Context: an optimization exercise on an open-source flow, tuned for small area. The choices shown serve that exercise and are no tape-out recipe. Where RTL was checked, it was by simulation tests only, not by an equivalence proof against the original. Not every run is shown, and edits may drop behaviour that the tests do not exercise. For runs 5 and 8 to 12, only the layout was checked, not whether the RTL still works. Power is estimated from default activity; no workload was simulated.

File: flow/config.mk
export PLATFORM = sky130hd
export DESIGN_NAME = alu_32
export DESIGN_NICKNAME = alu_32
export VERILOG_FILES = /design/flow/design.v
export SDC_FILE = /design/flow/constraint.sdc
export NUM_CORES = 4
export LEC_CHECK = 0
export CAP_MARGIN = 20
export CORE_MARGIN = 2
export CORE_UTILIZATION = 40
export GPL_TIMING_DRIVEN = 0
export SLEW_MARGIN = 20
export SYNTH_HIERARCHICAL = 1
File: flow/constraint.sdc
create_clock -name core_clock -period 10.0 [get_ports {clk}]
set_input_delay 2.0000 -clock core_clock [delete_from_list [all_inputs] [get_ports {clk}]]
set_output_delay 2.0000 -clock core_clock [all_outputs]
set_load 0.01 [all_outputs]
File: flow/design.v
module alu_32(
    input clk, rst,
    input [31:0] a_in, b_in,
    input [3:0] select,
    output reg [31:0] y_out,
    output reg flag, carry_bit);
  wire [31:0] a_rev;
  genvar gi;
  generate for (gi = 0; gi < 32; gi = gi + 1) begin : rv
    assign a_rev[gi] = a_in[31 - gi];
  end endgenerate
  wire pp1;
  wire pp2;
  wire pp3;
  wire pp4;
  wire pp5;
  wire pp6;
  wire pp7;
  wire pp8;
  wire pp9;
  wire pp10;
  wire pp11;
  wire pp12;
  wire pp13;
  wire pp14;
  wire pp15;
  wire pp16;
  wire pp17;
  wire pp18;
  wire pp19;
  wire pp20;
  wire pp21;
  wire pp22;
  wire pp23;
  wire pp24;
  wire pp25;
  wire pp26;
  wire pp27;
  wire pp28;
  wire pp29;
  wire pp30;
  wire pp31;
  wire pp32;
  wire ng33;
  wire pp34;
  wire pp35;
  wire pp36;
  wire pp37;
  wire pp38;
  wire pp39;
  wire pp40;
  wire pp41;
  wire pp42;
  wire pp43;
  wire pp44;
  wire pp45;
  wire pp46;
  wire pp47;
  wire pp48;
  wire pp49;
  wire pp50;
  wire pp51;
  wire pp52;
  wire pp53;
  wire pp54;
  wire pp55;
  wire pp56;
  wire pp57;
  wire pp58;
  wire pp59;
  wire pp60;
  wire pp61;
  wire pp62;
  wire pp63;
  wire pp64;
  wire pp65;
  wire pp66;
  wire pp67;
  wire pp68;
  wire pp69;
  wire pp70;
  wire pp71;
  wire pp72;
  wire pp73;
  wire pp74;
  wire pp75;
  wire pp76;
  wire pp77;
  wire pp78;
  wire pp79;
  wire pp80;
  wire pp81;
  wire pp82;
  wire pp83;
  wire pp84;
  wire pp85;
  wire pp86;
  wire pp87;
  wire pp88;
  wire pp89;
  wire pp90;
  wire pp91;
  wire pp92;
  wire pp93;
  wire pp94;
  wire pp95;
  wire pp96;
  wire pp97;
  wire pp98;
  wire pp99;
  wire pp100;
  wire pp101;
  wire pp102;
  wire pp103;
  wire pp104;
  wire pp105;
  wire pp106;
  wire pp107;
  wire pp108;
  wire pp109;
  wire pp110;
  wire pp111;
  wire pp112;
  wire pp113;
  wire pp114;
  wire pp115;
  wire pp116;
  wire pp117;
  wire pp118;
  wire pp119;
  wire pp120;
  wire pp121;
  wire pp122;
  wire pp123;
  wire pp124;
  wire pp125;
  wire pp126;
  wire pp127;
  wire pp128;
  wire pp129;
  wire pp130;
  wire pp131;
  wire pp132;
  wire pp133;
  wire pp134;
  wire pp135;
  wire pp136;
  wire pp137;
  wire pp138;
  wire pp139;
  wire pp140;
  wire pp141;
  wire pp142;
  wire pp143;
  wire pp144;
  wire pp145;
  wire pp146;
  wire pp147;
  wire pp148;
  wire pp149;
  wire pp150;
  wire pp151;
  wire pp152;
  wire pp153;
  wire pp154;
  wire pp155;
  wire pp156;
  wire pp157;
  wire pp158;
  wire pp159;
  wire pp160;
  wire pp161;
  wire pp162;
  wire pp163;
  wire pp164;
  wire pp165;
  wire pp166;
  wire pp167;
  wire pp168;
  wire pp169;
  wire pp170;
  wire pp171;
  wire pp172;
  wire pp173;
  wire pp174;
  wire pp175;
  wire pp176;
  wire pp177;
  wire pp178;
  wire pp179;
  wire pp180;
  wire pp181;
  wire pp182;
  wire pp183;
  wire pp184;
  wire pp185;
  wire pp186;
  wire pp187;
  wire pp188;
  wire pp189;
  wire pp190;
  wire pp191;
  wire pp192;
  wire pp193;
  wire pp194;
  wire pp195;
  wire pp196;
  wire pp197;
  wire pp198;
  wire pp199;
  wire pp200;
  wire pp201;
  wire pp202;
  wire pp203;
  wire pp204;
  wire pp205;
  wire pp206;
  wire pp207;
  wire pp208;
  wire pp209;
  wire pp210;
  wire pp211;
  wire pp212;
  wire pp213;
  wire pp214;
  wire pp215;
  wire pp216;
  wire pp217;
  wire pp218;
  wire pp219;
  wire pp220;
  wire pp221;
  wire pp222;
  wire pp223;
  wire pp224;
  wire pp225;
  wire pp226;
  wire pp227;
  wire pp228;
  wire pp229;
  wire pp230;
  wire pp231;
  wire pp232;
  wire pp233;
  wire pp234;
  wire pp235;
  wire pp236;
  wire pp237;
  wire pp238;
  wire pp239;
  wire pp240;
  wire pp241;
  wire pp242;
  wire pp243;
  wire pp244;
  wire pp245;
  wire pp246;
  wire pp247;
  wire pp248;
  wire pp249;
  wire pp250;
  wire pp251;
  wire pp252;
  wire pp253;
  wire pp254;
  wire pp255;
  wire pp256;
  wire pp257;
  wire pp258;
  wire pp259;
  wire pp260;
  wire pp261;
  wire pp262;
  wire pp263;
  wire pp264;
  wire pp265;
  wire pp266;
  wire pp267;
  wire pp268;
  wire pp269;
  wire pp270;
  wire pp271;
  wire pp272;
  wire pp273;
  wire e274;
  wire s275;
  wire co276;
  wire s277;
  wire co278;
  wire s279;
  wire co280;
  wire s281;
  wire co282;
  wire s283;
  wire co284;
  wire s285;
  wire co286;
  wire s287;
  wire co288;
  wire s289;
  wire co290;
  wire s291;
  wire co292;
  wire s293;
  wire co294;
  wire s295;
  wire co296;
  wire s297;
  wire co298;
  wire s299;
  wire co300;
  wire s301;
  wire co302;
  wire s303;
  wire co304;
  wire s305;
  wire co306;
  wire s307;
  wire co308;
  wire s309;
  wire co310;
  wire s311;
  wire co312;
  wire s313;
  wire co314;
  wire s315;
  wire co316;
  wire s317;
  wire co318;
  wire s319;
  wire co320;
  wire s321;
  wire co322;
  wire s323;
  wire co324;
  wire s325;
  wire co326;
  wire s327;
  wire co328;
  wire s329;
  wire co330;
  wire s331;
  wire co332;
  wire s333;
  wire co334;
  wire s335;
  wire co336;
  wire s337;
  wire co338;
  wire s339;
  wire co340;
  wire s341;
  wire co342;
  wire s343;
  wire co344;
  wire s345;
  wire co346;
  wire s347;
  wire co348;
  wire s349;
  wire co350;
  wire s351;
  wire co352;
  wire s353;
  wire co354;
  wire s355;
  wire co356;
  wire s357;
  wire co358;
  wire s359;
  wire co360;
  wire s361;
  wire co362;
  wire s363;
  wire co364;
  wire s365;
  wire co366;
  wire s367;
  wire co368;
  wire s369;
  wire co370;
  wire s371;
  wire co372;
  wire s373;
  wire co374;
  wire s375;
  wire co376;
  wire s377;
  wire co378;
  wire s379;
  wire co380;
  wire s381;
  wire co382;
  wire s383;
  wire co384;
  wire s385;
  wire co386;
  wire s387;
  wire co388;
  wire s389;
  wire co390;
  wire s391;
  wire co392;
  wire s393;
  wire co394;
  wire s395;
  wire co396;
  wire s397;
  wire co398;
  wire s399;
  wire co400;
  wire s401;
  wire co402;
  wire s403;
  wire co404;
  wire s405;
  wire co406;
  wire s407;
  wire co408;
  wire s409;
  wire co410;
  wire s411;
  wire co412;
  wire s413;
  wire co414;
  wire s415;
  wire co416;
  wire s417;
  wire co418;
  wire s419;
  wire co420;
  wire s421;
  wire co422;
  wire s423;
  wire co424;
  wire s425;
  wire co426;
  wire s427;
  wire co428;
  wire s429;
  wire co430;
  wire s431;
  wire co432;
  wire s433;
  wire co434;
  wire s435;
  wire co436;
  wire s437;
  wire co438;
  wire s439;
  wire co440;
  wire s441;
  wire co442;
  wire s443;
  wire co444;
  wire s445;
  wire co446;
  wire s447;
  wire co448;
  wire s449;
  wire co450;
  wire s451;
  wire co452;
  wire s453;
  wire co454;
  wire s455;
  wire co456;
  wire s457;
  wire co458;
  wire s459;
  wire co460;
  wire s461;
  wire co462;
  wire s463;
  wire co464;
  wire s465;
  wire co466;
  wire s467;
  wire co468;
  wire s469;
  wire co470;
  wire s471;
  wire co472;
  wire s473;
  wire co474;
  wire s475;
  wire co476;
  wire s477;
  wire co478;
  wire s479;
  wire co480;
  wire s481;
  wire co482;
  wire s483;
  wire co484;
  wire s485;
  wire co486;
  wire s487;
  wire co488;
  wire s489;
  wire co490;
  wire s491;
  wire co492;
  wire s493;
  wire co494;
  wire s495;
  wire co496;
  wire s497;
  wire co498;
  wire s499;
  wire co500;
  wire s501;
  wire co502;
  wire s503;
  wire co504;
  wire s505;
  wire co506;
  wire s507;
  wire co508;
  wire s509;
  wire co510;
  wire s511;
  wire co512;
  wire s513;
  wire co514;
  wire s515;
  wire co516;
  wire s517;
  wire co518;
  wire s519;
  wire co520;
  wire s521;
  wire co522;
  wire s523;
  wire co524;
  wire s525;
  wire co526;
  wire s527;
  wire co528;
  wire s529;
  wire co530;
  wire s531;
  wire co532;
  wire s533;
  wire co534;
  wire s535;
  wire co536;
  wire s537;
  wire co538;
  wire s539;
  wire co540;
  wire s541;
  wire co542;
  wire s543;
  wire co544;
  wire s545;
  wire co546;
  wire s547;
  wire co548;
  wire s549;
  wire co550;
  wire s551;
  wire co552;
  wire s553;
  wire co554;
  wire s555;
  wire co556;
  wire s557;
  wire co558;
  wire s559;
  wire co560;
  wire s561;
  wire co562;
  wire s563;
  wire co564;
  wire s565;
  wire co566;
  wire s567;
  wire co568;
  wire s569;
  wire co570;
  wire s571;
  wire co572;
  wire s573;
  wire co574;
  wire s575;
  wire co576;
  wire s577;
  wire co578;
  wire s579;
  wire co580;
  wire s581;
  wire co582;
  wire s583;
  wire co584;
  wire s585;
  wire co586;
  wire s587;
  wire co588;
  wire s589;
  wire co590;
  wire s591;
  wire co592;
  wire s593;
  wire co594;
  wire s595;
  wire co596;
  wire s597;
  wire co598;
  wire s599;
  wire co600;
  wire s601;
  wire co602;
  wire s603;
  wire co604;
  wire s605;
  wire co606;
  wire s607;
  wire co608;
  wire s609;
  wire co610;
  wire s611;
  wire co612;
  wire s613;
  wire co614;
  wire s615;
  wire co616;
  wire s617;
  wire co618;
  wire s619;
  wire co620;
  wire s621;
  wire co622;
  wire s623;
  wire co624;
  wire s625;
  wire co626;
  wire s627;
  wire co628;
  wire s629;
  wire co630;
  wire s631;
  wire co632;
  wire s633;
  wire co634;
  wire s635;
  wire co636;
  wire s637;
  wire co638;
  wire s639;
  wire co640;
  wire s641;
  wire co642;
  wire s643;
  wire co644;
  wire s645;
  wire co646;
  wire s647;
  wire co648;
  wire s649;
  wire co650;
  wire s651;
  wire co652;
  wire s653;
  wire co654;
  wire s655;
  wire co656;
  wire s657;
  wire co658;
  wire s659;
  wire co660;
  wire s661;
  wire co662;
  wire s663;
  wire co664;
  wire s665;
  wire co666;
  wire s667;
  wire co668;
  wire s669;
  wire co670;
  wire s671;
  wire co672;
  wire s673;
  wire co674;
  wire s675;
  wire co676;
  wire s677;
  wire co678;
  wire s679;
  wire co680;
  wire s681;
  wire co682;
  wire s683;
  wire co684;
  wire s685;
  wire co686;
  wire s687;
  wire co688;
  wire s689;
  wire co690;
  wire s691;
  wire co692;
  wire s693;
  wire co694;
  wire s695;
  wire co696;
  wire s697;
  wire co698;
  wire s699;
  wire co700;
  wire s701;
  wire co702;
  wire s703;
  wire co704;
  wire s705;
  wire co706;
  wire s707;
  wire co708;
  wire s709;
  wire co710;
  wire s711;
  wire co712;
  wire s713;
  wire co714;
  wire s715;
  wire co716;
  wire s717;
  wire co718;
  wire s719;
  wire co720;
  wire s721;
  wire co722;
  wire s723;
  wire co724;
  wire s725;
  wire co726;
  wire s727;
  wire co728;
  wire y729;
  wire y730;
  wire y731;
  wire y732;
  wire y733;
  wire y734;
  wire y735;
  wire y736;
  wire y737;
  wire y738;
  wire y739;
  wire y740;
  wire y741;
  wire y742;
  wire y743;
  wire y744;
  wire y745;
  wire y746;
  wire y747;
  wire y748;
  wire y749;
  wire y750;
  wire y751;
  wire y752;
  wire y753;
  wire y754;
  wire y755;
  wire y756;
  wire y757;
  wire s758;
  wire co759;
  wire s760;
  wire co761;
  wire s762;
  wire co763;
  wire s764;
  wire co765;
  wire s766;
  wire co767;
  wire s768;
  wire co769;
  wire s770;
  wire co771;
  wire s772;
  wire co773;
  wire s774;
  wire co775;
  wire s776;
  wire co777;
  wire s778;
  wire co779;
  wire s780;
  wire co781;
  wire s782;
  wire co783;
  wire s784;
  wire co785;
  wire s786;
  wire co787;
  wire s788;
  wire co789;
  wire s790;
  wire co791;
  wire s792;
  wire co793;
  wire s794;
  wire co795;
  wire s796;
  wire co797;
  wire s798;
  wire co799;
  wire s800;
  wire co801;
  wire s802;
  wire co803;
  wire s804;
  wire co805;
  wire s806;
  wire co807;
  wire s808;
  wire co809;
  wire s810;
  wire co811;
  wire s812;
  wire co813;
  wire s814;
  wire co815;
  wire s816;
  wire co817;
  wire s818;
  wire co819;
  wire s820;
  wire co821;
  wire g822;
  wire g823;
  wire p824;
  wire g825;
  wire p826;
  wire g827;
  wire p828;
  wire g829;
  wire p830;
  wire g831;
  wire p832;
  wire g833;
  wire p834;
  wire g835;
  wire p836;
  wire g837;
  wire p838;
  wire g839;
  wire p840;
  wire g841;
  wire p842;
  wire g843;
  wire p844;
  wire g845;
  wire p846;
  wire g847;
  wire p848;
  wire g849;
  wire p850;
  wire g851;
  wire g852;
  wire p853;
  wire g854;
  wire p855;
  wire g856;
  wire p857;
  wire g858;
  wire p859;
  wire g860;
  wire p861;
  wire g862;
  wire p863;
  wire g864;
  wire g865;
  wire p866;
  wire g867;
  wire p868;
  wire g869;
  wire g870;
  wire g871;
  wire g872;
  wire g873;
  wire g874;
  wire g875;
  wire g876;
  wire g877;
  wire g878;
  wire g879;
  wire g880;
  wire g881;
  wire g882;
  wire g883;
  wire g884;
  wire g885;
  wire g886;
  wire g887;
  wire g888;
  wire g889;
  wire g890;
  wire g891;
  wire g892;
  wire g893;
  wire g894;
  wire g895;
  wire y896;
  wire y897;
  wire y898;
  wire y899;
  wire y900;
  wire y901;
  wire y902;
  wire y903;
  wire y904;
  wire y905;
  wire y906;
  wire y907;
  wire y908;
  wire y909;
  wire y910;
  wire y911;
  wire y912;
  wire y913;
  wire y914;
  wire y915;
  wire y916;
  wire y917;
  wire y918;
  wire y919;
  wire y920;
  wire y921;
  wire y922;
  wire y923;
  wire y924;
  wire y925;
  wire y926;
  wire op_add = (select == 4'd0);
  wire op_sub = (select == 4'd1);
  wire op_mul = (select == 4'd2);
  wire op_srl = (select == 4'd3);
  wire op_sll = (select == 4'd4);
  wire op_and = (select == 4'd5);
  wire op_or  = (select == 4'd6);
  wire op_xor = (select == 4'd7);
  wire op_not = (select == 4'd8);
  wire op_as  = op_add | op_sub;
  wire big = |b_in[31:5];
  wire op_sh  = (op_srl | op_sll) & ~big;
  wire [31:0] x = op_srl ? a_rev : a_in;
  wire bx0 = b_in[0] ^ 1'b0;
  wire by0 = b_in[1] ^ b_in[0];
  wire one0 = (op_mul & bx0) | ((op_sh & (b_in[4:1] == 4'd0)) & ~b_in[0]) | op_as;
  wire two0 = (op_mul & by0 & ~bx0) | ((op_sh & (b_in[4:1] == 4'd0)) & b_in[0]);
  wire neg0 = op_mul & b_in[1];
  wire bx1 = b_in[2] ^ b_in[1];
  wire by1 = b_in[3] ^ b_in[2];
  wire one1 = (op_mul & bx1) | ((op_sh & (b_in[4:1] == 4'd1)) & ~b_in[0]);
  wire two1 = (op_mul & by1 & ~bx1) | ((op_sh & (b_in[4:1] == 4'd1)) & b_in[0]);
  wire neg1 = op_mul & b_in[3];
  wire bx2 = b_in[4] ^ b_in[3];
  wire by2 = b_in[5] ^ b_in[4];
  wire one2 = (op_mul & bx2) | ((op_sh & (b_in[4:1] == 4'd2)) & ~b_in[0]);
  wire two2 = (op_mul & by2 & ~bx2) | ((op_sh & (b_in[4:1] == 4'd2)) & b_in[0]);
  wire neg2 = op_mul & b_in[5];
  wire bx3 = b_in[6] ^ b_in[5];
  wire by3 = b_in[7] ^ b_in[6];
  wire one3 = (op_mul & bx3) | ((op_sh & (b_in[4:1] == 4'd3)) & ~b_in[0]);
  wire two3 = (op_mul & by3 & ~bx3) | ((op_sh & (b_in[4:1] == 4'd3)) & b_in[0]);
  wire neg3 = op_mul & b_in[7];
  wire bx4 = b_in[8] ^ b_in[7];
  wire by4 = b_in[9] ^ b_in[8];
  wire one4 = (op_mul & bx4) | ((op_sh & (b_in[4:1] == 4'd4)) & ~b_in[0]);
  wire two4 = (op_mul & by4 & ~bx4) | ((op_sh & (b_in[4:1] == 4'd4)) & b_in[0]);
  wire neg4 = op_mul & b_in[9];
  wire bx5 = b_in[10] ^ b_in[9];
  wire by5 = b_in[11] ^ b_in[10];
  wire one5 = (op_mul & bx5) | ((op_sh & (b_in[4:1] == 4'd5)) & ~b_in[0]);
  wire two5 = (op_mul & by5 & ~bx5) | ((op_sh & (b_in[4:1] == 4'd5)) & b_in[0]);
  wire neg5 = op_mul & b_in[11];
  wire bx6 = b_in[12] ^ b_in[11];
  wire by6 = b_in[13] ^ b_in[12];
  wire one6 = (op_mul & bx6) | ((op_sh & (b_in[4:1] == 4'd6)) & ~b_in[0]);
  wire two6 = (op_mul & by6 & ~bx6) | ((op_sh & (b_in[4:1] == 4'd6)) & b_in[0]);
  wire neg6 = op_mul & b_in[13];
  wire bx7 = b_in[14] ^ b_in[13];
  wire by7 = b_in[15] ^ b_in[14];
  wire one7 = (op_mul & bx7) | ((op_sh & (b_in[4:1] == 4'd7)) & ~b_in[0]);
  wire two7 = (op_mul & by7 & ~bx7) | ((op_sh & (b_in[4:1] == 4'd7)) & b_in[0]);
  wire neg7 = op_mul & b_in[15];
  wire bx8 = b_in[16] ^ b_in[15];
  wire by8 = b_in[17] ^ b_in[16];
  wire one8 = (op_mul & bx8) | ((op_sh & (b_in[4:1] == 4'd8)) & ~b_in[0]);
  wire two8 = (op_mul & by8 & ~bx8) | ((op_sh & (b_in[4:1] == 4'd8)) & b_in[0]);
  wire neg8 = op_mul & b_in[17];
  wire bx9 = b_in[18] ^ b_in[17];
  wire by9 = b_in[19] ^ b_in[18];
  wire one9 = (op_mul & bx9) | ((op_sh & (b_in[4:1] == 4'd9)) & ~b_in[0]);
  wire two9 = (op_mul & by9 & ~bx9) | ((op_sh & (b_in[4:1] == 4'd9)) & b_in[0]);
  wire neg9 = op_mul & b_in[19];
  wire bx10 = b_in[20] ^ b_in[19];
  wire by10 = b_in[21] ^ b_in[20];
  wire one10 = (op_mul & bx10) | ((op_sh & (b_in[4:1] == 4'd10)) & ~b_in[0]);
  wire two10 = (op_mul & by10 & ~bx10) | ((op_sh & (b_in[4:1] == 4'd10)) & b_in[0]);
  wire neg10 = op_mul & b_in[21];
  wire bx11 = b_in[22] ^ b_in[21];
  wire by11 = b_in[23] ^ b_in[22];
  wire one11 = (op_mul & bx11) | ((op_sh & (b_in[4:1] == 4'd11)) & ~b_in[0]);
  wire two11 = (op_mul & by11 & ~bx11) | ((op_sh & (b_in[4:1] == 4'd11)) & b_in[0]);
  wire neg11 = op_mul & b_in[23];
  wire bx12 = b_in[24] ^ b_in[23];
  wire by12 = b_in[25] ^ b_in[24];
  wire one12 = (op_mul & bx12) | ((op_sh & (b_in[4:1] == 4'd12)) & ~b_in[0]);
  wire two12 = (op_mul & by12 & ~bx12) | ((op_sh & (b_in[4:1] == 4'd12)) & b_in[0]);
  wire neg12 = op_mul & b_in[25];
  wire bx13 = b_in[26] ^ b_in[25];
  wire by13 = b_in[27] ^ b_in[26];
  wire one13 = (op_mul & bx13) | ((op_sh & (b_in[4:1] == 4'd13)) & ~b_in[0]);
  wire two13 = (op_mul & by13 & ~bx13) | ((op_sh & (b_in[4:1] == 4'd13)) & b_in[0]);
  wire neg13 = op_mul & b_in[27];
  wire bx14 = b_in[28] ^ b_in[27];
  wire by14 = b_in[29] ^ b_in[28];
  wire one14 = (op_mul & bx14) | ((op_sh & (b_in[4:1] == 4'd14)) & ~b_in[0]);
  wire two14 = (op_mul & by14 & ~bx14) | ((op_sh & (b_in[4:1] == 4'd14)) & b_in[0]);
  wire neg14 = op_mul & b_in[29];
  wire bx15 = b_in[30] ^ b_in[29];
  wire by15 = b_in[31] ^ b_in[30];
  wire one15 = (op_mul & bx15) | ((op_sh & (b_in[4:1] == 4'd15)) & ~b_in[0]);
  wire two15 = (op_mul & by15 & ~bx15) | ((op_sh & (b_in[4:1] == 4'd15)) & b_in[0]);
  wire neg15 = op_mul & b_in[31];
  wire xc1 = neg1 | op_sub;
  assign pp1 = (one0 & x[0]) ^ neg0;
  assign pp2 = ((one0 & x[1]) | (two0 & x[0])) ^ neg0;
  assign pp3 = ((one0 & x[2]) | (two0 & x[1])) ^ neg0;
  assign pp4 = ((one0 & x[3]) | (two0 & x[2])) ^ neg0;
  assign pp5 = ((one0 & x[4]) | (two0 & x[3])) ^ neg0;
  assign pp6 = ((one0 & x[5]) | (two0 & x[4])) ^ neg0;
  assign pp7 = ((one0 & x[6]) | (two0 & x[5])) ^ neg0;
  assign pp8 = ((one0 & x[7]) | (two0 & x[6])) ^ neg0;
  assign pp9 = ((one0 & x[8]) | (two0 & x[7])) ^ neg0;
  assign pp10 = ((one0 & x[9]) | (two0 & x[8])) ^ neg0;
  assign pp11 = ((one0 & x[10]) | (two0 & x[9])) ^ neg0;
  assign pp12 = ((one0 & x[11]) | (two0 & x[10])) ^ neg0;
  assign pp13 = ((one0 & x[12]) | (two0 & x[11])) ^ neg0;
  assign pp14 = ((one0 & x[13]) | (two0 & x[12])) ^ neg0;
  assign pp15 = ((one0 & x[14]) | (two0 & x[13])) ^ neg0;
  assign pp16 = ((one0 & x[15]) | (two0 & x[14])) ^ neg0;
  assign pp17 = ((one0 & x[16]) | (two0 & x[15])) ^ neg0;
  assign pp18 = ((one0 & x[17]) | (two0 & x[16])) ^ neg0;
  assign pp19 = ((one0 & x[18]) | (two0 & x[17])) ^ neg0;
  assign pp20 = ((one0 & x[19]) | (two0 & x[18])) ^ neg0;
  assign pp21 = ((one0 & x[20]) | (two0 & x[19])) ^ neg0;
  assign pp22 = ((one0 & x[21]) | (two0 & x[20])) ^ neg0;
  assign pp23 = ((one0 & x[22]) | (two0 & x[21])) ^ neg0;
  assign pp24 = ((one0 & x[23]) | (two0 & x[22])) ^ neg0;
  assign pp25 = ((one0 & x[24]) | (two0 & x[23])) ^ neg0;
  assign pp26 = ((one0 & x[25]) | (two0 & x[24])) ^ neg0;
  assign pp27 = ((one0 & x[26]) | (two0 & x[25])) ^ neg0;
  assign pp28 = ((one0 & x[27]) | (two0 & x[26])) ^ neg0;
  assign pp29 = ((one0 & x[28]) | (two0 & x[27])) ^ neg0;
  assign pp30 = ((one0 & x[29]) | (two0 & x[28])) ^ neg0;
  assign pp31 = ((one0 & x[30]) | (two0 & x[29])) ^ neg0;
  assign pp32 = ((one0 & x[31]) | (two0 & x[30])) ^ neg0;
  assign ng33 = neg0 | (op_as & (b_in[0] ^ op_sub));
  assign pp34 = ((one1 & x[0]) | (op_as & b_in[2])) ^ xc1;
  assign pp35 = ((one1 & x[1]) | (two1 & x[0]) | (op_as & b_in[3])) ^ xc1;
  assign pp36 = ((one1 & x[2]) | (two1 & x[1]) | (op_as & b_in[4])) ^ xc1;
  assign pp37 = ((one1 & x[3]) | (two1 & x[2]) | (op_as & b_in[5])) ^ xc1;
  assign pp38 = ((one1 & x[4]) | (two1 & x[3]) | (op_as & b_in[6])) ^ xc1;
  assign pp39 = ((one1 & x[5]) | (two1 & x[4]) | (op_as & b_in[7])) ^ xc1;
  assign pp40 = ((one1 & x[6]) | (two1 & x[5]) | (op_as & b_in[8])) ^ xc1;
  assign pp41 = ((one1 & x[7]) | (two1 & x[6]) | (op_as & b_in[9])) ^ xc1;
  assign pp42 = ((one1 & x[8]) | (two1 & x[7]) | (op_as & b_in[10])) ^ xc1;
  assign pp43 = ((one1 & x[9]) | (two1 & x[8]) | (op_as & b_in[11])) ^ xc1;
  assign pp44 = ((one1 & x[10]) | (two1 & x[9]) | (op_as & b_in[12])) ^ xc1;
  assign pp45 = ((one1 & x[11]) | (two1 & x[10]) | (op_as & b_in[13])) ^ xc1;
  assign pp46 = ((one1 & x[12]) | (two1 & x[11]) | (op_as & b_in[14])) ^ xc1;
  assign pp47 = ((one1 & x[13]) | (two1 & x[12]) | (op_as & b_in[15])) ^ xc1;
  assign pp48 = ((one1 & x[14]) | (two1 & x[13]) | (op_as & b_in[16])) ^ xc1;
  assign pp49 = ((one1 & x[15]) | (two1 & x[14]) | (op_as & b_in[17])) ^ xc1;
  assign pp50 = ((one1 & x[16]) | (two1 & x[15]) | (op_as & b_in[18])) ^ xc1;
  assign pp51 = ((one1 & x[17]) | (two1 & x[16]) | (op_as & b_in[19])) ^ xc1;
  assign pp52 = ((one1 & x[18]) | (two1 & x[17]) | (op_as & b_in[20])) ^ xc1;
  assign pp53 = ((one1 & x[19]) | (two1 & x[18]) | (op_as & b_in[21])) ^ xc1;
  assign pp54 = ((one1 & x[20]) | (two1 & x[19]) | (op_as & b_in[22])) ^ xc1;
  assign pp55 = ((one1 & x[21]) | (two1 & x[20]) | (op_as & b_in[23])) ^ xc1;
  assign pp56 = ((one1 & x[22]) | (two1 & x[21]) | (op_as & b_in[24])) ^ xc1;
  assign pp57 = ((one1 & x[23]) | (two1 & x[22]) | (op_as & b_in[25])) ^ xc1;
  assign pp58 = ((one1 & x[24]) | (two1 & x[23]) | (op_as & b_in[26])) ^ xc1;
  assign pp59 = ((one1 & x[25]) | (two1 & x[24]) | (op_as & b_in[27])) ^ xc1;
  assign pp60 = ((one1 & x[26]) | (two1 & x[25]) | (op_as & b_in[28])) ^ xc1;
  assign pp61 = ((one1 & x[27]) | (two1 & x[26]) | (op_as & b_in[29])) ^ xc1;
  assign pp62 = ((one1 & x[28]) | (two1 & x[27]) | (op_as & b_in[30])) ^ xc1;
  assign pp63 = ((one1 & x[29]) | (two1 & x[28]) | (op_as & b_in[31])) ^ xc1;
  assign pp64 = (one2 & x[0]) ^ neg2;
  assign pp65 = ((one2 & x[1]) | (two2 & x[0])) ^ neg2;
  assign pp66 = ((one2 & x[2]) | (two2 & x[1])) ^ neg2;
  assign pp67 = ((one2 & x[3]) | (two2 & x[2])) ^ neg2;
  assign pp68 = ((one2 & x[4]) | (two2 & x[3])) ^ neg2;
  assign pp69 = ((one2 & x[5]) | (two2 & x[4])) ^ neg2;
  assign pp70 = ((one2 & x[6]) | (two2 & x[5])) ^ neg2;
  assign pp71 = ((one2 & x[7]) | (two2 & x[6])) ^ neg2;
  assign pp72 = ((one2 & x[8]) | (two2 & x[7])) ^ neg2;
  assign pp73 = ((one2 & x[9]) | (two2 & x[8])) ^ neg2;
  assign pp74 = ((one2 & x[10]) | (two2 & x[9])) ^ neg2;
  assign pp75 = ((one2 & x[11]) | (two2 & x[10])) ^ neg2;
  assign pp76 = ((one2 & x[12]) | (two2 & x[11])) ^ neg2;
  assign pp77 = ((one2 & x[13]) | (two2 & x[12])) ^ neg2;
  assign pp78 = ((one2 & x[14]) | (two2 & x[13])) ^ neg2;
  assign pp79 = ((one2 & x[15]) | (two2 & x[14])) ^ neg2;
  assign pp80 = ((one2 & x[16]) | (two2 & x[15])) ^ neg2;
  assign pp81 = ((one2 & x[17]) | (two2 & x[16])) ^ neg2;
  assign pp82 = ((one2 & x[18]) | (two2 & x[17])) ^ neg2;
  assign pp83 = ((one2 & x[19]) | (two2 & x[18])) ^ neg2;
  assign pp84 = ((one2 & x[20]) | (two2 & x[19])) ^ neg2;
  assign pp85 = ((one2 & x[21]) | (two2 & x[20])) ^ neg2;
  assign pp86 = ((one2 & x[22]) | (two2 & x[21])) ^ neg2;
  assign pp87 = ((one2 & x[23]) | (two2 & x[22])) ^ neg2;
  assign pp88 = ((one2 & x[24]) | (two2 & x[23])) ^ neg2;
  assign pp89 = ((one2 & x[25]) | (two2 & x[24])) ^ neg2;
  assign pp90 = ((one2 & x[26]) | (two2 & x[25])) ^ neg2;
  assign pp91 = ((one2 & x[27]) | (two2 & x[26])) ^ neg2;
  assign pp92 = (one3 & x[0]) ^ neg3;
  assign pp93 = ((one3 & x[1]) | (two3 & x[0])) ^ neg3;
  assign pp94 = ((one3 & x[2]) | (two3 & x[1])) ^ neg3;
  assign pp95 = ((one3 & x[3]) | (two3 & x[2])) ^ neg3;
  assign pp96 = ((one3 & x[4]) | (two3 & x[3])) ^ neg3;
  assign pp97 = ((one3 & x[5]) | (two3 & x[4])) ^ neg3;
  assign pp98 = ((one3 & x[6]) | (two3 & x[5])) ^ neg3;
  assign pp99 = ((one3 & x[7]) | (two3 & x[6])) ^ neg3;
  assign pp100 = ((one3 & x[8]) | (two3 & x[7])) ^ neg3;
  assign pp101 = ((one3 & x[9]) | (two3 & x[8])) ^ neg3;
  assign pp102 = ((one3 & x[10]) | (two3 & x[9])) ^ neg3;
  assign pp103 = ((one3 & x[11]) | (two3 & x[10])) ^ neg3;
  assign pp104 = ((one3 & x[12]) | (two3 & x[11])) ^ neg3;
  assign pp105 = ((one3 & x[13]) | (two3 & x[12])) ^ neg3;
  assign pp106 = ((one3 & x[14]) | (two3 & x[13])) ^ neg3;
  assign pp107 = ((one3 & x[15]) | (two3 & x[14])) ^ neg3;
  assign pp108 = ((one3 & x[16]) | (two3 & x[15])) ^ neg3;
  assign pp109 = ((one3 & x[17]) | (two3 & x[16])) ^ neg3;
  assign pp110 = ((one3 & x[18]) | (two3 & x[17])) ^ neg3;
  assign pp111 = ((one3 & x[19]) | (two3 & x[18])) ^ neg3;
  assign pp112 = ((one3 & x[20]) | (two3 & x[19])) ^ neg3;
  assign pp113 = ((one3 & x[21]) | (two3 & x[20])) ^ neg3;
  assign pp114 = ((one3 & x[22]) | (two3 & x[21])) ^ neg3;
  assign pp115 = ((one3 & x[23]) | (two3 & x[22])) ^ neg3;
  assign pp116 = ((one3 & x[24]) | (two3 & x[23])) ^ neg3;
  assign pp117 = ((one3 & x[25]) | (two3 & x[24])) ^ neg3;
  assign pp118 = (one4 & x[0]) ^ neg4;
  assign pp119 = ((one4 & x[1]) | (two4 & x[0])) ^ neg4;
  assign pp120 = ((one4 & x[2]) | (two4 & x[1])) ^ neg4;
  assign pp121 = ((one4 & x[3]) | (two4 & x[2])) ^ neg4;
  assign pp122 = ((one4 & x[4]) | (two4 & x[3])) ^ neg4;
  assign pp123 = ((one4 & x[5]) | (two4 & x[4])) ^ neg4;
  assign pp124 = ((one4 & x[6]) | (two4 & x[5])) ^ neg4;
  assign pp125 = ((one4 & x[7]) | (two4 & x[6])) ^ neg4;
  assign pp126 = ((one4 & x[8]) | (two4 & x[7])) ^ neg4;
  assign pp127 = ((one4 & x[9]) | (two4 & x[8])) ^ neg4;
  assign pp128 = ((one4 & x[10]) | (two4 & x[9])) ^ neg4;
  assign pp129 = ((one4 & x[11]) | (two4 & x[10])) ^ neg4;
  assign pp130 = ((one4 & x[12]) | (two4 & x[11])) ^ neg4;
  assign pp131 = ((one4 & x[13]) | (two4 & x[12])) ^ neg4;
  assign pp132 = ((one4 & x[14]) | (two4 & x[13])) ^ neg4;
  assign pp133 = ((one4 & x[15]) | (two4 & x[14])) ^ neg4;
  assign pp134 = ((one4 & x[16]) | (two4 & x[15])) ^ neg4;
  assign pp135 = ((one4 & x[17]) | (two4 & x[16])) ^ neg4;
  assign pp136 = ((one4 & x[18]) | (two4 & x[17])) ^ neg4;
  assign pp137 = ((one4 & x[19]) | (two4 & x[18])) ^ neg4;
  assign pp138 = ((one4 & x[20]) | (two4 & x[19])) ^ neg4;
  assign pp139 = ((one4 & x[21]) | (two4 & x[20])) ^ neg4;
  assign pp140 = ((one4 & x[22]) | (two4 & x[21])) ^ neg4;
  assign pp141 = ((one4 & x[23]) | (two4 & x[22])) ^ neg4;
  assign pp142 = (one5 & x[0]) ^ neg5;
  assign pp143 = ((one5 & x[1]) | (two5 & x[0])) ^ neg5;
  assign pp144 = ((one5 & x[2]) | (two5 & x[1])) ^ neg5;
  assign pp145 = ((one5 & x[3]) | (two5 & x[2])) ^ neg5;
  assign pp146 = ((one5 & x[4]) | (two5 & x[3])) ^ neg5;
  assign pp147 = ((one5 & x[5]) | (two5 & x[4])) ^ neg5;
  assign pp148 = ((one5 & x[6]) | (two5 & x[5])) ^ neg5;
  assign pp149 = ((one5 & x[7]) | (two5 & x[6])) ^ neg5;
  assign pp150 = ((one5 & x[8]) | (two5 & x[7])) ^ neg5;
  assign pp151 = ((one5 & x[9]) | (two5 & x[8])) ^ neg5;
  assign pp152 = ((one5 & x[10]) | (two5 & x[9])) ^ neg5;
  assign pp153 = ((one5 & x[11]) | (two5 & x[10])) ^ neg5;
  assign pp154 = ((one5 & x[12]) | (two5 & x[11])) ^ neg5;
  assign pp155 = ((one5 & x[13]) | (two5 & x[12])) ^ neg5;
  assign pp156 = ((one5 & x[14]) | (two5 & x[13])) ^ neg5;
  assign pp157 = ((one5 & x[15]) | (two5 & x[14])) ^ neg5;
  assign pp158 = ((one5 & x[16]) | (two5 & x[15])) ^ neg5;
  assign pp159 = ((one5 & x[17]) | (two5 & x[16])) ^ neg5;
  assign pp160 = ((one5 & x[18]) | (two5 & x[17])) ^ neg5;
  assign pp161 = ((one5 & x[19]) | (two5 & x[18])) ^ neg5;
  assign pp162 = ((one5 & x[20]) | (two5 & x[19])) ^ neg5;
  assign pp163 = ((one5 & x[21]) | (two5 & x[20])) ^ neg5;
  assign pp164 = (one6 & x[0]) ^ neg6;
  assign pp165 = ((one6 & x[1]) | (two6 & x[0])) ^ neg6;
  assign pp166 = ((one6 & x[2]) | (two6 & x[1])) ^ neg6;
  assign pp167 = ((one6 & x[3]) | (two6 & x[2])) ^ neg6;
  assign pp168 = ((one6 & x[4]) | (two6 & x[3])) ^ neg6;
  assign pp169 = ((one6 & x[5]) | (two6 & x[4])) ^ neg6;
  assign pp170 = ((one6 & x[6]) | (two6 & x[5])) ^ neg6;
  assign pp171 = ((one6 & x[7]) | (two6 & x[6])) ^ neg6;
  assign pp172 = ((one6 & x[8]) | (two6 & x[7])) ^ neg6;
  assign pp173 = ((one6 & x[9]) | (two6 & x[8])) ^ neg6;
  assign pp174 = ((one6 & x[10]) | (two6 & x[9])) ^ neg6;
  assign pp175 = ((one6 & x[11]) | (two6 & x[10])) ^ neg6;
  assign pp176 = ((one6 & x[12]) | (two6 & x[11])) ^ neg6;
  assign pp177 = ((one6 & x[13]) | (two6 & x[12])) ^ neg6;
  assign pp178 = ((one6 & x[14]) | (two6 & x[13])) ^ neg6;
  assign pp179 = ((one6 & x[15]) | (two6 & x[14])) ^ neg6;
  assign pp180 = ((one6 & x[16]) | (two6 & x[15])) ^ neg6;
  assign pp181 = ((one6 & x[17]) | (two6 & x[16])) ^ neg6;
  assign pp182 = ((one6 & x[18]) | (two6 & x[17])) ^ neg6;
  assign pp183 = ((one6 & x[19]) | (two6 & x[18])) ^ neg6;
  assign pp184 = (one7 & x[0]) ^ neg7;
  assign pp185 = ((one7 & x[1]) | (two7 & x[0])) ^ neg7;
  assign pp186 = ((one7 & x[2]) | (two7 & x[1])) ^ neg7;
  assign pp187 = ((one7 & x[3]) | (two7 & x[2])) ^ neg7;
  assign pp188 = ((one7 & x[4]) | (two7 & x[3])) ^ neg7;
  assign pp189 = ((one7 & x[5]) | (two7 & x[4])) ^ neg7;
  assign pp190 = ((one7 & x[6]) | (two7 & x[5])) ^ neg7;
  assign pp191 = ((one7 & x[7]) | (two7 & x[6])) ^ neg7;
  assign pp192 = ((one7 & x[8]) | (two7 & x[7])) ^ neg7;
  assign pp193 = ((one7 & x[9]) | (two7 & x[8])) ^ neg7;
  assign pp194 = ((one7 & x[10]) | (two7 & x[9])) ^ neg7;
  assign pp195 = ((one7 & x[11]) | (two7 & x[10])) ^ neg7;
  assign pp196 = ((one7 & x[12]) | (two7 & x[11])) ^ neg7;
  assign pp197 = ((one7 & x[13]) | (two7 & x[12])) ^ neg7;
  assign pp198 = ((one7 & x[14]) | (two7 & x[13])) ^ neg7;
  assign pp199 = ((one7 & x[15]) | (two7 & x[14])) ^ neg7;
  assign pp200 = ((one7 & x[16]) | (two7 & x[15])) ^ neg7;
  assign pp201 = ((one7 & x[17]) | (two7 & x[16])) ^ neg7;
  assign pp202 = (one8 & x[0]) ^ neg8;
  assign pp203 = ((one8 & x[1]) | (two8 & x[0])) ^ neg8;
  assign pp204 = ((one8 & x[2]) | (two8 & x[1])) ^ neg8;
  assign pp205 = ((one8 & x[3]) | (two8 & x[2])) ^ neg8;
  assign pp206 = ((one8 & x[4]) | (two8 & x[3])) ^ neg8;
  assign pp207 = ((one8 & x[5]) | (two8 & x[4])) ^ neg8;
  assign pp208 = ((one8 & x[6]) | (two8 & x[5])) ^ neg8;
  assign pp209 = ((one8 & x[7]) | (two8 & x[6])) ^ neg8;
  assign pp210 = ((one8 & x[8]) | (two8 & x[7])) ^ neg8;
  assign pp211 = ((one8 & x[9]) | (two8 & x[8])) ^ neg8;
  assign pp212 = ((one8 & x[10]) | (two8 & x[9])) ^ neg8;
  assign pp213 = ((one8 & x[11]) | (two8 & x[10])) ^ neg8;
  assign pp214 = ((one8 & x[12]) | (two8 & x[11])) ^ neg8;
  assign pp215 = ((one8 & x[13]) | (two8 & x[12])) ^ neg8;
  assign pp216 = ((one8 & x[14]) | (two8 & x[13])) ^ neg8;
  assign pp217 = ((one8 & x[15]) | (two8 & x[14])) ^ neg8;
  assign pp218 = (one9 & x[0]) ^ neg9;
  assign pp219 = ((one9 & x[1]) | (two9 & x[0])) ^ neg9;
  assign pp220 = ((one9 & x[2]) | (two9 & x[1])) ^ neg9;
  assign pp221 = ((one9 & x[3]) | (two9 & x[2])) ^ neg9;
  assign pp222 = ((one9 & x[4]) | (two9 & x[3])) ^ neg9;
  assign pp223 = ((one9 & x[5]) | (two9 & x[4])) ^ neg9;
  assign pp224 = ((one9 & x[6]) | (two9 & x[5])) ^ neg9;
  assign pp225 = ((one9 & x[7]) | (two9 & x[6])) ^ neg9;
  assign pp226 = ((one9 & x[8]) | (two9 & x[7])) ^ neg9;
  assign pp227 = ((one9 & x[9]) | (two9 & x[8])) ^ neg9;
  assign pp228 = ((one9 & x[10]) | (two9 & x[9])) ^ neg9;
  assign pp229 = ((one9 & x[11]) | (two9 & x[10])) ^ neg9;
  assign pp230 = ((one9 & x[12]) | (two9 & x[11])) ^ neg9;
  assign pp231 = ((one9 & x[13]) | (two9 & x[12])) ^ neg9;
  assign pp232 = (one10 & x[0]) ^ neg10;
  assign pp233 = ((one10 & x[1]) | (two10 & x[0])) ^ neg10;
  assign pp234 = ((one10 & x[2]) | (two10 & x[1])) ^ neg10;
  assign pp235 = ((one10 & x[3]) | (two10 & x[2])) ^ neg10;
  assign pp236 = ((one10 & x[4]) | (two10 & x[3])) ^ neg10;
  assign pp237 = ((one10 & x[5]) | (two10 & x[4])) ^ neg10;
  assign pp238 = ((one10 & x[6]) | (two10 & x[5])) ^ neg10;
  assign pp239 = ((one10 & x[7]) | (two10 & x[6])) ^ neg10;
  assign pp240 = ((one10 & x[8]) | (two10 & x[7])) ^ neg10;
  assign pp241 = ((one10 & x[9]) | (two10 & x[8])) ^ neg10;
  assign pp242 = ((one10 & x[10]) | (two10 & x[9])) ^ neg10;
  assign pp243 = ((one10 & x[11]) | (two10 & x[10])) ^ neg10;
  assign pp244 = (one11 & x[0]) ^ neg11;
  assign pp245 = ((one11 & x[1]) | (two11 & x[0])) ^ neg11;
  assign pp246 = ((one11 & x[2]) | (two11 & x[1])) ^ neg11;
  assign pp247 = ((one11 & x[3]) | (two11 & x[2])) ^ neg11;
  assign pp248 = ((one11 & x[4]) | (two11 & x[3])) ^ neg11;
  assign pp249 = ((one11 & x[5]) | (two11 & x[4])) ^ neg11;
  assign pp250 = ((one11 & x[6]) | (two11 & x[5])) ^ neg11;
  assign pp251 = ((one11 & x[7]) | (two11 & x[6])) ^ neg11;
  assign pp252 = ((one11 & x[8]) | (two11 & x[7])) ^ neg11;
  assign pp253 = ((one11 & x[9]) | (two11 & x[8])) ^ neg11;
  assign pp254 = (one12 & x[0]) ^ neg12;
  assign pp255 = ((one12 & x[1]) | (two12 & x[0])) ^ neg12;
  assign pp256 = ((one12 & x[2]) | (two12 & x[1])) ^ neg12;
  assign pp257 = ((one12 & x[3]) | (two12 & x[2])) ^ neg12;
  assign pp258 = ((one12 & x[4]) | (two12 & x[3])) ^ neg12;
  assign pp259 = ((one12 & x[5]) | (two12 & x[4])) ^ neg12;
  assign pp260 = ((one12 & x[6]) | (two12 & x[5])) ^ neg12;
  assign pp261 = ((one12 & x[7]) | (two12 & x[6])) ^ neg12;
  assign pp262 = (one13 & x[0]) ^ neg13;
  assign pp263 = ((one13 & x[1]) | (two13 & x[0])) ^ neg13;
  assign pp264 = ((one13 & x[2]) | (two13 & x[1])) ^ neg13;
  assign pp265 = ((one13 & x[3]) | (two13 & x[2])) ^ neg13;
  assign pp266 = ((one13 & x[4]) | (two13 & x[3])) ^ neg13;
  assign pp267 = ((one13 & x[5]) | (two13 & x[4])) ^ neg13;
  assign pp268 = (one14 & x[0]) ^ neg14;
  assign pp269 = ((one14 & x[1]) | (two14 & x[0])) ^ neg14;
  assign pp270 = ((one14 & x[2]) | (two14 & x[1])) ^ neg14;
  assign pp271 = ((one14 & x[3]) | (two14 & x[2])) ^ neg14;
  assign pp272 = (one15 & x[0]) ^ neg15;
  assign pp273 = ((one15 & x[1]) | (two15 & x[0])) ^ neg15;
  assign e274 = op_as & (b_in[1] ^ op_sub);
  alu_ha u276 (.a(neg12), .b(pp25), .s(s275), .co(co276));
  alu_ha u278 (.a(pp26), .b(pp57), .s(s277), .co(co278));
  alu_fa u280 (.a(neg13), .b(pp27), .c(pp58), .s(s279), .co(co280));
  alu_ha u282 (.a(pp86), .b(pp112), .s(s281), .co(co282));
  alu_fa u284 (.a(pp28), .b(pp59), .c(pp87), .s(s283), .co(co284));
  alu_ha u286 (.a(pp113), .b(pp137), .s(s285), .co(co286));
  alu_fa u288 (.a(neg14), .b(pp29), .c(pp60), .s(s287), .co(co288));
  alu_fa u290 (.a(pp88), .b(pp114), .c(pp138), .s(s289), .co(co290));
  alu_ha u292 (.a(pp160), .b(pp180), .s(s291), .co(co292));
  alu_fa u294 (.a(pp30), .b(pp61), .c(pp89), .s(s293), .co(co294));
  alu_fa u296 (.a(pp115), .b(pp139), .c(pp161), .s(s295), .co(co296));
  alu_ha u298 (.a(pp181), .b(pp199), .s(s297), .co(co298));
  alu_fa u300 (.a(neg15), .b(pp31), .c(pp62), .s(s299), .co(co300));
  alu_fa u302 (.a(pp90), .b(pp116), .c(pp140), .s(s301), .co(co302));
  alu_fa u304 (.a(pp162), .b(pp182), .c(pp200), .s(s303), .co(co304));
  alu_ha u306 (.a(pp216), .b(pp230), .s(s305), .co(co306));
  alu_ha u308 (.a(neg8), .b(pp17), .s(s307), .co(co308));
  alu_ha u310 (.a(pp18), .b(pp49), .s(s309), .co(co310));
  alu_fa u312 (.a(neg9), .b(pp19), .c(pp50), .s(s311), .co(co312));
  alu_ha u314 (.a(pp78), .b(pp104), .s(s313), .co(co314));
  alu_fa u316 (.a(pp20), .b(pp51), .c(pp79), .s(s315), .co(co316));
  alu_ha u318 (.a(pp105), .b(pp129), .s(s317), .co(co318));
  alu_fa u320 (.a(neg10), .b(pp21), .c(pp52), .s(s319), .co(co320));
  alu_fa u322 (.a(pp80), .b(pp106), .c(pp130), .s(s321), .co(co322));
  alu_ha u324 (.a(pp152), .b(pp172), .s(s323), .co(co324));
  alu_fa u326 (.a(pp22), .b(pp53), .c(pp81), .s(s325), .co(co326));
  alu_fa u328 (.a(pp107), .b(pp131), .c(pp153), .s(s327), .co(co328));
  alu_ha u330 (.a(pp173), .b(pp191), .s(s329), .co(co330));
  alu_fa u332 (.a(neg11), .b(pp23), .c(pp54), .s(s331), .co(co332));
  alu_fa u334 (.a(pp82), .b(pp108), .c(pp132), .s(s333), .co(co334));
  alu_fa u336 (.a(pp154), .b(pp174), .c(pp192), .s(s335), .co(co336));
  alu_ha u338 (.a(pp208), .b(pp222), .s(s337), .co(co338));
  alu_fa u340 (.a(pp24), .b(pp55), .c(pp83), .s(s339), .co(co340));
  alu_fa u342 (.a(pp109), .b(pp133), .c(pp155), .s(s341), .co(co342));
  alu_fa u344 (.a(pp175), .b(pp193), .c(pp209), .s(s343), .co(co344));
  alu_ha u346 (.a(pp223), .b(pp235), .s(s345), .co(co346));
  alu_fa u348 (.a(pp56), .b(pp84), .c(pp110), .s(s347), .co(co348));
  alu_fa u350 (.a(pp134), .b(pp156), .c(pp176), .s(s349), .co(co350));
  alu_fa u352 (.a(pp194), .b(pp210), .c(pp224), .s(s351), .co(co352));
  alu_fa u354 (.a(pp236), .b(pp246), .c(pp254), .s(s353), .co(co354));
  alu_fa u356 (.a(pp85), .b(pp111), .c(pp135), .s(s355), .co(co356));
  alu_fa u358 (.a(pp157), .b(pp177), .c(pp195), .s(s357), .co(co358));
  alu_fa u360 (.a(pp211), .b(pp225), .c(pp237), .s(s359), .co(co360));
  alu_fa u362 (.a(pp247), .b(pp255), .c(co276), .s(s361), .co(co362));
  alu_fa u364 (.a(pp136), .b(pp158), .c(pp178), .s(s363), .co(co364));
  alu_fa u366 (.a(pp196), .b(pp212), .c(pp226), .s(s365), .co(co366));
  alu_fa u368 (.a(pp238), .b(pp248), .c(pp256), .s(s367), .co(co368));
  alu_fa u370 (.a(pp262), .b(co278), .c(s281), .s(s369), .co(co370));
  alu_fa u372 (.a(pp159), .b(pp179), .c(pp197), .s(s371), .co(co372));
  alu_fa u374 (.a(pp213), .b(pp227), .c(pp239), .s(s373), .co(co374));
  alu_fa u376 (.a(pp249), .b(pp257), .c(pp263), .s(s375), .co(co376));
  alu_fa u378 (.a(co282), .b(s285), .c(co280), .s(s377), .co(co378));
  alu_fa u380 (.a(pp198), .b(pp214), .c(pp228), .s(s379), .co(co380));
  alu_fa u382 (.a(pp240), .b(pp250), .c(pp258), .s(s381), .co(co382));
  alu_fa u384 (.a(pp264), .b(pp268), .c(co286), .s(s383), .co(co384));
  alu_fa u386 (.a(s291), .b(co284), .c(s287), .s(s385), .co(co386));
  alu_fa u388 (.a(pp215), .b(pp229), .c(pp241), .s(s387), .co(co388));
  alu_fa u390 (.a(pp251), .b(pp259), .c(pp265), .s(s389), .co(co390));
  alu_fa u392 (.a(pp269), .b(co292), .c(s297), .s(s391), .co(co392));
  alu_fa u394 (.a(co288), .b(co290), .c(s293), .s(s393), .co(co394));
  alu_fa u396 (.a(pp242), .b(pp252), .c(pp260), .s(s395), .co(co396));
  alu_fa u398 (.a(pp266), .b(pp270), .c(pp272), .s(s397), .co(co398));
  alu_fa u400 (.a(co298), .b(s305), .c(co294), .s(s399), .co(co400));
  alu_fa u402 (.a(co296), .b(s299), .c(s301), .s(s401), .co(co402));
  alu_ha u404 (.a(neg5), .b(pp11), .s(s403), .co(co404));
  alu_ha u406 (.a(pp12), .b(pp43), .s(s405), .co(co406));
  alu_fa u408 (.a(neg6), .b(pp13), .c(pp44), .s(s407), .co(co408));
  alu_ha u410 (.a(pp72), .b(pp98), .s(s409), .co(co410));
  alu_fa u412 (.a(pp14), .b(pp45), .c(pp73), .s(s411), .co(co412));
  alu_ha u414 (.a(pp99), .b(pp123), .s(s413), .co(co414));
  alu_fa u416 (.a(neg7), .b(pp15), .c(pp46), .s(s415), .co(co416));
  alu_fa u418 (.a(pp74), .b(pp100), .c(pp124), .s(s417), .co(co418));
  alu_ha u420 (.a(pp146), .b(pp166), .s(s419), .co(co420));
  alu_fa u422 (.a(pp16), .b(pp47), .c(pp75), .s(s421), .co(co422));
  alu_fa u424 (.a(pp101), .b(pp125), .c(pp147), .s(s423), .co(co424));
  alu_ha u426 (.a(pp167), .b(pp185), .s(s425), .co(co426));
  alu_fa u428 (.a(pp48), .b(pp76), .c(pp102), .s(s427), .co(co428));
  alu_fa u430 (.a(pp126), .b(pp148), .c(pp168), .s(s429), .co(co430));
  alu_fa u432 (.a(pp186), .b(pp202), .c(s307), .s(s431), .co(co432));
  alu_fa u434 (.a(pp77), .b(pp103), .c(pp127), .s(s433), .co(co434));
  alu_fa u436 (.a(pp149), .b(pp169), .c(pp187), .s(s435), .co(co436));
  alu_fa u438 (.a(pp203), .b(co308), .c(s309), .s(s437), .co(co438));
  alu_fa u440 (.a(pp128), .b(pp150), .c(pp170), .s(s439), .co(co440));
  alu_fa u442 (.a(pp188), .b(pp204), .c(pp218), .s(s441), .co(co442));
  alu_fa u444 (.a(co310), .b(s313), .c(s311), .s(s443), .co(co444));
  alu_fa u446 (.a(pp151), .b(pp171), .c(pp189), .s(s445), .co(co446));
  alu_fa u448 (.a(pp205), .b(pp219), .c(co314), .s(s447), .co(co448));
  alu_fa u450 (.a(s317), .b(co312), .c(s315), .s(s449), .co(co450));
  alu_fa u452 (.a(pp190), .b(pp206), .c(pp220), .s(s451), .co(co452));
  alu_fa u454 (.a(pp232), .b(co318), .c(s323), .s(s453), .co(co454));
  alu_fa u456 (.a(co316), .b(s319), .c(s321), .s(s455), .co(co456));
  alu_fa u458 (.a(pp207), .b(pp221), .c(pp233), .s(s457), .co(co458));
  alu_fa u460 (.a(co324), .b(s329), .c(co320), .s(s459), .co(co460));
  alu_fa u462 (.a(co322), .b(s325), .c(s327), .s(s461), .co(co462));
  alu_fa u464 (.a(pp234), .b(pp244), .c(co330), .s(s463), .co(co464));
  alu_fa u466 (.a(s337), .b(co326), .c(co328), .s(s465), .co(co466));
  alu_fa u468 (.a(s331), .b(s333), .c(s335), .s(s467), .co(co468));
  alu_fa u470 (.a(pp245), .b(co338), .c(s345), .s(s469), .co(co470));
  alu_fa u472 (.a(co332), .b(co334), .c(co336), .s(s471), .co(co472));
  alu_fa u474 (.a(s339), .b(s341), .c(s343), .s(s473), .co(co474));
  alu_fa u476 (.a(co346), .b(s275), .c(co340), .s(s475), .co(co476));
  alu_fa u478 (.a(co342), .b(co344), .c(s347), .s(s477), .co(co478));
  alu_fa u480 (.a(s349), .b(s351), .c(s353), .s(s479), .co(co480));
  alu_fa u482 (.a(s277), .b(co348), .c(co350), .s(s481), .co(co482));
  alu_fa u484 (.a(co352), .b(co354), .c(s355), .s(s483), .co(co484));
  alu_fa u486 (.a(s357), .b(s359), .c(s361), .s(s485), .co(co486));
  alu_fa u488 (.a(co356), .b(co358), .c(co360), .s(s487), .co(co488));
  alu_fa u490 (.a(s363), .b(s365), .c(s367), .s(s489), .co(co490));
  alu_fa u492 (.a(s279), .b(co362), .c(s369), .s(s491), .co(co492));
  alu_fa u494 (.a(co364), .b(co366), .c(co368), .s(s493), .co(co494));
  alu_fa u496 (.a(s371), .b(s373), .c(s375), .s(s495), .co(co496));
  alu_fa u498 (.a(s283), .b(co370), .c(s377), .s(s497), .co(co498));
  alu_fa u500 (.a(co372), .b(co374), .c(co376), .s(s499), .co(co500));
  alu_fa u502 (.a(s379), .b(s381), .c(s289), .s(s501), .co(co502));
  alu_fa u504 (.a(co378), .b(s383), .c(s385), .s(s503), .co(co504));
  alu_fa u506 (.a(co380), .b(co382), .c(s387), .s(s505), .co(co506));
  alu_fa u508 (.a(s389), .b(s295), .c(co384), .s(s507), .co(co508));
  alu_fa u510 (.a(s391), .b(co386), .c(s393), .s(s509), .co(co510));
  alu_fa u512 (.a(co388), .b(co390), .c(s395), .s(s511), .co(co512));
  alu_fa u514 (.a(s397), .b(s303), .c(co392), .s(s513), .co(co514));
  alu_fa u516 (.a(co394), .b(s399), .c(s401), .s(s515), .co(co516));
  alu_ha u518 (.a(neg3), .b(pp7), .s(s517), .co(co518));
  alu_ha u520 (.a(pp8), .b(pp39), .s(s519), .co(co520));
  alu_fa u522 (.a(neg4), .b(pp9), .c(pp40), .s(s521), .co(co522));
  alu_ha u524 (.a(pp68), .b(pp94), .s(s523), .co(co524));
  alu_fa u526 (.a(pp10), .b(pp41), .c(pp69), .s(s525), .co(co526));
  alu_ha u528 (.a(pp95), .b(pp119), .s(s527), .co(co528));
  alu_fa u530 (.a(pp42), .b(pp70), .c(pp96), .s(s529), .co(co530));
  alu_fa u532 (.a(pp120), .b(pp142), .c(s403), .s(s531), .co(co532));
  alu_fa u534 (.a(pp71), .b(pp97), .c(pp121), .s(s533), .co(co534));
  alu_fa u536 (.a(pp143), .b(co404), .c(s405), .s(s535), .co(co536));
  alu_fa u538 (.a(pp122), .b(pp144), .c(pp164), .s(s537), .co(co538));
  alu_fa u540 (.a(co406), .b(s409), .c(s407), .s(s539), .co(co540));
  alu_fa u542 (.a(pp145), .b(pp165), .c(co410), .s(s541), .co(co542));
  alu_fa u544 (.a(s413), .b(co408), .c(s411), .s(s543), .co(co544));
  alu_fa u546 (.a(pp184), .b(co414), .c(s419), .s(s545), .co(co546));
  alu_fa u548 (.a(co412), .b(s415), .c(s417), .s(s547), .co(co548));
  alu_fa u550 (.a(co420), .b(s425), .c(co416), .s(s549), .co(co550));
  alu_fa u552 (.a(co418), .b(s421), .c(s423), .s(s551), .co(co552));
  alu_fa u554 (.a(co426), .b(co422), .c(co424), .s(s553), .co(co554));
  alu_fa u556 (.a(s427), .b(s429), .c(s431), .s(s555), .co(co556));
  alu_fa u558 (.a(co428), .b(co430), .c(s433), .s(s557), .co(co558));
  alu_fa u560 (.a(s435), .b(co432), .c(s437), .s(s559), .co(co560));
  alu_fa u562 (.a(co434), .b(co436), .c(s439), .s(s561), .co(co562));
  alu_fa u564 (.a(s441), .b(co438), .c(s443), .s(s563), .co(co564));
  alu_fa u566 (.a(co440), .b(co442), .c(s445), .s(s565), .co(co566));
  alu_fa u568 (.a(s447), .b(co444), .c(s449), .s(s567), .co(co568));
  alu_fa u570 (.a(co446), .b(s451), .c(co448), .s(s569), .co(co570));
  alu_fa u572 (.a(s453), .b(co450), .c(s455), .s(s571), .co(co572));
  alu_fa u574 (.a(co452), .b(s457), .c(co454), .s(s573), .co(co574));
  alu_fa u576 (.a(co456), .b(s459), .c(s461), .s(s575), .co(co576));
  alu_fa u578 (.a(co458), .b(co460), .c(s463), .s(s577), .co(co578));
  alu_fa u580 (.a(co462), .b(s465), .c(s467), .s(s579), .co(co580));
  alu_fa u582 (.a(co464), .b(co466), .c(s469), .s(s581), .co(co582));
  alu_fa u584 (.a(co468), .b(s471), .c(s473), .s(s583), .co(co584));
  alu_fa u586 (.a(co470), .b(co472), .c(co474), .s(s585), .co(co586));
  alu_fa u588 (.a(s475), .b(s477), .c(s479), .s(s587), .co(co588));
  alu_fa u590 (.a(co476), .b(co478), .c(co480), .s(s589), .co(co590));
  alu_fa u592 (.a(s481), .b(s483), .c(s485), .s(s591), .co(co592));
  alu_fa u594 (.a(co482), .b(co484), .c(s487), .s(s593), .co(co594));
  alu_fa u596 (.a(s489), .b(co486), .c(s491), .s(s595), .co(co596));
  alu_fa u598 (.a(co488), .b(co490), .c(s493), .s(s597), .co(co598));
  alu_fa u600 (.a(s495), .b(co492), .c(s497), .s(s599), .co(co600));
  alu_fa u602 (.a(co494), .b(co496), .c(s499), .s(s601), .co(co602));
  alu_fa u604 (.a(s501), .b(co498), .c(s503), .s(s603), .co(co604));
  alu_fa u606 (.a(co500), .b(co502), .c(s505), .s(s605), .co(co606));
  alu_fa u608 (.a(s507), .b(co504), .c(s509), .s(s607), .co(co608));
  alu_fa u610 (.a(co506), .b(s511), .c(co508), .s(s609), .co(co610));
  alu_fa u612 (.a(s513), .b(co510), .c(s515), .s(s611), .co(co612));
  alu_ha u614 (.a(neg2), .b(pp5), .s(s613), .co(co614));
  alu_ha u616 (.a(pp6), .b(pp37), .s(s615), .co(co616));
  alu_fa u618 (.a(pp38), .b(pp66), .c(pp92), .s(s617), .co(co618));
  alu_fa u620 (.a(pp67), .b(pp93), .c(co518), .s(s619), .co(co620));
  alu_fa u622 (.a(pp118), .b(co520), .c(s523), .s(s621), .co(co622));
  alu_fa u624 (.a(co524), .b(s527), .c(co522), .s(s623), .co(co624));
  alu_fa u626 (.a(co528), .b(co526), .c(s529), .s(s625), .co(co626));
  alu_fa u628 (.a(co530), .b(s533), .c(co532), .s(s627), .co(co628));
  alu_fa u630 (.a(co534), .b(s537), .c(co536), .s(s629), .co(co630));
  alu_fa u632 (.a(co538), .b(s541), .c(co540), .s(s631), .co(co632));
  alu_fa u634 (.a(co542), .b(s545), .c(co544), .s(s633), .co(co634));
  alu_fa u636 (.a(co546), .b(co548), .c(s549), .s(s635), .co(co636));
  alu_fa u638 (.a(co550), .b(co552), .c(s553), .s(s637), .co(co638));
  alu_fa u640 (.a(co554), .b(s557), .c(co556), .s(s639), .co(co640));
  alu_fa u642 (.a(co558), .b(s561), .c(co560), .s(s641), .co(co642));
  alu_fa u644 (.a(co562), .b(s565), .c(co564), .s(s643), .co(co644));
  alu_fa u646 (.a(co566), .b(s569), .c(co568), .s(s645), .co(co646));
  alu_fa u648 (.a(co570), .b(s573), .c(co572), .s(s647), .co(co648));
  alu_fa u650 (.a(co574), .b(s577), .c(co576), .s(s649), .co(co650));
  alu_fa u652 (.a(co578), .b(s581), .c(co580), .s(s651), .co(co652));
  alu_fa u654 (.a(co582), .b(co584), .c(s585), .s(s653), .co(co654));
  alu_fa u656 (.a(co586), .b(co588), .c(s589), .s(s655), .co(co656));
  alu_fa u658 (.a(co590), .b(s593), .c(co592), .s(s657), .co(co658));
  alu_fa u660 (.a(co594), .b(s597), .c(co596), .s(s659), .co(co660));
  alu_fa u662 (.a(co598), .b(s601), .c(co600), .s(s661), .co(co662));
  alu_fa u664 (.a(co602), .b(s605), .c(co604), .s(s663), .co(co664));
  alu_fa u666 (.a(co606), .b(s609), .c(co608), .s(s665), .co(co666));
  alu_ha u668 (.a(op_sub), .b(ng33), .s(s667), .co(co668));
  alu_ha u670 (.a(e274), .b(pp2), .s(s669), .co(co670));
  alu_fa u672 (.a(neg1), .b(pp3), .c(pp34), .s(s671), .co(co672));
  alu_ha u674 (.a(pp4), .b(pp35), .s(s673), .co(co674));
  alu_fa u676 (.a(pp36), .b(pp64), .c(s613), .s(s675), .co(co676));
  alu_fa u678 (.a(pp65), .b(co614), .c(s615), .s(s677), .co(co678));
  alu_fa u680 (.a(co616), .b(s517), .c(s617), .s(s679), .co(co680));
  alu_fa u682 (.a(s519), .b(co618), .c(s619), .s(s681), .co(co682));
  alu_fa u684 (.a(s521), .b(co620), .c(s621), .s(s683), .co(co684));
  alu_fa u686 (.a(s525), .b(co622), .c(s623), .s(s685), .co(co686));
  alu_fa u688 (.a(co624), .b(s531), .c(s625), .s(s687), .co(co688));
  alu_fa u690 (.a(s535), .b(co626), .c(s627), .s(s689), .co(co690));
  alu_fa u692 (.a(s539), .b(co628), .c(s629), .s(s691), .co(co692));
  alu_fa u694 (.a(s543), .b(co630), .c(s631), .s(s693), .co(co694));
  alu_fa u696 (.a(s547), .b(co632), .c(s633), .s(s695), .co(co696));
  alu_fa u698 (.a(s551), .b(co634), .c(s635), .s(s697), .co(co698));
  alu_fa u700 (.a(co636), .b(s555), .c(s637), .s(s699), .co(co700));
  alu_fa u702 (.a(co638), .b(s559), .c(s639), .s(s701), .co(co702));
  alu_fa u704 (.a(s563), .b(co640), .c(s641), .s(s703), .co(co704));
  alu_fa u706 (.a(s567), .b(co642), .c(s643), .s(s705), .co(co706));
  alu_fa u708 (.a(s571), .b(co644), .c(s645), .s(s707), .co(co708));
  alu_fa u710 (.a(s575), .b(co646), .c(s647), .s(s709), .co(co710));
  alu_fa u712 (.a(s579), .b(co648), .c(s649), .s(s711), .co(co712));
  alu_fa u714 (.a(s583), .b(co650), .c(s651), .s(s713), .co(co714));
  alu_fa u716 (.a(s587), .b(co652), .c(s653), .s(s715), .co(co716));
  alu_fa u718 (.a(co654), .b(s591), .c(s655), .s(s717), .co(co718));
  alu_fa u720 (.a(co656), .b(s595), .c(s657), .s(s719), .co(co720));
  alu_fa u722 (.a(s599), .b(co658), .c(s659), .s(s721), .co(co722));
  alu_fa u724 (.a(s603), .b(co660), .c(s661), .s(s723), .co(co724));
  alu_fa u726 (.a(s607), .b(co662), .c(s663), .s(s725), .co(co726));
  alu_fa u728 (.a(s611), .b(co664), .c(s665), .s(s727), .co(co728));
  alu_xor u729 (.a(pp32), .b(pp63), .y(y729));
  alu_xor u730 (.a(pp91), .b(pp117), .y(y730));
  alu_xor u731 (.a(pp141), .b(pp163), .y(y731));
  alu_xor u732 (.a(pp183), .b(pp201), .y(y732));
  alu_xor u733 (.a(pp217), .b(pp231), .y(y733));
  alu_xor u734 (.a(pp243), .b(pp253), .y(y734));
  alu_xor u735 (.a(pp261), .b(pp267), .y(y735));
  alu_xor u736 (.a(pp271), .b(pp273), .y(y736));
  alu_xor u737 (.a(co306), .b(y729), .y(y737));
  alu_xor u738 (.a(y730), .b(y731), .y(y738));
  alu_xor u739 (.a(y732), .b(y733), .y(y739));
  alu_xor u740 (.a(y734), .b(y735), .y(y740));
  alu_xor u741 (.a(y736), .b(co396), .y(y741));
  alu_xor u742 (.a(co398), .b(co300), .y(y742));
  alu_xor u743 (.a(co302), .b(co304), .y(y743));
  alu_xor u744 (.a(y737), .b(y738), .y(y744));
  alu_xor u745 (.a(y739), .b(y740), .y(y745));
  alu_xor u746 (.a(y741), .b(y742), .y(y746));
  alu_xor u747 (.a(y743), .b(co400), .y(y747));
  alu_xor u748 (.a(y744), .b(y745), .y(y748));
  alu_xor u749 (.a(co512), .b(co402), .y(y749));
  alu_xor u750 (.a(y746), .b(co514), .y(y750));
  alu_xor u751 (.a(y747), .b(y748), .y(y751));
  alu_xor u752 (.a(y749), .b(y750), .y(y752));
  alu_xor u753 (.a(co516), .b(y751), .y(y753));
  alu_xor u754 (.a(co610), .b(y752), .y(y754));
  alu_xor u755 (.a(y753), .b(co612), .y(y755));
  alu_xor u756 (.a(y754), .b(y755), .y(y756));
  alu_xor u757 (.a(co666), .b(y756), .y(y757));
  alu_ha u759 (.a(s667), .b(pp1), .s(s758), .co(co759));
  alu_ha u761 (.a(co668), .b(s669), .s(s760), .co(co761));
  alu_ha u763 (.a(co670), .b(s671), .s(s762), .co(co763));
  alu_ha u765 (.a(co672), .b(s673), .s(s764), .co(co765));
  alu_ha u767 (.a(co674), .b(s675), .s(s766), .co(co767));
  alu_ha u769 (.a(co676), .b(s677), .s(s768), .co(co769));
  alu_ha u771 (.a(co678), .b(s679), .s(s770), .co(co771));
  alu_ha u773 (.a(co680), .b(s681), .s(s772), .co(co773));
  alu_ha u775 (.a(co682), .b(s683), .s(s774), .co(co775));
  alu_ha u777 (.a(co684), .b(s685), .s(s776), .co(co777));
  alu_ha u779 (.a(co686), .b(s687), .s(s778), .co(co779));
  alu_ha u781 (.a(co688), .b(s689), .s(s780), .co(co781));
  alu_ha u783 (.a(co690), .b(s691), .s(s782), .co(co783));
  alu_ha u785 (.a(co692), .b(s693), .s(s784), .co(co785));
  alu_ha u787 (.a(co694), .b(s695), .s(s786), .co(co787));
  alu_ha u789 (.a(co696), .b(s697), .s(s788), .co(co789));
  alu_ha u791 (.a(co698), .b(s699), .s(s790), .co(co791));
  alu_ha u793 (.a(co700), .b(s701), .s(s792), .co(co793));
  alu_ha u795 (.a(co702), .b(s703), .s(s794), .co(co795));
  alu_ha u797 (.a(co704), .b(s705), .s(s796), .co(co797));
  alu_ha u799 (.a(co706), .b(s707), .s(s798), .co(co799));
  alu_ha u801 (.a(co708), .b(s709), .s(s800), .co(co801));
  alu_ha u803 (.a(co710), .b(s711), .s(s802), .co(co803));
  alu_ha u805 (.a(co712), .b(s713), .s(s804), .co(co805));
  alu_ha u807 (.a(co714), .b(s715), .s(s806), .co(co807));
  alu_ha u809 (.a(co716), .b(s717), .s(s808), .co(co809));
  alu_ha u811 (.a(co718), .b(s719), .s(s810), .co(co811));
  alu_ha u813 (.a(co720), .b(s721), .s(s812), .co(co813));
  alu_ha u815 (.a(co722), .b(s723), .s(s814), .co(co815));
  alu_ha u817 (.a(co724), .b(s725), .s(s816), .co(co817));
  alu_ha u819 (.a(co726), .b(s727), .s(s818), .co(co819));
  alu_ha u821 (.a(co728), .b(y757), .s(s820), .co(co821));
  alu_g u822 (.g1(co761), .p1(s760), .g0(co759), .g(g822));
  alu_gp u824 (.g1(co765), .p1(s764), .g0(co763), .p0(s762), .g(g823), .p(p824));
  alu_gp u826 (.g1(co769), .p1(s768), .g0(co767), .p0(s766), .g(g825), .p(p826));
  alu_gp u828 (.g1(co773), .p1(s772), .g0(co771), .p0(s770), .g(g827), .p(p828));
  alu_gp u830 (.g1(co777), .p1(s776), .g0(co775), .p0(s774), .g(g829), .p(p830));
  alu_gp u832 (.g1(co781), .p1(s780), .g0(co779), .p0(s778), .g(g831), .p(p832));
  alu_gp u834 (.g1(co785), .p1(s784), .g0(co783), .p0(s782), .g(g833), .p(p834));
  alu_gp u836 (.g1(co789), .p1(s788), .g0(co787), .p0(s786), .g(g835), .p(p836));
  alu_gp u838 (.g1(co793), .p1(s792), .g0(co791), .p0(s790), .g(g837), .p(p838));
  alu_gp u840 (.g1(co797), .p1(s796), .g0(co795), .p0(s794), .g(g839), .p(p840));
  alu_gp u842 (.g1(co801), .p1(s800), .g0(co799), .p0(s798), .g(g841), .p(p842));
  alu_gp u844 (.g1(co805), .p1(s804), .g0(co803), .p0(s802), .g(g843), .p(p844));
  alu_gp u846 (.g1(co809), .p1(s808), .g0(co807), .p0(s806), .g(g845), .p(p846));
  alu_gp u848 (.g1(co813), .p1(s812), .g0(co811), .p0(s810), .g(g847), .p(p848));
  alu_gp u850 (.g1(co817), .p1(s816), .g0(co815), .p0(s814), .g(g849), .p(p850));
  alu_g u851 (.g1(g823), .p1(p824), .g0(g822), .g(g851));
  alu_gp u853 (.g1(g827), .p1(p828), .g0(g825), .p0(p826), .g(g852), .p(p853));
  alu_gp u855 (.g1(g831), .p1(p832), .g0(g829), .p0(p830), .g(g854), .p(p855));
  alu_gp u857 (.g1(g835), .p1(p836), .g0(g833), .p0(p834), .g(g856), .p(p857));
  alu_gp u859 (.g1(g839), .p1(p840), .g0(g837), .p0(p838), .g(g858), .p(p859));
  alu_gp u861 (.g1(g843), .p1(p844), .g0(g841), .p0(p842), .g(g860), .p(p861));
  alu_gp u863 (.g1(g847), .p1(p848), .g0(g845), .p0(p846), .g(g862), .p(p863));
  alu_g u864 (.g1(g852), .p1(p853), .g0(g851), .g(g864));
  alu_gp u866 (.g1(g856), .p1(p857), .g0(g854), .p0(p855), .g(g865), .p(p866));
  alu_gp u868 (.g1(g860), .p1(p861), .g0(g858), .p0(p859), .g(g867), .p(p868));
  alu_g u869 (.g1(g865), .p1(p866), .g0(g864), .g(g869));
  alu_g u870 (.g1(g867), .p1(p868), .g0(g869), .g(g870));
  alu_g u871 (.g1(g854), .p1(p855), .g0(g864), .g(g871));
  alu_g u872 (.g1(g858), .p1(p859), .g0(g869), .g(g872));
  alu_g u873 (.g1(g862), .p1(p863), .g0(g870), .g(g873));
  alu_g u874 (.g1(g825), .p1(p826), .g0(g851), .g(g874));
  alu_g u875 (.g1(g829), .p1(p830), .g0(g864), .g(g875));
  alu_g u876 (.g1(g833), .p1(p834), .g0(g871), .g(g876));
  alu_g u877 (.g1(g837), .p1(p838), .g0(g869), .g(g877));
  alu_g u878 (.g1(g841), .p1(p842), .g0(g872), .g(g878));
  alu_g u879 (.g1(g845), .p1(p846), .g0(g870), .g(g879));
  alu_g u880 (.g1(g849), .p1(p850), .g0(g873), .g(g880));
  alu_g u881 (.g1(co763), .p1(s762), .g0(g822), .g(g881));
  alu_g u882 (.g1(co767), .p1(s766), .g0(g851), .g(g882));
  alu_g u883 (.g1(co771), .p1(s770), .g0(g874), .g(g883));
  alu_g u884 (.g1(co775), .p1(s774), .g0(g864), .g(g884));
  alu_g u885 (.g1(co779), .p1(s778), .g0(g875), .g(g885));
  alu_g u886 (.g1(co783), .p1(s782), .g0(g871), .g(g886));
  alu_g u887 (.g1(co787), .p1(s786), .g0(g876), .g(g887));
  alu_g u888 (.g1(co791), .p1(s790), .g0(g869), .g(g888));
  alu_g u889 (.g1(co795), .p1(s794), .g0(g877), .g(g889));
  alu_g u890 (.g1(co799), .p1(s798), .g0(g872), .g(g890));
  alu_g u891 (.g1(co803), .p1(s802), .g0(g878), .g(g891));
  alu_g u892 (.g1(co807), .p1(s806), .g0(g870), .g(g892));
  alu_g u893 (.g1(co811), .p1(s810), .g0(g879), .g(g893));
  alu_g u894 (.g1(co815), .p1(s814), .g0(g873), .g(g894));
  alu_g u895 (.g1(co819), .p1(s818), .g0(g880), .g(g895));
  alu_xor u896 (.a(s760), .b(co759), .y(y896));
  alu_xor u897 (.a(s762), .b(g822), .y(y897));
  alu_xor u898 (.a(s764), .b(g881), .y(y898));
  alu_xor u899 (.a(s766), .b(g851), .y(y899));
  alu_xor u900 (.a(s768), .b(g882), .y(y900));
  alu_xor u901 (.a(s770), .b(g874), .y(y901));
  alu_xor u902 (.a(s772), .b(g883), .y(y902));
  alu_xor u903 (.a(s774), .b(g864), .y(y903));
  alu_xor u904 (.a(s776), .b(g884), .y(y904));
  alu_xor u905 (.a(s778), .b(g875), .y(y905));
  alu_xor u906 (.a(s780), .b(g885), .y(y906));
  alu_xor u907 (.a(s782), .b(g871), .y(y907));
  alu_xor u908 (.a(s784), .b(g886), .y(y908));
  alu_xor u909 (.a(s786), .b(g876), .y(y909));
  alu_xor u910 (.a(s788), .b(g887), .y(y910));
  alu_xor u911 (.a(s790), .b(g869), .y(y911));
  alu_xor u912 (.a(s792), .b(g888), .y(y912));
  alu_xor u913 (.a(s794), .b(g877), .y(y913));
  alu_xor u914 (.a(s796), .b(g889), .y(y914));
  alu_xor u915 (.a(s798), .b(g872), .y(y915));
  alu_xor u916 (.a(s800), .b(g890), .y(y916));
  alu_xor u917 (.a(s802), .b(g878), .y(y917));
  alu_xor u918 (.a(s804), .b(g891), .y(y918));
  alu_xor u919 (.a(s806), .b(g870), .y(y919));
  alu_xor u920 (.a(s808), .b(g892), .y(y920));
  alu_xor u921 (.a(s810), .b(g879), .y(y921));
  alu_xor u922 (.a(s812), .b(g893), .y(y922));
  alu_xor u923 (.a(s814), .b(g873), .y(y923));
  alu_xor u924 (.a(s816), .b(g894), .y(y924));
  alu_xor u925 (.a(s818), .b(g880), .y(y925));
  alu_xor u926 (.a(s820), .b(g895), .y(y926));
  wire [31:0] r = {y926, y925, y924, y923, y922, y921, y920, y919, y918, y917, y916, y915, y914, y913, y912, y911, y910, y909, y908, y907, y906, y905, y904, y903, y902, y901, y900, y899, y898, y897, y896, s758};
  wire [31:0] r_rev;
  generate for (gi = 0; gi < 32; gi = gi + 1) begin : rr
    assign r_rev[gi] = r[31 - gi];
  end endgenerate
  wire op_arith = op_add | op_sub | op_mul | op_sll;
  wire lc11 = op_and | op_or;
  wire lc10 = op_or | op_xor;
  wire lc01 = op_or | op_xor | op_not;
  wire [31:0] res = ({32{op_arith}} & r)
                  | ({32{op_srl}} & r_rev)
                  | ({32{lc11}} & a_in & b_in)
                  | ({32{lc10}} & a_in & ~b_in)
                  | ({32{lc01}} & ~a_in & b_in)
                  | ({32{op_not}} & ~a_in & ~b_in);
  wire cout = (a_in[31] & b_in[31]) | ((a_in[31] | b_in[31]) & ~r[31]);
  always @(posedge clk) begin
    if (rst) begin
      y_out <= 32'd0;
      flag <= 1'b0;
      carry_bit <= 1'b0;
    end else begin
      y_out <= res;
      flag <= op_add & cout;
      if (op_add) carry_bit <= cout;
    end
  end
endmodule
module alu_fa(input a, b, c, output s, co);
  assign s = a ^ b ^ c;
  assign co = (a & b) | (a & c) | (b & c);
endmodule
module alu_ha(input a, b, output s, co);
  assign s = a ^ b;
  assign co = a & b;
endmodule
module alu_xor(input a, b, output y);
  assign y = a ^ b;
endmodule
module alu_gp(input g1, p1, g0, p0, output g, p);
  assign g = g1 | (p1 & g0);
  assign p = p1 & p0;
endmodule
module alu_g(input g1, p1, g0, output g);
  assign g = g1 | (p1 & g0);
endmodule
File: flow/run.sh
#!/bin/bash
# synth_recipe.tcl (not shown) runs the flow's synth.tcl, then flattens the netlist and writes it again
# the make line also repeats each setting of config.mk as NAME=value (left out here)
make -C /OpenROAD-flow-scripts/flow DESIGN_CONFIG=/design/flow/config.mk WORK_HOME=/design/flow/orfs CLKGATE_MAP_FILE= SYNTH_SCRIPT=/design/flow/synth_recipe.tcl finish
run_1/sizing.png
Scale bar: 50 um.
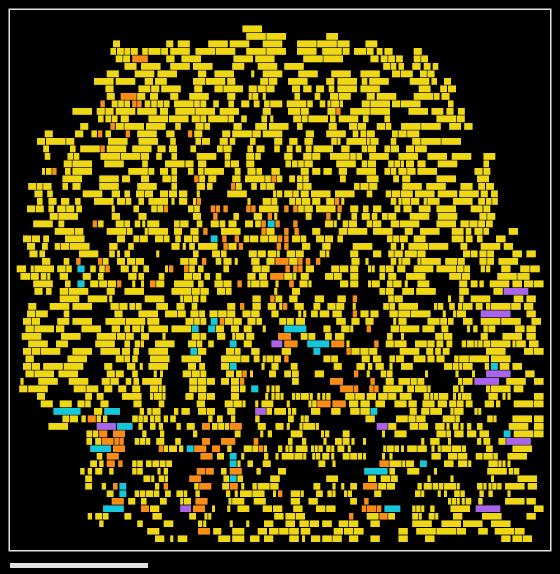
[cyan] x3 and x4 | cells: 31
[yellow] x1 and smaller | cells: 1584
[purple] x6 and larger | cells: 11
[orange] x2 | cells: 129

run_1/m4.png
Supply wires on this layer in gray.
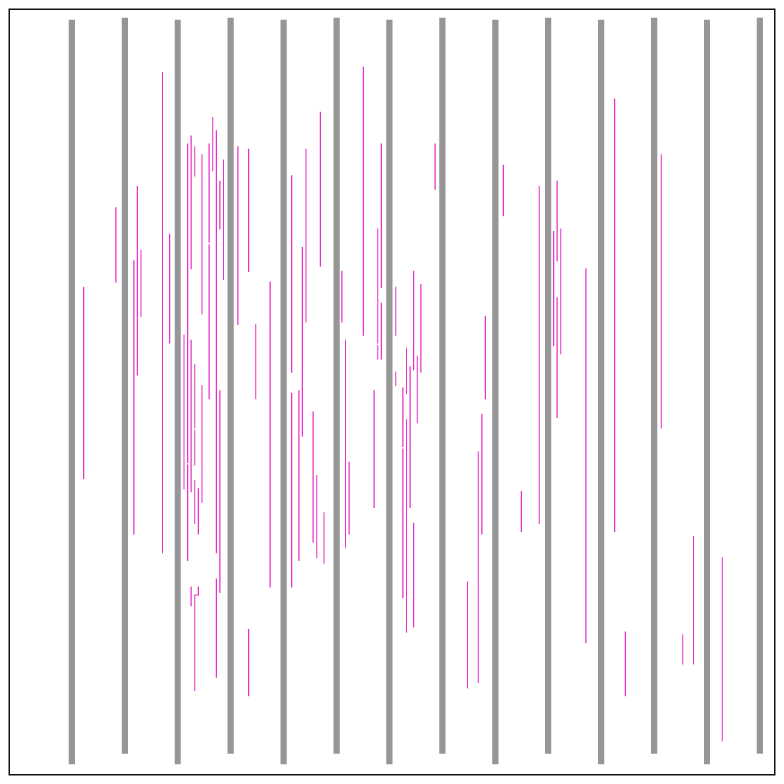
share of all routed wire: 4.3%
wire length on this layer: 2850 um
nets with wire on the layer: 69

==> reports/results.tsv, run 1 <==
stage	metric	value	unit
route	Detailed Route Iter0 Violations	1934	
synth	async set-or-reset flop fraction in the synthesized netlist	0	%
final_layout	Multi-input gate area	13300	um^2
power_and_ir_drop	leakage	7.49	nW
setup_path	Reg-to-Reg End	carry_bit	
power_and_ir_drop	Comb pwr share	79.6	%
synth	Top FF cell, synth	dfxtp_1	
synth	share of the synthesized area in the top cell type	26.8	%
route	drt total wl	66.3	mm
die	die height	196	um
die	row cnt	70	
route	Routed wire per std cell	29.8	um
power_and_ir_drop	Max VDD drop	0.000166	V
final_layout	number of fill cells in the layout	3663	
synth	largest cells by area after synthesis	fa_1 27%, xnor2_1 17%, o22ai_1 9.6%	
worst_hold_path	type of the worst min-delay path	register to register	
synth	sequential area share after synthesis	4.62	%
route	via count	14700	
setup_path	Crit Path Class	input port to register	
cts	# clock sinks	34	
sta	Fin. Hold Viols	0	
status	outcome	no timing/DRC/antenna violations	
route	via/cell ratio	6.59	
sta	Max Slew Vio Count	0	
setup_path	Critical Path RT	10210	ps
final_layout	share of cells above drive strength 1	9.74	%
synth	Synth area leader	fa_1	
cts	Root Buffer	clkbuf_16	
setup_path	Buf/Inv on CP	4	
sta	Tcrit/Tclk final	98.7	%
die	initial core utilization	40.4	%
global_route	largest net degree at the start of global routing	13	
route	Residual DRC	0	
setup_path	RR Startpoint	carry_bit	
global_route	first-pass GRT wire length	96.4	mm
global_route	number of global-route vias before repair	14500	
setup_path	r2r worst-path depth	2	
synth	number of flops mapped to enable cells by yosys	0	
route	DRT Pass-1 Iters	6	
placed_design	Placed Instances	2200	
sta	Max-slew headroom	18.6	%
run_1/clock_wires.png
Scale bar: 50 um.
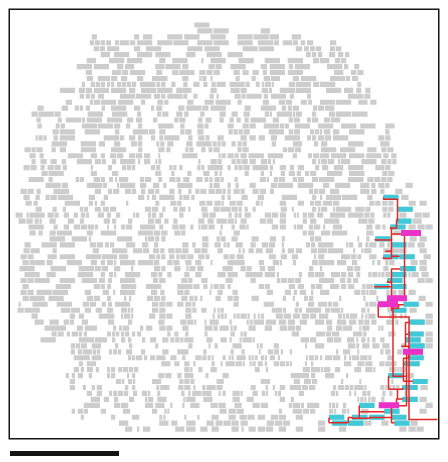
[cyan] flip-flops | count: 34
[red] clock wires | length: 444 um
[magenta] clock-net drivers | count: 5
routed clock nets: 6

run_1/layers.png
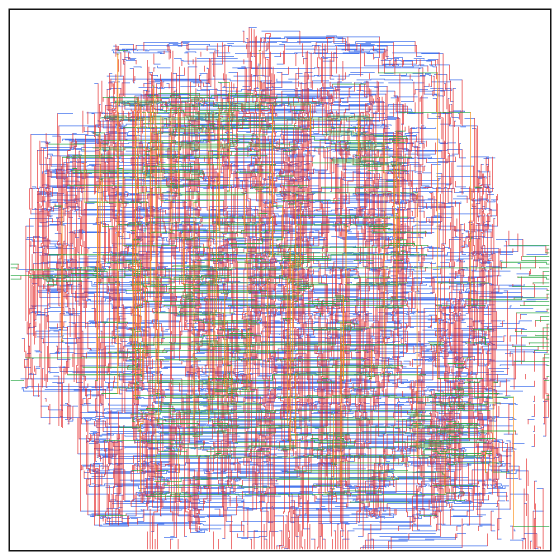
[red] M2 | wire length: 28.7 mm
[blue] M1 | wire length: 27.2 mm
[green] M3 | wire length: 7500 um
[orange] M4 | wire length: 2850 um

==> run 1: per-module statistics from Yosys, one instance, submodules excluded <==
module   times used  flip-flops and latches
alu_fa          197                       0
alu_xor          60                       0
alu_ha           62                       0
alu_g            30                       0
alu_gp           22                       0
alu_32            1                      34
==> run 1: stage by stage <==
stage	utilization (%)	setup TNS, ps	worst slack, ps
final	46.2	0	130
after detailed placement	44.7	-9210	-829
after global routing	46.2	-9.88	-9.88
after floorplan	-	0	1750
after CTS	45.3	0	48.2
after global placement	44.6	-9600	-833
==> run 1: timing repair <==
| item | CTS | global route |
|---|---|---|
| pin swaps | 0 | 9 |
| hold endpoints to repair | 0 | 0 |
| endpoints found under the setup margin | 16 | 16 |
| hold buffers | 0 | 0 |
| buffers inserted | 0 | 15 |
| resized for setup | 10 | 63 |
==> run 1: cell usage after synthesis (all sizes together) (33+ instances only) <==
master,n
xnor2,287
inv,45
xor2,61
and2,34
o22ai,227
mux2i,48
nand2,37
nor2,37
buf,101
dfxtp,34
fa,197
a21oi,63
nor4,33
clkbuf,72
ha,83
a21o,69
==> run 1: tightest hold or removal path, cell delays in order, from the launching register on <==
cell and delay, ps:
dfxtp_1 310, nand2b_1 60, a21oi_1 60
==> run 1: layout make-up <==
cell class	count	area share (%)
antenna	2	0.0297
buffer	173	4.82
clock buffer	5	0.743
clock inverter	3	0.268
inverter	45	1.00
multi-input combinational	1385	79.2
sequential	34	4.04
tap	468	3.48
timing repair buffer	110	6.43
==> run 1: flip-flops by register name, summed over array words and instances, names as in the netlist <==
signal and cells:
y_out 32, carry_bit 1, flag 1
==> run 1: metal layers <==
layer,track usage [%],vias up,part of all wire [%]
met4,13.6,0,4.3
met3,5.97,170,11
met1,48.0,7313,41
li1,-,6166,-
met2,52.3,1010,43
met5,0,-,0
==> run 1: placed cells by master (no fill, tap or decap), drive strengths merged, types with 2 or more instances in the layout <==
cell and n:
o21ai 17, and3b 2, and2 34, mux2i 48, fa 197, clkbuf 75
nand3b 19, o211ai 2, nor3 15, diode 2, ha 83, o221ai 29
o22ai 227, a222oi 16, a211oi 16, nand3 17, clkinvlp 2, buf 118
nand2 37, nor2 37, nor4 33, dfxtp 34, nor4b 2, inv 45
xnor2 287, a22oi 19, or4b 2, a31oi 15, clkdlybuf4s50 91, nand4b 2
a21oi 63, a2bb2oi 30, xor2 61, a21o 69, dlymetal6s2s 3
==> run 1: power by group through the flow <==
stage          clock [W]  combinational [W]  sequential (W)
5_1_grt         0.000183            0.00139        0.000167
6_report        0.000174            0.00132        0.000164
3_5_place_dp           0            0.00125        0.000168
3_3_place_gp           0            0.00124        0.000166
4_1_cts         0.000176            0.00127        0.000165
2_1_floorplan          0           0.000705        0.000179
==> run 1: how the worst max path moves through the flow <==
stage               startpoint        end  slack, ps  cells past startpoint
global placement      b_in[21]  y_out[31]       -830                     26
detailed placement    b_in[21]  carry_bit       -830                     27
finish                b_in[26]   y_out[1]        130                     25
CTS                   b_in[21]  carry_bit         50                     27
global route           b_in[2]  y_out[31]        -10                     26
floorplan             b_in[17]  y_out[31]       1750                     26
==> run 1: kinds of logic (layout without fill, tap and decap cells) <==
family / after synthesis / count (layout) / synth area share [%]
AO/OA/AOI/OAI: 503 / 503 / 23.3
XOR/XNOR: 348 / 348 / 20.7
adder cells (fa/ha/maj): 281 / 281 / 33.9
buffers and inverters: 218 / 336 / 6.53
flip-flops: 34 / 34 / 4.62
multiplexers: 48 / 48 / 3.34
other: 0 / 2 / 0
AND/OR/NAND/NOR: 205 / 205 / 7.65
run_1/chip.png
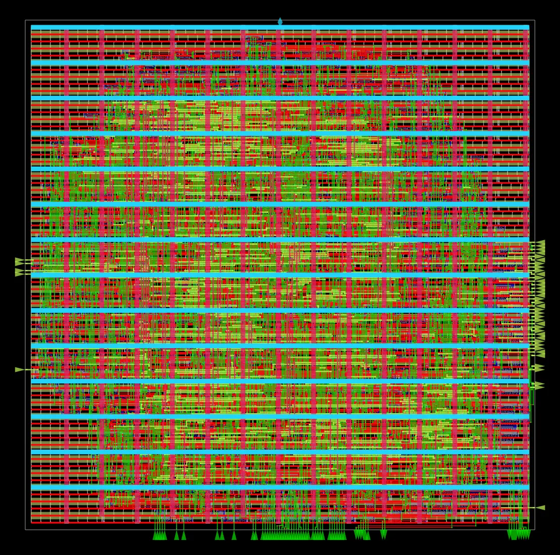

==> inputs of run 2 (changes only) <==
--- a/flow/config.mk
+++ b/flow/config.mk
@@ -8,6 +8,5 @@
 export CAP_MARGIN = 20
 export CORE_MARGIN = 2
 export CORE_UTILIZATION = 40
-export GPL_TIMING_DRIVEN = 0
 export SLEW_MARGIN = 20
 export SYNTH_HIERARCHICAL = 1
run_2/chip.png
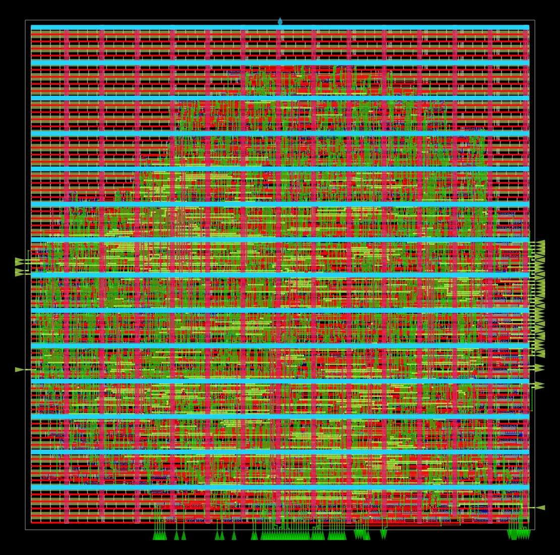
drt total wl: 59.1 mm
IO Pins: 104
Die Area: 38400 um^2
Final Non-Filler Cells: 2169
Final Cell Area: 16900 um^2

==> run 2 against run 1 <==
Clock power decreased by 12%. Highest routed layer unchanged. Largest power group unchanged. Synthesized cell count unchanged. Clock skew unchanged. Via count decreased by 4.6%. Area after synthesis unchanged. Utilization increased by 0.10 points. Sequential share of layout area about the same. Die area unchanged. Maximum frequency increased by 3.4%.
==> reports/results.tsv, run 2 <==
stage	metric	value	unit	change
sta	setup TNS	0	ps	unchanged
sta	Fin. Hold Viols	0		unchanged
synth	Top FF cell, synth	dfxtp_1		
sta	Tcrit/Tclk final	95.5	%	-3.2 points
cts	postcts setup bufs	0		unchanged
setup_path	Critical Path RT	10150	ps	-60 ps
final_layout	number of fill cells in the layout	3529		-3.7%
synth	sequential area share after synthesis	4.62	%	unchanged
final_layout	top flop regs	y_out: 32 flops, carry_bit: 1 flops, flag: 1 flops		
cts	# hold bufs at CTS	0		unchanged
status	outcome	no timing/DRC/antenna violations		
final_layout	most common cell after layout, fill and taps aside	xnor2_1		
synth	Synth area leader	fa_1		
global_route	number of global-route vias before repair	13800		-4.6%
final_layout	commonest cells after routing, fill and taps aside	287 x xnor2_1, 227 x o22ai_1, 197 x fa_1		
route	Residual DRC	0		unchanged
route	met3 wire len	5.69	mm	-24%
cts	Root Buffer	clkbuf_16		
route	via/cell ratio	6.45		-2.1%
cts	Resized cells post-CTS	0		-10
synth	share of the synthesized area in the top cell type	26.8	%	unchanged
setup_path	Crit Path Class	input port to register		
final_layout	Top reg by flops	y_out		
global_route	first-pass GRT wire length	88.2	mm	-8.5%
final_layout	ant diodes	0		-2
die	die height	196	um	unchanged
setup_path	r2r worst-path depth	2		unchanged
power_and_ir_drop	Comb pwr share	79.2	%	-0.4 points
cts	Clock Path Buffers	2		
synth	largest cells by area after synthesis	fa_1 27%, xnor2_1 17%, o22ai_1 9.6%		
route	via count	14000		-4.6%
sta	fin worst setup slack	451	ps	+321 ps
placed_design	Setup WS pre-CTS	320	ps	+1150 ps
route	top routing layer in use	met4		
setup_path	RR Startpoint	carry_bit		
route	M1 WL	25.3	mm	-7.0%
route	Routed wire per std cell	27.2	um	-8.5%
synth	synth cell count leaders	287 x xnor2_1, 227 x o22ai_1, 197 x fa_1		
setup_path	Reg-to-Reg End	carry_bit		
die	row cnt	70		unchanged
power_and_ir_drop	leakage	7.57	nW	+1.1%
sta	Max-slew headroom	33.3	%	+15 points
route	Detailed Route Iter0 Violations	1432		-26%
route	DRT Pass-1 Iters	6		unchanged
synth	async set-or-reset flop fraction in the synthesized netlist	0	%	unchanged
sta	Max Slew Vio Count	0		unchanged
global_route	grt ovf	0		
final_layout	max reg flops	32		unchanged
placed_design	Placed Instances	2161		-1.8%
synth	most numerous cell in the Yosys netlist	xnor2_1		
worst_hold_path	type of the worst min-delay path	register to register		
cts	# clock sinks	34		unchanged
run_2/m4.png
Supply wires on this layer in gray.
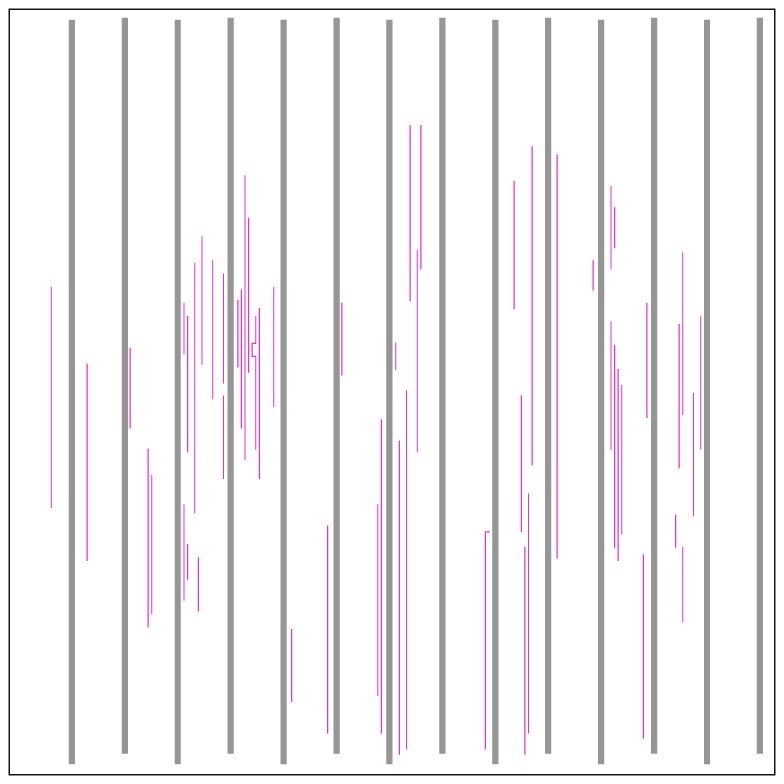
wire length on this layer: 2170 um
nets with wire on the layer: 47
main direction: vertical
share of all routed wire: 3.7%
longest straight run: 103 um

## run 2: cell counts after synthesis
Identical to the previous run, type by type.
## run 2: logic make-up (layout without fill, tap and decap cells)
group / Yosys count / after routing / share of synthesized area, %
AOI/OAI and AO/OA: 503 / 503 / 23.3
and+or+nand+nor: 205 / 205 / 7.65
xor gates and xnor gates: 348 / 348 / 20.7
adders and majority gates: 281 / 281 / 33.9
DFF: 34 / 34 / 4.62
buffers and inverters: 218 / 282 / 6.53
muxes: 48 / 48 / 3.34
## run 2: critical path, cell delays in order
cell,delay (ps)
clkdlybuf4s50_1,710
inv_1,140
ha_1,240
nand4b_1,260
buf_4,320
nor4_1,110
a21oi_2,740
o22ai_1,250
xnor2_1,240
fa_1,480
fa_1,460
fa_1,390
fa_1,520
fa_1,420
ha_1,330
and2_1,190
and2_1,170
and2_1,160
a21o_1,240
a21o_1,240
a21o_1,200
a21o_1,170
xor2_1,220
a222oi_1,360
a21oi_1,110
## run 2: metal layers
metal | global-route usage, % | up-vias
met3 | 4.54 | 118
met5 | 0 | -
li1 | - | 6056
met4 | 10.9 | 0
met2 | 46.4 | 811
met1 | 43.8 | 6998
## run 2: power groups by stage
stage,clock [W],sequential (W),combinational [W]
floorplan,0,0.000179,0.000705
global placement,0,0.000167,0.00116
detailed placement,0,0.000167,0.00117
CTS,0.000156,0.000165,0.00118
global route,0.000161,0.000167,0.00128
finish,0.000153,0.000164,0.00121
## run 2: worst max path at each step
stage	cells past startpoint	start	to
3_5_place_dp	25	b_in[15]	y_out[31]
4_1_cts	25	b_in[15]	y_out[31]
2_1_floorplan	26	b_in[17]	y_out[31]
6_report	25	b_in[15]	y_out[31]
5_1_grt	26	b_in[15]	carry_bit
3_3_place_gp	26	b_in[15]	carry_bit
## run 2: cell type report
cell class | instances | area [um^2] | share of cell area, %
multi-input cells | 1385 | 13200 | 78.3
flip-flops and latches | 34 | 681 | 4.03
clock buffers | 7 | 143 | 0.845
clock inverters | 1 | 5.00 | 0.0297
well taps | 468 | 586 | 3.47
inverters | 45 | 169 | 1.00
repair buffers | 229 | 2080 | 12.3
## run 2: stage by stage
stage	cell area, um^2	power (W)	utilization [%]	hold slack, ps
final	16900	0.00153	46.3	478
after global routing	16900	0.00161	46.3	533
after CTS	16900	0.00150	46.3	470
after detailed placement	16700	0.00134	45.9	463
after global placement	16700	0.00133	45.9	473
after floorplan	14700	0.000884	-	491
## run 2: Yosys stat by module (local to each module, per instance)
module / flops+latches / area (um^2) / cells inside
alu_xor: 0 / 8.76 / 1
alu_gp: 0 / 13.8 / 2
alu_g: 0 / 7.51 / 1
alu_fa: 0 / 20.0 / 1
alu_32: 34 / 8960 / 1244
alu_ha: 0 / 12.5 / 1
run_2/layers.png
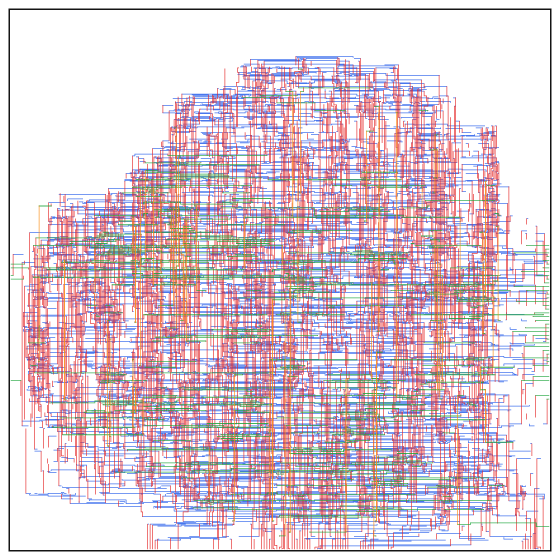

==> inputs of run 3 (changes only) <==
--- a/flow/config.mk
+++ b/flow/config.mk
@@ -7,6 +7,7 @@
 export LEC_CHECK = 0
 export CAP_MARGIN = 20
 export CORE_MARGIN = 2
-export CORE_UTILIZATION = 40
+export CORE_UTILIZATION = 65
+export PLACE_DENSITY = 0.75
 export SLEW_MARGIN = 20
 export SYNTH_HIERARCHICAL = 1
run_3/layers.png
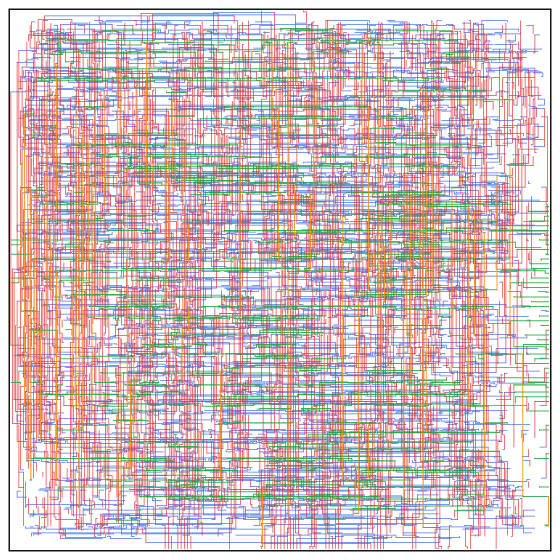
via count: 14300
Routed wire per std cell: 28.6 um
gr usage total: 47.1%
drt total wl: 56.4 mm

run_3/chip.png
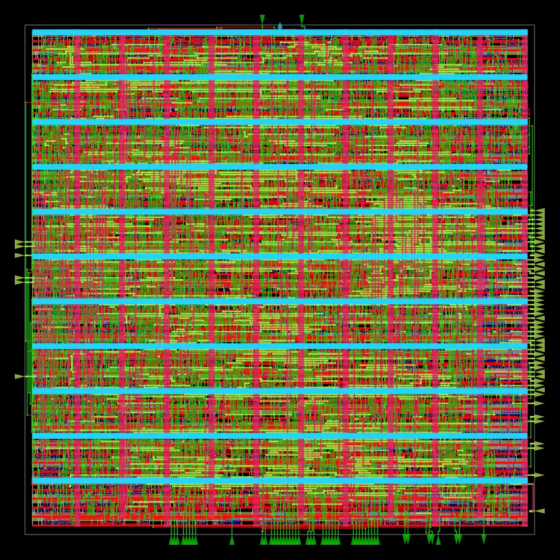
die height: 155 um
Final Non-Filler Cells: 1969
final core occ: 73.5%
Die X: 155 um
row cnt: 55

==> run 3 against run 2 <==
Flip-flop and latch count did not move. First-iteration DRC count up 37%. Final area is 2.3% lower. Clock skew did not move. Critical path depth decreased by 2. Largest cell class unchanged. Largest power group unchanged.
==> reports/results.tsv, run 3 <==
stage	metric	value	unit	change
global_route	grt ovf	0		unchanged
cts	Root Buffer	clkbuf_16		
setup_path	RR Startpoint	carry_bit		
status	outcome	no timing/DRC/antenna violations		
synth	most numerous cell in the Yosys netlist	xnor2_1		
sta	Max-slew headroom	32.5	%	-0.81 points
cts	Resized cells post-CTS	0		unchanged
route	Residual DRC	0		unchanged
setup_path	launch point of the worst path	select[3]		
global_route	first-pass GRT wire length	85.1	mm	-3.6%
route	Detailed Route Iter0 Violations	1957		+37%
route	via/cell ratio	7.28		+13%
synth	share of the synthesized area in the top cell type	26.8	%	unchanged
setup_path	crit-path leading delay family	adder cells		
final_layout	top flop regs	y_out: 32 flops, carry_bit: 1 flops, flag: 1 flops		
worst_hold_path	type of the worst min-delay path	register to register		
synth	sequential area share after synthesis	4.62	%	unchanged
placed_design	post-placement cell area	16300	um^2	-2.4%
route	DRT Pass-1 Iters	9		+3
power_and_ir_drop	Comb pwr share	77.9	%	-1.3 points
synth	Top FF cell, synth	dfxtp_1		
cts	# hold bufs at CTS	0		unchanged
setup_path	r2r worst-path depth	2		unchanged
synth	async set-or-reset flop fraction in the synthesized netlist	0	%	unchanged
synth	Synth area leader	fa_1		
cts	Clock Path Buffers	2		unchanged
setup_path	Buf/Inv on CP	3		unchanged
setup_path	crit-path max cell delay	880	ps	+140 ps
setup_path	CP Depth	23		-8.0%
global_route	number of global-route vias before repair	14000		+0.92%
final_layout	Top reg by flops	y_out		
sta	Fin. Hold Viols	0		unchanged
die	Die Area	23900	um^2	-38%
synth	synth cell count leaders	287 x xnor2_1, 227 x o22ai_1, 197 x fa_1		
cts	# clock sinks	34		unchanged
final_layout	commonest cells after routing, fill and taps aside	287 x xnor2_1, 227 x o22ai_1, 197 x fa_1		
==> run 3: kinds of logic (layout without fill, tap and decap cells) <==
family	after synthesis	after routing	share of synthesized area, %
and+or+nand+nor	205	205	7.65
adders and majority gates	281	281	33.9
DFF	34	34	4.62
AOI/OAI and AO/OA	503	503	23.3
muxes	48	48	3.34
buffers and inverters	218	265	6.53
xor gates and xnor gates	348	348	20.7
==> run 3: final cells by class <==
type | count | area [um^2] | area share (%)
Inverter | 45 | 169 | 1.02
Sequential cell | 34 | 681 | 4.13
Multi-Input combinational cell | 1385 | 13200 | 80.0
Clock buffer | 5 | 125 | 0.759
Clock inverter | 3 | 40.0 | 0.243
Tap cell | 285 | 357 | 2.16
Timing Repair Buffer | 212 | 1920 | 11.7
==> run 3: stage by stage <==
step | instances | power [W]
floorplan | 1637 | 0.000884
global placement | 1961 | 0.00128
detailed placement | 1961 | 0.00130
CTS | 1969 | 0.00148
global route | 1969 | 0.00159
finish | 1969 | 0.00152
==> run 3: power by group through the flow <==
stage                     clock network (W)  registers (W)  logic (W)
after floorplan                           0       0.000179   0.000705
after global placement                    0       0.000167    0.00111
after detailed placement                  0       0.000167    0.00113
after CTS                          0.000174       0.000164    0.00114
after global routing               0.000177       0.000166    0.00125
final                              0.000173       0.000164    0.00118
==> run 3: worst reg2reg max path, cell delays in order, from the launching register on <==
cell	delay, ps
dfxtp_1	330
nand2b_1	60
a21oi_1	110
==> run 3: metal layers <==
metal  GRT usage [%]  vias up  routed length [um]
met2            71.0     1168               24600
met5               0        -                   0
met3            10.1      238                7160
li1                -     6008                   -
met1            63.6     6930               21100
met4            25.5        0                3520
==> run 3: worst paths after layout <==
check / to / slack (ps)
min: carry_bit / 470
min reg2reg: carry_bit / 470
max reg2reg: carry_bit / 9440
max: carry_bit / 310
==> run 3: per-module statistics from Yosys (local to each module, per instance) <==
module	cell area, um^2	cells	times used
alu_32	8960	1244	1
alu_fa	20.0	1	197
alu_g	7.51	1	30
alu_gp	13.8	2	22
alu_ha	12.5	1	62
alu_xor	8.76	1	60
run_3/clock_wires.png
Scale bar: 50 um.
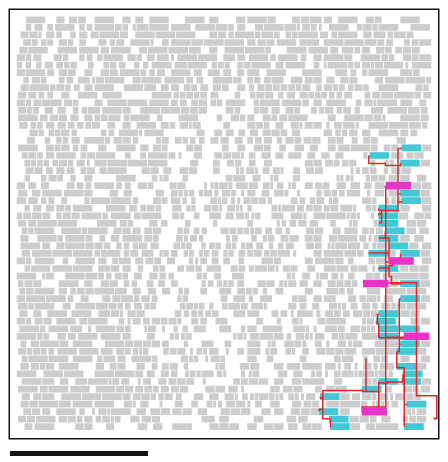

==> inputs of run 4 (changes only) <==
==> flow/flow/run.sh (new file) <==
#!/bin/bash
# Layout flow: the standard ORFS flow (standard.sh, unchanged synthesis),
# with the port buffers made of the smallest buffer cell instead of the
# default delay buffer, and power/area recovery on paths with positive slack
# after global routing. Each tool's output goes to a log in this folder.
set -euo pipefail
export BUFFER_PORTS_ARGS="-buffer_cell sky130_fd_sc_hd__buf_1"
export RECOVER_POWER=100
bash standard.sh > standard.log 2>&1
==> flow/standard.sh (new file) <==
#!/bin/bash
# synth_recipe.tcl (not shown) runs the flow's synth.tcl, then flattens the netlist and writes it again
# the make line also repeats each setting of config.mk as NAME=value (left out here)
make -C /OpenROAD-flow-scripts/flow DESIGN_CONFIG=/design/flow/config.mk WORK_HOME=/design/flow/orfs CLKGATE_MAP_FILE= SYNTH_SCRIPT=/design/flow/synth_recipe.tcl "${@:-finish}"
--- a/flow/config.mk
+++ b/flow/config.mk
@@ -7,7 +7,6 @@
 export LEC_CHECK = 0
 export CAP_MARGIN = 20
 export CORE_MARGIN = 2
-export CORE_UTILIZATION = 65
-export PLACE_DENSITY = 0.75
+export CORE_UTILIZATION = 40
 export SLEW_MARGIN = 20
 export SYNTH_HIERARCHICAL = 1
removed: flow/run.sh
run_4/clock_wires.png
Scale bar: 50 um.
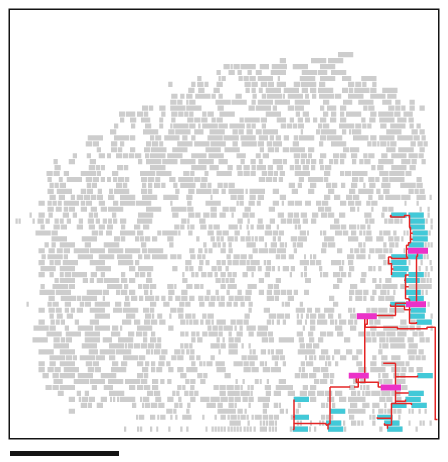
Clock Skew: 0 ps
Clk Latency, worst-skew pair: 280 ps

run_4/sizing.png
Scale bar: 50 um.
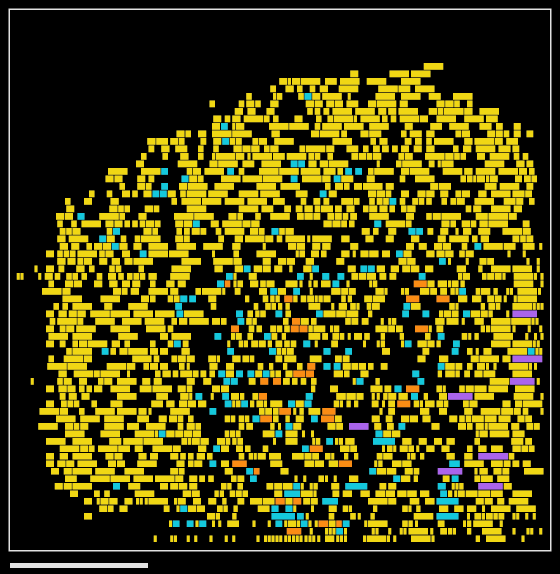
[orange] x2 | cells: 31
[purple] x6 and larger | cells: 8
[cyan] x3 and x4 | cells: 131
[yellow] x1 and smaller | cells: 1528

==> run 4 against run 3 <==
Count of clock-buffer cells in the layout unchanged. First-iteration DRC count increased by 3.0%. Non-clock buffer count increased by 14. Critical path type unchanged. Die area increased by 61%. Register-to-register slack about the same.
==> reports/results.tsv, run 4 <==
stage	metric	value	unit	change
sta	Fin. Hold Viols	0		unchanged
synth	sequential area share after synthesis	4.62	%	unchanged
synth	most numerous cell in the Yosys netlist	xnor2_1		
route	drt total wl	58.9	mm	+4.4%
route	via count	13900		-3.1%
global_route	number of global-route vias before repair	13700		-2.0%
final_layout	Final Non-Filler Cells	2166		+10%
setup_path	r2r worst-path depth	2		unchanged
sta	achievable frequency	0.107	GHz	
route	via/cell ratio	6.42		-12%
die	Die Area	38400	um^2	+61%
final_layout	Top reg by flops	y_out		
cts	# clock sinks	34		unchanged
sta	Min Hold Slack	477	ps	
final_layout	top flop regs	y_out: 32 flops, carry_bit: 1 flops, flag: 1 flops		
route	Residual DRC	0		unchanged
cts	Root Buffer	clkbuf_16		
synth	async set-or-reset flop fraction in the synthesized netlist	0	%	unchanged
synth	Synth area leader	fa_1		
final_layout	commonest cells after routing, fill and taps aside	287 x xnor2_1, 227 x o22ai_1, 197 x fa_1		
cts	Resized cells post-CTS	0		unchanged
route	Detailed Route Iter0 Violations	2015		+3.0%
power_and_ir_drop	Comb pwr share	76.1	%	-1.8 points
cts	# hold bufs at CTS	0		unchanged
status	outcome	no timing/DRC/antenna violations		
worst_hold_path	type of the worst min-delay path	register to register		
global_route	largest net degree at the start of global routing	35		
placed_design	Placed Instances	2158		+10%
global_route	first-pass GRT wire length	87.5	mm	+2.8%
cts	Clock Path Buffers	2		unchanged
global_route	initial antenna violation count	0		
synth	Top FF cell, synth	dfxtp_1		
setup_path	Crit Path Class	input port to register		
sta	Max-slew headroom	27.6	%	-4.8 points
synth	synth cell count leaders	287 x xnor2_1, 227 x o22ai_1, 197 x fa_1		
die	die height	196	um	+27%
route	Routed wire per std cell	27.2	um	-5.1%
route	DRT Pass-1 Iters	9		unchanged
synth	share of the synthesized area in the top cell type	26.8	%	unchanged
-- run 4: cell counts after synthesis --
Identical to the previous run, type by type.
-- run 4: Yosys stat by module (local to each module, per instance) --
module   times used  cell area [um^2]  flip-flops and latches  cells inside
alu_32            1              8960                      34          1244
alu_fa          197              20.0                       0             1
alu_g            30              7.51                       0             1
alu_gp           22              13.8                       0             2
alu_ha           62              12.5                       0             1
alu_xor          60              8.76                       0             1
-- run 4: final timing paths --
kind	slack, ps	to	startpoint
max	640	y_out[31]	select[1]
min	480	carry_bit	carry_bit
max reg2reg	9430	carry_bit	carry_bit
min reg2reg	480	carry_bit	carry_bit
-- run 4: metal layers --
metal  GRT usage (%)  vias up  part of all wire (%)
met5               0        -                     0
met3            6.45      134                   9.9
met2            45.7      832                    43
met4            11.3        0                   4.2
met1            42.7     6899                    43
li1                -     6034                     -
-- run 4: power groups by stage --
| stage | registers, W | clock network, W | logic (W) |
|---|---|---|---|
| after floorplan | 0.000179 | 0 | 0.000705 |
| after global placement | 0.000167 | 0 | 0.00111 |
| after detailed placement | 0.000167 | 0 | 0.00111 |
| after CTS | 0.000165 | 0.000202 | 0.00112 |
| after global routing | 0.000166 | 0.000207 | 0.00123 |
| final | 0.000164 | 0.000200 | 0.00116 |
-- run 4: metrics by stage --
stage               total power (W)  utilization [%]  area, um^2
global route                0.00160             44.4       16200
global placement            0.00127             43.8       16000
finish                      0.00153             44.4       16200
CTS                         0.00149             44.4       16200
floorplan                  0.000884                -       14700
detailed placement          0.00128             43.9       16000
-- run 4: layout make-up --
cell class                      count  area (um^2)
Multi-Input combinational cell   1385        13200
Sequential cell                    34          681
Inverter                           45          169
Fill cell                        3640        20300
Clock buffer                        5          125
Timing Repair Buffer              226         1320
Clock inverter                      3         68.8
Tap cell                          468          586
-- run 4: logic make-up (layout without fill, tap and decap cells) --
family / Yosys count / count (layout) / synth area share [%]
AO/OA/AOI/OAI: 503 / 503 / 23.3
flip-flops: 34 / 34 / 4.62
multiplexers: 48 / 48 / 3.34
adder cells (fa/ha/maj): 281 / 281 / 33.9
AND/OR/NAND/NOR: 205 / 205 / 7.65
buffers and inverters: 218 / 279 / 6.53
XOR/XNOR: 348 / 348 / 20.7
-- run 4: worst max-delay path, stage by stage --
cell	delay [ps]
clkbuf_1	430
and4bb_4	690
buf_4	300
mux2i_2	690
a2bb2oi_1	290
o221ai_1	170
xnor2_1	280
fa_1	490
fa_1	470
fa_1	540
fa_1	440
ha_1	330
and2_0	190
and2_0	170
and2_0	150
a21o_1	280
a21o_1	280
a21o_1	230
a21o_1	200
a21o_1	180
xor2_1	200
a222oi_1	350
a21oi_1	110
run_4/m4.png
Supply wires on this layer in gray.
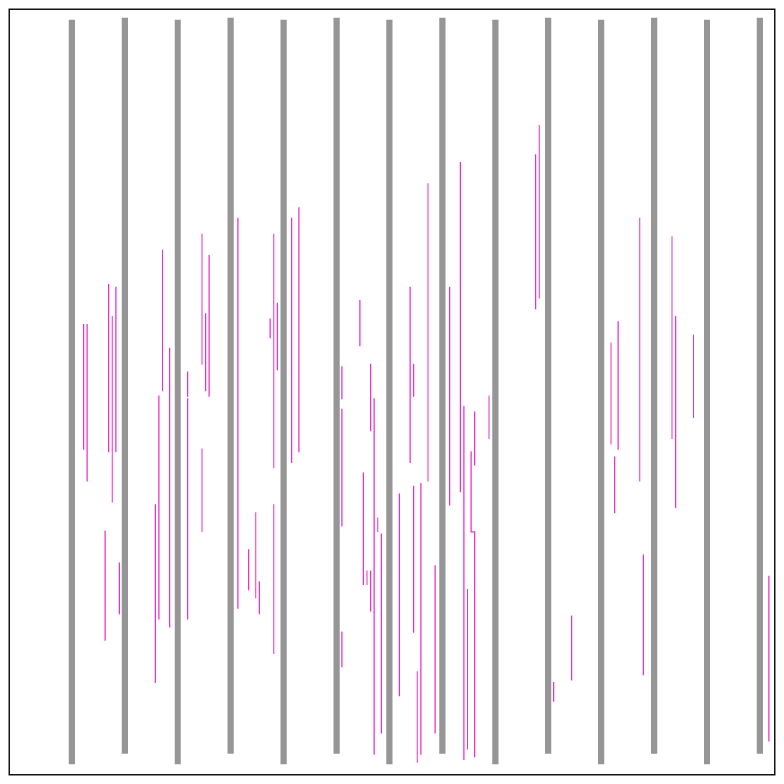

## Run 5: files that changed since run 4, shown whole
removed: flow/flow/run.sh
removed: flow/standard.sh
==> flow/design.v <==
module alu_32(
    input clk, rst,
    input [31:0] a_in, b_in,
    input [3:0] select,
    output reg [31:0] y_out,
    output reg flag, carry_bit);
  wire [31:0] a_rev;
  genvar gi;
  generate for (gi = 0; gi < 32; gi = gi + 1) begin : rv
    assign a_rev[gi] = a_in[31 - gi];
  end endgenerate
  wire ng1;
  wire e2;
  wire s3;
  wire co4;
  wire s5;
  wire co6;
  wire s7;
  wire co8;
  wire s9;
  wire co10;
  wire s11;
  wire co12;
  wire s13;
  wire co14;
  wire s15;
  wire co16;
  wire s17;
  wire co18;
  wire s19;
  wire co20;
  wire s21;
  wire co22;
  wire s23;
  wire co24;
  wire s25;
  wire co26;
  wire s27;
  wire co28;
  wire s29;
  wire co30;
  wire s31;
  wire co32;
  wire s33;
  wire co34;
  wire s35;
  wire co36;
  wire s37;
  wire co38;
  wire s39;
  wire co40;
  wire s41;
  wire co42;
  wire s43;
  wire co44;
  wire s45;
  wire co46;
  wire s47;
  wire co48;
  wire s49;
  wire co50;
  wire s51;
  wire co52;
  wire s53;
  wire co54;
  wire s55;
  wire co56;
  wire s57;
  wire co58;
  wire s59;
  wire co60;
  wire s61;
  wire co62;
  wire s63;
  wire co64;
  wire s65;
  wire co66;
  wire s67;
  wire co68;
  wire s69;
  wire co70;
  wire s71;
  wire co72;
  wire s73;
  wire co74;
  wire s75;
  wire co76;
  wire s77;
  wire co78;
  wire s79;
  wire co80;
  wire s81;
  wire co82;
  wire s83;
  wire co84;
  wire s85;
  wire co86;
  wire s87;
  wire co88;
  wire s89;
  wire co90;
  wire s91;
  wire co92;
  wire s93;
  wire co94;
  wire s95;
  wire co96;
  wire s97;
  wire co98;
  wire s99;
  wire co100;
  wire s101;
  wire co102;
  wire s103;
  wire co104;
  wire s105;
  wire co106;
  wire s107;
  wire co108;
  wire s109;
  wire co110;
  wire s111;
  wire co112;
  wire s113;
  wire co114;
  wire s115;
  wire co116;
  wire s117;
  wire co118;
  wire s119;
  wire co120;
  wire s121;
  wire co122;
  wire s123;
  wire co124;
  wire s125;
  wire co126;
  wire s127;
  wire co128;
  wire s129;
  wire co130;
  wire s131;
  wire co132;
  wire s133;
  wire co134;
  wire s135;
  wire co136;
  wire s137;
  wire co138;
  wire s139;
  wire co140;
  wire s141;
  wire co142;
  wire s143;
  wire co144;
  wire s145;
  wire co146;
  wire s147;
  wire co148;
  wire s149;
  wire co150;
  wire s151;
  wire co152;
  wire s153;
  wire co154;
  wire s155;
  wire co156;
  wire s157;
  wire co158;
  wire s159;
  wire co160;
  wire s161;
  wire co162;
  wire s163;
  wire co164;
  wire s165;
  wire co166;
  wire s167;
  wire co168;
  wire s169;
  wire co170;
  wire s171;
  wire co172;
  wire s173;
  wire co174;
  wire s175;
  wire co176;
  wire s177;
  wire co178;
  wire s179;
  wire co180;
  wire s181;
  wire co182;
  wire s183;
  wire co184;
  wire s185;
  wire co186;
  wire s187;
  wire co188;
  wire s189;
  wire co190;
  wire s191;
  wire co192;
  wire s193;
  wire co194;
  wire s195;
  wire co196;
  wire s197;
  wire co198;
  wire s199;
  wire co200;
  wire s201;
  wire co202;
  wire s203;
  wire co204;
  wire s205;
  wire co206;
  wire s207;
  wire co208;
  wire s209;
  wire co210;
  wire s211;
  wire co212;
  wire s213;
  wire co214;
  wire s215;
  wire co216;
  wire s217;
  wire co218;
  wire s219;
  wire co220;
  wire s221;
  wire co222;
  wire s223;
  wire co224;
  wire s225;
  wire co226;
  wire s227;
  wire co228;
  wire s229;
  wire co230;
  wire s231;
  wire co232;
  wire s233;
  wire co234;
  wire s235;
  wire co236;
  wire s237;
  wire co238;
  wire s239;
  wire co240;
  wire s241;
  wire co242;
  wire s243;
  wire co244;
  wire s245;
  wire co246;
  wire s247;
  wire co248;
  wire s249;
  wire co250;
  wire s251;
  wire co252;
  wire s253;
  wire co254;
  wire s255;
  wire co256;
  wire s257;
  wire co258;
  wire s259;
  wire co260;
  wire s261;
  wire co262;
  wire s263;
  wire co264;
  wire s265;
  wire co266;
  wire s267;
  wire co268;
  wire s269;
  wire co270;
  wire s271;
  wire co272;
  wire s273;
  wire co274;
  wire s275;
  wire co276;
  wire s277;
  wire co278;
  wire s279;
  wire co280;
  wire s281;
  wire co282;
  wire s283;
  wire co284;
  wire s285;
  wire co286;
  wire s287;
  wire co288;
  wire s289;
  wire co290;
  wire s291;
  wire co292;
  wire s293;
  wire co294;
  wire s295;
  wire co296;
  wire s297;
  wire co298;
  wire s299;
  wire co300;
  wire s301;
  wire co302;
  wire s303;
  wire co304;
  wire s305;
  wire co306;
  wire s307;
  wire co308;
  wire s309;
  wire co310;
  wire s311;
  wire co312;
  wire s313;
  wire co314;
  wire s315;
  wire co316;
  wire s317;
  wire co318;
  wire s319;
  wire co320;
  wire s321;
  wire co322;
  wire s323;
  wire co324;
  wire s325;
  wire co326;
  wire s327;
  wire co328;
  wire s329;
  wire co330;
  wire s331;
  wire co332;
  wire s333;
  wire co334;
  wire s335;
  wire co336;
  wire s337;
  wire co338;
  wire s339;
  wire co340;
  wire s341;
  wire co342;
  wire s343;
  wire co344;
  wire s345;
  wire co346;
  wire s347;
  wire co348;
  wire s349;
  wire co350;
  wire s351;
  wire co352;
  wire s353;
  wire co354;
  wire s355;
  wire co356;
  wire s357;
  wire co358;
  wire s359;
  wire co360;
  wire s361;
  wire co362;
  wire s363;
  wire co364;
  wire s365;
  wire co366;
  wire s367;
  wire co368;
  wire s369;
  wire co370;
  wire s371;
  wire co372;
  wire s373;
  wire co374;
  wire s375;
  wire co376;
  wire s377;
  wire co378;
  wire s379;
  wire co380;
  wire s381;
  wire co382;
  wire s383;
  wire co384;
  wire s385;
  wire co386;
  wire s387;
  wire co388;
  wire s389;
  wire co390;
  wire s391;
  wire co392;
  wire s393;
  wire co394;
  wire s395;
  wire co396;
  wire s397;
  wire co398;
  wire s399;
  wire co400;
  wire s401;
  wire co402;
  wire s403;
  wire co404;
  wire s405;
  wire co406;
  wire s407;
  wire co408;
  wire s409;
  wire co410;
  wire s411;
  wire co412;
  wire s413;
  wire co414;
  wire s415;
  wire co416;
  wire s417;
  wire co418;
  wire s419;
  wire co420;
  wire s421;
  wire co422;
  wire s423;
  wire co424;
  wire s425;
  wire co426;
  wire s427;
  wire co428;
  wire s429;
  wire co430;
  wire s431;
  wire co432;
  wire s433;
  wire co434;
  wire s435;
  wire co436;
  wire s437;
  wire co438;
  wire s439;
  wire co440;
  wire s441;
  wire co442;
  wire s443;
  wire co444;
  wire s445;
  wire co446;
  wire s447;
  wire co448;
  wire s449;
  wire co450;
  wire s451;
  wire co452;
  wire s453;
  wire co454;
  wire s455;
  wire co456;
  wire y457;
  wire y458;
  wire y459;
  wire y460;
  wire y461;
  wire y462;
  wire y463;
  wire y464;
  wire y465;
  wire y466;
  wire y467;
  wire y468;
  wire y469;
  wire y470;
  wire y471;
  wire y472;
  wire y473;
  wire y474;
  wire y475;
  wire y476;
  wire y477;
  wire y478;
  wire y479;
  wire y480;
  wire y481;
  wire y482;
  wire y483;
  wire y484;
  wire y485;
  wire s486;
  wire co487;
  wire s488;
  wire co489;
  wire s490;
  wire co491;
  wire s492;
  wire co493;
  wire s494;
  wire co495;
  wire s496;
  wire co497;
  wire s498;
  wire co499;
  wire s500;
  wire co501;
  wire s502;
  wire co503;
  wire s504;
  wire co505;
  wire s506;
  wire co507;
  wire s508;
  wire co509;
  wire s510;
  wire co511;
  wire s512;
  wire co513;
  wire s514;
  wire co515;
  wire s516;
  wire co517;
  wire s518;
  wire co519;
  wire s520;
  wire co521;
  wire s522;
  wire co523;
  wire s524;
  wire co525;
  wire s526;
  wire co527;
  wire s528;
  wire co529;
  wire s530;
  wire co531;
  wire s532;
  wire co533;
  wire s534;
  wire co535;
  wire s536;
  wire co537;
  wire s538;
  wire co539;
  wire s540;
  wire co541;
  wire s542;
  wire co543;
  wire s544;
  wire co545;
  wire s546;
  wire co547;
  wire s548;
  wire co549;
  wire g550;
  wire g551;
  wire p552;
  wire g553;
  wire p554;
  wire g555;
  wire p556;
  wire g557;
  wire p558;
  wire g559;
  wire p560;
  wire g561;
  wire p562;
  wire g563;
  wire p564;
  wire g565;
  wire p566;
  wire g567;
  wire p568;
  wire g569;
  wire p570;
  wire g571;
  wire p572;
  wire g573;
  wire p574;
  wire g575;
  wire p576;
  wire g577;
  wire p578;
  wire g579;
  wire g580;
  wire p581;
  wire g582;
  wire p583;
  wire g584;
  wire p585;
  wire g586;
  wire p587;
  wire g588;
  wire p589;
  wire g590;
  wire p591;
  wire g592;
  wire g593;
  wire p594;
  wire g595;
  wire p596;
  wire g597;
  wire g598;
  wire g599;
  wire g600;
  wire g601;
  wire g602;
  wire g603;
  wire g604;
  wire g605;
  wire g606;
  wire g607;
  wire g608;
  wire g609;
  wire g610;
  wire g611;
  wire g612;
  wire g613;
  wire g614;
  wire g615;
  wire g616;
  wire g617;
  wire g618;
  wire g619;
  wire g620;
  wire g621;
  wire g622;
  wire g623;
  wire y624;
  wire y625;
  wire y626;
  wire y627;
  wire y628;
  wire y629;
  wire y630;
  wire y631;
  wire y632;
  wire y633;
  wire y634;
  wire y635;
  wire y636;
  wire y637;
  wire y638;
  wire y639;
  wire y640;
  wire y641;
  wire y642;
  wire y643;
  wire y644;
  wire y645;
  wire y646;
  wire y647;
  wire y648;
  wire y649;
  wire y650;
  wire y651;
  wire y652;
  wire y653;
  wire y654;
  wire op_add = (select == 4'd0);
  wire op_sub = (select == 4'd1);
  wire op_mul = (select == 4'd2);
  wire op_srl = (select == 4'd3);
  wire op_sll = (select == 4'd4);
  wire op_and = (select == 4'd5);
  wire op_or  = (select == 4'd6);
  wire op_xor = (select == 4'd7);
  wire op_not = (select == 4'd8);
  wire op_as  = op_add | op_sub;
  wire big = |b_in[31:5];
  wire op_sh  = op_srl | op_sll;   
  wire [31:0] x = op_srl ? a_rev : a_in;
  wire bx0 = b_in[0] ^ 1'b0;
  wire by0 = b_in[1] ^ b_in[0];
  wire one0 = (op_mul & bx0) | ((op_sh & (b_in[4:1] == 4'd0)) & ~b_in[0]) | op_as;
  wire two0 = (op_mul & by0 & ~bx0) | ((op_sh & (b_in[4:1] == 4'd0)) & b_in[0]);
  wire neg0 = op_mul & b_in[1];
  wire bx1 = b_in[2] ^ b_in[1];
  wire by1 = b_in[3] ^ b_in[2];
  wire one1 = (op_mul & bx1) | ((op_sh & (b_in[4:1] == 4'd1)) & ~b_in[0]);
  wire two1 = (op_mul & by1 & ~bx1) | ((op_sh & (b_in[4:1] == 4'd1)) & b_in[0]);
  wire neg1 = op_mul & b_in[3];
  wire bx2 = b_in[4] ^ b_in[3];
  wire by2 = b_in[5] ^ b_in[4];
  wire one2 = (op_mul & bx2) | ((op_sh & (b_in[4:1] == 4'd2)) & ~b_in[0]);
  wire two2 = (op_mul & by2 & ~bx2) | ((op_sh & (b_in[4:1] == 4'd2)) & b_in[0]);
  wire neg2 = op_mul & b_in[5];
  wire bx3 = b_in[6] ^ b_in[5];
  wire by3 = b_in[7] ^ b_in[6];
  wire one3 = (op_mul & bx3) | ((op_sh & (b_in[4:1] == 4'd3)) & ~b_in[0]);
  wire two3 = (op_mul & by3 & ~bx3) | ((op_sh & (b_in[4:1] == 4'd3)) & b_in[0]);
  wire neg3 = op_mul & b_in[7];
  wire bx4 = b_in[8] ^ b_in[7];
  wire by4 = b_in[9] ^ b_in[8];
  wire one4 = (op_mul & bx4) | ((op_sh & (b_in[4:1] == 4'd4)) & ~b_in[0]);
  wire two4 = (op_mul & by4 & ~bx4) | ((op_sh & (b_in[4:1] == 4'd4)) & b_in[0]);
  wire neg4 = op_mul & b_in[9];
  wire bx5 = b_in[10] ^ b_in[9];
  wire by5 = b_in[11] ^ b_in[10];
  wire one5 = (op_mul & bx5) | ((op_sh & (b_in[4:1] == 4'd5)) & ~b_in[0]);
  wire two5 = (op_mul & by5 & ~bx5) | ((op_sh & (b_in[4:1] == 4'd5)) & b_in[0]);
  wire neg5 = op_mul & b_in[11];
  wire bx6 = b_in[12] ^ b_in[11];
  wire by6 = b_in[13] ^ b_in[12];
  wire one6 = (op_mul & bx6) | ((op_sh & (b_in[4:1] == 4'd6)) & ~b_in[0]);
  wire two6 = (op_mul & by6 & ~bx6) | ((op_sh & (b_in[4:1] == 4'd6)) & b_in[0]);
  wire neg6 = op_mul & b_in[13];
  wire bx7 = b_in[14] ^ b_in[13];
  wire by7 = b_in[15] ^ b_in[14];
  wire one7 = (op_mul & bx7) | ((op_sh & (b_in[4:1] == 4'd7)) & ~b_in[0]);
  wire two7 = (op_mul & by7 & ~bx7) | ((op_sh & (b_in[4:1] == 4'd7)) & b_in[0]);
  wire neg7 = op_mul & b_in[15];
  wire bx8 = b_in[16] ^ b_in[15];
  wire by8 = b_in[17] ^ b_in[16];
  wire one8 = (op_mul & bx8) | ((op_sh & (b_in[4:1] == 4'd8)) & ~b_in[0]);
  wire two8 = (op_mul & by8 & ~bx8) | ((op_sh & (b_in[4:1] == 4'd8)) & b_in[0]);
  wire neg8 = op_mul & b_in[17];
  wire bx9 = b_in[18] ^ b_in[17];
  wire by9 = b_in[19] ^ b_in[18];
  wire one9 = (op_mul & bx9) | ((op_sh & (b_in[4:1] == 4'd9)) & ~b_in[0]);
  wire two9 = (op_mul & by9 & ~bx9) | ((op_sh & (b_in[4:1] == 4'd9)) & b_in[0]);
  wire neg9 = op_mul & b_in[19];
  wire bx10 = b_in[20] ^ b_in[19];
  wire by10 = b_in[21] ^ b_in[20];
  wire one10 = (op_mul & bx10) | ((op_sh & (b_in[4:1] == 4'd10)) & ~b_in[0]);
  wire two10 = (op_mul & by10 & ~bx10) | ((op_sh & (b_in[4:1] == 4'd10)) & b_in[0]);
  wire neg10 = op_mul & b_in[21];
  wire bx11 = b_in[22] ^ b_in[21];
  wire by11 = b_in[23] ^ b_in[22];
  wire one11 = (op_mul & bx11) | ((op_sh & (b_in[4:1] == 4'd11)) & ~b_in[0]);
  wire two11 = (op_mul & by11 & ~bx11) | ((op_sh & (b_in[4:1] == 4'd11)) & b_in[0]);
  wire neg11 = op_mul & b_in[23];
  wire bx12 = b_in[24] ^ b_in[23];
  wire by12 = b_in[25] ^ b_in[24];
  wire one12 = (op_mul & bx12) | ((op_sh & (b_in[4:1] == 4'd12)) & ~b_in[0]);
  wire two12 = (op_mul & by12 & ~bx12) | ((op_sh & (b_in[4:1] == 4'd12)) & b_in[0]);
  wire neg12 = op_mul & b_in[25];
  wire bx13 = b_in[26] ^ b_in[25];
  wire by13 = b_in[27] ^ b_in[26];
  wire one13 = (op_mul & bx13) | ((op_sh & (b_in[4:1] == 4'd13)) & ~b_in[0]);
  wire two13 = (op_mul & by13 & ~bx13) | ((op_sh & (b_in[4:1] == 4'd13)) & b_in[0]);
  wire neg13 = op_mul & b_in[27];
  wire bx14 = b_in[28] ^ b_in[27];
  wire by14 = b_in[29] ^ b_in[28];
  wire one14 = (op_mul & bx14) | ((op_sh & (b_in[4:1] == 4'd14)) & ~b_in[0]);
  wire two14 = (op_mul & by14 & ~bx14) | ((op_sh & (b_in[4:1] == 4'd14)) & b_in[0]);
  wire neg14 = op_mul & b_in[29];
  wire bx15 = b_in[30] ^ b_in[29];
  wire by15 = b_in[31] ^ b_in[30];
  wire one15 = (op_mul & bx15) | ((op_sh & (b_in[4:1] == 4'd15)) & ~b_in[0]);
  wire two15 = (op_mul & by15 & ~bx15) | ((op_sh & (b_in[4:1] == 4'd15)) & b_in[0]);
  wire neg15 = op_mul & b_in[31];
  wire xc1 = neg1 | op_sub;
  wire [272-1:0] ppv;
  alu_ppa u_ppa (.x(x), .one(one_v), .two(two_v), .xc(xc_v), .e(op_as), .b(b_in), .pp(ppv));
  wire [15:0] one_v = {one15, one14, one13, one12, one11, one10, one9, one8, one7, one6, one5, one4, one3, one2, one1, one0};
  wire [15:0] two_v = {two15, two14, two13, two12, two11, two10, two9, two8, two7, two6, two5, two4, two3, two2, two1, two0};
  wire [15:0] xc_v = {neg15, neg14, neg13, neg12, neg11, neg10, neg9, neg8, neg7, neg6, neg5, neg4, neg3, neg2, xc1, neg0};
  assign ng1 = neg0 | (op_as & (b_in[0] ^ op_sub));
  assign e2 = op_as & (b_in[1] ^ op_sub);
  alu_ha u4 (.a(neg12), .b(ppv[24]), .s(s3), .co(co4));
  alu_ha u6 (.a(ppv[25]), .b(ppv[55]), .s(s5), .co(co6));
  alu_fa u8 (.a(neg13), .b(ppv[26]), .c(ppv[56]), .s(s7), .co(co8));
  alu_ha u10 (.a(ppv[84]), .b(ppv[110]), .s(s9), .co(co10));
  alu_fa u12 (.a(ppv[27]), .b(ppv[57]), .c(ppv[85]), .s(s11), .co(co12));
  alu_ha u14 (.a(ppv[111]), .b(ppv[135]), .s(s13), .co(co14));
  alu_fa u16 (.a(neg14), .b(ppv[28]), .c(ppv[58]), .s(s15), .co(co16));
  alu_fa u18 (.a(ppv[86]), .b(ppv[112]), .c(ppv[136]), .s(s17), .co(co18));
  alu_ha u20 (.a(ppv[158]), .b(ppv[178]), .s(s19), .co(co20));
  alu_fa u22 (.a(ppv[29]), .b(ppv[59]), .c(ppv[87]), .s(s21), .co(co22));
  alu_fa u24 (.a(ppv[113]), .b(ppv[137]), .c(ppv[159]), .s(s23), .co(co24));
  alu_ha u26 (.a(ppv[179]), .b(ppv[197]), .s(s25), .co(co26));
  alu_fa u28 (.a(neg15), .b(ppv[30]), .c(ppv[60]), .s(s27), .co(co28));
  alu_fa u30 (.a(ppv[88]), .b(ppv[114]), .c(ppv[138]), .s(s29), .co(co30));
  alu_fa u32 (.a(ppv[160]), .b(ppv[180]), .c(ppv[198]), .s(s31), .co(co32));
  alu_ha u34 (.a(ppv[214]), .b(ppv[228]), .s(s33), .co(co34));
  alu_ha u36 (.a(neg8), .b(ppv[16]), .s(s35), .co(co36));
  alu_ha u38 (.a(ppv[17]), .b(ppv[47]), .s(s37), .co(co38));
  alu_fa u40 (.a(neg9), .b(ppv[18]), .c(ppv[48]), .s(s39), .co(co40));
  alu_ha u42 (.a(ppv[76]), .b(ppv[102]), .s(s41), .co(co42));
  alu_fa u44 (.a(ppv[19]), .b(ppv[49]), .c(ppv[77]), .s(s43), .co(co44));
  alu_ha u46 (.a(ppv[103]), .b(ppv[127]), .s(s45), .co(co46));
  alu_fa u48 (.a(neg10), .b(ppv[20]), .c(ppv[50]), .s(s47), .co(co48));
  alu_fa u50 (.a(ppv[78]), .b(ppv[104]), .c(ppv[128]), .s(s49), .co(co50));
  alu_ha u52 (.a(ppv[150]), .b(ppv[170]), .s(s51), .co(co52));
  alu_fa u54 (.a(ppv[21]), .b(ppv[51]), .c(ppv[79]), .s(s53), .co(co54));
  alu_fa u56 (.a(ppv[105]), .b(ppv[129]), .c(ppv[151]), .s(s55), .co(co56));
  alu_ha u58 (.a(ppv[171]), .b(ppv[189]), .s(s57), .co(co58));
  alu_fa u60 (.a(neg11), .b(ppv[22]), .c(ppv[52]), .s(s59), .co(co60));
  alu_fa u62 (.a(ppv[80]), .b(ppv[106]), .c(ppv[130]), .s(s61), .co(co62));
  alu_fa u64 (.a(ppv[152]), .b(ppv[172]), .c(ppv[190]), .s(s63), .co(co64));
  alu_ha u66 (.a(ppv[206]), .b(ppv[220]), .s(s65), .co(co66));
  alu_fa u68 (.a(ppv[23]), .b(ppv[53]), .c(ppv[81]), .s(s67), .co(co68));
  alu_fa u70 (.a(ppv[107]), .b(ppv[131]), .c(ppv[153]), .s(s69), .co(co70));
  alu_fa u72 (.a(ppv[173]), .b(ppv[191]), .c(ppv[207]), .s(s71), .co(co72));
  alu_ha u74 (.a(ppv[221]), .b(ppv[233]), .s(s73), .co(co74));
  alu_fa u76 (.a(ppv[54]), .b(ppv[82]), .c(ppv[108]), .s(s75), .co(co76));
  alu_fa u78 (.a(ppv[132]), .b(ppv[154]), .c(ppv[174]), .s(s77), .co(co78));
  alu_fa u80 (.a(ppv[192]), .b(ppv[208]), .c(ppv[222]), .s(s79), .co(co80));
  alu_fa u82 (.a(ppv[234]), .b(ppv[244]), .c(ppv[252]), .s(s81), .co(co82));
  alu_fa u84 (.a(ppv[83]), .b(ppv[109]), .c(ppv[133]), .s(s83), .co(co84));
  alu_fa u86 (.a(ppv[155]), .b(ppv[175]), .c(ppv[193]), .s(s85), .co(co86));
  alu_fa u88 (.a(ppv[209]), .b(ppv[223]), .c(ppv[235]), .s(s87), .co(co88));
  alu_fa u90 (.a(ppv[245]), .b(ppv[253]), .c(co4), .s(s89), .co(co90));
  alu_fa u92 (.a(ppv[134]), .b(ppv[156]), .c(ppv[176]), .s(s91), .co(co92));
  alu_fa u94 (.a(ppv[194]), .b(ppv[210]), .c(ppv[224]), .s(s93), .co(co94));
  alu_fa u96 (.a(ppv[236]), .b(ppv[246]), .c(ppv[254]), .s(s95), .co(co96));
  alu_fa u98 (.a(ppv[260]), .b(co6), .c(s9), .s(s97), .co(co98));
  alu_fa u100 (.a(ppv[157]), .b(ppv[177]), .c(ppv[195]), .s(s99), .co(co100));
  alu_fa u102 (.a(ppv[211]), .b(ppv[225]), .c(ppv[237]), .s(s101), .co(co102));
  alu_fa u104 (.a(ppv[247]), .b(ppv[255]), .c(ppv[261]), .s(s103), .co(co104));
  alu_fa u106 (.a(co10), .b(s13), .c(co8), .s(s105), .co(co106));
  alu_fa u108 (.a(ppv[196]), .b(ppv[212]), .c(ppv[226]), .s(s107), .co(co108));
  alu_fa u110 (.a(ppv[238]), .b(ppv[248]), .c(ppv[256]), .s(s109), .co(co110));
  alu_fa u112 (.a(ppv[262]), .b(ppv[266]), .c(co14), .s(s111), .co(co112));
  alu_fa u114 (.a(s19), .b(co12), .c(s15), .s(s113), .co(co114));
  alu_fa u116 (.a(ppv[213]), .b(ppv[227]), .c(ppv[239]), .s(s115), .co(co116));
  alu_fa u118 (.a(ppv[249]), .b(ppv[257]), .c(ppv[263]), .s(s117), .co(co118));
  alu_fa u120 (.a(ppv[267]), .b(co20), .c(s25), .s(s119), .co(co120));
  alu_fa u122 (.a(co16), .b(co18), .c(s21), .s(s121), .co(co122));
  alu_fa u124 (.a(ppv[240]), .b(ppv[250]), .c(ppv[258]), .s(s123), .co(co124));
  alu_fa u126 (.a(ppv[264]), .b(ppv[268]), .c(ppv[270]), .s(s125), .co(co126));
  alu_fa u128 (.a(co26), .b(s33), .c(co22), .s(s127), .co(co128));
  alu_fa u130 (.a(co24), .b(s27), .c(s29), .s(s129), .co(co130));
  alu_ha u132 (.a(neg5), .b(ppv[10]), .s(s131), .co(co132));
  alu_ha u134 (.a(ppv[11]), .b(ppv[41]), .s(s133), .co(co134));
  alu_fa u136 (.a(neg6), .b(ppv[12]), .c(ppv[42]), .s(s135), .co(co136));
  alu_ha u138 (.a(ppv[70]), .b(ppv[96]), .s(s137), .co(co138));
  alu_fa u140 (.a(ppv[13]), .b(ppv[43]), .c(ppv[71]), .s(s139), .co(co140));
  alu_ha u142 (.a(ppv[97]), .b(ppv[121]), .s(s141), .co(co142));
  alu_fa u144 (.a(neg7), .b(ppv[14]), .c(ppv[44]), .s(s143), .co(co144));
  alu_fa u146 (.a(ppv[72]), .b(ppv[98]), .c(ppv[122]), .s(s145), .co(co146));
  alu_ha u148 (.a(ppv[144]), .b(ppv[164]), .s(s147), .co(co148));
  alu_fa u150 (.a(ppv[15]), .b(ppv[45]), .c(ppv[73]), .s(s149), .co(co150));
  alu_fa u152 (.a(ppv[99]), .b(ppv[123]), .c(ppv[145]), .s(s151), .co(co152));
  alu_ha u154 (.a(ppv[165]), .b(ppv[183]), .s(s153), .co(co154));
  alu_fa u156 (.a(ppv[46]), .b(ppv[74]), .c(ppv[100]), .s(s155), .co(co156));
  alu_fa u158 (.a(ppv[124]), .b(ppv[146]), .c(ppv[166]), .s(s157), .co(co158));
  alu_fa u160 (.a(ppv[184]), .b(ppv[200]), .c(s35), .s(s159), .co(co160));
  alu_fa u162 (.a(ppv[75]), .b(ppv[101]), .c(ppv[125]), .s(s161), .co(co162));
  alu_fa u164 (.a(ppv[147]), .b(ppv[167]), .c(ppv[185]), .s(s163), .co(co164));
  alu_fa u166 (.a(ppv[201]), .b(co36), .c(s37), .s(s165), .co(co166));
  alu_fa u168 (.a(ppv[126]), .b(ppv[148]), .c(ppv[168]), .s(s167), .co(co168));
  alu_fa u170 (.a(ppv[186]), .b(ppv[202]), .c(ppv[216]), .s(s169), .co(co170));
  alu_fa u172 (.a(co38), .b(s41), .c(s39), .s(s171), .co(co172));
  alu_fa u174 (.a(ppv[149]), .b(ppv[169]), .c(ppv[187]), .s(s173), .co(co174));
  alu_fa u176 (.a(ppv[203]), .b(ppv[217]), .c(co42), .s(s175), .co(co176));
  alu_fa u178 (.a(s45), .b(co40), .c(s43), .s(s177), .co(co178));
  alu_fa u180 (.a(ppv[188]), .b(ppv[204]), .c(ppv[218]), .s(s179), .co(co180));
  alu_fa u182 (.a(ppv[230]), .b(co46), .c(s51), .s(s181), .co(co182));
  alu_fa u184 (.a(co44), .b(s47), .c(s49), .s(s183), .co(co184));
  alu_fa u186 (.a(ppv[205]), .b(ppv[219]), .c(ppv[231]), .s(s185), .co(co186));
  alu_fa u188 (.a(co52), .b(s57), .c(co48), .s(s187), .co(co188));
  alu_fa u190 (.a(co50), .b(s53), .c(s55), .s(s189), .co(co190));
  alu_fa u192 (.a(ppv[232]), .b(ppv[242]), .c(co58), .s(s191), .co(co192));
  alu_fa u194 (.a(s65), .b(co54), .c(co56), .s(s193), .co(co194));
  alu_fa u196 (.a(s59), .b(s61), .c(s63), .s(s195), .co(co196));
  alu_fa u198 (.a(ppv[243]), .b(co66), .c(s73), .s(s197), .co(co198));
  alu_fa u200 (.a(co60), .b(co62), .c(co64), .s(s199), .co(co200));
  alu_fa u202 (.a(s67), .b(s69), .c(s71), .s(s201), .co(co202));
  alu_fa u204 (.a(co74), .b(s3), .c(co68), .s(s203), .co(co204));
  alu_fa u206 (.a(co70), .b(co72), .c(s75), .s(s205), .co(co206));
  alu_fa u208 (.a(s77), .b(s79), .c(s81), .s(s207), .co(co208));
  alu_fa u210 (.a(s5), .b(co76), .c(co78), .s(s209), .co(co210));
  alu_fa u212 (.a(co80), .b(co82), .c(s83), .s(s211), .co(co212));
  alu_fa u214 (.a(s85), .b(s87), .c(s89), .s(s213), .co(co214));
  alu_fa u216 (.a(co84), .b(co86), .c(co88), .s(s215), .co(co216));
  alu_fa u218 (.a(s91), .b(s93), .c(s95), .s(s217), .co(co218));
  alu_fa u220 (.a(s7), .b(co90), .c(s97), .s(s219), .co(co220));
  alu_fa u222 (.a(co92), .b(co94), .c(co96), .s(s221), .co(co222));
  alu_fa u224 (.a(s99), .b(s101), .c(s103), .s(s223), .co(co224));
  alu_fa u226 (.a(s11), .b(co98), .c(s105), .s(s225), .co(co226));
  alu_fa u228 (.a(co100), .b(co102), .c(co104), .s(s227), .co(co228));
  alu_fa u230 (.a(s107), .b(s109), .c(s17), .s(s229), .co(co230));
  alu_fa u232 (.a(co106), .b(s111), .c(s113), .s(s231), .co(co232));
  alu_fa u234 (.a(co108), .b(co110), .c(s115), .s(s233), .co(co234));
  alu_fa u236 (.a(s117), .b(s23), .c(co112), .s(s235), .co(co236));
  alu_fa u238 (.a(s119), .b(co114), .c(s121), .s(s237), .co(co238));
  alu_fa u240 (.a(co116), .b(co118), .c(s123), .s(s239), .co(co240));
  alu_fa u242 (.a(s125), .b(s31), .c(co120), .s(s241), .co(co242));
  alu_fa u244 (.a(co122), .b(s127), .c(s129), .s(s243), .co(co244));
  alu_ha u246 (.a(neg3), .b(ppv[6]), .s(s245), .co(co246));
  alu_ha u248 (.a(ppv[7]), .b(ppv[37]), .s(s247), .co(co248));
  alu_fa u250 (.a(neg4), .b(ppv[8]), .c(ppv[38]), .s(s249), .co(co250));
  alu_ha u252 (.a(ppv[66]), .b(ppv[92]), .s(s251), .co(co252));
  alu_fa u254 (.a(ppv[9]), .b(ppv[39]), .c(ppv[67]), .s(s253), .co(co254));
  alu_ha u256 (.a(ppv[93]), .b(ppv[117]), .s(s255), .co(co256));
  alu_fa u258 (.a(ppv[40]), .b(ppv[68]), .c(ppv[94]), .s(s257), .co(co258));
  alu_fa u260 (.a(ppv[118]), .b(ppv[140]), .c(s131), .s(s259), .co(co260));
  alu_fa u262 (.a(ppv[69]), .b(ppv[95]), .c(ppv[119]), .s(s261), .co(co262));
  alu_fa u264 (.a(ppv[141]), .b(co132), .c(s133), .s(s263), .co(co264));
  alu_fa u266 (.a(ppv[120]), .b(ppv[142]), .c(ppv[162]), .s(s265), .co(co266));
  alu_fa u268 (.a(co134), .b(s137), .c(s135), .s(s267), .co(co268));
  alu_fa u270 (.a(ppv[143]), .b(ppv[163]), .c(co138), .s(s269), .co(co270));
  alu_fa u272 (.a(s141), .b(co136), .c(s139), .s(s271), .co(co272));
  alu_fa u274 (.a(ppv[182]), .b(co142), .c(s147), .s(s273), .co(co274));
  alu_fa u276 (.a(co140), .b(s143), .c(s145), .s(s275), .co(co276));
  alu_fa u278 (.a(co148), .b(s153), .c(co144), .s(s277), .co(co278));
  alu_fa u280 (.a(co146), .b(s149), .c(s151), .s(s279), .co(co280));
  alu_fa u282 (.a(co154), .b(co150), .c(co152), .s(s281), .co(co282));
  alu_fa u284 (.a(s155), .b(s157), .c(s159), .s(s283), .co(co284));
  alu_fa u286 (.a(co156), .b(co158), .c(s161), .s(s285), .co(co286));
  alu_fa u288 (.a(s163), .b(co160), .c(s165), .s(s287), .co(co288));
  alu_fa u290 (.a(co162), .b(co164), .c(s167), .s(s289), .co(co290));
  alu_fa u292 (.a(s169), .b(co166), .c(s171), .s(s291), .co(co292));
  alu_fa u294 (.a(co168), .b(co170), .c(s173), .s(s293), .co(co294));
  alu_fa u296 (.a(s175), .b(co172), .c(s177), .s(s295), .co(co296));
  alu_fa u298 (.a(co174), .b(s179), .c(co176), .s(s297), .co(co298));
  alu_fa u300 (.a(s181), .b(co178), .c(s183), .s(s299), .co(co300));
  alu_fa u302 (.a(co180), .b(s185), .c(co182), .s(s301), .co(co302));
  alu_fa u304 (.a(co184), .b(s187), .c(s189), .s(s303), .co(co304));
  alu_fa u306 (.a(co186), .b(co188), .c(s191), .s(s305), .co(co306));
  alu_fa u308 (.a(co190), .b(s193), .c(s195), .s(s307), .co(co308));
  alu_fa u310 (.a(co192), .b(co194), .c(s197), .s(s309), .co(co310));
  alu_fa u312 (.a(co196), .b(s199), .c(s201), .s(s311), .co(co312));
  alu_fa u314 (.a(co198), .b(co200), .c(co202), .s(s313), .co(co314));
  alu_fa u316 (.a(s203), .b(s205), .c(s207), .s(s315), .co(co316));
  alu_fa u318 (.a(co204), .b(co206), .c(co208), .s(s317), .co(co318));
  alu_fa u320 (.a(s209), .b(s211), .c(s213), .s(s319), .co(co320));
  alu_fa u322 (.a(co210), .b(co212), .c(s215), .s(s321), .co(co322));
  alu_fa u324 (.a(s217), .b(co214), .c(s219), .s(s323), .co(co324));
  alu_fa u326 (.a(co216), .b(co218), .c(s221), .s(s325), .co(co326));
  alu_fa u328 (.a(s223), .b(co220), .c(s225), .s(s327), .co(co328));
  alu_fa u330 (.a(co222), .b(co224), .c(s227), .s(s329), .co(co330));
  alu_fa u332 (.a(s229), .b(co226), .c(s231), .s(s331), .co(co332));
  alu_fa u334 (.a(co228), .b(co230), .c(s233), .s(s333), .co(co334));
  alu_fa u336 (.a(s235), .b(co232), .c(s237), .s(s335), .co(co336));
  alu_fa u338 (.a(co234), .b(s239), .c(co236), .s(s337), .co(co338));
  alu_fa u340 (.a(s241), .b(co238), .c(s243), .s(s339), .co(co340));
  alu_ha u342 (.a(neg2), .b(ppv[4]), .s(s341), .co(co342));
  alu_ha u344 (.a(ppv[5]), .b(ppv[35]), .s(s343), .co(co344));
  alu_fa u346 (.a(ppv[36]), .b(ppv[64]), .c(ppv[90]), .s(s345), .co(co346));
  alu_fa u348 (.a(ppv[65]), .b(ppv[91]), .c(co246), .s(s347), .co(co348));
  alu_fa u350 (.a(ppv[116]), .b(co248), .c(s251), .s(s349), .co(co350));
  alu_fa u352 (.a(co252), .b(s255), .c(co250), .s(s351), .co(co352));
  alu_fa u354 (.a(co256), .b(co254), .c(s257), .s(s353), .co(co354));
  alu_fa u356 (.a(co258), .b(s261), .c(co260), .s(s355), .co(co356));
  alu_fa u358 (.a(co262), .b(s265), .c(co264), .s(s357), .co(co358));
  alu_fa u360 (.a(co266), .b(s269), .c(co268), .s(s359), .co(co360));
  alu_fa u362 (.a(co270), .b(s273), .c(co272), .s(s361), .co(co362));
  alu_fa u364 (.a(co274), .b(co276), .c(s277), .s(s363), .co(co364));
  alu_fa u366 (.a(co278), .b(co280), .c(s281), .s(s365), .co(co366));
  alu_fa u368 (.a(co282), .b(s285), .c(co284), .s(s367), .co(co368));
  alu_fa u370 (.a(co286), .b(s289), .c(co288), .s(s369), .co(co370));
  alu_fa u372 (.a(co290), .b(s293), .c(co292), .s(s371), .co(co372));
  alu_fa u374 (.a(co294), .b(s297), .c(co296), .s(s373), .co(co374));
  alu_fa u376 (.a(co298), .b(s301), .c(co300), .s(s375), .co(co376));
  alu_fa u378 (.a(co302), .b(s305), .c(co304), .s(s377), .co(co378));
  alu_fa u380 (.a(co306), .b(s309), .c(co308), .s(s379), .co(co380));
  alu_fa u382 (.a(co310), .b(co312), .c(s313), .s(s381), .co(co382));
  alu_fa u384 (.a(co314), .b(co316), .c(s317), .s(s383), .co(co384));
  alu_fa u386 (.a(co318), .b(s321), .c(co320), .s(s385), .co(co386));
  alu_fa u388 (.a(co322), .b(s325), .c(co324), .s(s387), .co(co388));
  alu_fa u390 (.a(co326), .b(s329), .c(co328), .s(s389), .co(co390));
  alu_fa u392 (.a(co330), .b(s333), .c(co332), .s(s391), .co(co392));
  alu_fa u394 (.a(co334), .b(s337), .c(co336), .s(s393), .co(co394));
  alu_ha u396 (.a(op_sub), .b(ng1), .s(s395), .co(co396));
  alu_ha u398 (.a(e2), .b(ppv[1]), .s(s397), .co(co398));
  alu_fa u400 (.a(neg1), .b(ppv[2]), .c(ppv[32]), .s(s399), .co(co400));
  alu_ha u402 (.a(ppv[3]), .b(ppv[33]), .s(s401), .co(co402));
  alu_fa u404 (.a(ppv[34]), .b(ppv[62]), .c(s341), .s(s403), .co(co404));
  alu_fa u406 (.a(ppv[63]), .b(co342), .c(s343), .s(s405), .co(co406));
  alu_fa u408 (.a(co344), .b(s245), .c(s345), .s(s407), .co(co408));
  alu_fa u410 (.a(s247), .b(co346), .c(s347), .s(s409), .co(co410));
  alu_fa u412 (.a(s249), .b(co348), .c(s349), .s(s411), .co(co412));
  alu_fa u414 (.a(s253), .b(co350), .c(s351), .s(s413), .co(co414));
  alu_fa u416 (.a(co352), .b(s259), .c(s353), .s(s415), .co(co416));
  alu_fa u418 (.a(s263), .b(co354), .c(s355), .s(s417), .co(co418));
  alu_fa u420 (.a(s267), .b(co356), .c(s357), .s(s419), .co(co420));
  alu_fa u422 (.a(s271), .b(co358), .c(s359), .s(s421), .co(co422));
  alu_fa u424 (.a(s275), .b(co360), .c(s361), .s(s423), .co(co424));
  alu_fa u426 (.a(s279), .b(co362), .c(s363), .s(s425), .co(co426));
  alu_fa u428 (.a(co364), .b(s283), .c(s365), .s(s427), .co(co428));
  alu_fa u430 (.a(co366), .b(s287), .c(s367), .s(s429), .co(co430));
  alu_fa u432 (.a(s291), .b(co368), .c(s369), .s(s431), .co(co432));
  alu_fa u434 (.a(s295), .b(co370), .c(s371), .s(s433), .co(co434));
  alu_fa u436 (.a(s299), .b(co372), .c(s373), .s(s435), .co(co436));
  alu_fa u438 (.a(s303), .b(co374), .c(s375), .s(s437), .co(co438));
  alu_fa u440 (.a(s307), .b(co376), .c(s377), .s(s439), .co(co440));
  alu_fa u442 (.a(s311), .b(co378), .c(s379), .s(s441), .co(co442));
  alu_fa u444 (.a(s315), .b(co380), .c(s381), .s(s443), .co(co444));
  alu_fa u446 (.a(co382), .b(s319), .c(s383), .s(s445), .co(co446));
  alu_fa u448 (.a(co384), .b(s323), .c(s385), .s(s447), .co(co448));
  alu_fa u450 (.a(s327), .b(co386), .c(s387), .s(s449), .co(co450));
  alu_fa u452 (.a(s331), .b(co388), .c(s389), .s(s451), .co(co452));
  alu_fa u454 (.a(s335), .b(co390), .c(s391), .s(s453), .co(co454));
  alu_fa u456 (.a(s339), .b(co392), .c(s393), .s(s455), .co(co456));
  alu_xor u457 (.a(ppv[31]), .b(ppv[61]), .y(y457));
  alu_xor u458 (.a(ppv[89]), .b(ppv[115]), .y(y458));
  alu_xor u459 (.a(ppv[139]), .b(ppv[161]), .y(y459));
  alu_xor u460 (.a(ppv[181]), .b(ppv[199]), .y(y460));
  alu_xor u461 (.a(ppv[215]), .b(ppv[229]), .y(y461));
  alu_xor u462 (.a(ppv[241]), .b(ppv[251]), .y(y462));
  alu_xor u463 (.a(ppv[259]), .b(ppv[265]), .y(y463));
  alu_xor u464 (.a(ppv[269]), .b(ppv[271]), .y(y464));
  alu_xor u465 (.a(co34), .b(y457), .y(y465));
  alu_xor u466 (.a(y458), .b(y459), .y(y466));
  alu_xor u467 (.a(y460), .b(y461), .y(y467));
  alu_xor u468 (.a(y462), .b(y463), .y(y468));
  alu_xor u469 (.a(y464), .b(co124), .y(y469));
  alu_xor u470 (.a(co126), .b(co28), .y(y470));
  alu_xor u471 (.a(co30), .b(co32), .y(y471));
  alu_xor u472 (.a(y465), .b(y466), .y(y472));
  alu_xor u473 (.a(y467), .b(y468), .y(y473));
  alu_xor u474 (.a(y469), .b(y470), .y(y474));
  alu_xor u475 (.a(y471), .b(co128), .y(y475));
  alu_xor u476 (.a(y472), .b(y473), .y(y476));
  alu_xor u477 (.a(co240), .b(co130), .y(y477));
  alu_xor u478 (.a(y474), .b(co242), .y(y478));
  alu_xor u479 (.a(y475), .b(y476), .y(y479));
  alu_xor u480 (.a(y477), .b(y478), .y(y480));
  alu_xor u481 (.a(co244), .b(y479), .y(y481));
  alu_xor u482 (.a(co338), .b(y480), .y(y482));
  alu_xor u483 (.a(y481), .b(co340), .y(y483));
  alu_xor u484 (.a(y482), .b(y483), .y(y484));
  alu_xor u485 (.a(co394), .b(y484), .y(y485));
  alu_ha u487 (.a(s395), .b(ppv[0]), .s(s486), .co(co487));
  alu_ha u489 (.a(co396), .b(s397), .s(s488), .co(co489));
  alu_ha u491 (.a(co398), .b(s399), .s(s490), .co(co491));
  alu_ha u493 (.a(co400), .b(s401), .s(s492), .co(co493));
  alu_ha u495 (.a(co402), .b(s403), .s(s494), .co(co495));
  alu_ha u497 (.a(co404), .b(s405), .s(s496), .co(co497));
  alu_ha u499 (.a(co406), .b(s407), .s(s498), .co(co499));
  alu_ha u501 (.a(co408), .b(s409), .s(s500), .co(co501));
  alu_ha u503 (.a(co410), .b(s411), .s(s502), .co(co503));
  alu_ha u505 (.a(co412), .b(s413), .s(s504), .co(co505));
  alu_ha u507 (.a(co414), .b(s415), .s(s506), .co(co507));
  alu_ha u509 (.a(co416), .b(s417), .s(s508), .co(co509));
  alu_ha u511 (.a(co418), .b(s419), .s(s510), .co(co511));
  alu_ha u513 (.a(co420), .b(s421), .s(s512), .co(co513));
  alu_ha u515 (.a(co422), .b(s423), .s(s514), .co(co515));
  alu_ha u517 (.a(co424), .b(s425), .s(s516), .co(co517));
  alu_ha u519 (.a(co426), .b(s427), .s(s518), .co(co519));
  alu_ha u521 (.a(co428), .b(s429), .s(s520), .co(co521));
  alu_ha u523 (.a(co430), .b(s431), .s(s522), .co(co523));
  alu_ha u525 (.a(co432), .b(s433), .s(s524), .co(co525));
  alu_ha u527 (.a(co434), .b(s435), .s(s526), .co(co527));
  alu_ha u529 (.a(co436), .b(s437), .s(s528), .co(co529));
  alu_ha u531 (.a(co438), .b(s439), .s(s530), .co(co531));
  alu_ha u533 (.a(co440), .b(s441), .s(s532), .co(co533));
  alu_ha u535 (.a(co442), .b(s443), .s(s534), .co(co535));
  alu_ha u537 (.a(co444), .b(s445), .s(s536), .co(co537));
  alu_ha u539 (.a(co446), .b(s447), .s(s538), .co(co539));
  alu_ha u541 (.a(co448), .b(s449), .s(s540), .co(co541));
  alu_ha u543 (.a(co450), .b(s451), .s(s542), .co(co543));
  alu_ha u545 (.a(co452), .b(s453), .s(s544), .co(co545));
  alu_ha u547 (.a(co454), .b(s455), .s(s546), .co(co547));
  alu_ha u549 (.a(co456), .b(y485), .s(s548), .co(co549));
  alu_g u550 (.g1(co489), .p1(s488), .g0(co487), .g(g550));
  alu_gp u552 (.g1(co493), .p1(s492), .g0(co491), .p0(s490), .g(g551), .p(p552));
  alu_gp u554 (.g1(co497), .p1(s496), .g0(co495), .p0(s494), .g(g553), .p(p554));
  alu_gp u556 (.g1(co501), .p1(s500), .g0(co499), .p0(s498), .g(g555), .p(p556));
  alu_gp u558 (.g1(co505), .p1(s504), .g0(co503), .p0(s502), .g(g557), .p(p558));
  alu_gp u560 (.g1(co509), .p1(s508), .g0(co507), .p0(s506), .g(g559), .p(p560));
  alu_gp u562 (.g1(co513), .p1(s512), .g0(co511), .p0(s510), .g(g561), .p(p562));
  alu_gp u564 (.g1(co517), .p1(s516), .g0(co515), .p0(s514), .g(g563), .p(p564));
  alu_gp u566 (.g1(co521), .p1(s520), .g0(co519), .p0(s518), .g(g565), .p(p566));
  alu_gp u568 (.g1(co525), .p1(s524), .g0(co523), .p0(s522), .g(g567), .p(p568));
  alu_gp u570 (.g1(co529), .p1(s528), .g0(co527), .p0(s526), .g(g569), .p(p570));
  alu_gp u572 (.g1(co533), .p1(s532), .g0(co531), .p0(s530), .g(g571), .p(p572));
  alu_gp u574 (.g1(co537), .p1(s536), .g0(co535), .p0(s534), .g(g573), .p(p574));
  alu_gp u576 (.g1(co541), .p1(s540), .g0(co539), .p0(s538), .g(g575), .p(p576));
  alu_gp u578 (.g1(co545), .p1(s544), .g0(co543), .p0(s542), .g(g577), .p(p578));
  alu_g u579 (.g1(g551), .p1(p552), .g0(g550), .g(g579));
  alu_gp u581 (.g1(g555), .p1(p556), .g0(g553), .p0(p554), .g(g580), .p(p581));
  alu_gp u583 (.g1(g559), .p1(p560), .g0(g557), .p0(p558), .g(g582), .p(p583));
  alu_gp u585 (.g1(g563), .p1(p564), .g0(g561), .p0(p562), .g(g584), .p(p585));
  alu_gp u587 (.g1(g567), .p1(p568), .g0(g565), .p0(p566), .g(g586), .p(p587));
  alu_gp u589 (.g1(g571), .p1(p572), .g0(g569), .p0(p570), .g(g588), .p(p589));
  alu_gp u591 (.g1(g575), .p1(p576), .g0(g573), .p0(p574), .g(g590), .p(p591));
  alu_g u592 (.g1(g580), .p1(p581), .g0(g579), .g(g592));
  alu_gp u594 (.g1(g584), .p1(p585), .g0(g582), .p0(p583), .g(g593), .p(p594));
  alu_gp u596 (.g1(g588), .p1(p589), .g0(g586), .p0(p587), .g(g595), .p(p596));
  alu_g u597 (.g1(g593), .p1(p594), .g0(g592), .g(g597));
  alu_g u598 (.g1(g595), .p1(p596), .g0(g597), .g(g598));
  alu_g u599 (.g1(g582), .p1(p583), .g0(g592), .g(g599));
  alu_g u600 (.g1(g586), .p1(p587), .g0(g597), .g(g600));
  alu_g u601 (.g1(g590), .p1(p591), .g0(g598), .g(g601));
  alu_g u602 (.g1(g553), .p1(p554), .g0(g579), .g(g602));
  alu_g u603 (.g1(g557), .p1(p558), .g0(g592), .g(g603));
  alu_g u604 (.g1(g561), .p1(p562), .g0(g599), .g(g604));
  alu_g u605 (.g1(g565), .p1(p566), .g0(g597), .g(g605));
  alu_g u606 (.g1(g569), .p1(p570), .g0(g600), .g(g606));
  alu_g u607 (.g1(g573), .p1(p574), .g0(g598), .g(g607));
  alu_g u608 (.g1(g577), .p1(p578), .g0(g601), .g(g608));
  alu_g u609 (.g1(co491), .p1(s490), .g0(g550), .g(g609));
  alu_g u610 (.g1(co495), .p1(s494), .g0(g579), .g(g610));
  alu_g u611 (.g1(co499), .p1(s498), .g0(g602), .g(g611));
  alu_g u612 (.g1(co503), .p1(s502), .g0(g592), .g(g612));
  alu_g u613 (.g1(co507), .p1(s506), .g0(g603), .g(g613));
  alu_g u614 (.g1(co511), .p1(s510), .g0(g599), .g(g614));
  alu_g u615 (.g1(co515), .p1(s514), .g0(g604), .g(g615));
  alu_g u616 (.g1(co519), .p1(s518), .g0(g597), .g(g616));
  alu_g u617 (.g1(co523), .p1(s522), .g0(g605), .g(g617));
  alu_g u618 (.g1(co527), .p1(s526), .g0(g600), .g(g618));
  alu_g u619 (.g1(co531), .p1(s530), .g0(g606), .g(g619));
  alu_g u620 (.g1(co535), .p1(s534), .g0(g598), .g(g620));
  alu_g u621 (.g1(co539), .p1(s538), .g0(g607), .g(g621));
  alu_g u622 (.g1(co543), .p1(s542), .g0(g601), .g(g622));
  alu_g u623 (.g1(co547), .p1(s546), .g0(g608), .g(g623));
  alu_xor u624 (.a(s488), .b(co487), .y(y624));
  alu_xor u625 (.a(s490), .b(g550), .y(y625));
  alu_xor u626 (.a(s492), .b(g609), .y(y626));
  alu_xor u627 (.a(s494), .b(g579), .y(y627));
  alu_xor u628 (.a(s496), .b(g610), .y(y628));
  alu_xor u629 (.a(s498), .b(g602), .y(y629));
  alu_xor u630 (.a(s500), .b(g611), .y(y630));
  alu_xor u631 (.a(s502), .b(g592), .y(y631));
  alu_xor u632 (.a(s504), .b(g612), .y(y632));
  alu_xor u633 (.a(s506), .b(g603), .y(y633));
  alu_xor u634 (.a(s508), .b(g613), .y(y634));
  alu_xor u635 (.a(s510), .b(g599), .y(y635));
  alu_xor u636 (.a(s512), .b(g614), .y(y636));
  alu_xor u637 (.a(s514), .b(g604), .y(y637));
  alu_xor u638 (.a(s516), .b(g615), .y(y638));
  alu_xor u639 (.a(s518), .b(g597), .y(y639));
  alu_xor u640 (.a(s520), .b(g616), .y(y640));
  alu_xor u641 (.a(s522), .b(g605), .y(y641));
  alu_xor u642 (.a(s524), .b(g617), .y(y642));
  alu_xor u643 (.a(s526), .b(g600), .y(y643));
  alu_xor u644 (.a(s528), .b(g618), .y(y644));
  alu_xor u645 (.a(s530), .b(g606), .y(y645));
  alu_xor u646 (.a(s532), .b(g619), .y(y646));
  alu_xor u647 (.a(s534), .b(g598), .y(y647));
  alu_xor u648 (.a(s536), .b(g620), .y(y648));
  alu_xor u649 (.a(s538), .b(g607), .y(y649));
  alu_xor u650 (.a(s540), .b(g621), .y(y650));
  alu_xor u651 (.a(s542), .b(g601), .y(y651));
  alu_xor u652 (.a(s544), .b(g622), .y(y652));
  alu_xor u653 (.a(s546), .b(g608), .y(y653));
  alu_xor u654 (.a(s548), .b(g623), .y(y654));
  wire [31:0] r = {y654, y653, y652, y651, y650, y649, y648, y647, y646, y645, y644, y643, y642, y641, y640, y639, y638, y637, y636, y635, y634, y633, y632, y631, y630, y629, y628, y627, y626, y625, y624, s486};
  wire [31:0] r_rev;
  generate for (gi = 0; gi < 32; gi = gi + 1) begin : rr
    assign r_rev[gi] = r[31 - gi];
  end endgenerate
  wire op_arith = op_add | op_sub | op_mul | (op_sll & ~big);
  wire op_rev = op_srl & ~big;
  wire lc11 = op_and | op_or;
  wire lc10 = op_or | op_xor;
  wire lc01 = op_or | op_xor | op_not;
  wire [31:0] res = ({32{op_arith}} & r)
                  | ({32{op_rev}} & r_rev)
                  | ({32{lc11}} & a_in & b_in)
                  | ({32{lc10}} & a_in & ~b_in)
                  | ({32{lc01}} & ~a_in & b_in)
                  | ({32{op_not}} & ~a_in & ~b_in);
  wire cout = (a_in[31] & b_in[31]) | ((a_in[31] | b_in[31]) & ~r[31]);
  always @(posedge clk) begin
    if (rst) begin
      y_out <= 32'd0;
      flag <= 1'b0;
      carry_bit <= 1'b0;
    end else begin
      y_out <= res;
      flag <= op_add & cout;
      if (op_add) carry_bit <= cout;
    end
  end
endmodule
module alu_fa(input a, b, c, output s, co);
  assign s = a ^ b ^ c;
  assign co = (a & b) | (a & c) | (b & c);
endmodule
module alu_ha(input a, b, output s, co);
  assign s = a ^ b;
  assign co = a & b;
endmodule
module alu_xor(input a, b, output y);
  assign y = a ^ b;
endmodule
module alu_gp(input g1, p1, g0, p0, output g, p);
  assign g = g1 | (p1 & g0);
  assign p = p1 & p0;
endmodule
module alu_g(input g1, p1, g0, output g);
  assign g = g1 | (p1 & g0);
endmodule
module alu_ppa(input [31:0] x, input [15:0] one, two, xc, input e,
               input [31:0] b, output [271:0] pp);
  assign pp[0] = ((one[0] & x[0])) ^ xc[0];
  assign pp[1] = ((one[0] & x[1]) | (two[0] & x[0])) ^ xc[0];
  assign pp[2] = ((one[0] & x[2]) | (two[0] & x[1])) ^ xc[0];
  assign pp[3] = ((one[0] & x[3]) | (two[0] & x[2])) ^ xc[0];
  assign pp[4] = ((one[0] & x[4]) | (two[0] & x[3])) ^ xc[0];
  assign pp[5] = ((one[0] & x[5]) | (two[0] & x[4])) ^ xc[0];
  assign pp[6] = ((one[0] & x[6]) | (two[0] & x[5])) ^ xc[0];
  assign pp[7] = ((one[0] & x[7]) | (two[0] & x[6])) ^ xc[0];
  assign pp[8] = ((one[0] & x[8]) | (two[0] & x[7])) ^ xc[0];
  assign pp[9] = ((one[0] & x[9]) | (two[0] & x[8])) ^ xc[0];
  assign pp[10] = ((one[0] & x[10]) | (two[0] & x[9])) ^ xc[0];
  assign pp[11] = ((one[0] & x[11]) | (two[0] & x[10])) ^ xc[0];
  assign pp[12] = ((one[0] & x[12]) | (two[0] & x[11])) ^ xc[0];
  assign pp[13] = ((one[0] & x[13]) | (two[0] & x[12])) ^ xc[0];
  assign pp[14] = ((one[0] & x[14]) | (two[0] & x[13])) ^ xc[0];
  assign pp[15] = ((one[0] & x[15]) | (two[0] & x[14])) ^ xc[0];
  assign pp[16] = ((one[0] & x[16]) | (two[0] & x[15])) ^ xc[0];
  assign pp[17] = ((one[0] & x[17]) | (two[0] & x[16])) ^ xc[0];
  assign pp[18] = ((one[0] & x[18]) | (two[0] & x[17])) ^ xc[0];
  assign pp[19] = ((one[0] & x[19]) | (two[0] & x[18])) ^ xc[0];
  assign pp[20] = ((one[0] & x[20]) | (two[0] & x[19])) ^ xc[0];
  assign pp[21] = ((one[0] & x[21]) | (two[0] & x[20])) ^ xc[0];
  assign pp[22] = ((one[0] & x[22]) | (two[0] & x[21])) ^ xc[0];
  assign pp[23] = ((one[0] & x[23]) | (two[0] & x[22])) ^ xc[0];
  assign pp[24] = ((one[0] & x[24]) | (two[0] & x[23])) ^ xc[0];
  assign pp[25] = ((one[0] & x[25]) | (two[0] & x[24])) ^ xc[0];
  assign pp[26] = ((one[0] & x[26]) | (two[0] & x[25])) ^ xc[0];
  assign pp[27] = ((one[0] & x[27]) | (two[0] & x[26])) ^ xc[0];
  assign pp[28] = ((one[0] & x[28]) | (two[0] & x[27])) ^ xc[0];
  assign pp[29] = ((one[0] & x[29]) | (two[0] & x[28])) ^ xc[0];
  assign pp[30] = ((one[0] & x[30]) | (two[0] & x[29])) ^ xc[0];
  assign pp[31] = ((one[0] & x[31]) | (two[0] & x[30])) ^ xc[0];
  assign pp[32] = ((one[1] & x[0]) | (e & b[2])) ^ xc[1];
  assign pp[33] = ((one[1] & x[1]) | (two[1] & x[0]) | (e & b[3])) ^ xc[1];
  assign pp[34] = ((one[1] & x[2]) | (two[1] & x[1]) | (e & b[4])) ^ xc[1];
  assign pp[35] = ((one[1] & x[3]) | (two[1] & x[2]) | (e & b[5])) ^ xc[1];
  assign pp[36] = ((one[1] & x[4]) | (two[1] & x[3]) | (e & b[6])) ^ xc[1];
  assign pp[37] = ((one[1] & x[5]) | (two[1] & x[4]) | (e & b[7])) ^ xc[1];
  assign pp[38] = ((one[1] & x[6]) | (two[1] & x[5]) | (e & b[8])) ^ xc[1];
  assign pp[39] = ((one[1] & x[7]) | (two[1] & x[6]) | (e & b[9])) ^ xc[1];
  assign pp[40] = ((one[1] & x[8]) | (two[1] & x[7]) | (e & b[10])) ^ xc[1];
  assign pp[41] = ((one[1] & x[9]) | (two[1] & x[8]) | (e & b[11])) ^ xc[1];
  assign pp[42] = ((one[1] & x[10]) | (two[1] & x[9]) | (e & b[12])) ^ xc[1];
  assign pp[43] = ((one[1] & x[11]) | (two[1] & x[10]) | (e & b[13])) ^ xc[1];
  assign pp[44] = ((one[1] & x[12]) | (two[1] & x[11]) | (e & b[14])) ^ xc[1];
  assign pp[45] = ((one[1] & x[13]) | (two[1] & x[12]) | (e & b[15])) ^ xc[1];
  assign pp[46] = ((one[1] & x[14]) | (two[1] & x[13]) | (e & b[16])) ^ xc[1];
  assign pp[47] = ((one[1] & x[15]) | (two[1] & x[14]) | (e & b[17])) ^ xc[1];
  assign pp[48] = ((one[1] & x[16]) | (two[1] & x[15]) | (e & b[18])) ^ xc[1];
  assign pp[49] = ((one[1] & x[17]) | (two[1] & x[16]) | (e & b[19])) ^ xc[1];
  assign pp[50] = ((one[1] & x[18]) | (two[1] & x[17]) | (e & b[20])) ^ xc[1];
  assign pp[51] = ((one[1] & x[19]) | (two[1] & x[18]) | (e & b[21])) ^ xc[1];
  assign pp[52] = ((one[1] & x[20]) | (two[1] & x[19]) | (e & b[22])) ^ xc[1];
  assign pp[53] = ((one[1] & x[21]) | (two[1] & x[20]) | (e & b[23])) ^ xc[1];
  assign pp[54] = ((one[1] & x[22]) | (two[1] & x[21]) | (e & b[24])) ^ xc[1];
  assign pp[55] = ((one[1] & x[23]) | (two[1] & x[22]) | (e & b[25])) ^ xc[1];
  assign pp[56] = ((one[1] & x[24]) | (two[1] & x[23]) | (e & b[26])) ^ xc[1];
  assign pp[57] = ((one[1] & x[25]) | (two[1] & x[24]) | (e & b[27])) ^ xc[1];
  assign pp[58] = ((one[1] & x[26]) | (two[1] & x[25]) | (e & b[28])) ^ xc[1];
  assign pp[59] = ((one[1] & x[27]) | (two[1] & x[26]) | (e & b[29])) ^ xc[1];
  assign pp[60] = ((one[1] & x[28]) | (two[1] & x[27]) | (e & b[30])) ^ xc[1];
  assign pp[61] = ((one[1] & x[29]) | (two[1] & x[28]) | (e & b[31])) ^ xc[1];
  assign pp[62] = ((one[2] & x[0])) ^ xc[2];
  assign pp[63] = ((one[2] & x[1]) | (two[2] & x[0])) ^ xc[2];
  assign pp[64] = ((one[2] & x[2]) | (two[2] & x[1])) ^ xc[2];
  assign pp[65] = ((one[2] & x[3]) | (two[2] & x[2])) ^ xc[2];
  assign pp[66] = ((one[2] & x[4]) | (two[2] & x[3])) ^ xc[2];
  assign pp[67] = ((one[2] & x[5]) | (two[2] & x[4])) ^ xc[2];
  assign pp[68] = ((one[2] & x[6]) | (two[2] & x[5])) ^ xc[2];
  assign pp[69] = ((one[2] & x[7]) | (two[2] & x[6])) ^ xc[2];
  assign pp[70] = ((one[2] & x[8]) | (two[2] & x[7])) ^ xc[2];
  assign pp[71] = ((one[2] & x[9]) | (two[2] & x[8])) ^ xc[2];
  assign pp[72] = ((one[2] & x[10]) | (two[2] & x[9])) ^ xc[2];
  assign pp[73] = ((one[2] & x[11]) | (two[2] & x[10])) ^ xc[2];
  assign pp[74] = ((one[2] & x[12]) | (two[2] & x[11])) ^ xc[2];
  assign pp[75] = ((one[2] & x[13]) | (two[2] & x[12])) ^ xc[2];
  assign pp[76] = ((one[2] & x[14]) | (two[2] & x[13])) ^ xc[2];
  assign pp[77] = ((one[2] & x[15]) | (two[2] & x[14])) ^ xc[2];
  assign pp[78] = ((one[2] & x[16]) | (two[2] & x[15])) ^ xc[2];
  assign pp[79] = ((one[2] & x[17]) | (two[2] & x[16])) ^ xc[2];
  assign pp[80] = ((one[2] & x[18]) | (two[2] & x[17])) ^ xc[2];
  assign pp[81] = ((one[2] & x[19]) | (two[2] & x[18])) ^ xc[2];
  assign pp[82] = ((one[2] & x[20]) | (two[2] & x[19])) ^ xc[2];
  assign pp[83] = ((one[2] & x[21]) | (two[2] & x[20])) ^ xc[2];
  assign pp[84] = ((one[2] & x[22]) | (two[2] & x[21])) ^ xc[2];
  assign pp[85] = ((one[2] & x[23]) | (two[2] & x[22])) ^ xc[2];
  assign pp[86] = ((one[2] & x[24]) | (two[2] & x[23])) ^ xc[2];
  assign pp[87] = ((one[2] & x[25]) | (two[2] & x[24])) ^ xc[2];
  assign pp[88] = ((one[2] & x[26]) | (two[2] & x[25])) ^ xc[2];
  assign pp[89] = ((one[2] & x[27]) | (two[2] & x[26])) ^ xc[2];
  assign pp[90] = ((one[3] & x[0])) ^ xc[3];
  assign pp[91] = ((one[3] & x[1]) | (two[3] & x[0])) ^ xc[3];
  assign pp[92] = ((one[3] & x[2]) | (two[3] & x[1])) ^ xc[3];
  assign pp[93] = ((one[3] & x[3]) | (two[3] & x[2])) ^ xc[3];
  assign pp[94] = ((one[3] & x[4]) | (two[3] & x[3])) ^ xc[3];
  assign pp[95] = ((one[3] & x[5]) | (two[3] & x[4])) ^ xc[3];
  assign pp[96] = ((one[3] & x[6]) | (two[3] & x[5])) ^ xc[3];
  assign pp[97] = ((one[3] & x[7]) | (two[3] & x[6])) ^ xc[3];
  assign pp[98] = ((one[3] & x[8]) | (two[3] & x[7])) ^ xc[3];
  assign pp[99] = ((one[3] & x[9]) | (two[3] & x[8])) ^ xc[3];
  assign pp[100] = ((one[3] & x[10]) | (two[3] & x[9])) ^ xc[3];
  assign pp[101] = ((one[3] & x[11]) | (two[3] & x[10])) ^ xc[3];
  assign pp[102] = ((one[3] & x[12]) | (two[3] & x[11])) ^ xc[3];
  assign pp[103] = ((one[3] & x[13]) | (two[3] & x[12])) ^ xc[3];
  assign pp[104] = ((one[3] & x[14]) | (two[3] & x[13])) ^ xc[3];
  assign pp[105] = ((one[3] & x[15]) | (two[3] & x[14])) ^ xc[3];
  assign pp[106] = ((one[3] & x[16]) | (two[3] & x[15])) ^ xc[3];
  assign pp[107] = ((one[3] & x[17]) | (two[3] & x[16])) ^ xc[3];
  assign pp[108] = ((one[3] & x[18]) | (two[3] & x[17])) ^ xc[3];
  assign pp[109] = ((one[3] & x[19]) | (two[3] & x[18])) ^ xc[3];
  assign pp[110] = ((one[3] & x[20]) | (two[3] & x[19])) ^ xc[3];
  assign pp[111] = ((one[3] & x[21]) | (two[3] & x[20])) ^ xc[3];
  assign pp[112] = ((one[3] & x[22]) | (two[3] & x[21])) ^ xc[3];
  assign pp[113] = ((one[3] & x[23]) | (two[3] & x[22])) ^ xc[3];
  assign pp[114] = ((one[3] & x[24]) | (two[3] & x[23])) ^ xc[3];
  assign pp[115] = ((one[3] & x[25]) | (two[3] & x[24])) ^ xc[3];
  assign pp[116] = ((one[4] & x[0])) ^ xc[4];
  assign pp[117] = ((one[4] & x[1]) | (two[4] & x[0])) ^ xc[4];
  assign pp[118] = ((one[4] & x[2]) | (two[4] & x[1])) ^ xc[4];
  assign pp[119] = ((one[4] & x[3]) | (two[4] & x[2])) ^ xc[4];
  assign pp[120] = ((one[4] & x[4]) | (two[4] & x[3])) ^ xc[4];
  assign pp[121] = ((one[4] & x[5]) | (two[4] & x[4])) ^ xc[4];
  assign pp[122] = ((one[4] & x[6]) | (two[4] & x[5])) ^ xc[4];
  assign pp[123] = ((one[4] & x[7]) | (two[4] & x[6])) ^ xc[4];
  assign pp[124] = ((one[4] & x[8]) | (two[4] & x[7])) ^ xc[4];
  assign pp[125] = ((one[4] & x[9]) | (two[4] & x[8])) ^ xc[4];
  assign pp[126] = ((one[4] & x[10]) | (two[4] & x[9])) ^ xc[4];
  assign pp[127] = ((one[4] & x[11]) | (two[4] & x[10])) ^ xc[4];
  assign pp[128] = ((one[4] & x[12]) | (two[4] & x[11])) ^ xc[4];
  assign pp[129] = ((one[4] & x[13]) | (two[4] & x[12])) ^ xc[4];
  assign pp[130] = ((one[4] & x[14]) | (two[4] & x[13])) ^ xc[4];
  assign pp[131] = ((one[4] & x[15]) | (two[4] & x[14])) ^ xc[4];
  assign pp[132] = ((one[4] & x[16]) | (two[4] & x[15])) ^ xc[4];
  assign pp[133] = ((one[4] & x[17]) | (two[4] & x[16])) ^ xc[4];
  assign pp[134] = ((one[4] & x[18]) | (two[4] & x[17])) ^ xc[4];
  assign pp[135] = ((one[4] & x[19]) | (two[4] & x[18])) ^ xc[4];
  assign pp[136] = ((one[4] & x[20]) | (two[4] & x[19])) ^ xc[4];
  assign pp[137] = ((one[4] & x[21]) | (two[4] & x[20])) ^ xc[4];
  assign pp[138] = ((one[4] & x[22]) | (two[4] & x[21])) ^ xc[4];
  assign pp[139] = ((one[4] & x[23]) | (two[4] & x[22])) ^ xc[4];
  assign pp[140] = ((one[5] & x[0])) ^ xc[5];
  assign pp[141] = ((one[5] & x[1]) | (two[5] & x[0])) ^ xc[5];
  assign pp[142] = ((one[5] & x[2]) | (two[5] & x[1])) ^ xc[5];
  assign pp[143] = ((one[5] & x[3]) | (two[5] & x[2])) ^ xc[5];
  assign pp[144] = ((one[5] & x[4]) | (two[5] & x[3])) ^ xc[5];
  assign pp[145] = ((one[5] & x[5]) | (two[5] & x[4])) ^ xc[5];
  assign pp[146] = ((one[5] & x[6]) | (two[5] & x[5])) ^ xc[5];
  assign pp[147] = ((one[5] & x[7]) | (two[5] & x[6])) ^ xc[5];
  assign pp[148] = ((one[5] & x[8]) | (two[5] & x[7])) ^ xc[5];
  assign pp[149] = ((one[5] & x[9]) | (two[5] & x[8])) ^ xc[5];
  assign pp[150] = ((one[5] & x[10]) | (two[5] & x[9])) ^ xc[5];
  assign pp[151] = ((one[5] & x[11]) | (two[5] & x[10])) ^ xc[5];
  assign pp[152] = ((one[5] & x[12]) | (two[5] & x[11])) ^ xc[5];
  assign pp[153] = ((one[5] & x[13]) | (two[5] & x[12])) ^ xc[5];
  assign pp[154] = ((one[5] & x[14]) | (two[5] & x[13])) ^ xc[5];
  assign pp[155] = ((one[5] & x[15]) | (two[5] & x[14])) ^ xc[5];
  assign pp[156] = ((one[5] & x[16]) | (two[5] & x[15])) ^ xc[5];
  assign pp[157] = ((one[5] & x[17]) | (two[5] & x[16])) ^ xc[5];
  assign pp[158] = ((one[5] & x[18]) | (two[5] & x[17])) ^ xc[5];
  assign pp[159] = ((one[5] & x[19]) | (two[5] & x[18])) ^ xc[5];
  assign pp[160] = ((one[5] & x[20]) | (two[5] & x[19])) ^ xc[5];
  assign pp[161] = ((one[5] & x[21]) | (two[5] & x[20])) ^ xc[5];
  assign pp[162] = ((one[6] & x[0])) ^ xc[6];
  assign pp[163] = ((one[6] & x[1]) | (two[6] & x[0])) ^ xc[6];
  assign pp[164] = ((one[6] & x[2]) | (two[6] & x[1])) ^ xc[6];
  assign pp[165] = ((one[6] & x[3]) | (two[6] & x[2])) ^ xc[6];
  assign pp[166] = ((one[6] & x[4]) | (two[6] & x[3])) ^ xc[6];
  assign pp[167] = ((one[6] & x[5]) | (two[6] & x[4])) ^ xc[6];
  assign pp[168] = ((one[6] & x[6]) | (two[6] & x[5])) ^ xc[6];
  assign pp[169] = ((one[6] & x[7]) | (two[6] & x[6])) ^ xc[6];
  assign pp[170] = ((one[6] & x[8]) | (two[6] & x[7])) ^ xc[6];
  assign pp[171] = ((one[6] & x[9]) | (two[6] & x[8])) ^ xc[6];
  assign pp[172] = ((one[6] & x[10]) | (two[6] & x[9])) ^ xc[6];
  assign pp[173] = ((one[6] & x[11]) | (two[6] & x[10])) ^ xc[6];
  assign pp[174] = ((one[6] & x[12]) | (two[6] & x[11])) ^ xc[6];
  assign pp[175] = ((one[6] & x[13]) | (two[6] & x[12])) ^ xc[6];
  assign pp[176] = ((one[6] & x[14]) | (two[6] & x[13])) ^ xc[6];
  assign pp[177] = ((one[6] & x[15]) | (two[6] & x[14])) ^ xc[6];
  assign pp[178] = ((one[6] & x[16]) | (two[6] & x[15])) ^ xc[6];
  assign pp[179] = ((one[6] & x[17]) | (two[6] & x[16])) ^ xc[6];
  assign pp[180] = ((one[6] & x[18]) | (two[6] & x[17])) ^ xc[6];
  assign pp[181] = ((one[6] & x[19]) | (two[6] & x[18])) ^ xc[6];
  assign pp[182] = ((one[7] & x[0])) ^ xc[7];
  assign pp[183] = ((one[7] & x[1]) | (two[7] & x[0])) ^ xc[7];
  assign pp[184] = ((one[7] & x[2]) | (two[7] & x[1])) ^ xc[7];
  assign pp[185] = ((one[7] & x[3]) | (two[7] & x[2])) ^ xc[7];
  assign pp[186] = ((one[7] & x[4]) | (two[7] & x[3])) ^ xc[7];
  assign pp[187] = ((one[7] & x[5]) | (two[7] & x[4])) ^ xc[7];
  assign pp[188] = ((one[7] & x[6]) | (two[7] & x[5])) ^ xc[7];
  assign pp[189] = ((one[7] & x[7]) | (two[7] & x[6])) ^ xc[7];
  assign pp[190] = ((one[7] & x[8]) | (two[7] & x[7])) ^ xc[7];
  assign pp[191] = ((one[7] & x[9]) | (two[7] & x[8])) ^ xc[7];
  assign pp[192] = ((one[7] & x[10]) | (two[7] & x[9])) ^ xc[7];
  assign pp[193] = ((one[7] & x[11]) | (two[7] & x[10])) ^ xc[7];
  assign pp[194] = ((one[7] & x[12]) | (two[7] & x[11])) ^ xc[7];
  assign pp[195] = ((one[7] & x[13]) | (two[7] & x[12])) ^ xc[7];
  assign pp[196] = ((one[7] & x[14]) | (two[7] & x[13])) ^ xc[7];
  assign pp[197] = ((one[7] & x[15]) | (two[7] & x[14])) ^ xc[7];
  assign pp[198] = ((one[7] & x[16]) | (two[7] & x[15])) ^ xc[7];
  assign pp[199] = ((one[7] & x[17]) | (two[7] & x[16])) ^ xc[7];
  assign pp[200] = ((one[8] & x[0])) ^ xc[8];
  assign pp[201] = ((one[8] & x[1]) | (two[8] & x[0])) ^ xc[8];
  assign pp[202] = ((one[8] & x[2]) | (two[8] & x[1])) ^ xc[8];
  assign pp[203] = ((one[8] & x[3]) | (two[8] & x[2])) ^ xc[8];
  assign pp[204] = ((one[8] & x[4]) | (two[8] & x[3])) ^ xc[8];
  assign pp[205] = ((one[8] & x[5]) | (two[8] & x[4])) ^ xc[8];
  assign pp[206] = ((one[8] & x[6]) | (two[8] & x[5])) ^ xc[8];
  assign pp[207] = ((one[8] & x[7]) | (two[8] & x[6])) ^ xc[8];
  assign pp[208] = ((one[8] & x[8]) | (two[8] & x[7])) ^ xc[8];
  assign pp[209] = ((one[8] & x[9]) | (two[8] & x[8])) ^ xc[8];
  assign pp[210] = ((one[8] & x[10]) | (two[8] & x[9])) ^ xc[8];
  assign pp[211] = ((one[8] & x[11]) | (two[8] & x[10])) ^ xc[8];
  assign pp[212] = ((one[8] & x[12]) | (two[8] & x[11])) ^ xc[8];
  assign pp[213] = ((one[8] & x[13]) | (two[8] & x[12])) ^ xc[8];
  assign pp[214] = ((one[8] & x[14]) | (two[8] & x[13])) ^ xc[8];
  assign pp[215] = ((one[8] & x[15]) | (two[8] & x[14])) ^ xc[8];
  assign pp[216] = ((one[9] & x[0])) ^ xc[9];
  assign pp[217] = ((one[9] & x[1]) | (two[9] & x[0])) ^ xc[9];
  assign pp[218] = ((one[9] & x[2]) | (two[9] & x[1])) ^ xc[9];
  assign pp[219] = ((one[9] & x[3]) | (two[9] & x[2])) ^ xc[9];
  assign pp[220] = ((one[9] & x[4]) | (two[9] & x[3])) ^ xc[9];
  assign pp[221] = ((one[9] & x[5]) | (two[9] & x[4])) ^ xc[9];
  assign pp[222] = ((one[9] & x[6]) | (two[9] & x[5])) ^ xc[9];
  assign pp[223] = ((one[9] & x[7]) | (two[9] & x[6])) ^ xc[9];
  assign pp[224] = ((one[9] & x[8]) | (two[9] & x[7])) ^ xc[9];
  assign pp[225] = ((one[9] & x[9]) | (two[9] & x[8])) ^ xc[9];
  assign pp[226] = ((one[9] & x[10]) | (two[9] & x[9])) ^ xc[9];
  assign pp[227] = ((one[9] & x[11]) | (two[9] & x[10])) ^ xc[9];
  assign pp[228] = ((one[9] & x[12]) | (two[9] & x[11])) ^ xc[9];
  assign pp[229] = ((one[9] & x[13]) | (two[9] & x[12])) ^ xc[9];
  assign pp[230] = ((one[10] & x[0])) ^ xc[10];
  assign pp[231] = ((one[10] & x[1]) | (two[10] & x[0])) ^ xc[10];
  assign pp[232] = ((one[10] & x[2]) | (two[10] & x[1])) ^ xc[10];
  assign pp[233] = ((one[10] & x[3]) | (two[10] & x[2])) ^ xc[10];
  assign pp[234] = ((one[10] & x[4]) | (two[10] & x[3])) ^ xc[10];
  assign pp[235] = ((one[10] & x[5]) | (two[10] & x[4])) ^ xc[10];
  assign pp[236] = ((one[10] & x[6]) | (two[10] & x[5])) ^ xc[10];
  assign pp[237] = ((one[10] & x[7]) | (two[10] & x[6])) ^ xc[10];
  assign pp[238] = ((one[10] & x[8]) | (two[10] & x[7])) ^ xc[10];
  assign pp[239] = ((one[10] & x[9]) | (two[10] & x[8])) ^ xc[10];
  assign pp[240] = ((one[10] & x[10]) | (two[10] & x[9])) ^ xc[10];
  assign pp[241] = ((one[10] & x[11]) | (two[10] & x[10])) ^ xc[10];
  assign pp[242] = ((one[11] & x[0])) ^ xc[11];
  assign pp[243] = ((one[11] & x[1]) | (two[11] & x[0])) ^ xc[11];
  assign pp[244] = ((one[11] & x[2]) | (two[11] & x[1])) ^ xc[11];
  assign pp[245] = ((one[11] & x[3]) | (two[11] & x[2])) ^ xc[11];
  assign pp[246] = ((one[11] & x[4]) | (two[11] & x[3])) ^ xc[11];
  assign pp[247] = ((one[11] & x[5]) | (two[11] & x[4])) ^ xc[11];
  assign pp[248] = ((one[11] & x[6]) | (two[11] & x[5])) ^ xc[11];
  assign pp[249] = ((one[11] & x[7]) | (two[11] & x[6])) ^ xc[11];
  assign pp[250] = ((one[11] & x[8]) | (two[11] & x[7])) ^ xc[11];
  assign pp[251] = ((one[11] & x[9]) | (two[11] & x[8])) ^ xc[11];
  assign pp[252] = ((one[12] & x[0])) ^ xc[12];
  assign pp[253] = ((one[12] & x[1]) | (two[12] & x[0])) ^ xc[12];
  assign pp[254] = ((one[12] & x[2]) | (two[12] & x[1])) ^ xc[12];
  assign pp[255] = ((one[12] & x[3]) | (two[12] & x[2])) ^ xc[12];
  assign pp[256] = ((one[12] & x[4]) | (two[12] & x[3])) ^ xc[12];
  assign pp[257] = ((one[12] & x[5]) | (two[12] & x[4])) ^ xc[12];
  assign pp[258] = ((one[12] & x[6]) | (two[12] & x[5])) ^ xc[12];
  assign pp[259] = ((one[12] & x[7]) | (two[12] & x[6])) ^ xc[12];
  assign pp[260] = ((one[13] & x[0])) ^ xc[13];
  assign pp[261] = ((one[13] & x[1]) | (two[13] & x[0])) ^ xc[13];
  assign pp[262] = ((one[13] & x[2]) | (two[13] & x[1])) ^ xc[13];
  assign pp[263] = ((one[13] & x[3]) | (two[13] & x[2])) ^ xc[13];
  assign pp[264] = ((one[13] & x[4]) | (two[13] & x[3])) ^ xc[13];
  assign pp[265] = ((one[13] & x[5]) | (two[13] & x[4])) ^ xc[13];
  assign pp[266] = ((one[14] & x[0])) ^ xc[14];
  assign pp[267] = ((one[14] & x[1]) | (two[14] & x[0])) ^ xc[14];
  assign pp[268] = ((one[14] & x[2]) | (two[14] & x[1])) ^ xc[14];
  assign pp[269] = ((one[14] & x[3]) | (two[14] & x[2])) ^ xc[14];
  assign pp[270] = ((one[15] & x[0])) ^ xc[15];
  assign pp[271] = ((one[15] & x[1]) | (two[15] & x[0])) ^ xc[15];
endmodule
==> flow/run.sh <==
#!/bin/bash
# synth_recipe.tcl (not shown) runs the flow's synth.tcl, then flattens the netlist and writes it again
# the make line also repeats each setting of config.mk as NAME=value (left out here)
make -C /OpenROAD-flow-scripts/flow DESIGN_CONFIG=/design/flow/config.mk WORK_HOME=/design/flow/orfs CLKGATE_MAP_FILE= SYNTH_SCRIPT=/design/flow/synth_recipe.tcl finish
run_5/m4.png
Supply wires on this layer in gray.
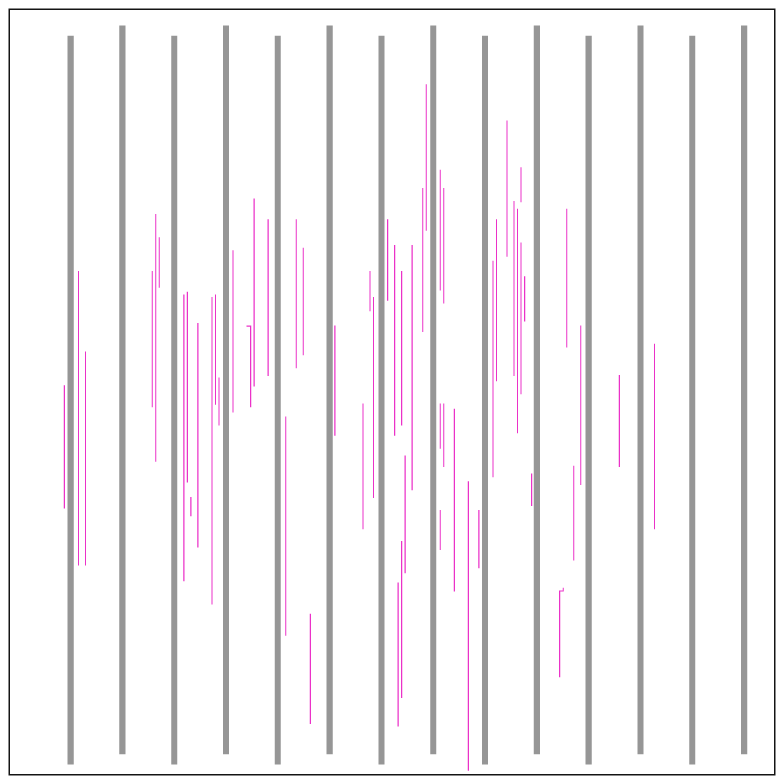
share of all routed wire: 3.7%
longest straight run: 80.2 um
wire length on this layer: 2120 um

==> run 5 against run 4 <==
Area after synthesis grew 4.5%. First-iteration DRC count shrank 27%. Clock power grew 6%. Clock skew is the same. Die area grew 4.4%. Total power grew 13%. Critical path depth grew 1. Critical path type unchanged. Utilization grew 1.4 points. Synthesized cell count grew 1.3%. Global-route usage shrank 1.9 points. Sequential power shrank 3%.
==> reports/results.tsv, run 5 <==
stage	metric	value	unit	change
final_layout	Top reg by flops	y_out		
sta	Max-slew headroom	30.2	%	+2.6 points
global_route	first-pass GRT wire length	88.4	mm	+1.1%
setup_path	r2r worst-path depth	2		unchanged
setup_path	Crit Path Class	input port to register		
route	via count	13900		-0.28%
status	outcome	no timing/DRC/antenna violations		
cts	Clk Latency, worst-skew pair	290	ps	about the same
worst_hold_path	type of the worst min-delay path	register to register		
sta	achievable frequency	0.104	GHz	-2.9%
synth	post-synthesis simple-gate area fraction	6.48	%	-1.2 points
synth	Synth area leader	fa_1		
global_route	initial antenna violation count	0		unchanged
worst_hold_path	Hold EP	carry_bit		
synth	most numerous cell in the Yosys netlist	xnor2_1		
route	DRT Pass-1 Iters	9		unchanged
setup_path	Reg-to-Reg End	carry_bit		
route	Routed wire per std cell	26.2	um	-3.6%
cts	Root Buffer	clkbuf_16		
synth	post-synthesis xor/xnor area fraction	19.9	%	-0.82 points
power_and_ir_drop	Pwr Total	0.00173	W	+13%
global_route	largest net degree at the start of global routing	41		+17%
route	Residual DRC	0		unchanged
synth	Synth Area in Adders	32.4	%	-1.4 points
die	die height	200	um	+2.2%
setup_path	RR Startpoint	carry_bit		
route	via/cell ratio	6.32		-1.5%
worst_hold_path	HP Start	carry_bit		
synth	synth cell count leaders	289 x xnor2_1, 236 x a22oi_1, 197 x fa_1		
synth	Synth Area in Compound Gates	25.6	%	+2.4 points
die	Die Area	40000	um^2	+4.4%
synth	share of the synthesized area in the top cell type	25.6	%	-1.1 points
setup_path	Reg2Reg Setup Slack	9340	ps	-90 ps
synth	sequential area share after synthesis	4.42	%	-0.20 points
setup_path	launch point of the worst path	select[0]		
run_5/layers.png
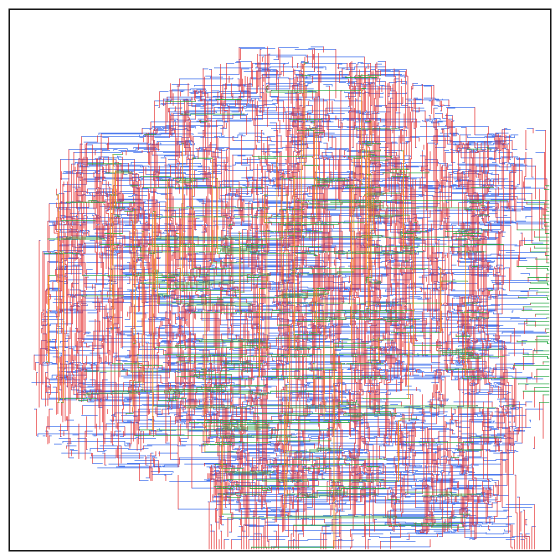
[orange] M4 | wire length: 2120 um
[green] M3 | wire length: 5190 um
[blue] M1 | wire length: 24.2 mm
[red] M2 | wire length: 25.9 mm

run 5: cell types whose count changed after synthesis, sizes merged, moves of 37 or more:
| cell | before | now |
|---|---|---|
| a22oi | 19 | 236 |
| a21oi | 63 | 23 |
| o22ai | 227 | 5 |
| buf | 101 | 139 |
| mux2 | 0 | 37 |
| o21ai | 17 | 63 |
run 5: worst max-delay path, cell delays in order:
cell and delay [ps]:
clkdlybuf4s50_1 790, nand2_1 200, nor3_4 190, buf_12 250
mux2_2 540, a222oi_1 470, xnor2_1 220, fa_1 520
fa_1 530, fa_1 410, fa_1 510, fa_1 430
ha_1 340, and2_1 180, and2_1 160, and2_1 150
a21o_1 270, a21o_1 250, a21o_1 200, a21o_1 170
xor2_1 240, maj3_1 370, or3_1 340, a21oi_1 130
run 5: per-layer routing:
metal / wire (um) / global-route usage, % / up-vias
met5: 0 / 0 / -
met4: 2120 / 10.6 / 0
met3: 5190 / 5.16 / 121
met2: 25900 / 44.6 / 764
met1: 24200 / 38.9 / 6946
li1: - / - / 6029
run 5: final cells by class:
| type | count | area, um^2 |
|---|---|---|
| clock buffers | 5 | 125 |
| clock inverters | 3 | 68.8 |
| repair buffers | 206 | 1830 |
| fillers | 3667 | 20500 |
| multi-input cells | 1393 | 13800 |
| flip-flops and latches | 34 | 681 |
| well taps | 511 | 639 |
| inverters | 40 | 150 |
run 5: cells by family (layout without fill, tap and decap cells):
family | count (synthesis) | count (layout)
AO/OA/AOI/OAI | 526 | 526
XOR/XNOR | 349 | 349
adder cells (fa/ha/maj) | 281 | 281
buffers and inverters | 232 | 254
flip-flops | 34 | 34
multiplexers | 56 | 56
AND/OR/NAND/NOR | 181 | 181
run 5: Yosys stat by module, one instance, submodules excluded:
module | area [um^2] | copies in the design | cells inside | flops+latches
alu_ppa | 5110 | 1 | 680 | 0
alu_32 | 4500 | 1 | 586 | 34
alu_fa | 20.0 | 197 | 1 | 0
alu_gp | 13.8 | 22 | 2 | 0
alu_ha | 12.5 | 62 | 1 | 0
alu_xor | 8.76 | 60 | 1 | 0
alu_g | 7.51 | 30 | 1 | 0
run 5: how the worst max path moves through the flow:
stage                endpoint  slack [ps]  cells after the start
global placement    carry_bit         220                     24
detailed placement  carry_bit         120                     24
finish              carry_bit         350                     24
global route        carry_bit          20                     25
floorplan           carry_bit        1460                     26
CTS                 carry_bit         420                     24
run 5: metrics by stage:
stage          worst slack (ps)  instances  util, %  cell area (um^2)  hold slack [ps]
2_1_floorplan              1460       1659        -             15400              499
3_3_place_gp                224       2183     45.2             17100              510
3_5_place_dp                119       2184     45.2             17100              499
4_1_cts                     421       2192     45.7             17300              509
5_1_grt                    16.4       2192     45.8             17300              547
6_report                    351       2192     45.8             17300              516
run 5: what timing repair did:
action | in CTS | in global routing
setup buffers | 0 | 0
resized for setup | 0 | 1
endpoints found under the setup margin | 0 | 1
run 5: power breakdown:
| part | switching [W] | internal, W |
|---|---|---|
| clock network | 0.0000690 | 0.000143 |
| logic | 0.000825 | 0.000535 |
| registers | 0.00000480 | 0.000154 |
run_5/chip.png
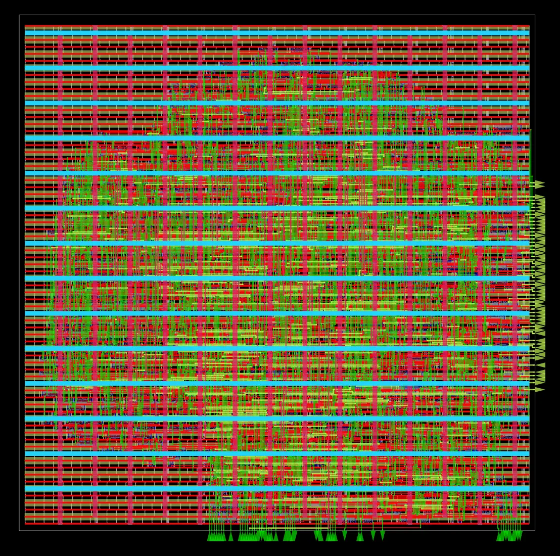

==> inputs of run 6 (changes only) <==
--- a/flow/design.v
+++ b/flow/design.v
@@ -673,88 +673,91 @@
   wire op_xor = (select == 4'd7);
   wire op_not = (select == 4'd8);
   wire op_as  = op_add | op_sub;
-  wire big = |b_in[31:5];
+  wire big;
+  alu_big u_big (.b(b_in[31:5]), .y(big));
   wire op_sh  = op_srl | op_sll;   
   wire [31:0] x = op_srl ? a_rev : a_in;
+  wire [15:0] shd;
+  alu_dec u_dec (.s(b_in[4:1]), .en(op_sh), .d(shd));
   wire bx0 = b_in[0] ^ 1'b0;
   wire by0 = b_in[1] ^ b_in[0];
-  wire one0 = (op_mul & bx0) | ((op_sh & (b_in[4:1] == 4'd0)) & ~b_in[0]) | op_as;
-  wire two0 = (op_mul & by0 & ~bx0) | ((op_sh & (b_in[4:1] == 4'd0)) & b_in[0]);
+  wire one0 = (op_mul & bx0) | (shd[0] & ~b_in[0]) | op_as;
+  wire two0 = (op_mul & by0 & ~bx0) | (shd[0] & b_in[0]);
   wire neg0 = op_mul & b_in[1];
   wire bx1 = b_in[2] ^ b_in[1];
   wire by1 = b_in[3] ^ b_in[2];
-  wire one1 = (op_mul & bx1) | ((op_sh & (b_in[4:1] == 4'd1)) & ~b_in[0]);
-  wire two1 = (op_mul & by1 & ~bx1) | ((op_sh & (b_in[4:1] == 4'd1)) & b_in[0]);
+  wire one1 = (op_mul & bx1) | (shd[1] & ~b_in[0]);
+  wire two1 = (op_mul & by1 & ~bx1) | (shd[1] & b_in[0]);
   wire neg1 = op_mul & b_in[3];
   wire bx2 = b_in[4] ^ b_in[3];
   wire by2 = b_in[5] ^ b_in[4];
-  wire one2 = (op_mul & bx2) | ((op_sh & (b_in[4:1] == 4'd2)) & ~b_in[0]);
-  wire two2 = (op_mul & by2 & ~bx2) | ((op_sh & (b_in[4:1] == 4'd2)) & b_in[0]);
+  wire one2 = (op_mul & bx2) | (shd[2] & ~b_in[0]);
+  wire two2 = (op_mul & by2 & ~bx2) | (shd[2] & b_in[0]);
   wire neg2 = op_mul & b_in[5];
   wire bx3 = b_in[6] ^ b_in[5];
   wire by3 = b_in[7] ^ b_in[6];
-  wire one3 = (op_mul & bx3) | ((op_sh & (b_in[4:1] == 4'd3)) & ~b_in[0]);
-  wire two3 = (op_mul & by3 & ~bx3) | ((op_sh & (b_in[4:1] == 4'd3)) & b_in[0]);
+  wire one3 = (op_mul & bx3) | (shd[3] & ~b_in[0]);
+  wire two3 = (op_mul & by3 & ~bx3) | (shd[3] & b_in[0]);
   wire neg3 = op_mul & b_in[7];
   wire bx4 = b_in[8] ^ b_in[7];
   wire by4 = b_in[9] ^ b_in[8];
-  wire one4 = (op_mul & bx4) | ((op_sh & (b_in[4:1] == 4'd4)) & ~b_in[0]);
-  wire two4 = (op_mul & by4 & ~bx4) | ((op_sh & (b_in[4:1] == 4'd4)) & b_in[0]);
+  wire one4 = (op_mul & bx4) | (shd[4] & ~b_in[0]);
+  wire two4 = (op_mul & by4 & ~bx4) | (shd[4] & b_in[0]);
   wire neg4 = op_mul & b_in[9];
   wire bx5 = b_in[10] ^ b_in[9];
   wire by5 = b_in[11] ^ b_in[10];
-  wire one5 = (op_mul & bx5) | ((op_sh & (b_in[4:1] == 4'd5)) & ~b_in[0]);
-  wire two5 = (op_mul & by5 & ~bx5) | ((op_sh & (b_in[4:1] == 4'd5)) & b_in[0]);
+  wire one5 = (op_mul & bx5) | (shd[5] & ~b_in[0]);
+  wire two5 = (op_mul & by5 & ~bx5) | (shd[5] & b_in[0]);
   wire neg5 = op_mul & b_in[11];
   wire bx6 = b_in[12] ^ b_in[11];
   wire by6 = b_in[13] ^ b_in[12];
-  wire one6 = (op_mul & bx6) | ((op_sh & (b_in[4:1] == 4'd6)) & ~b_in[0]);
-  wire two6 = (op_mul & by6 & ~bx6) | ((op_sh & (b_in[4:1] == 4'd6)) & b_in[0]);
+  wire one6 = (op_mul & bx6) | (shd[6] & ~b_in[0]);
+  wire two6 = (op_mul & by6 & ~bx6) | (shd[6] & b_in[0]);
   wire neg6 = op_mul & b_in[13];
   wire bx7 = b_in[14] ^ b_in[13];
   wire by7 = b_in[15] ^ b_in[14];
-  wire one7 = (op_mul & bx7) | ((op_sh & (b_in[4:1] == 4'd7)) & ~b_in[0]);
-  wire two7 = (op_mul & by7 & ~bx7) | ((op_sh & (b_in[4:1] == 4'd7)) & b_in[0]);
+  wire one7 = (op_mul & bx7) | (shd[7] & ~b_in[0]);
+  wire two7 = (op_mul & by7 & ~bx7) | (shd[7] & b_in[0]);
   wire neg7 = op_mul & b_in[15];
   wire bx8 = b_in[16] ^ b_in[15];
   wire by8 = b_in[17] ^ b_in[16];
-  wire one8 = (op_mul & bx8) | ((op_sh & (b_in[4:1] == 4'd8)) & ~b_in[0]);
-  wire two8 = (op_mul & by8 & ~bx8) | ((op_sh & (b_in[4:1] == 4'd8)) & b_in[0]);
+  wire one8 = (op_mul & bx8) | (shd[8] & ~b_in[0]);
+  wire two8 = (op_mul & by8 & ~bx8) | (shd[8] & b_in[0]);
   wire neg8 = op_mul & b_in[17];
   wire bx9 = b_in[18] ^ b_in[17];
   wire by9 = b_in[19] ^ b_in[18];
-  wire one9 = (op_mul & bx9) | ((op_sh & (b_in[4:1] == 4'd9)) & ~b_in[0]);
-  wire two9 = (op_mul & by9 & ~bx9) | ((op_sh & (b_in[4:1] == 4'd9)) & b_in[0]);
+  wire one9 = (op_mul & bx9) | (shd[9] & ~b_in[0]);
+  wire two9 = (op_mul & by9 & ~bx9) | (shd[9] & b_in[0]);
   wire neg9 = op_mul & b_in[19];
   wire bx10 = b_in[20] ^ b_in[19];
   wire by10 = b_in[21] ^ b_in[20];
-  wire one10 = (op_mul & bx10) | ((op_sh & (b_in[4:1] == 4'd10)) & ~b_in[0]);
-  wire two10 = (op_mul & by10 & ~bx10) | ((op_sh & (b_in[4:1] == 4'd10)) & b_in[0]);
+  wire one10 = (op_mul & bx10) | (shd[10] & ~b_in[0]);
+  wire two10 = (op_mul & by10 & ~bx10) | (shd[10] & b_in[0]);
   wire neg10 = op_mul & b_in[21];
   wire bx11 = b_in[22] ^ b_in[21];
   wire by11 = b_in[23] ^ b_in[22];
-  wire one11 = (op_mul & bx11) | ((op_sh & (b_in[4:1] == 4'd11)) & ~b_in[0]);
-  wire two11 = (op_mul & by11 & ~bx11) | ((op_sh & (b_in[4:1] == 4'd11)) & b_in[0]);
+  wire one11 = (op_mul & bx11) | (shd[11] & ~b_in[0]);
+  wire two11 = (op_mul & by11 & ~bx11) | (shd[11] & b_in[0]);
   wire neg11 = op_mul & b_in[23];
   wire bx12 = b_in[24] ^ b_in[23];
   wire by12 = b_in[25] ^ b_in[24];
-  wire one12 = (op_mul & bx12) | ((op_sh & (b_in[4:1] == 4'd12)) & ~b_in[0]);
-  wire two12 = (op_mul & by12 & ~bx12) | ((op_sh & (b_in[4:1] == 4'd12)) & b_in[0]);
+  wire one12 = (op_mul & bx12) | (shd[12] & ~b_in[0]);
+  wire two12 = (op_mul & by12 & ~bx12) | (shd[12] & b_in[0]);
   wire neg12 = op_mul & b_in[25];
   wire bx13 = b_in[26] ^ b_in[25];
   wire by13 = b_in[27] ^ b_in[26];
-  wire one13 = (op_mul & bx13) | ((op_sh & (b_in[4:1] == 4'd13)) & ~b_in[0]);
-  wire two13 = (op_mul & by13 & ~bx13) | ((op_sh & (b_in[4:1] == 4'd13)) & b_in[0]);
+  wire one13 = (op_mul & bx13) | (shd[13] & ~b_in[0]);
+  wire two13 = (op_mul & by13 & ~bx13) | (shd[13] & b_in[0]);
   wire neg13 = op_mul & b_in[27];
   wire bx14 = b_in[28] ^ b_in[27];
   wire by14 = b_in[29] ^ b_in[28];
-  wire one14 = (op_mul & bx14) | ((op_sh & (b_in[4:1] == 4'd14)) & ~b_in[0]);
-  wire two14 = (op_mul & by14 & ~bx14) | ((op_sh & (b_in[4:1] == 4'd14)) & b_in[0]);
+  wire one14 = (op_mul & bx14) | (shd[14] & ~b_in[0]);
+  wire two14 = (op_mul & by14 & ~bx14) | (shd[14] & b_in[0]);
   wire neg14 = op_mul & b_in[29];
   wire bx15 = b_in[30] ^ b_in[29];
   wire by15 = b_in[31] ^ b_in[30];
-  wire one15 = (op_mul & bx15) | ((op_sh & (b_in[4:1] == 4'd15)) & ~b_in[0]);
-  wire two15 = (op_mul & by15 & ~bx15) | ((op_sh & (b_in[4:1] == 4'd15)) & b_in[0]);
+  wire one15 = (op_mul & bx15) | (shd[15] & ~b_in[0]);
+  wire two15 = (op_mul & by15 & ~bx15) | (shd[15] & b_in[0]);
   wire neg15 = op_mul & b_in[31];
   wire xc1 = neg1 | op_sub;
   wire [272-1:0] ppv;
@@ -1175,6 +1178,15 @@
 module alu_xor(input a, b, output y);
   assign y = a ^ b;
 endmodule
+module alu_big(input [26:0] b, output y);
+  assign y = |b;
+endmodule
+module alu_dec(input [3:0] s, input en, output [15:0] d);
+  genvar i;
+  generate for (i = 0; i < 16; i = i + 1) begin : g
+    assign d[i] = en & (s == i);
+  end endgenerate
+endmodule
 module alu_gp(input g1, p1, g0, p0, output g, p);
   assign g = g1 | (p1 & g0);
   assign p = p1 & p0;
==> flow/flow/run.sh (new file) <==
#!/bin/bash
# Layout flow: the standard ORFS flow (standard.sh, unchanged synthesis),
# with the port buffers made of the smallest buffer cell instead of the
# default delay buffer, and power/area recovery on paths with positive slack
# after global routing. Each tool's output goes to a log in this folder.
set -euo pipefail
export BUFFER_PORTS_ARGS="-buffer_cell sky130_fd_sc_hd__buf_1"
export RECOVER_POWER=100
bash standard.sh > standard.log 2>&1
==> flow/standard.sh (new file) <==
#!/bin/bash
# synth_recipe.tcl (not shown) runs the flow's synth.tcl, then flattens the netlist and writes it again
# the make line also repeats each setting of config.mk as NAME=value (left out here)
make -C /OpenROAD-flow-scripts/flow DESIGN_CONFIG=/design/flow/config.mk WORK_HOME=/design/flow/orfs CLKGATE_MAP_FILE= SYNTH_SCRIPT=/design/flow/synth_recipe.tcl "${@:-finish}"
--- a/flow/config.mk
+++ b/flow/config.mk
@@ -5,8 +5,8 @@
 export SDC_FILE = /design/flow/constraint.sdc
 export NUM_CORES = 4
 export LEC_CHECK = 0
-export CAP_MARGIN = 20
+export CAP_MARGIN = 0
 export CORE_MARGIN = 2
 export CORE_UTILIZATION = 40
-export SLEW_MARGIN = 20
+export SLEW_MARGIN = 0
 export SYNTH_HIERARCHICAL = 1
removed: flow/run.sh
run_6/chip.png
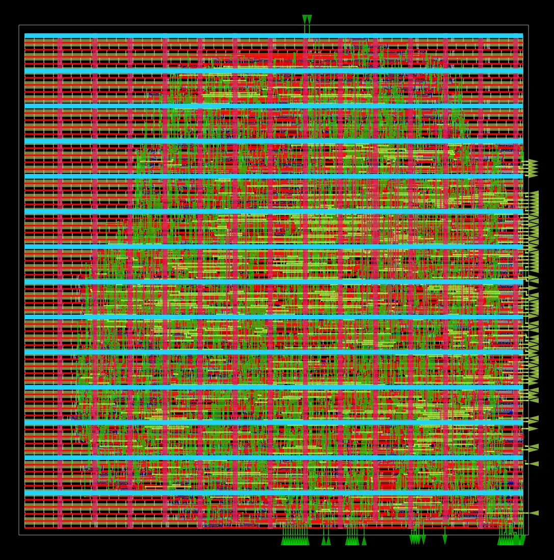
row cnt: 70
Final Cell Area: 15900 um^2
die height: 197 um
drt total wl: 57.1 mm

run_6/m4.png
Supply wires on this layer in gray.
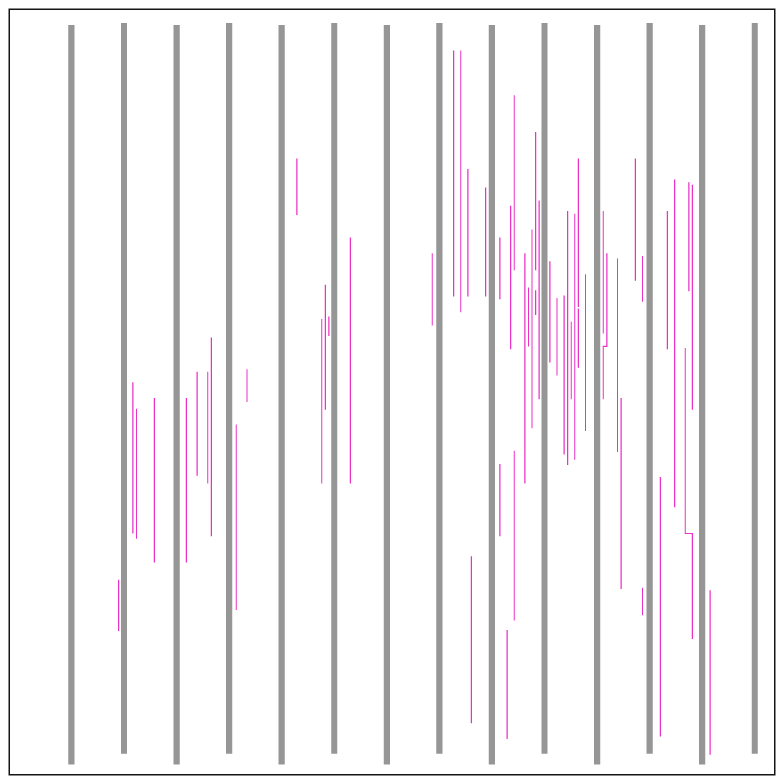
wire length on this layer: 2080 um
share of all routed wire: 3.7%

==> run 6 against run 5 <==
Combinational power is 7% lower. Count of clock-buffer cells in the layout stayed put. Non-clock buffer count is 21 lower. Global-route usage is 0.78 points higher. Largest cell class unchanged. Wire length is 0.53% lower. Synthesized cell count is 1.3% higher. Final area is 8.3% lower. Area after synthesis is 2.9% lower. Cell count is 2.5% lower. Sequential power hardly changed. Flip-flop and latch count stayed put. Still clean on timing, DRC and antenna. Critical path depth is 5 higher.
==> reports/results.tsv, run 6 <==
stage	metric	value	unit	change
setup_path	Crit Path Class	input port to register		
synth	most numerous cell in the Yosys netlist	xnor2_1		
status	outcome	no timing/DRC/antenna violations		
power_and_ir_drop	switching pwr	0.000866	W	-3.7%
worst_hold_path	type of the worst min-delay path	register to register		
synth	sequential area share after synthesis	4.56	%	+0.13 points
route	DRT Pass-1 Iters	8		-1
cts	Clk Latency, worst-skew pair	280	ps	about the same
sta	fin worst setup slack	343	ps	-8.39 ps
route	Residual DRC	0		unchanged
final_layout	Final Non-Filler Cells	2137		-2.5%
cts	Root Buffer	clkbuf_16		
setup_path	crit-path leading delay family	adder cells		
route	via/cell ratio	6.51		+2.9%
power_and_ir_drop	Comb pwr share	80.4	%	+1.8 points
synth	Synth area leader	fa_1		
power_and_ir_drop	Flop pwr share	10.1	%	+0.9 points
die	Die Area	38900	um^2	-2.8%
placed_design	Placed Instances	2130		-2.5%
setup_path	Crit-path slowest cell	o22ai_2		
sta	Max-slew headroom	7.60	%	-23 points
global_route	largest net degree at the start of global routing	53		+29%
sta	achievable frequency	0.104	GHz	about the same
final_layout	Top reg by flops	y_out		
power_and_ir_drop	switch share	54.8	%	+2.9 points
placed_design	Setup WS pre-CTS	214	ps	+95.4 ps
synth	share of the synthesized area in the top cell type	26.4	%	+0.76 points
setup_path	crit-path max cell delay	560	ps	-230 ps
route	via count	13900		+0.33%
setup_path	Buf/Inv on CP	5		+3
global_route	first-pass GRT wire length	86.6	mm	-2.1%
route	Routed wire per std cell	26.7	um	+2.0%
setup_path	CP Depth	29		+21%
placed_design	post-placement cell area	15700	um^2	-7.9%
power_and_ir_drop	Internal Pwr Total	0.000714	W	-14%
setup_path	r2r worst-path depth	2		unchanged
setup_path	cell mode on critical path	a21o_1		
synth	synth cell count leaders	289 x xnor2_1, 259 x a22oi_1, 197 x fa_1		
[run 6: changes by cell type in the layout (fill, tap and decap cells not counted), moves of 21 or more]
cell / delta
a31oi_1: +63
buf_1: +102
a22o_1: -32
a22oi_1: +23
nor3_1: +50
nor2_1: +23
ha_1: -21
a21oi_1: +56
buf_4: -23
nand2_1: -40
o21ai_0: -41
nand3b_1: +34
clkdlybuf4s50_1: -102
[run 6: metrics by stage]
stage | hold slack [ps] | power [W]
final | 516 | 0.00158
after global routing | 531 | 0.00169
after CTS | 517 | 0.00156
after detailed placement | 502 | 0.00140
after global placement | 523 | 0.00139
after floorplan | 536 | 0.00100
[run 6: cells by family after synthesis]
logic type,synth area share (%)
multiplexers,2.48
AND/OR/NAND/NOR,7.48
flip-flops,4.56
AO/OA/AOI/OAI,25.5
XOR/XNOR,20.5
buffers and inverters,7.85
adder cells (fa/ha/maj),31.7
[run 6: layer usage]
layer	global-route usage [%]	vias up	part of all wire (%)
met5	0	-	0
met3	2.87	122	9.3
met4	10.6	0	3.6
met1	41.6	6938	43
li1	-	6000	-
met2	45.9	846	44
[run 6: path summary, 6_finish.rpt]
kind                                start         to  slack, ps
worst max-delay path            select[0]  carry_bit        340
worst min-delay path            carry_bit  carry_bit        520
worst min register to register  carry_bit  carry_bit        520
worst max register to register  carry_bit  carry_bit       9380
[run 6: area by class of cell]
type,instances,area [um^2],share of cell area [%]
well taps,468,586,3.69
clock buffers,5,125,0.789
repair buffers,185,1070,6.72
multi-input cells,1395,13200,83.3
clock inverters,2,10.0,0.0631
flip-flops and latches,34,681,4.29
inverters,48,180,1.14
[run 6: worst register-to-register path, delay by kind of cell, from the launching register on]
kind	cells	cell delay (ps)
muxes	1	130
and+or+nand+nor	1	50
DFF	1	310
[run 6: power by group through the flow]
stage | clock [W] | sequential, W | combinational [W]
2_1_floorplan | 0 | 0.000173 | 0.000829
3_3_place_gp | 0 | 0.000162 | 0.00123
3_5_place_dp | 0 | 0.000162 | 0.00124
4_1_cts | 0.000152 | 0.000159 | 0.00125
5_1_grt | 0.000157 | 0.000161 | 0.00137
6_report | 0.000151 | 0.000159 | 0.00127
[run 6: Yosys stat by module (local to each module, per instance)]
module   cells  cell area [um^2]  copies in the design  flip-flops and latches
alu_big      9              57.6                     1                       0
alu_ha       1              12.5                    62                       0
alu_g        1              7.51                    30                       0
alu_ppa    680              5110                     1                       0
alu_32     575              3880                     1                      34
alu_dec     23               118                     1                       0
alu_fa       1              20.0                   197                       0
alu_xor      1              8.76                    60                       0
alu_gp       2              13.8                    22                       0
run_6/layers.png
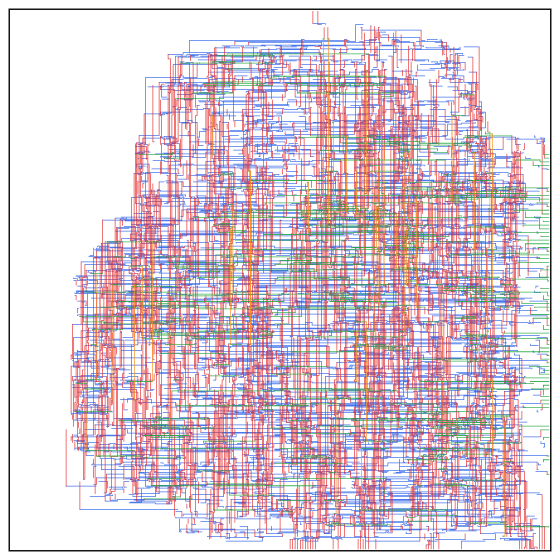

==> inputs of run 7 (changes only) <==
--- a/flow/config.mk
+++ b/flow/config.mk
@@ -5,8 +5,8 @@
 export SDC_FILE = /design/flow/constraint.sdc
 export NUM_CORES = 4
 export LEC_CHECK = 0
-export CAP_MARGIN = 0
+export CAP_MARGIN = 20
 export CORE_MARGIN = 2
 export CORE_UTILIZATION = 40
-export SLEW_MARGIN = 0
+export SLEW_MARGIN = 20
 export SYNTH_HIERARCHICAL = 1
run_7/layers.png
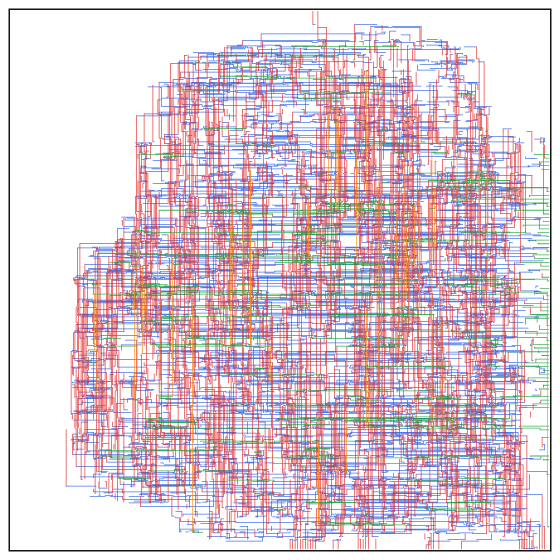
[orange] M4 | wire length: 2110 um
[blue] M1 | wire length: 24.2 mm
[red] M2 | wire length: 25.3 mm
[green] M3 | wire length: 5370 um

run_7/clock_wires.png
Scale bar: 50 um.
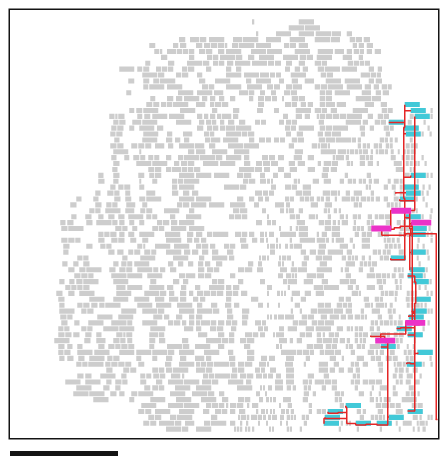
[red] clock wires | length: 605 um
[cyan] flip-flops | count: 34
[magenta] clock-net drivers | count: 5
flops lie: a column on the right
routed clock nets: 6

==> run 7 against run 6 <==
Non-clock buffer count is the same. Die area unchanged. Final area about the same. Wire length about the same. Register-to-register slack about the same. Count of clock-buffer cells in the layout increased by 2. Clock power up 4%. Critical endpoint unchanged. Largest power group unchanged. Highest routed layer unchanged.
==> reports/results.tsv, run 7 <==
stage	metric	value	unit	change
final_layout	Top reg by flops	y_out		
placed_design	Setup WS pre-CTS	205	ps	-9.58 ps
final_layout	Final Non-Filler Cells	2138		+0.047%
synth	synth cell count leaders	289 x xnor2_1, 259 x a22oi_1, 197 x fa_1		
setup_path	crit-path max cell delay	570	ps	about the same
placed_design	post-placement cell area	15700	um^2	about the same
sta	Max-slew headroom	39.9	%	+32 points
die	row cnt	70		unchanged
synth	sequential area share after synthesis	4.56	%	unchanged
global_route	largest net degree at the start of global routing	53		unchanged
route	via count	13900		unchanged
route	drt total wl	57.0	mm	about the same
power_and_ir_drop	Pwr Total	0.00159	W	+0.75%
route	DRT Pass-1 Iters	12		+4
die	Die Area	38900	um^2	unchanged
status	outcome	no timing/DRC/antenna violations		
sta	fin worst setup slack	303	ps	-40.3 ps
setup_path	cell mode on critical path	a21o_1		
power_and_ir_drop	Comb pwr share	80.1	%	-0.3 points
route	Routed wire per std cell	26.7	um	-0.13%
route	via/cell ratio	6.50		about the same
power_and_ir_drop	switching pwr	0.000868	W	+0.30%
power_and_ir_drop	switch share	54.6	%	-0.24 points
global_route	first-pass GRT wire length	86.4	mm	-0.27%
cts	Root Buffer	clkbuf_16		
## run 7: cell counts after synthesis
Identical to the previous run, type by type.
## run 7: layout make-up
type | instances | area share, %
clock buffer | 7 | 0.899
clock inverter | 1 | 0.0315
inverter | 48 | 1.14
multi-input combinational | 1395 | 83.3
sequential | 34 | 4.29
tap | 468 | 3.69
timing repair buffer | 185 | 6.69
## run 7: kinds of logic (layout without fill, tap and decap cells)
kind of cell / Yosys count / after routing / synth area share, %
AOI/OAI and AO/OA: 549 / 549 / 25.5
xor gates and xnor gates: 350 / 350 / 20.5
adders and majority gates: 260 / 260 / 31.7
buffers and inverters: 251 / 241 / 7.85
and+or+nand+nor: 203 / 203 / 7.48
DFF: 34 / 34 / 4.56
muxes: 33 / 33 / 2.48
## run 7: layer usage
| metal | vias up | share of wire [%] | global-route usage [%] |
|---|---|---|---|
| li1 | 5997 | - | - |
| met2 | 862 | 44 | 45.5 |
| met5 | - | 0 | 0 |
| met1 | 6912 | 43 | 41.2 |
| met4 | 0 | 3.7 | 10.6 |
| met3 | 135 | 9.4 | 3.57 |
## run 7: worst paths after layout
kind / start / to / slack (ps) / cells after the start
worst min register to register: carry_bit / carry_bit / 520 / 2
worst max register to register: carry_bit / carry_bit / 9380 / 2
worst min-delay path: carry_bit / carry_bit / 520 / 2
worst max-delay path: select[0] / carry_bit / 300 / 29
## run 7: critical path: cells and delay by family
| family | cells | cell delay (ps) |
|---|---|---|
| fa+ha+maj | 6 | 2540 |
| xor+xnor | 2 | 710 |
| simple gates | 7 | 1390 |
| buf+inv | 5 | 840 |
| compound gates | 8 | 2230 |
| mux | 1 | 140 |
## run 7: stage by stage
stage / util [%] / hold WS (ps)
global placement: 42.8 / 523
floorplan: - / 536
detailed placement: 42.9 / 513
finish: 43.2 / 524
CTS: 43.3 / 525
global route: 43.2 / 565
## run 7: modules after synthesis (local to each module, per instance), excerpt
module,cells inside,copies in the design,flip-flops and latches
alu_32,575,1,34
alu_big,9,1,0
alu_gp,2,22,0
alu_xor,1,60,0
alu_dec,23,1,0
alu_g,1,30,0
alu_fa,1,197,0
## run 7: power groups by stage
| stage | registers, W | logic, W | clock network (W) |
|---|---|---|---|
| floorplan | 0.000173 | 0.000829 | 0 |
| global placement | 0.000162 | 0.00123 | 0 |
| detailed placement | 0.000162 | 0.00124 | 0 |
| CTS | 0.000159 | 0.00125 | 0.000160 |
| global route | 0.000161 | 0.00137 | 0.000166 |
| finish | 0.000159 | 0.00128 | 0.000157 |
run_7/m4.png
Supply wires on this layer in gray.
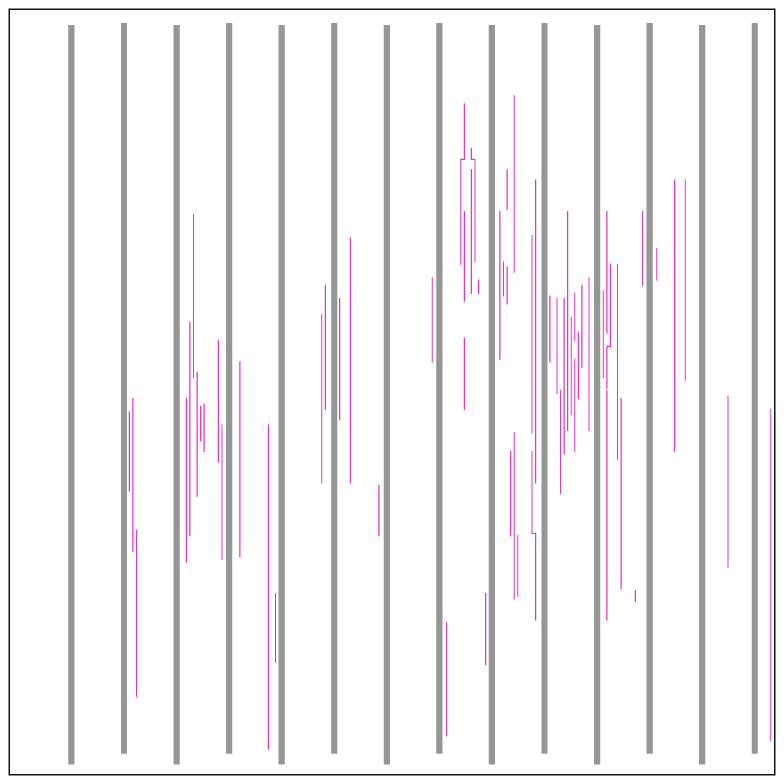

--- run 8: outline of the changes from run 7 ---
flow/design.v: 1471 -> 1442 lines; modules unchanged: 7
  alu_32: edited, 1169 -> 1140 lines
  alu_dec: edited, 6 -> 6 lines
==> module alu_dec as of run 8 <==
module alu_dec(input [3:0] s, output [15:0] d);
  genvar i;
  generate for (i = 0; i < 16; i = i + 1) begin : g
    assign d[i] = (s == i);
  end endgenerate
endmodule
--- a/flow/config.mk
+++ b/flow/config.mk
@@ -9,4 +9,5 @@
 export CORE_MARGIN = 2
 export CORE_UTILIZATION = 40
+export CTS_BUF_LIST = sky130_fd_sc_hd__clkbuf_8
 export SLEW_MARGIN = 20
 export SYNTH_HIERARCHICAL = 1
run_8/m4.png
Supply wires on this layer in gray.
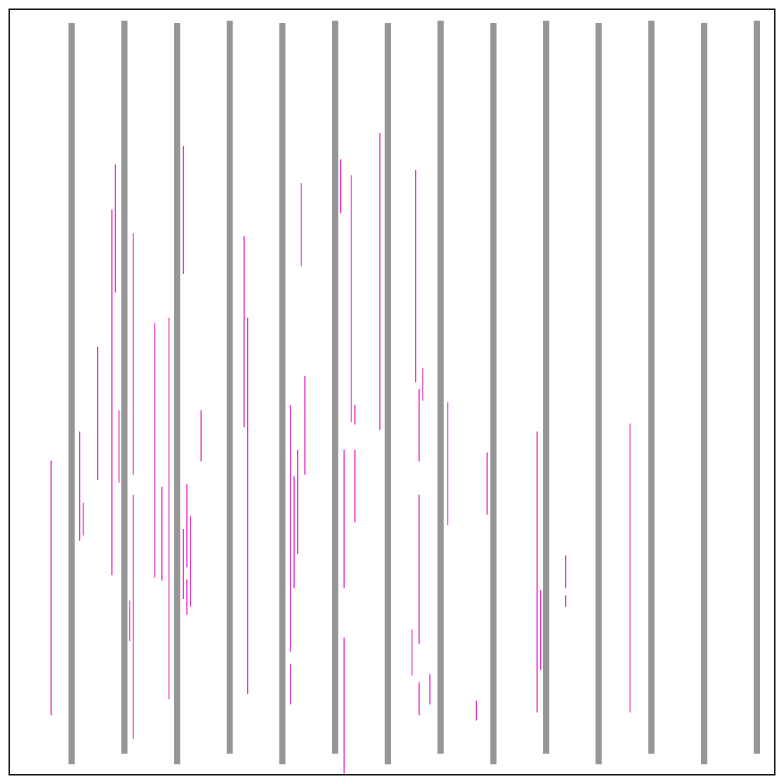
drt total wl: 55.1 mm
via count: 13400

run_8/chip.png
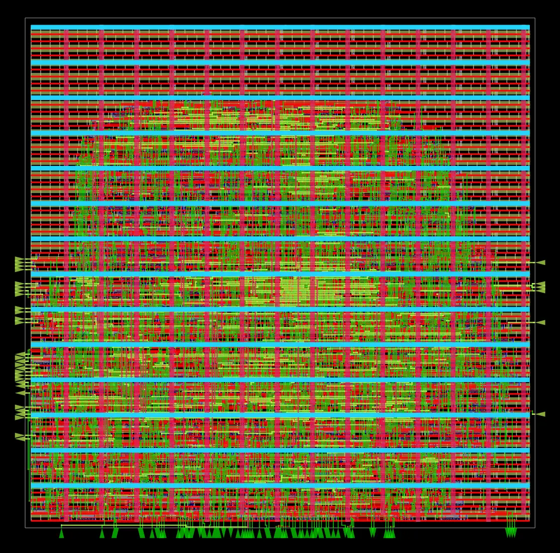
Die X: 197 um
Final Cell Area: 15800 um^2
final core occ: 43.2%
Final Non-Filler Cells: 2113
Die Area: 38700 um^2

==> run 8 against run 7 <==
Die area shrank 0.57%. First-iteration DRC count is 5.8% lower. Global-route usage decreased by 0.90 points. Via count is 3.9% lower. Synthesized cell count is 2.6% lower. Clock power is 4% higher. Wire length shrank 3.4%. Hold slack worse by 3.3 ps. Critical endpoint is now y_out[2]. Largest power group unchanged.
==> reports/results.tsv, run 8 <==
stage	metric	value	unit	change
status	outcome	no timing/DRC/antenna violations		
placed_design	Post-DP HPWL	41.1	mm	
final_layout	Top reg by flops	y_out		
setup_path	Reg2Reg Setup Slack	9390	ps	about the same
synth	Cell variety after synth	53		
global_route	gr usage total	28.2	%	
synth	sequential area share after synthesis	4.58	%	+0.026 points
global_route	GR peak layer	met2		
die	row cnt	70		unchanged
global_route	global-route met2 utilization	45.4	%	-0.14 points
global_route	initial antenna violation count	0		
sta	setup TNS	0	ps	
synth	synth cell count leaders	273 x xnor2_1, 228 x a22oi_1, 202 x fa_1		
route	via/cell ratio	6.32		-2.8%
setup_path	crit path DAT	9590	ps	
synth	Top FF cell, synth	dfxtp_1		
placed_design	post-placement cell area	15700	um^2	-0.23%
cts	CTS tree	done		
synth	Synth area leader	fa_1		
placed_design	GP Congestion	0.954		
sta	achievable frequency	0.107	GHz	
global_route	M3 GR Usage	5.36	%	+1.8 points
final_layout	top flop regs	y_out: 32 flops, carry_bit: 1 flops, flag: 1 flops		
synth	number of flops mapped to enable cells by yosys	0		
setup_path	critical path endpoint category	register		
setup_path	RR Startpoint	carry_bit		
global_route	met1 Use GR	38.5	%	-2.7 points
sta	Max-slew headroom	20.8	%	-19 points
setup_path	launch point of the worst path	select[2]		
cts	Root Buffer	clkbuf_8		
route	Routed wire per std cell	26.1	um	-2.3%
sta	Max Slew Vio Count	0		
worst_hold_path	hold depth	2		unchanged
setup_path	Crit Path Class	input port to register		
final_layout	P&R area growth vs syn	6.56	%	
die	IO Pins	104		
synth	Post-Syn Area	14900	um^2	
worst_hold_path	Hold EP	carry_bit		
final_layout	commonest cells after routing, fill and taps aside	273 x xnor2_1, 228 x a22oi_1, 202 x fa_1		
final_layout	max reg flops	32		
synth	synthesized area per cell	9.07	um^2	
setup_path	Reg-to-Reg End	carry_bit		
route	DRT Pass-1 Iters	9		-3
worst_hold_path	HP Start	carry_bit		
global_route	largest net degree at the start of global routing	42		-21%
cts	htree depth	2		
cts	Clock Path Buffers	2		
final_layout	NumNets Final	1973		
sta	Finish-stage setup viols	0		
setup_path	Startpoint Class	input port		
synth	async set-or-reset flop fraction in the synthesized netlist	0	%	
global_route	first-pass GRT wire length	83.3	mm	-3.6%
sta	Clock Skew	0	ps	
setup_path	r2r worst-path depth	2		unchanged
run 8: power by group:
group          internal, W  switching, W
clock             0.000100     0.0000627
sequential        0.000153    0.00000517
combinational     0.000414      0.000748
total             0.000668      0.000816
run 8: cells by family after synthesis:
logic type,synth area share [%]
multiplexers,0.211
AND/OR/NAND/NOR,9.16
flip-flops,4.58
buffers and inverters,7.47
adder cells (fa/ha/maj),32.1
AO/OA/AOI/OAI,24.4
XOR/XNOR,22.1
run 8: worst max-delay path by stage:
stage                endpoint  slack (ps)  depth (start not counted)
CTS                 carry_bit         790                         24
global placement    carry_bit         460                         23
finish               y_out[2]         620                         24
floorplan                flag        1750                         25
global route         y_out[2]         360                         24
detailed placement   y_out[2]         480                         24
run 8: Yosys stat by module, one instance, submodules excluded:
module | area [um^2] | times used
alu_ppa | 5110 | 1
alu_32 | 3730 | 1
alu_dec | 277 | 1
alu_big | 57.6 | 1
alu_fa | 20.0 | 202
alu_gp | 13.8 | 18
alu_ha | 12.5 | 57
alu_xor | 8.76 | 55
alu_g | 7.51 | 25
run 8: worst max-delay path: stages:
cell and delay (ps):
clkbuf_1 480, or3b_1 400, a21o_1 510, nor2_8 410, a22o_1 360, buf_4 290, a222oi_1 160, xnor2_1 260
fa_1 480, fa_1 500, fa_1 400, fa_1 510, fa_1 420, ha_1 330, a21o_1 180, a21o_1 180
a21o_1 150, a21o_1 270, a21o_1 230, a21o_1 180, a21o_1 160, xor2_1 220, a32o_1 250, a211o_1 210
run 8: cell type report:
class	instances	area (um^2)
tap	468	586
sequential	34	681
timing repair buffer	200	1130
inverter	32	120
multi-input combinational	1371	13200
fill	3654	20800
clock buffer	5	68.8
clock inverter	3	68.8
run 8: layer usage:
layer	vias up	part of all wire [%]
met5	-	0
met4	0	3.0
met3	114	9.9
met2	745	46
met1	6701	41
li1	5800	-
run 8: metrics by stage:
step                setup slack, ps  hold WS, ps  total power (W)  std cells
global placement                458          517          0.00130       2105
floorplan                      1750          528         0.000902       1637
CTS                             792          522          0.00148       2113
detailed placement              478          499          0.00131       2105
global route                    361          539          0.00158       2113
finish                          617          521          0.00148       2113
run_8/layers.png
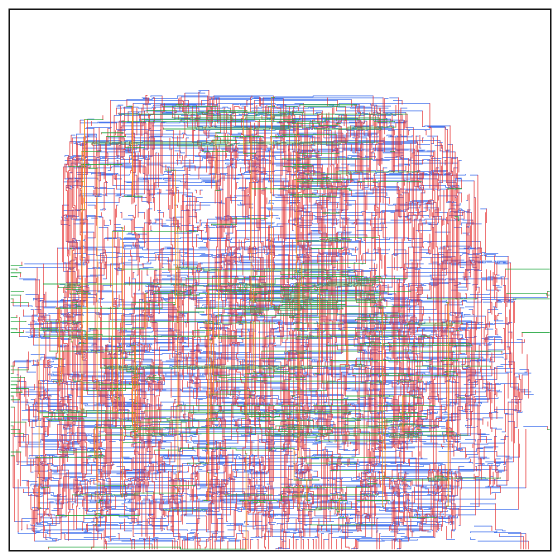

==> inputs of run 9 (changes only) <==
--- a/flow/config.mk
+++ b/flow/config.mk
@@ -7,7 +7,8 @@
 export LEC_CHECK = 0
 export CAP_MARGIN = 20
 export CORE_MARGIN = 2
-export CORE_UTILIZATION = 40
+export CORE_UTILIZATION = 60
 export CTS_BUF_LIST = sky130_fd_sc_hd__clkbuf_8
+export PLACE_DENSITY = 0.7
 export SLEW_MARGIN = 20
 export SYNTH_HIERARCHICAL = 1
run_9/layers.png
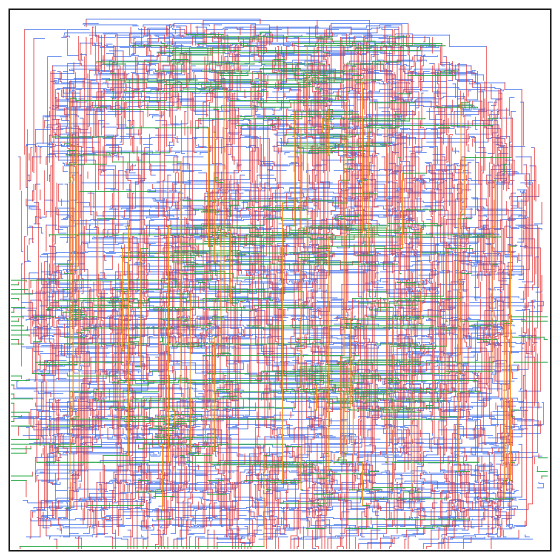
[orange] M4 | wire length: 2660 um
[blue] M1 | wire length: 20.1 mm
[red] M2 | wire length: 23.5 mm
[green] M3 | wire length: 5360 um

==> run 9 against run 8 <==
Synthesized cell count stayed put. Wire length fell by 6.3%. Sequential power barely moved. Hold slack lost 15 ps. First-iteration DRC count up 13%. Sequential share of layout area is 0.078 points higher.
==> reports/results.tsv, run 9 <==
stage	metric	value	unit	change
status	outcome	no timing/DRC/antenna violations		
die	Die Area	26000	um^2	-33%
sta	achievable frequency	0.107	GHz	+0.12%
global_route	first-pass GRT wire length	79.5	mm	-4.5%
synth	Synth area leader	fa_1		
final_layout	max reg flops	32		unchanged
setup_path	RR Startpoint	carry_bit		
placed_design	Post-DP HPWL	38.8	mm	-5.8%
global_route	initial antenna violation count	0		unchanged
global_route	gr usage total	39.7	%	+11 points
placed_design	GP Congestion	0.975		+2.3%
synth	mux contribution to synthesized area	0.211	%	unchanged
synth	Cell variety after synth	53		unchanged
setup_path	Reg-to-Reg End	carry_bit		
final_layout	top flop regs	y_out: 32 flops, carry_bit: 1 flops, flag: 1 flops		
global_route	met1 Use GR	53.2	%	+15 points
sta	Max Slew Vio Count	0		unchanged
placed_design	Placed Instances	1953		-7.2%
setup_path	crit-path max cell delay	590	ps	+80 ps
global_route	GR peak layer	met2		
synth	number of flops mapped to enable cells by yosys	0		unchanged
route	via/cell ratio	6.89		+9.0%
global_route	global-route met2 utilization	63.1	%	+18 points
worst_hold_path	Hold EP	carry_bit		
die	row cnt	57		-19%
cts	Clock Path Buffers	2		unchanged
synth	synthesized area per cell	9.07	um^2	unchanged
worst_hold_path	hold depth	2		unchanged
synth	async set-or-reset flop fraction in the synthesized netlist	0	%	unchanged
route	Routed wire per std cell	26.3	um	+0.93%
die	Die X	161	um	-18%
synth	Synth Area in Adders	32.1	%	unchanged
sta	Clock Skew	0	ps	unchanged
sta	Finish-stage setup viols	0		unchanged
synth	Top FF cell, synth	dfxtp_1		
cts	Root Buffer	clkbuf_8		
setup_path	Reg2Reg Setup Slack	9400	ps	about the same
run_9/sizing.png
Scale bar: 50 um.
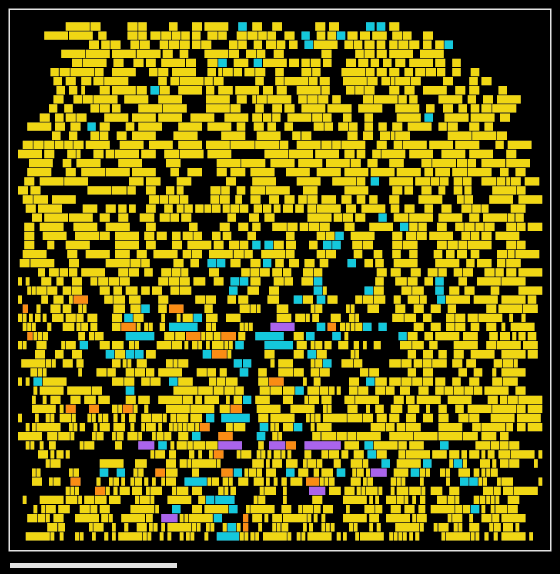
[orange] x2 | cells: 25
[yellow] x1 and smaller | cells: 1509
[cyan] x3 and x4 | cells: 95
[purple] x6 and larger | cells: 8

[run 9: cell counts after synthesis]
No cell type changed its count.
[run 9: worst max-delay path by stage]
stage | from | slack [ps] | to | cells after the start
floorplan | select[2] | 1750 | flag | 25
global placement | select[2] | 570 | carry_bit | 23
detailed placement | select[2] | 550 | y_out[2] | 24
CTS | select[2] | 850 | y_out[2] | 24
global route | select[2] | 370 | y_out[2] | 24
finish | select[2] | 630 | y_out[2] | 24
[run 9: cell type report]
class                      count  area (um^2)
fill                        2141         8770
multi-input combinational   1371        13200
sequential                    34          681
clock inverter                 3         37.5
tap                          324          405
clock buffer                   5         68.8
inverter                      32          120
timing repair buffer         192         1070
[run 9: kinds of logic after synthesis]
logic type / Yosys count
AOI/OAI and AO/OA: 477
xor gates and xnor gates: 375
adders and majority gates: 260
and+or+nand+nor: 256
buffers and inverters: 232
DFF: 34
muxes: 3
[run 9: worst max-delay path: cells and delay by family]
kind                     cells  cell delay, ps
buffers and inverters        2             730
AO/OA/AOI/OAI                9            2480
XOR/XNOR                     2             370
AND/OR/NAND/NOR              5            1280
adder cells (fa/ha/maj)      6            2730
[run 9: per-module statistics from Yosys (local to each module, per instance)]
module   cell area (um^2)  cells
alu_ppa              5110    680
alu_32               3730    553
alu_g                7.51      1
alu_fa               20.0      1
alu_big              57.6      9
alu_dec               277     20
alu_gp               13.8      2
alu_ha               12.5      1
alu_xor              8.76      1
[run 9: metrics by stage]
step           utilization, %  hold WS (ps)  area (um^2)
3_3_place_gp             63.5           513        15400
4_1_cts                  63.9           507        15500
3_5_place_dp             63.5           490        15400
6_report                 63.9           505        15500
2_1_floorplan               -           528        14900
5_1_grt                  63.9           534        15500
[run 9: layer usage]
layer / vias to the layer above / wire length [um]
met5: - / 0
met4: 0 / 2660
met3: 156 / 5360
met2: 858 / 23500
met1: 6714 / 20100
li1: 5783 / -
[run 9: power by group]
group | internal, W | switching, W
clock | 0.0000726 | 0.0000575
sequential | 0.000153 | 0.00000539
combinational | 0.000414 | 0.000730
total | 0.000640 | 0.000793
run_9/chip.png
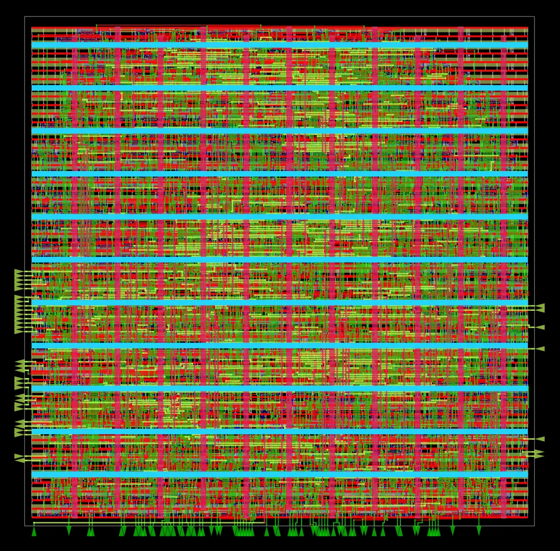

==> inputs of run 10 (changes only) <==
--- a/flow/config.mk
+++ b/flow/config.mk
@@ -7,8 +7,8 @@
 export LEC_CHECK = 0
 export CAP_MARGIN = 20
 export CORE_MARGIN = 2
-export CORE_UTILIZATION = 60
+export CORE_UTILIZATION = 70
 export CTS_BUF_LIST = sky130_fd_sc_hd__clkbuf_8
-export PLACE_DENSITY = 0.7
+export PLACE_DENSITY = 0.8
 export SLEW_MARGIN = 20
 export SYNTH_HIERARCHICAL = 1
run_10/chip.png
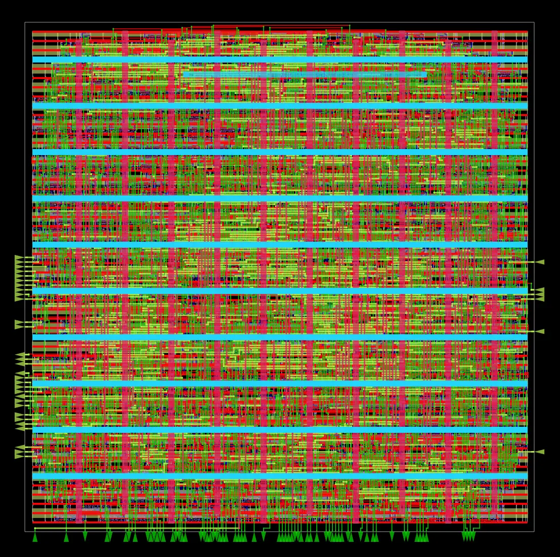
Final Non-Filler Cells: 1914
drt total wl: 51.3 mm
die height: 150 um
Die X: 150 um
Final Cell Area: 15500 um^2

==> run 10 against run 9 <==
Still clean on timing, DRC and antenna. Total power is 0.95% lower. Maximum frequency is 1.1% lower. First-iteration DRC count is 9.0% higher. Hold slack better by 66 ps. Clock skew stayed put. Final area is 0.28% lower. Count of clock-buffer cells in the layout is 1 higher. Die area is 14% lower. Highest routed layer is now met5.
==> reports/results.tsv, run 10 <==
stage	metric	value	unit	change
global_route	gr usage total	46.0	%	+6.3 points
global_route	number of global-route vias before repair	13800		
cts	CTS tree	done		
placed_design	GP Congestion	0.995		+2.0%
sta	achievable frequency	0.106	GHz	-1.1%
global_route	initial antenna violation count	0		unchanged
power_and_ir_drop	clock share of power	7.8	%	-1.3 points
final_layout	top flop regs	y_out: 32 flops, carry_bit: 1 flops, flag: 1 flops		
final_layout	number of fill cells in the layout	1619		-24%
power_and_ir_drop	Flop pwr share	11.2	%	about the same
sta	Finish-stage setup viols	0		unchanged
placed_design	post-placement cell area	15400	um^2	-0.17%
synth	synthesized area per cell	9.07	um^2	unchanged
power_and_ir_drop	switching pwr	0.000788	W	-0.61%
setup_path	Buf/Inv on CP	2		unchanged
global_route	first-pass GRT wire length	78.4	mm	-1.4%
cts	# hold bufs at CTS	0		
final_layout	max reg flops	32		unchanged
final_layout	final core occ	74.0	%	+10 points
sta	Min Hold Slack	572	ps	+66.2 ps
setup_path	crit-path leading delay family	adder cells		
power_and_ir_drop	switch share	55.5	%	+0.19 points
sta	Max Slew Vio Count	0		unchanged
synth	Top FF cell, synth	dfxtp_1		
placed_design	Post-DP HPWL	38.5	mm	-0.63%
synth	Synth area leader	fa_1		
status	outcome	no timing/DRC/antenna violations		
setup_path	crit-path max cell delay	630	ps	+40 ps
die	Die Area	22400	um^2	-14%
route	via/cell ratio	7.22		+4.8%
sta	Clock Skew	0	ps	unchanged
synth	async set-or-reset flop fraction in the synthesized netlist	0	%	unchanged
route	Routed wire per std cell	26.8	um	+1.9%
die	CORE AREA	21000	um^2	
cts	Root Buffer	clkbuf_8		
synth	number of flops mapped to enable cells by yosys	0		unchanged
cts	htree depth	2		
cts	Clock Path Buffers	2		unchanged
setup_path	Crit Path Class	input port to register		
power_and_ir_drop	Comb pwr share	81.0	%	+1.2 points
synth	Cell variety after synth	53		unchanged
placed_design	Placed Instances	1906		-2.4%
synth	share of the synthesized area in the top cell type	27.2	%	
global_route	largest net degree at the start of global routing	35		
power_and_ir_drop	Internal Pwr Total	0.000631	W	-1.4%
placed_design	port bufs	103		
die	row cnt	53		-7.0%
run_10/layers.png
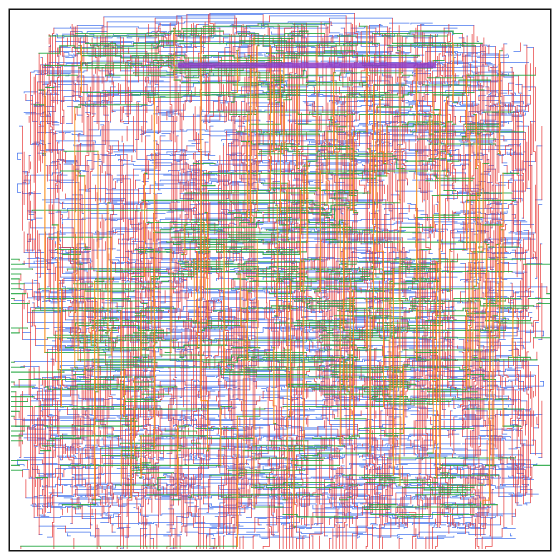
[red] M2 | wire length: 22.6 mm
[green] M3 | wire length: 6900 um
[blue] M1 | wire length: 18100 um
[orange] M4 | wire length: 3670 um
[purple] M5 | wire length: 69.9 um

==> run 10: cell counts after synthesis <==
Identical to the previous run, type by type.
==> run 10: per-layer routing <==
metal  vias to the layer above  GRT usage (%)  routed length, um
li1                       5792              -                  -
met1                      6605           59.8              18100
met2                      1141           70.3              22600
met3                       281           11.2               6900
met4                         2           25.6               3670
met5                         -           2.50                 69
==> run 10: final timing paths <==
check | from | end | slack (ps) | depth (start not counted)
hold reg to reg | carry_bit | carry_bit | 570 | 2
setup / recovery | select[0] | carry_bit | 530 | 24
setup reg to reg | carry_bit | carry_bit | 9350 | 2
hold / removal | carry_bit | carry_bit | 570 | 2
==> run 10: kinds of logic after synthesis <==
logic type	synth area share (%)
DFF	4.58
and+or+nand+nor	9.16
xor gates and xnor gates	22.1
AOI/OAI and AO/OA	24.4
buffers and inverters	7.47
muxes	0.211
adders and majority gates	32.1
==> run 10: per-stage QoR <==
step / total power (W) / setup slack (ps)
floorplan: 0.000902 / 1750
global placement: 0.00124 / 660
detailed placement: 0.00126 / 530
CTS: 0.00138 / 829
global route: 0.00149 / 328
finish: 0.00142 / 526
==> run 10: final cells by class <==
| cell class | count | area [um^2] | share of cell area [%] |
|---|---|---|---|
| multi-input cells | 1371 | 13200 | 84.9 |
| inverters | 32 | 120 | 0.775 |
| repair buffers | 194 | 1110 | 7.13 |
| well taps | 275 | 344 | 2.22 |
| clock inverters | 2 | 8.76 | 0.0565 |
| clock buffers | 6 | 82.6 | 0.533 |
| flip-flops and latches | 34 | 681 | 4.39 |
==> run 10: worst register-to-register path: stages (launching register included) <==
cell,delay (ps)
dfxtp_1,340
mux2i_1,140
nor2_1,50
==> run 10: modules after synthesis, one instance, submodules excluded, excerpt <==
module | cells | copies in the design | flops+latches
alu_xor | 1 | 55 | 0
alu_g | 1 | 25 | 0
alu_big | 9 | 1 | 0
alu_fa | 1 | 202 | 0
alu_gp | 2 | 18 | 0
alu_ppa | 680 | 1 | 0
alu_dec | 20 | 1 | 0
==> run 10: power by group through the flow <==
stage          Combinational (W)  Sequential [W]  Clock, W
5_1_grt                  0.00122        0.000160  0.000117
2_1_floorplan           0.000732        0.000170         0
3_3_place_gp             0.00108        0.000161         0
6_report                 0.00115        0.000159  0.000111
3_5_place_dp             0.00110        0.000161         0
4_1_cts                  0.00111        0.000159  0.000112
run_10/sizing.png
Scale bar: 50 um.
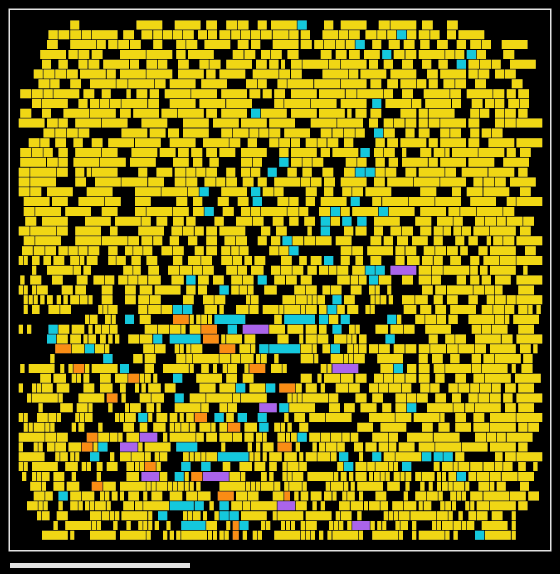

==> inputs of run 11 (changes only) <==
==> flow/flow/run.sh (replaced) <==
#!/bin/bash
# Layout flow: the standard ORFS flow (standard.sh, unchanged synthesis),
# with the port buffers made of the smallest buffer cell instead of the
# default delay buffer, and synthesis's buffers removed at floorplan so that
# the placer's repair rebuffers only the nets that need it. Each tool's
# output goes to a log in this folder.
set -euo pipefail
export BUFFER_PORTS_ARGS="-buffer_cell sky130_fd_sc_hd__buf_1"
export REMOVE_ABC_BUFFERS=1
bash standard.sh > standard.log 2>&1
--- a/flow/config.mk
+++ b/flow/config.mk
@@ -7,8 +7,8 @@
 export LEC_CHECK = 0
 export CAP_MARGIN = 20
 export CORE_MARGIN = 2
-export CORE_UTILIZATION = 70
+export CORE_UTILIZATION = 40
 export CTS_BUF_LIST = sky130_fd_sc_hd__clkbuf_8
-export PLACE_DENSITY = 0.8
+export GPL_TIMING_DRIVEN = 0
 export SLEW_MARGIN = 20
 export SYNTH_HIERARCHICAL = 1
run_11/sizing.png
Scale bar: 50 um.
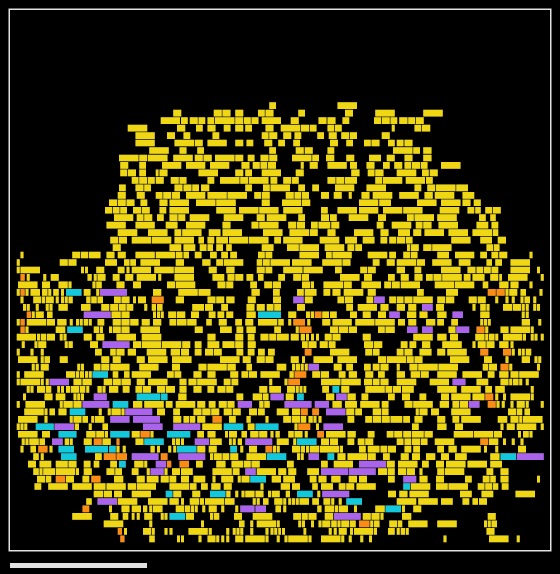
Final Cell Area: 16200 um^2
Plain + repair buffers: 153
fin worst setup slack: 299 ps
P&R area growth vs syn: 8.81%

==> run 11 against run 10 <==
Setup slack worse by 230 ps. Sequential power about the same. Highest routed layer unchanged. Count of clock-buffer cells in the layout unchanged. First-iteration DRC count down 21%. Critical endpoint unchanged. Non-clock buffer count down 41. Still clean on timing, DRC and antenna. Maximum frequency down 2.3%.
==> reports/results.tsv, run 11 <==
stage	metric	value	unit	change
status	outcome	no timing/DRC/antenna violations		
placed_design	Placed Instances	2058		+8.0%
synth	Synth area leader	fa_1		
worst_hold_path	Hold EP	carry_bit		
setup_path	Reg-to-Reg End	carry_bit		
final_layout	max reg flops	32		unchanged
route	via/cell ratio	6.49		-10%
setup_path	RR Startpoint	carry_bit		
route	M1 WL	20.8	mm	+15%
synth	async set-or-reset flop fraction in the synthesized netlist	0	%	unchanged
sta	Clock Skew	0	ps	unchanged
cts	# hold bufs at CTS	0		unchanged
sta	Max Slew Vio Count	0		unchanged
cts	Clock Path Buffers	2		unchanged
synth	number of flops mapped to enable cells by yosys	0		unchanged
placed_design	port bufs	103		unchanged
synth	Top FF cell, synth	dfxtp_1		
cts	CTS tree	done		
final_layout	top flop regs	y_out: 32 flops, carry_bit: 1 flops, flag: 1 flops		
sta	Finish-stage setup viols	0		unchanged
setup_path	Reg2Reg Setup Slack	9390	ps	+40 ps
placed_design	post-placement cell area	16100	um^2	+4.2%
cts	Root Buffer	clkbuf_8		
sta	achievable frequency	0.103	GHz	-2.3%
synth	share of the synthesized area in the top cell type	27.2	%	unchanged
die	row cnt	70		+32%
synth	Cell variety after synth	53		unchanged
run_11/clock_wires.png
Scale bar: 50 um.
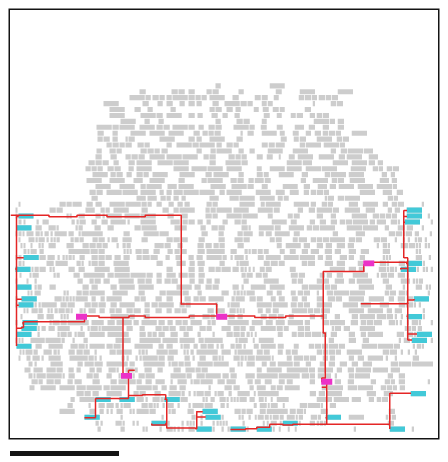
[cyan] flip-flops | count: 34
[red] clock wires | length: 828 um
[magenta] clock-net drivers | count: 5
routed clock nets: 6

==> run 11: cell counts after synthesis <==
No cell type changed its count.
==> run 11: where the power goes <==
part | leakage, nW | total, W | switching, W | internal (W)
Clock | 0.0472 | 0.000124 | 0.0000684 | 0.0000555
Sequential | 0.278 | 0.000158 | 0.00000478 | 0.000153
Combinational | 6.53 | 0.00115 | 0.000715 | 0.000431
Total | 6.86 | 0.00143 | 0.000788 | 0.000640
==> run 11: how the worst max path moves through the flow <==
stage | start | cells past startpoint | slack, ps | endpoint
floorplan | b_in[3] | 19 | -60 | flag
global placement | select[1] | 21 | -4690 | flag
detailed placement | select[2] | 23 | 40 | y_out[2]
CTS | select[2] | 23 | 380 | y_out[2]
global route | select[2] | 23 | 70 | y_out[2]
finish | select[2] | 23 | 300 | carry_bit
==> run 11: kinds of logic after synthesis <==
| family | count (synthesis) | share of synthesized area [%] |
|---|---|---|
| AO/OA/AOI/OAI | 477 | 24.4 |
| adder cells (fa/ha/maj) | 260 | 32.1 |
| flip-flops | 34 | 4.58 |
| AND/OR/NAND/NOR | 256 | 9.16 |
| multiplexers | 3 | 0.211 |
| buffers and inverters | 232 | 7.47 |
| XOR/XNOR | 375 | 22.1 |
==> run 11: area by class of cell <==
| type | count | area, um^2 |
|---|---|---|
| Sequential cell | 34 | 681 |
| Inverter | 32 | 120 |
| Tap cell | 468 | 586 |
| Multi-Input combinational cell | 1371 | 13400 |
| Fill cell | 3579 | 20400 |
| Clock inverter | 2 | 12.5 |
| Clock buffer | 6 | 82.6 |
| Timing Repair Buffer | 153 | 1270 |
==> run 11: Yosys stat by module (local to each module, per instance) <==
| module | flops+latches | copies in the design |
|---|---|---|
| alu_ha | 0 | 57 |
| alu_big | 0 | 1 |
| alu_fa | 0 | 202 |
| alu_32 | 34 | 1 |
| alu_ppa | 0 | 1 |
| alu_gp | 0 | 18 |
| alu_xor | 0 | 55 |
| alu_dec | 0 | 1 |
| alu_g | 0 | 25 |
==> run 11: layer usage <==
metal,track usage [%],vias to the layer above
met2,45.0,860
met1,36.7,6668
met3,6.26,155
met4,11.9,2
li1,-,5717
met5,0,-
==> run 11: stage by stage <==
step	worst slack [ps]	hold slack, ps	TNS (ps)	util [%]
4_1_cts	376	523	0	44.1
3_5_place_dp	37.1	503	0	43.9
6_report	299	517	0	44.1
2_1_floorplan	-59.4	528	-113	-
3_3_place_gp	-4690	482	-144030	40.5
5_1_grt	66.9	564	0	44.1
==> run 11: worst max-delay path, cell delays in order <==
cell and delay (ps):
buf_1 450, or3b_1 400, a21o_2 470, nor2_8 390
a22o_1 1030, a22oi_1 260, xnor2_1 190, ha_1 340
fa_1 590, fa_1 440, fa_1 390, fa_1 500
fa_1 410, ha_1 330, and2_1 180, and2_1 160
and2_1 150, a21o_1 220, a21o_1 200, xnor2_1 150
maj3_1 410, mux2i_1 150, nor2_1 50
run_11/chip.png
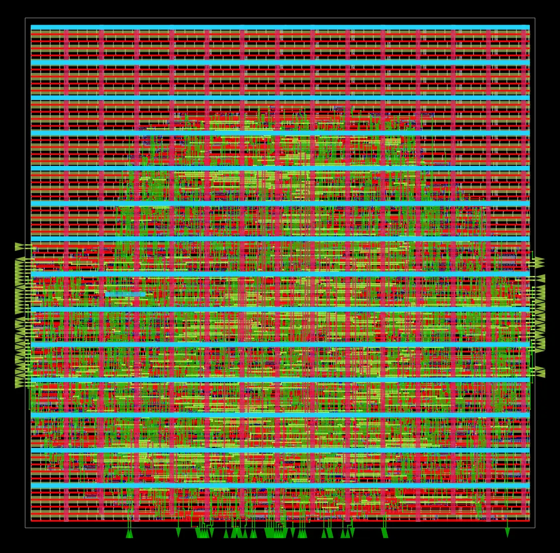

==> inputs of run 12 (changes only) <==
==> flow/flow/run.sh (replaced) <==
#!/bin/bash
# Layout flow: the standard ORFS flow (standard.sh). Synthesis runs
# unchanged; the layout steps after it use the smallest buffer for the port
# buffers and leave the largest buffers out of timing/design repair. Each
# tool's output goes to a log in this folder.
set -euo pipefail
bash standard.sh synth > synth.log 2>&1
export BUFFER_PORTS_ARGS="-buffer_cell sky130_fd_sc_hd__buf_1"
export DONT_USE_CELLS="sky130_fd_sc_hd__buf_6 sky130_fd_sc_hd__buf_8 sky130_fd_sc_hd__buf_12 sky130_fd_sc_hd__buf_16 sky130_fd_sc_hd__bufinv_8 sky130_fd_sc_hd__bufinv_16"
bash standard.sh > standard.log 2>&1
--- a/flow/config.mk
+++ b/flow/config.mk
@@ -9,6 +9,5 @@
 export CORE_MARGIN = 2
 export CORE_UTILIZATION = 40
 export CTS_BUF_LIST = sky130_fd_sc_hd__clkbuf_8
-export GPL_TIMING_DRIVEN = 0
 export SLEW_MARGIN = 20
 export SYNTH_HIERARCHICAL = 1
run_12/chip.png
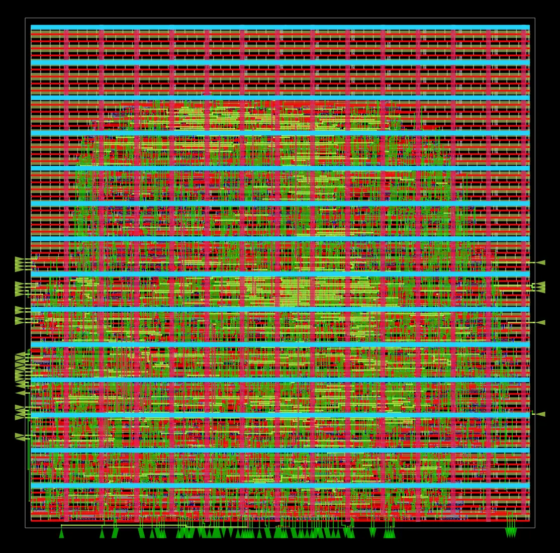
Final Non-Filler Cells: 2113
die height: 197 um
drt total wl: 54.9 mm
Final Cell Area: 15800 um^2
Die X: 197 um

run_12/layers.png
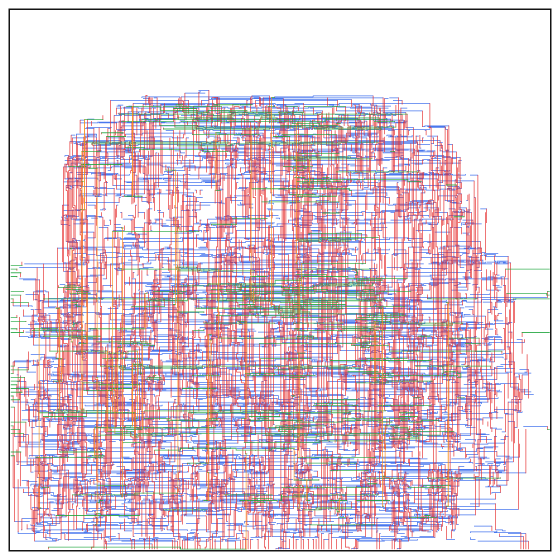
[green] M3 | wire length: 5120 um
[blue] M1 | wire length: 22.8 mm
[red] M2 | wire length: 25.3 mm
[orange] M4 | wire length: 1620 um

==> run 12 against run 11 <==
Critical path type unchanged. Critical endpoint is now y_out[2]. Still clean. Synthesized cell count did not move. Largest cell class unchanged. Largest power group unchanged. Wire length up 2.4%. Utilization shrank 0.91 points. Global-route usage increased by 0.083 points. Combinational power hardly changed.
==> reports/results.tsv, run 12 <==
stage	metric	value	unit	change
cts	# hold bufs at CTS	0		unchanged
cts	Clk Latency, worst-skew pair	300	ps	
route	antenna viol nets, final	0		
final_layout	Multi-input gate area	13200	um^2	-1.7%
final_layout	Register Area	681	um^2	unchanged
sta	achievable frequency	0.107	GHz	+3.7%
final_layout	number of fill cells in the layout	3654		+2.1%
cts	CTS tree	done		
sta	setup TNS	0	ps	unchanged
synth	mux contribution to synthesized area	0.211	%	unchanged
synth	Synth area leader	fa_1		
cts	Clock Path Buffers	2		unchanged
synth	Cell variety after synth	53		unchanged
synth	Synth Area in Compound Gates	24.4	%	unchanged
status	outcome	no timing/DRC/antenna violations		
die	row cnt	70		unchanged
cts	Root Buffer	clkbuf_8		
sta	Clock Skew	0	ps	unchanged
sta	Finish-stage setup viols	0		unchanged
synth	Top FF cell, synth	dfxtp_1		
sta	Min Hold Slack	521	ps	+3.29 ps
sta	clock period minus worst slack	9360	ps	
placed_design	port bufs	103		unchanged
synth	post-synthesis simple-gate area fraction	9.16	%	unchanged
synth	number of flops mapped to enable cells by yosys	0		unchanged
final_layout	max reg flops	32		unchanged
power_and_ir_drop	Max VDD drop	0.000116	V	
setup_path	launch point of the worst path	select[2]		
final_layout	top flop regs	y_out: 32 flops, carry_bit: 1 flops, flag: 1 flops		
synth	Synth Area in Adders	32.1	%	unchanged
global_route	largest net degree at the start of global routing	42		
synth	post-synthesis xor/xnor area fraction	22.1	%	unchanged
global_route	first-pass GRT wire length	83.3	mm	
sta	Max Slew Vio Count	0		unchanged
final_layout	P&R area growth vs syn	6.56	%	
synth	main combinational cell family by area after synthesis	adder cells		
synth	number of synthesized register bits	34		
synth	share of the synthesized area in the top cell type	27.2	%	unchanged
route	via/cell ratio	6.32		-2.5%
sta	Worst-Margin Slew	1160	ps	
route	Routed wire per std cell	26.0	um	
worst_hold_path	HP Start	carry_bit		
synth	async set-or-reset flop fraction in the synthesized netlist	0	%	unchanged
-- run 12: per-stage QoR --
stage | area, um^2 | setup slack [ps] | cells | total power [W] | util, %
global placement | 15700 | 458 | 2105 | 0.00130 | 42.9
CTS | 15800 | 792 | 2113 | 0.00148 | 43.2
global route | 15800 | 387 | 2113 | 0.00158 | 43.2
floorplan | 14900 | 1750 | 1637 | 0.000902 | -
finish | 15800 | 642 | 2113 | 0.00148 | 43.2
detailed placement | 15700 | 478 | 2105 | 0.00131 | 42.9
-- run 12: final timing paths --
kind	cells past startpoint	slack (ps)	end
worst min-delay path	2	520	carry_bit
worst max register to register	2	9390	carry_bit
worst min register to register	2	520	carry_bit
worst max-delay path	24	640	y_out[2]
-- run 12: cells by family after synthesis --
group,Yosys count
DFF,34
adders and majority gates,260
buffers and inverters,232
AOI/OAI and AO/OA,477
muxes,3
xor gates and xnor gates,375
and+or+nand+nor,256
-- run 12: layout make-up --
class                      count  area share [%]
sequential                    34            4.30
clock buffer                   5           0.435
timing repair buffer         200            7.14
inverter                      32           0.759
multi-input combinational   1371            83.2
clock inverter                 3           0.435
tap                          468            3.70
-- run 12: power by group --
part | total [W] | leakage (nW) | switching (W) | internal (W)
sequential | 0.000158 | 0.278 | 0.00000517 | 0.000153
clock | 0.000163 | 0.0683 | 0.0000628 | 0.000100
combinational | 0.00116 | 6.56 | 0.000748 | 0.000415
-- run 12: routing by layer --
metal / share of wire (%) / track usage [%] / wire length [um]
met1: 42 / 38.5 / 22800
met2: 46 / 45.4 / 25300
met3: 9.3 / 5.36 / 5120
met4: 3.0 / 8.55 / 1620
met5: 0 / 0 / 0
-- run 12: worst max-delay path, stage by stage --
cell and delay [ps]:
buf_1 480, or3b_1 400, a21o_1 490, nor2_8 410
a22o_1 360, buf_4 280, a222oi_1 150, xnor2_1 260
fa_1 480, fa_1 500, fa_1 410, fa_1 510
fa_1 420, ha_1 330, a21o_1 190, a21o_1 180
a21o_1 150, a21o_1 270, a21o_1 230, a21o_1 180
a21o_1 160, xor2_1 220, a32o_1 250, a211o_1 210
-- run 12: modules after synthesis (local to each module, per instance) --
module   cells  cell area [um^2]  flip-flops and latches
alu_xor      1              8.76                       0
alu_fa       1              20.0                       0
alu_ppa    680              5110                       0
alu_ha       1              12.5                       0
alu_big      9              57.6                       0
alu_dec     20               277                       0
alu_32     553              3730                      34
alu_g        1              7.51                       0
alu_gp       2              13.8                       0

-- separate check: timing with driven ports --
In the flow no input, the clock included, has a driving cell. The finished layouts below were timed again as built, in two steps.
Step 1, drivers: a clkbuf_16 drives clk and a buf_2 each remaining input, both assumed.
Step 2 moves the port delays by t, midway between the first and last clock arrival at a register: inputs arrive t later, outputs are due t later. That takes back most of the time a late clock gives input paths.
Three values: no drivers, after step 1, after step 2; two values: the first two.
run | t, ns | setup WS [ns] | worst data-port slew with drivers (ns) | pins driven straight from the clock port
run 1 | 0.313 | 0.130 / 0.135 / -0.178 | 0.06 | 1
run 2 | 0.316 | 0.451 / 0.464 / 0.148 | 0.06 | 1
run 3 | 0.312 | 0.311 / 0.318 / 0.005 | 0.07 | 1
run 4 | 0.314 | 0.635 / 0.648 / 0.335 | 0.05 | 1
run 5 | 0.331 | 0.351 / 0.371 / 0.040 | 0.05 | 1
run 6 | 0.328 | 0.343 / 0.367 / 0.039 | 0.04 | 1
run 7 | 0.319 | 0.303 / 0.322 / 0.004 | 0.04 | 1
run 8 | 0.333 | 0.617 / 0.623 / 0.290 | 0.09 | 1
run 9 | 0.336 | 0.628 / 0.636 / 0.300 | 0.04 | 1
run 10 | 0.334 | 0.526 / 0.538 / 0.204 | 0.06 | 1
run 11 | 0.386 | 0.299 / 0.305 / -0.080 | 0.06 | 1
run 12 | 0.333 | 0.642 / 0.647 / 0.314 | 0.09 | 1
Met with ideal ports but missed after step 2: setup timing in run 1 and run 11. For run 11, which loses most, drivers alone change the setup slack by +0.006 ns; drivers and shift together by -0.379 ns.
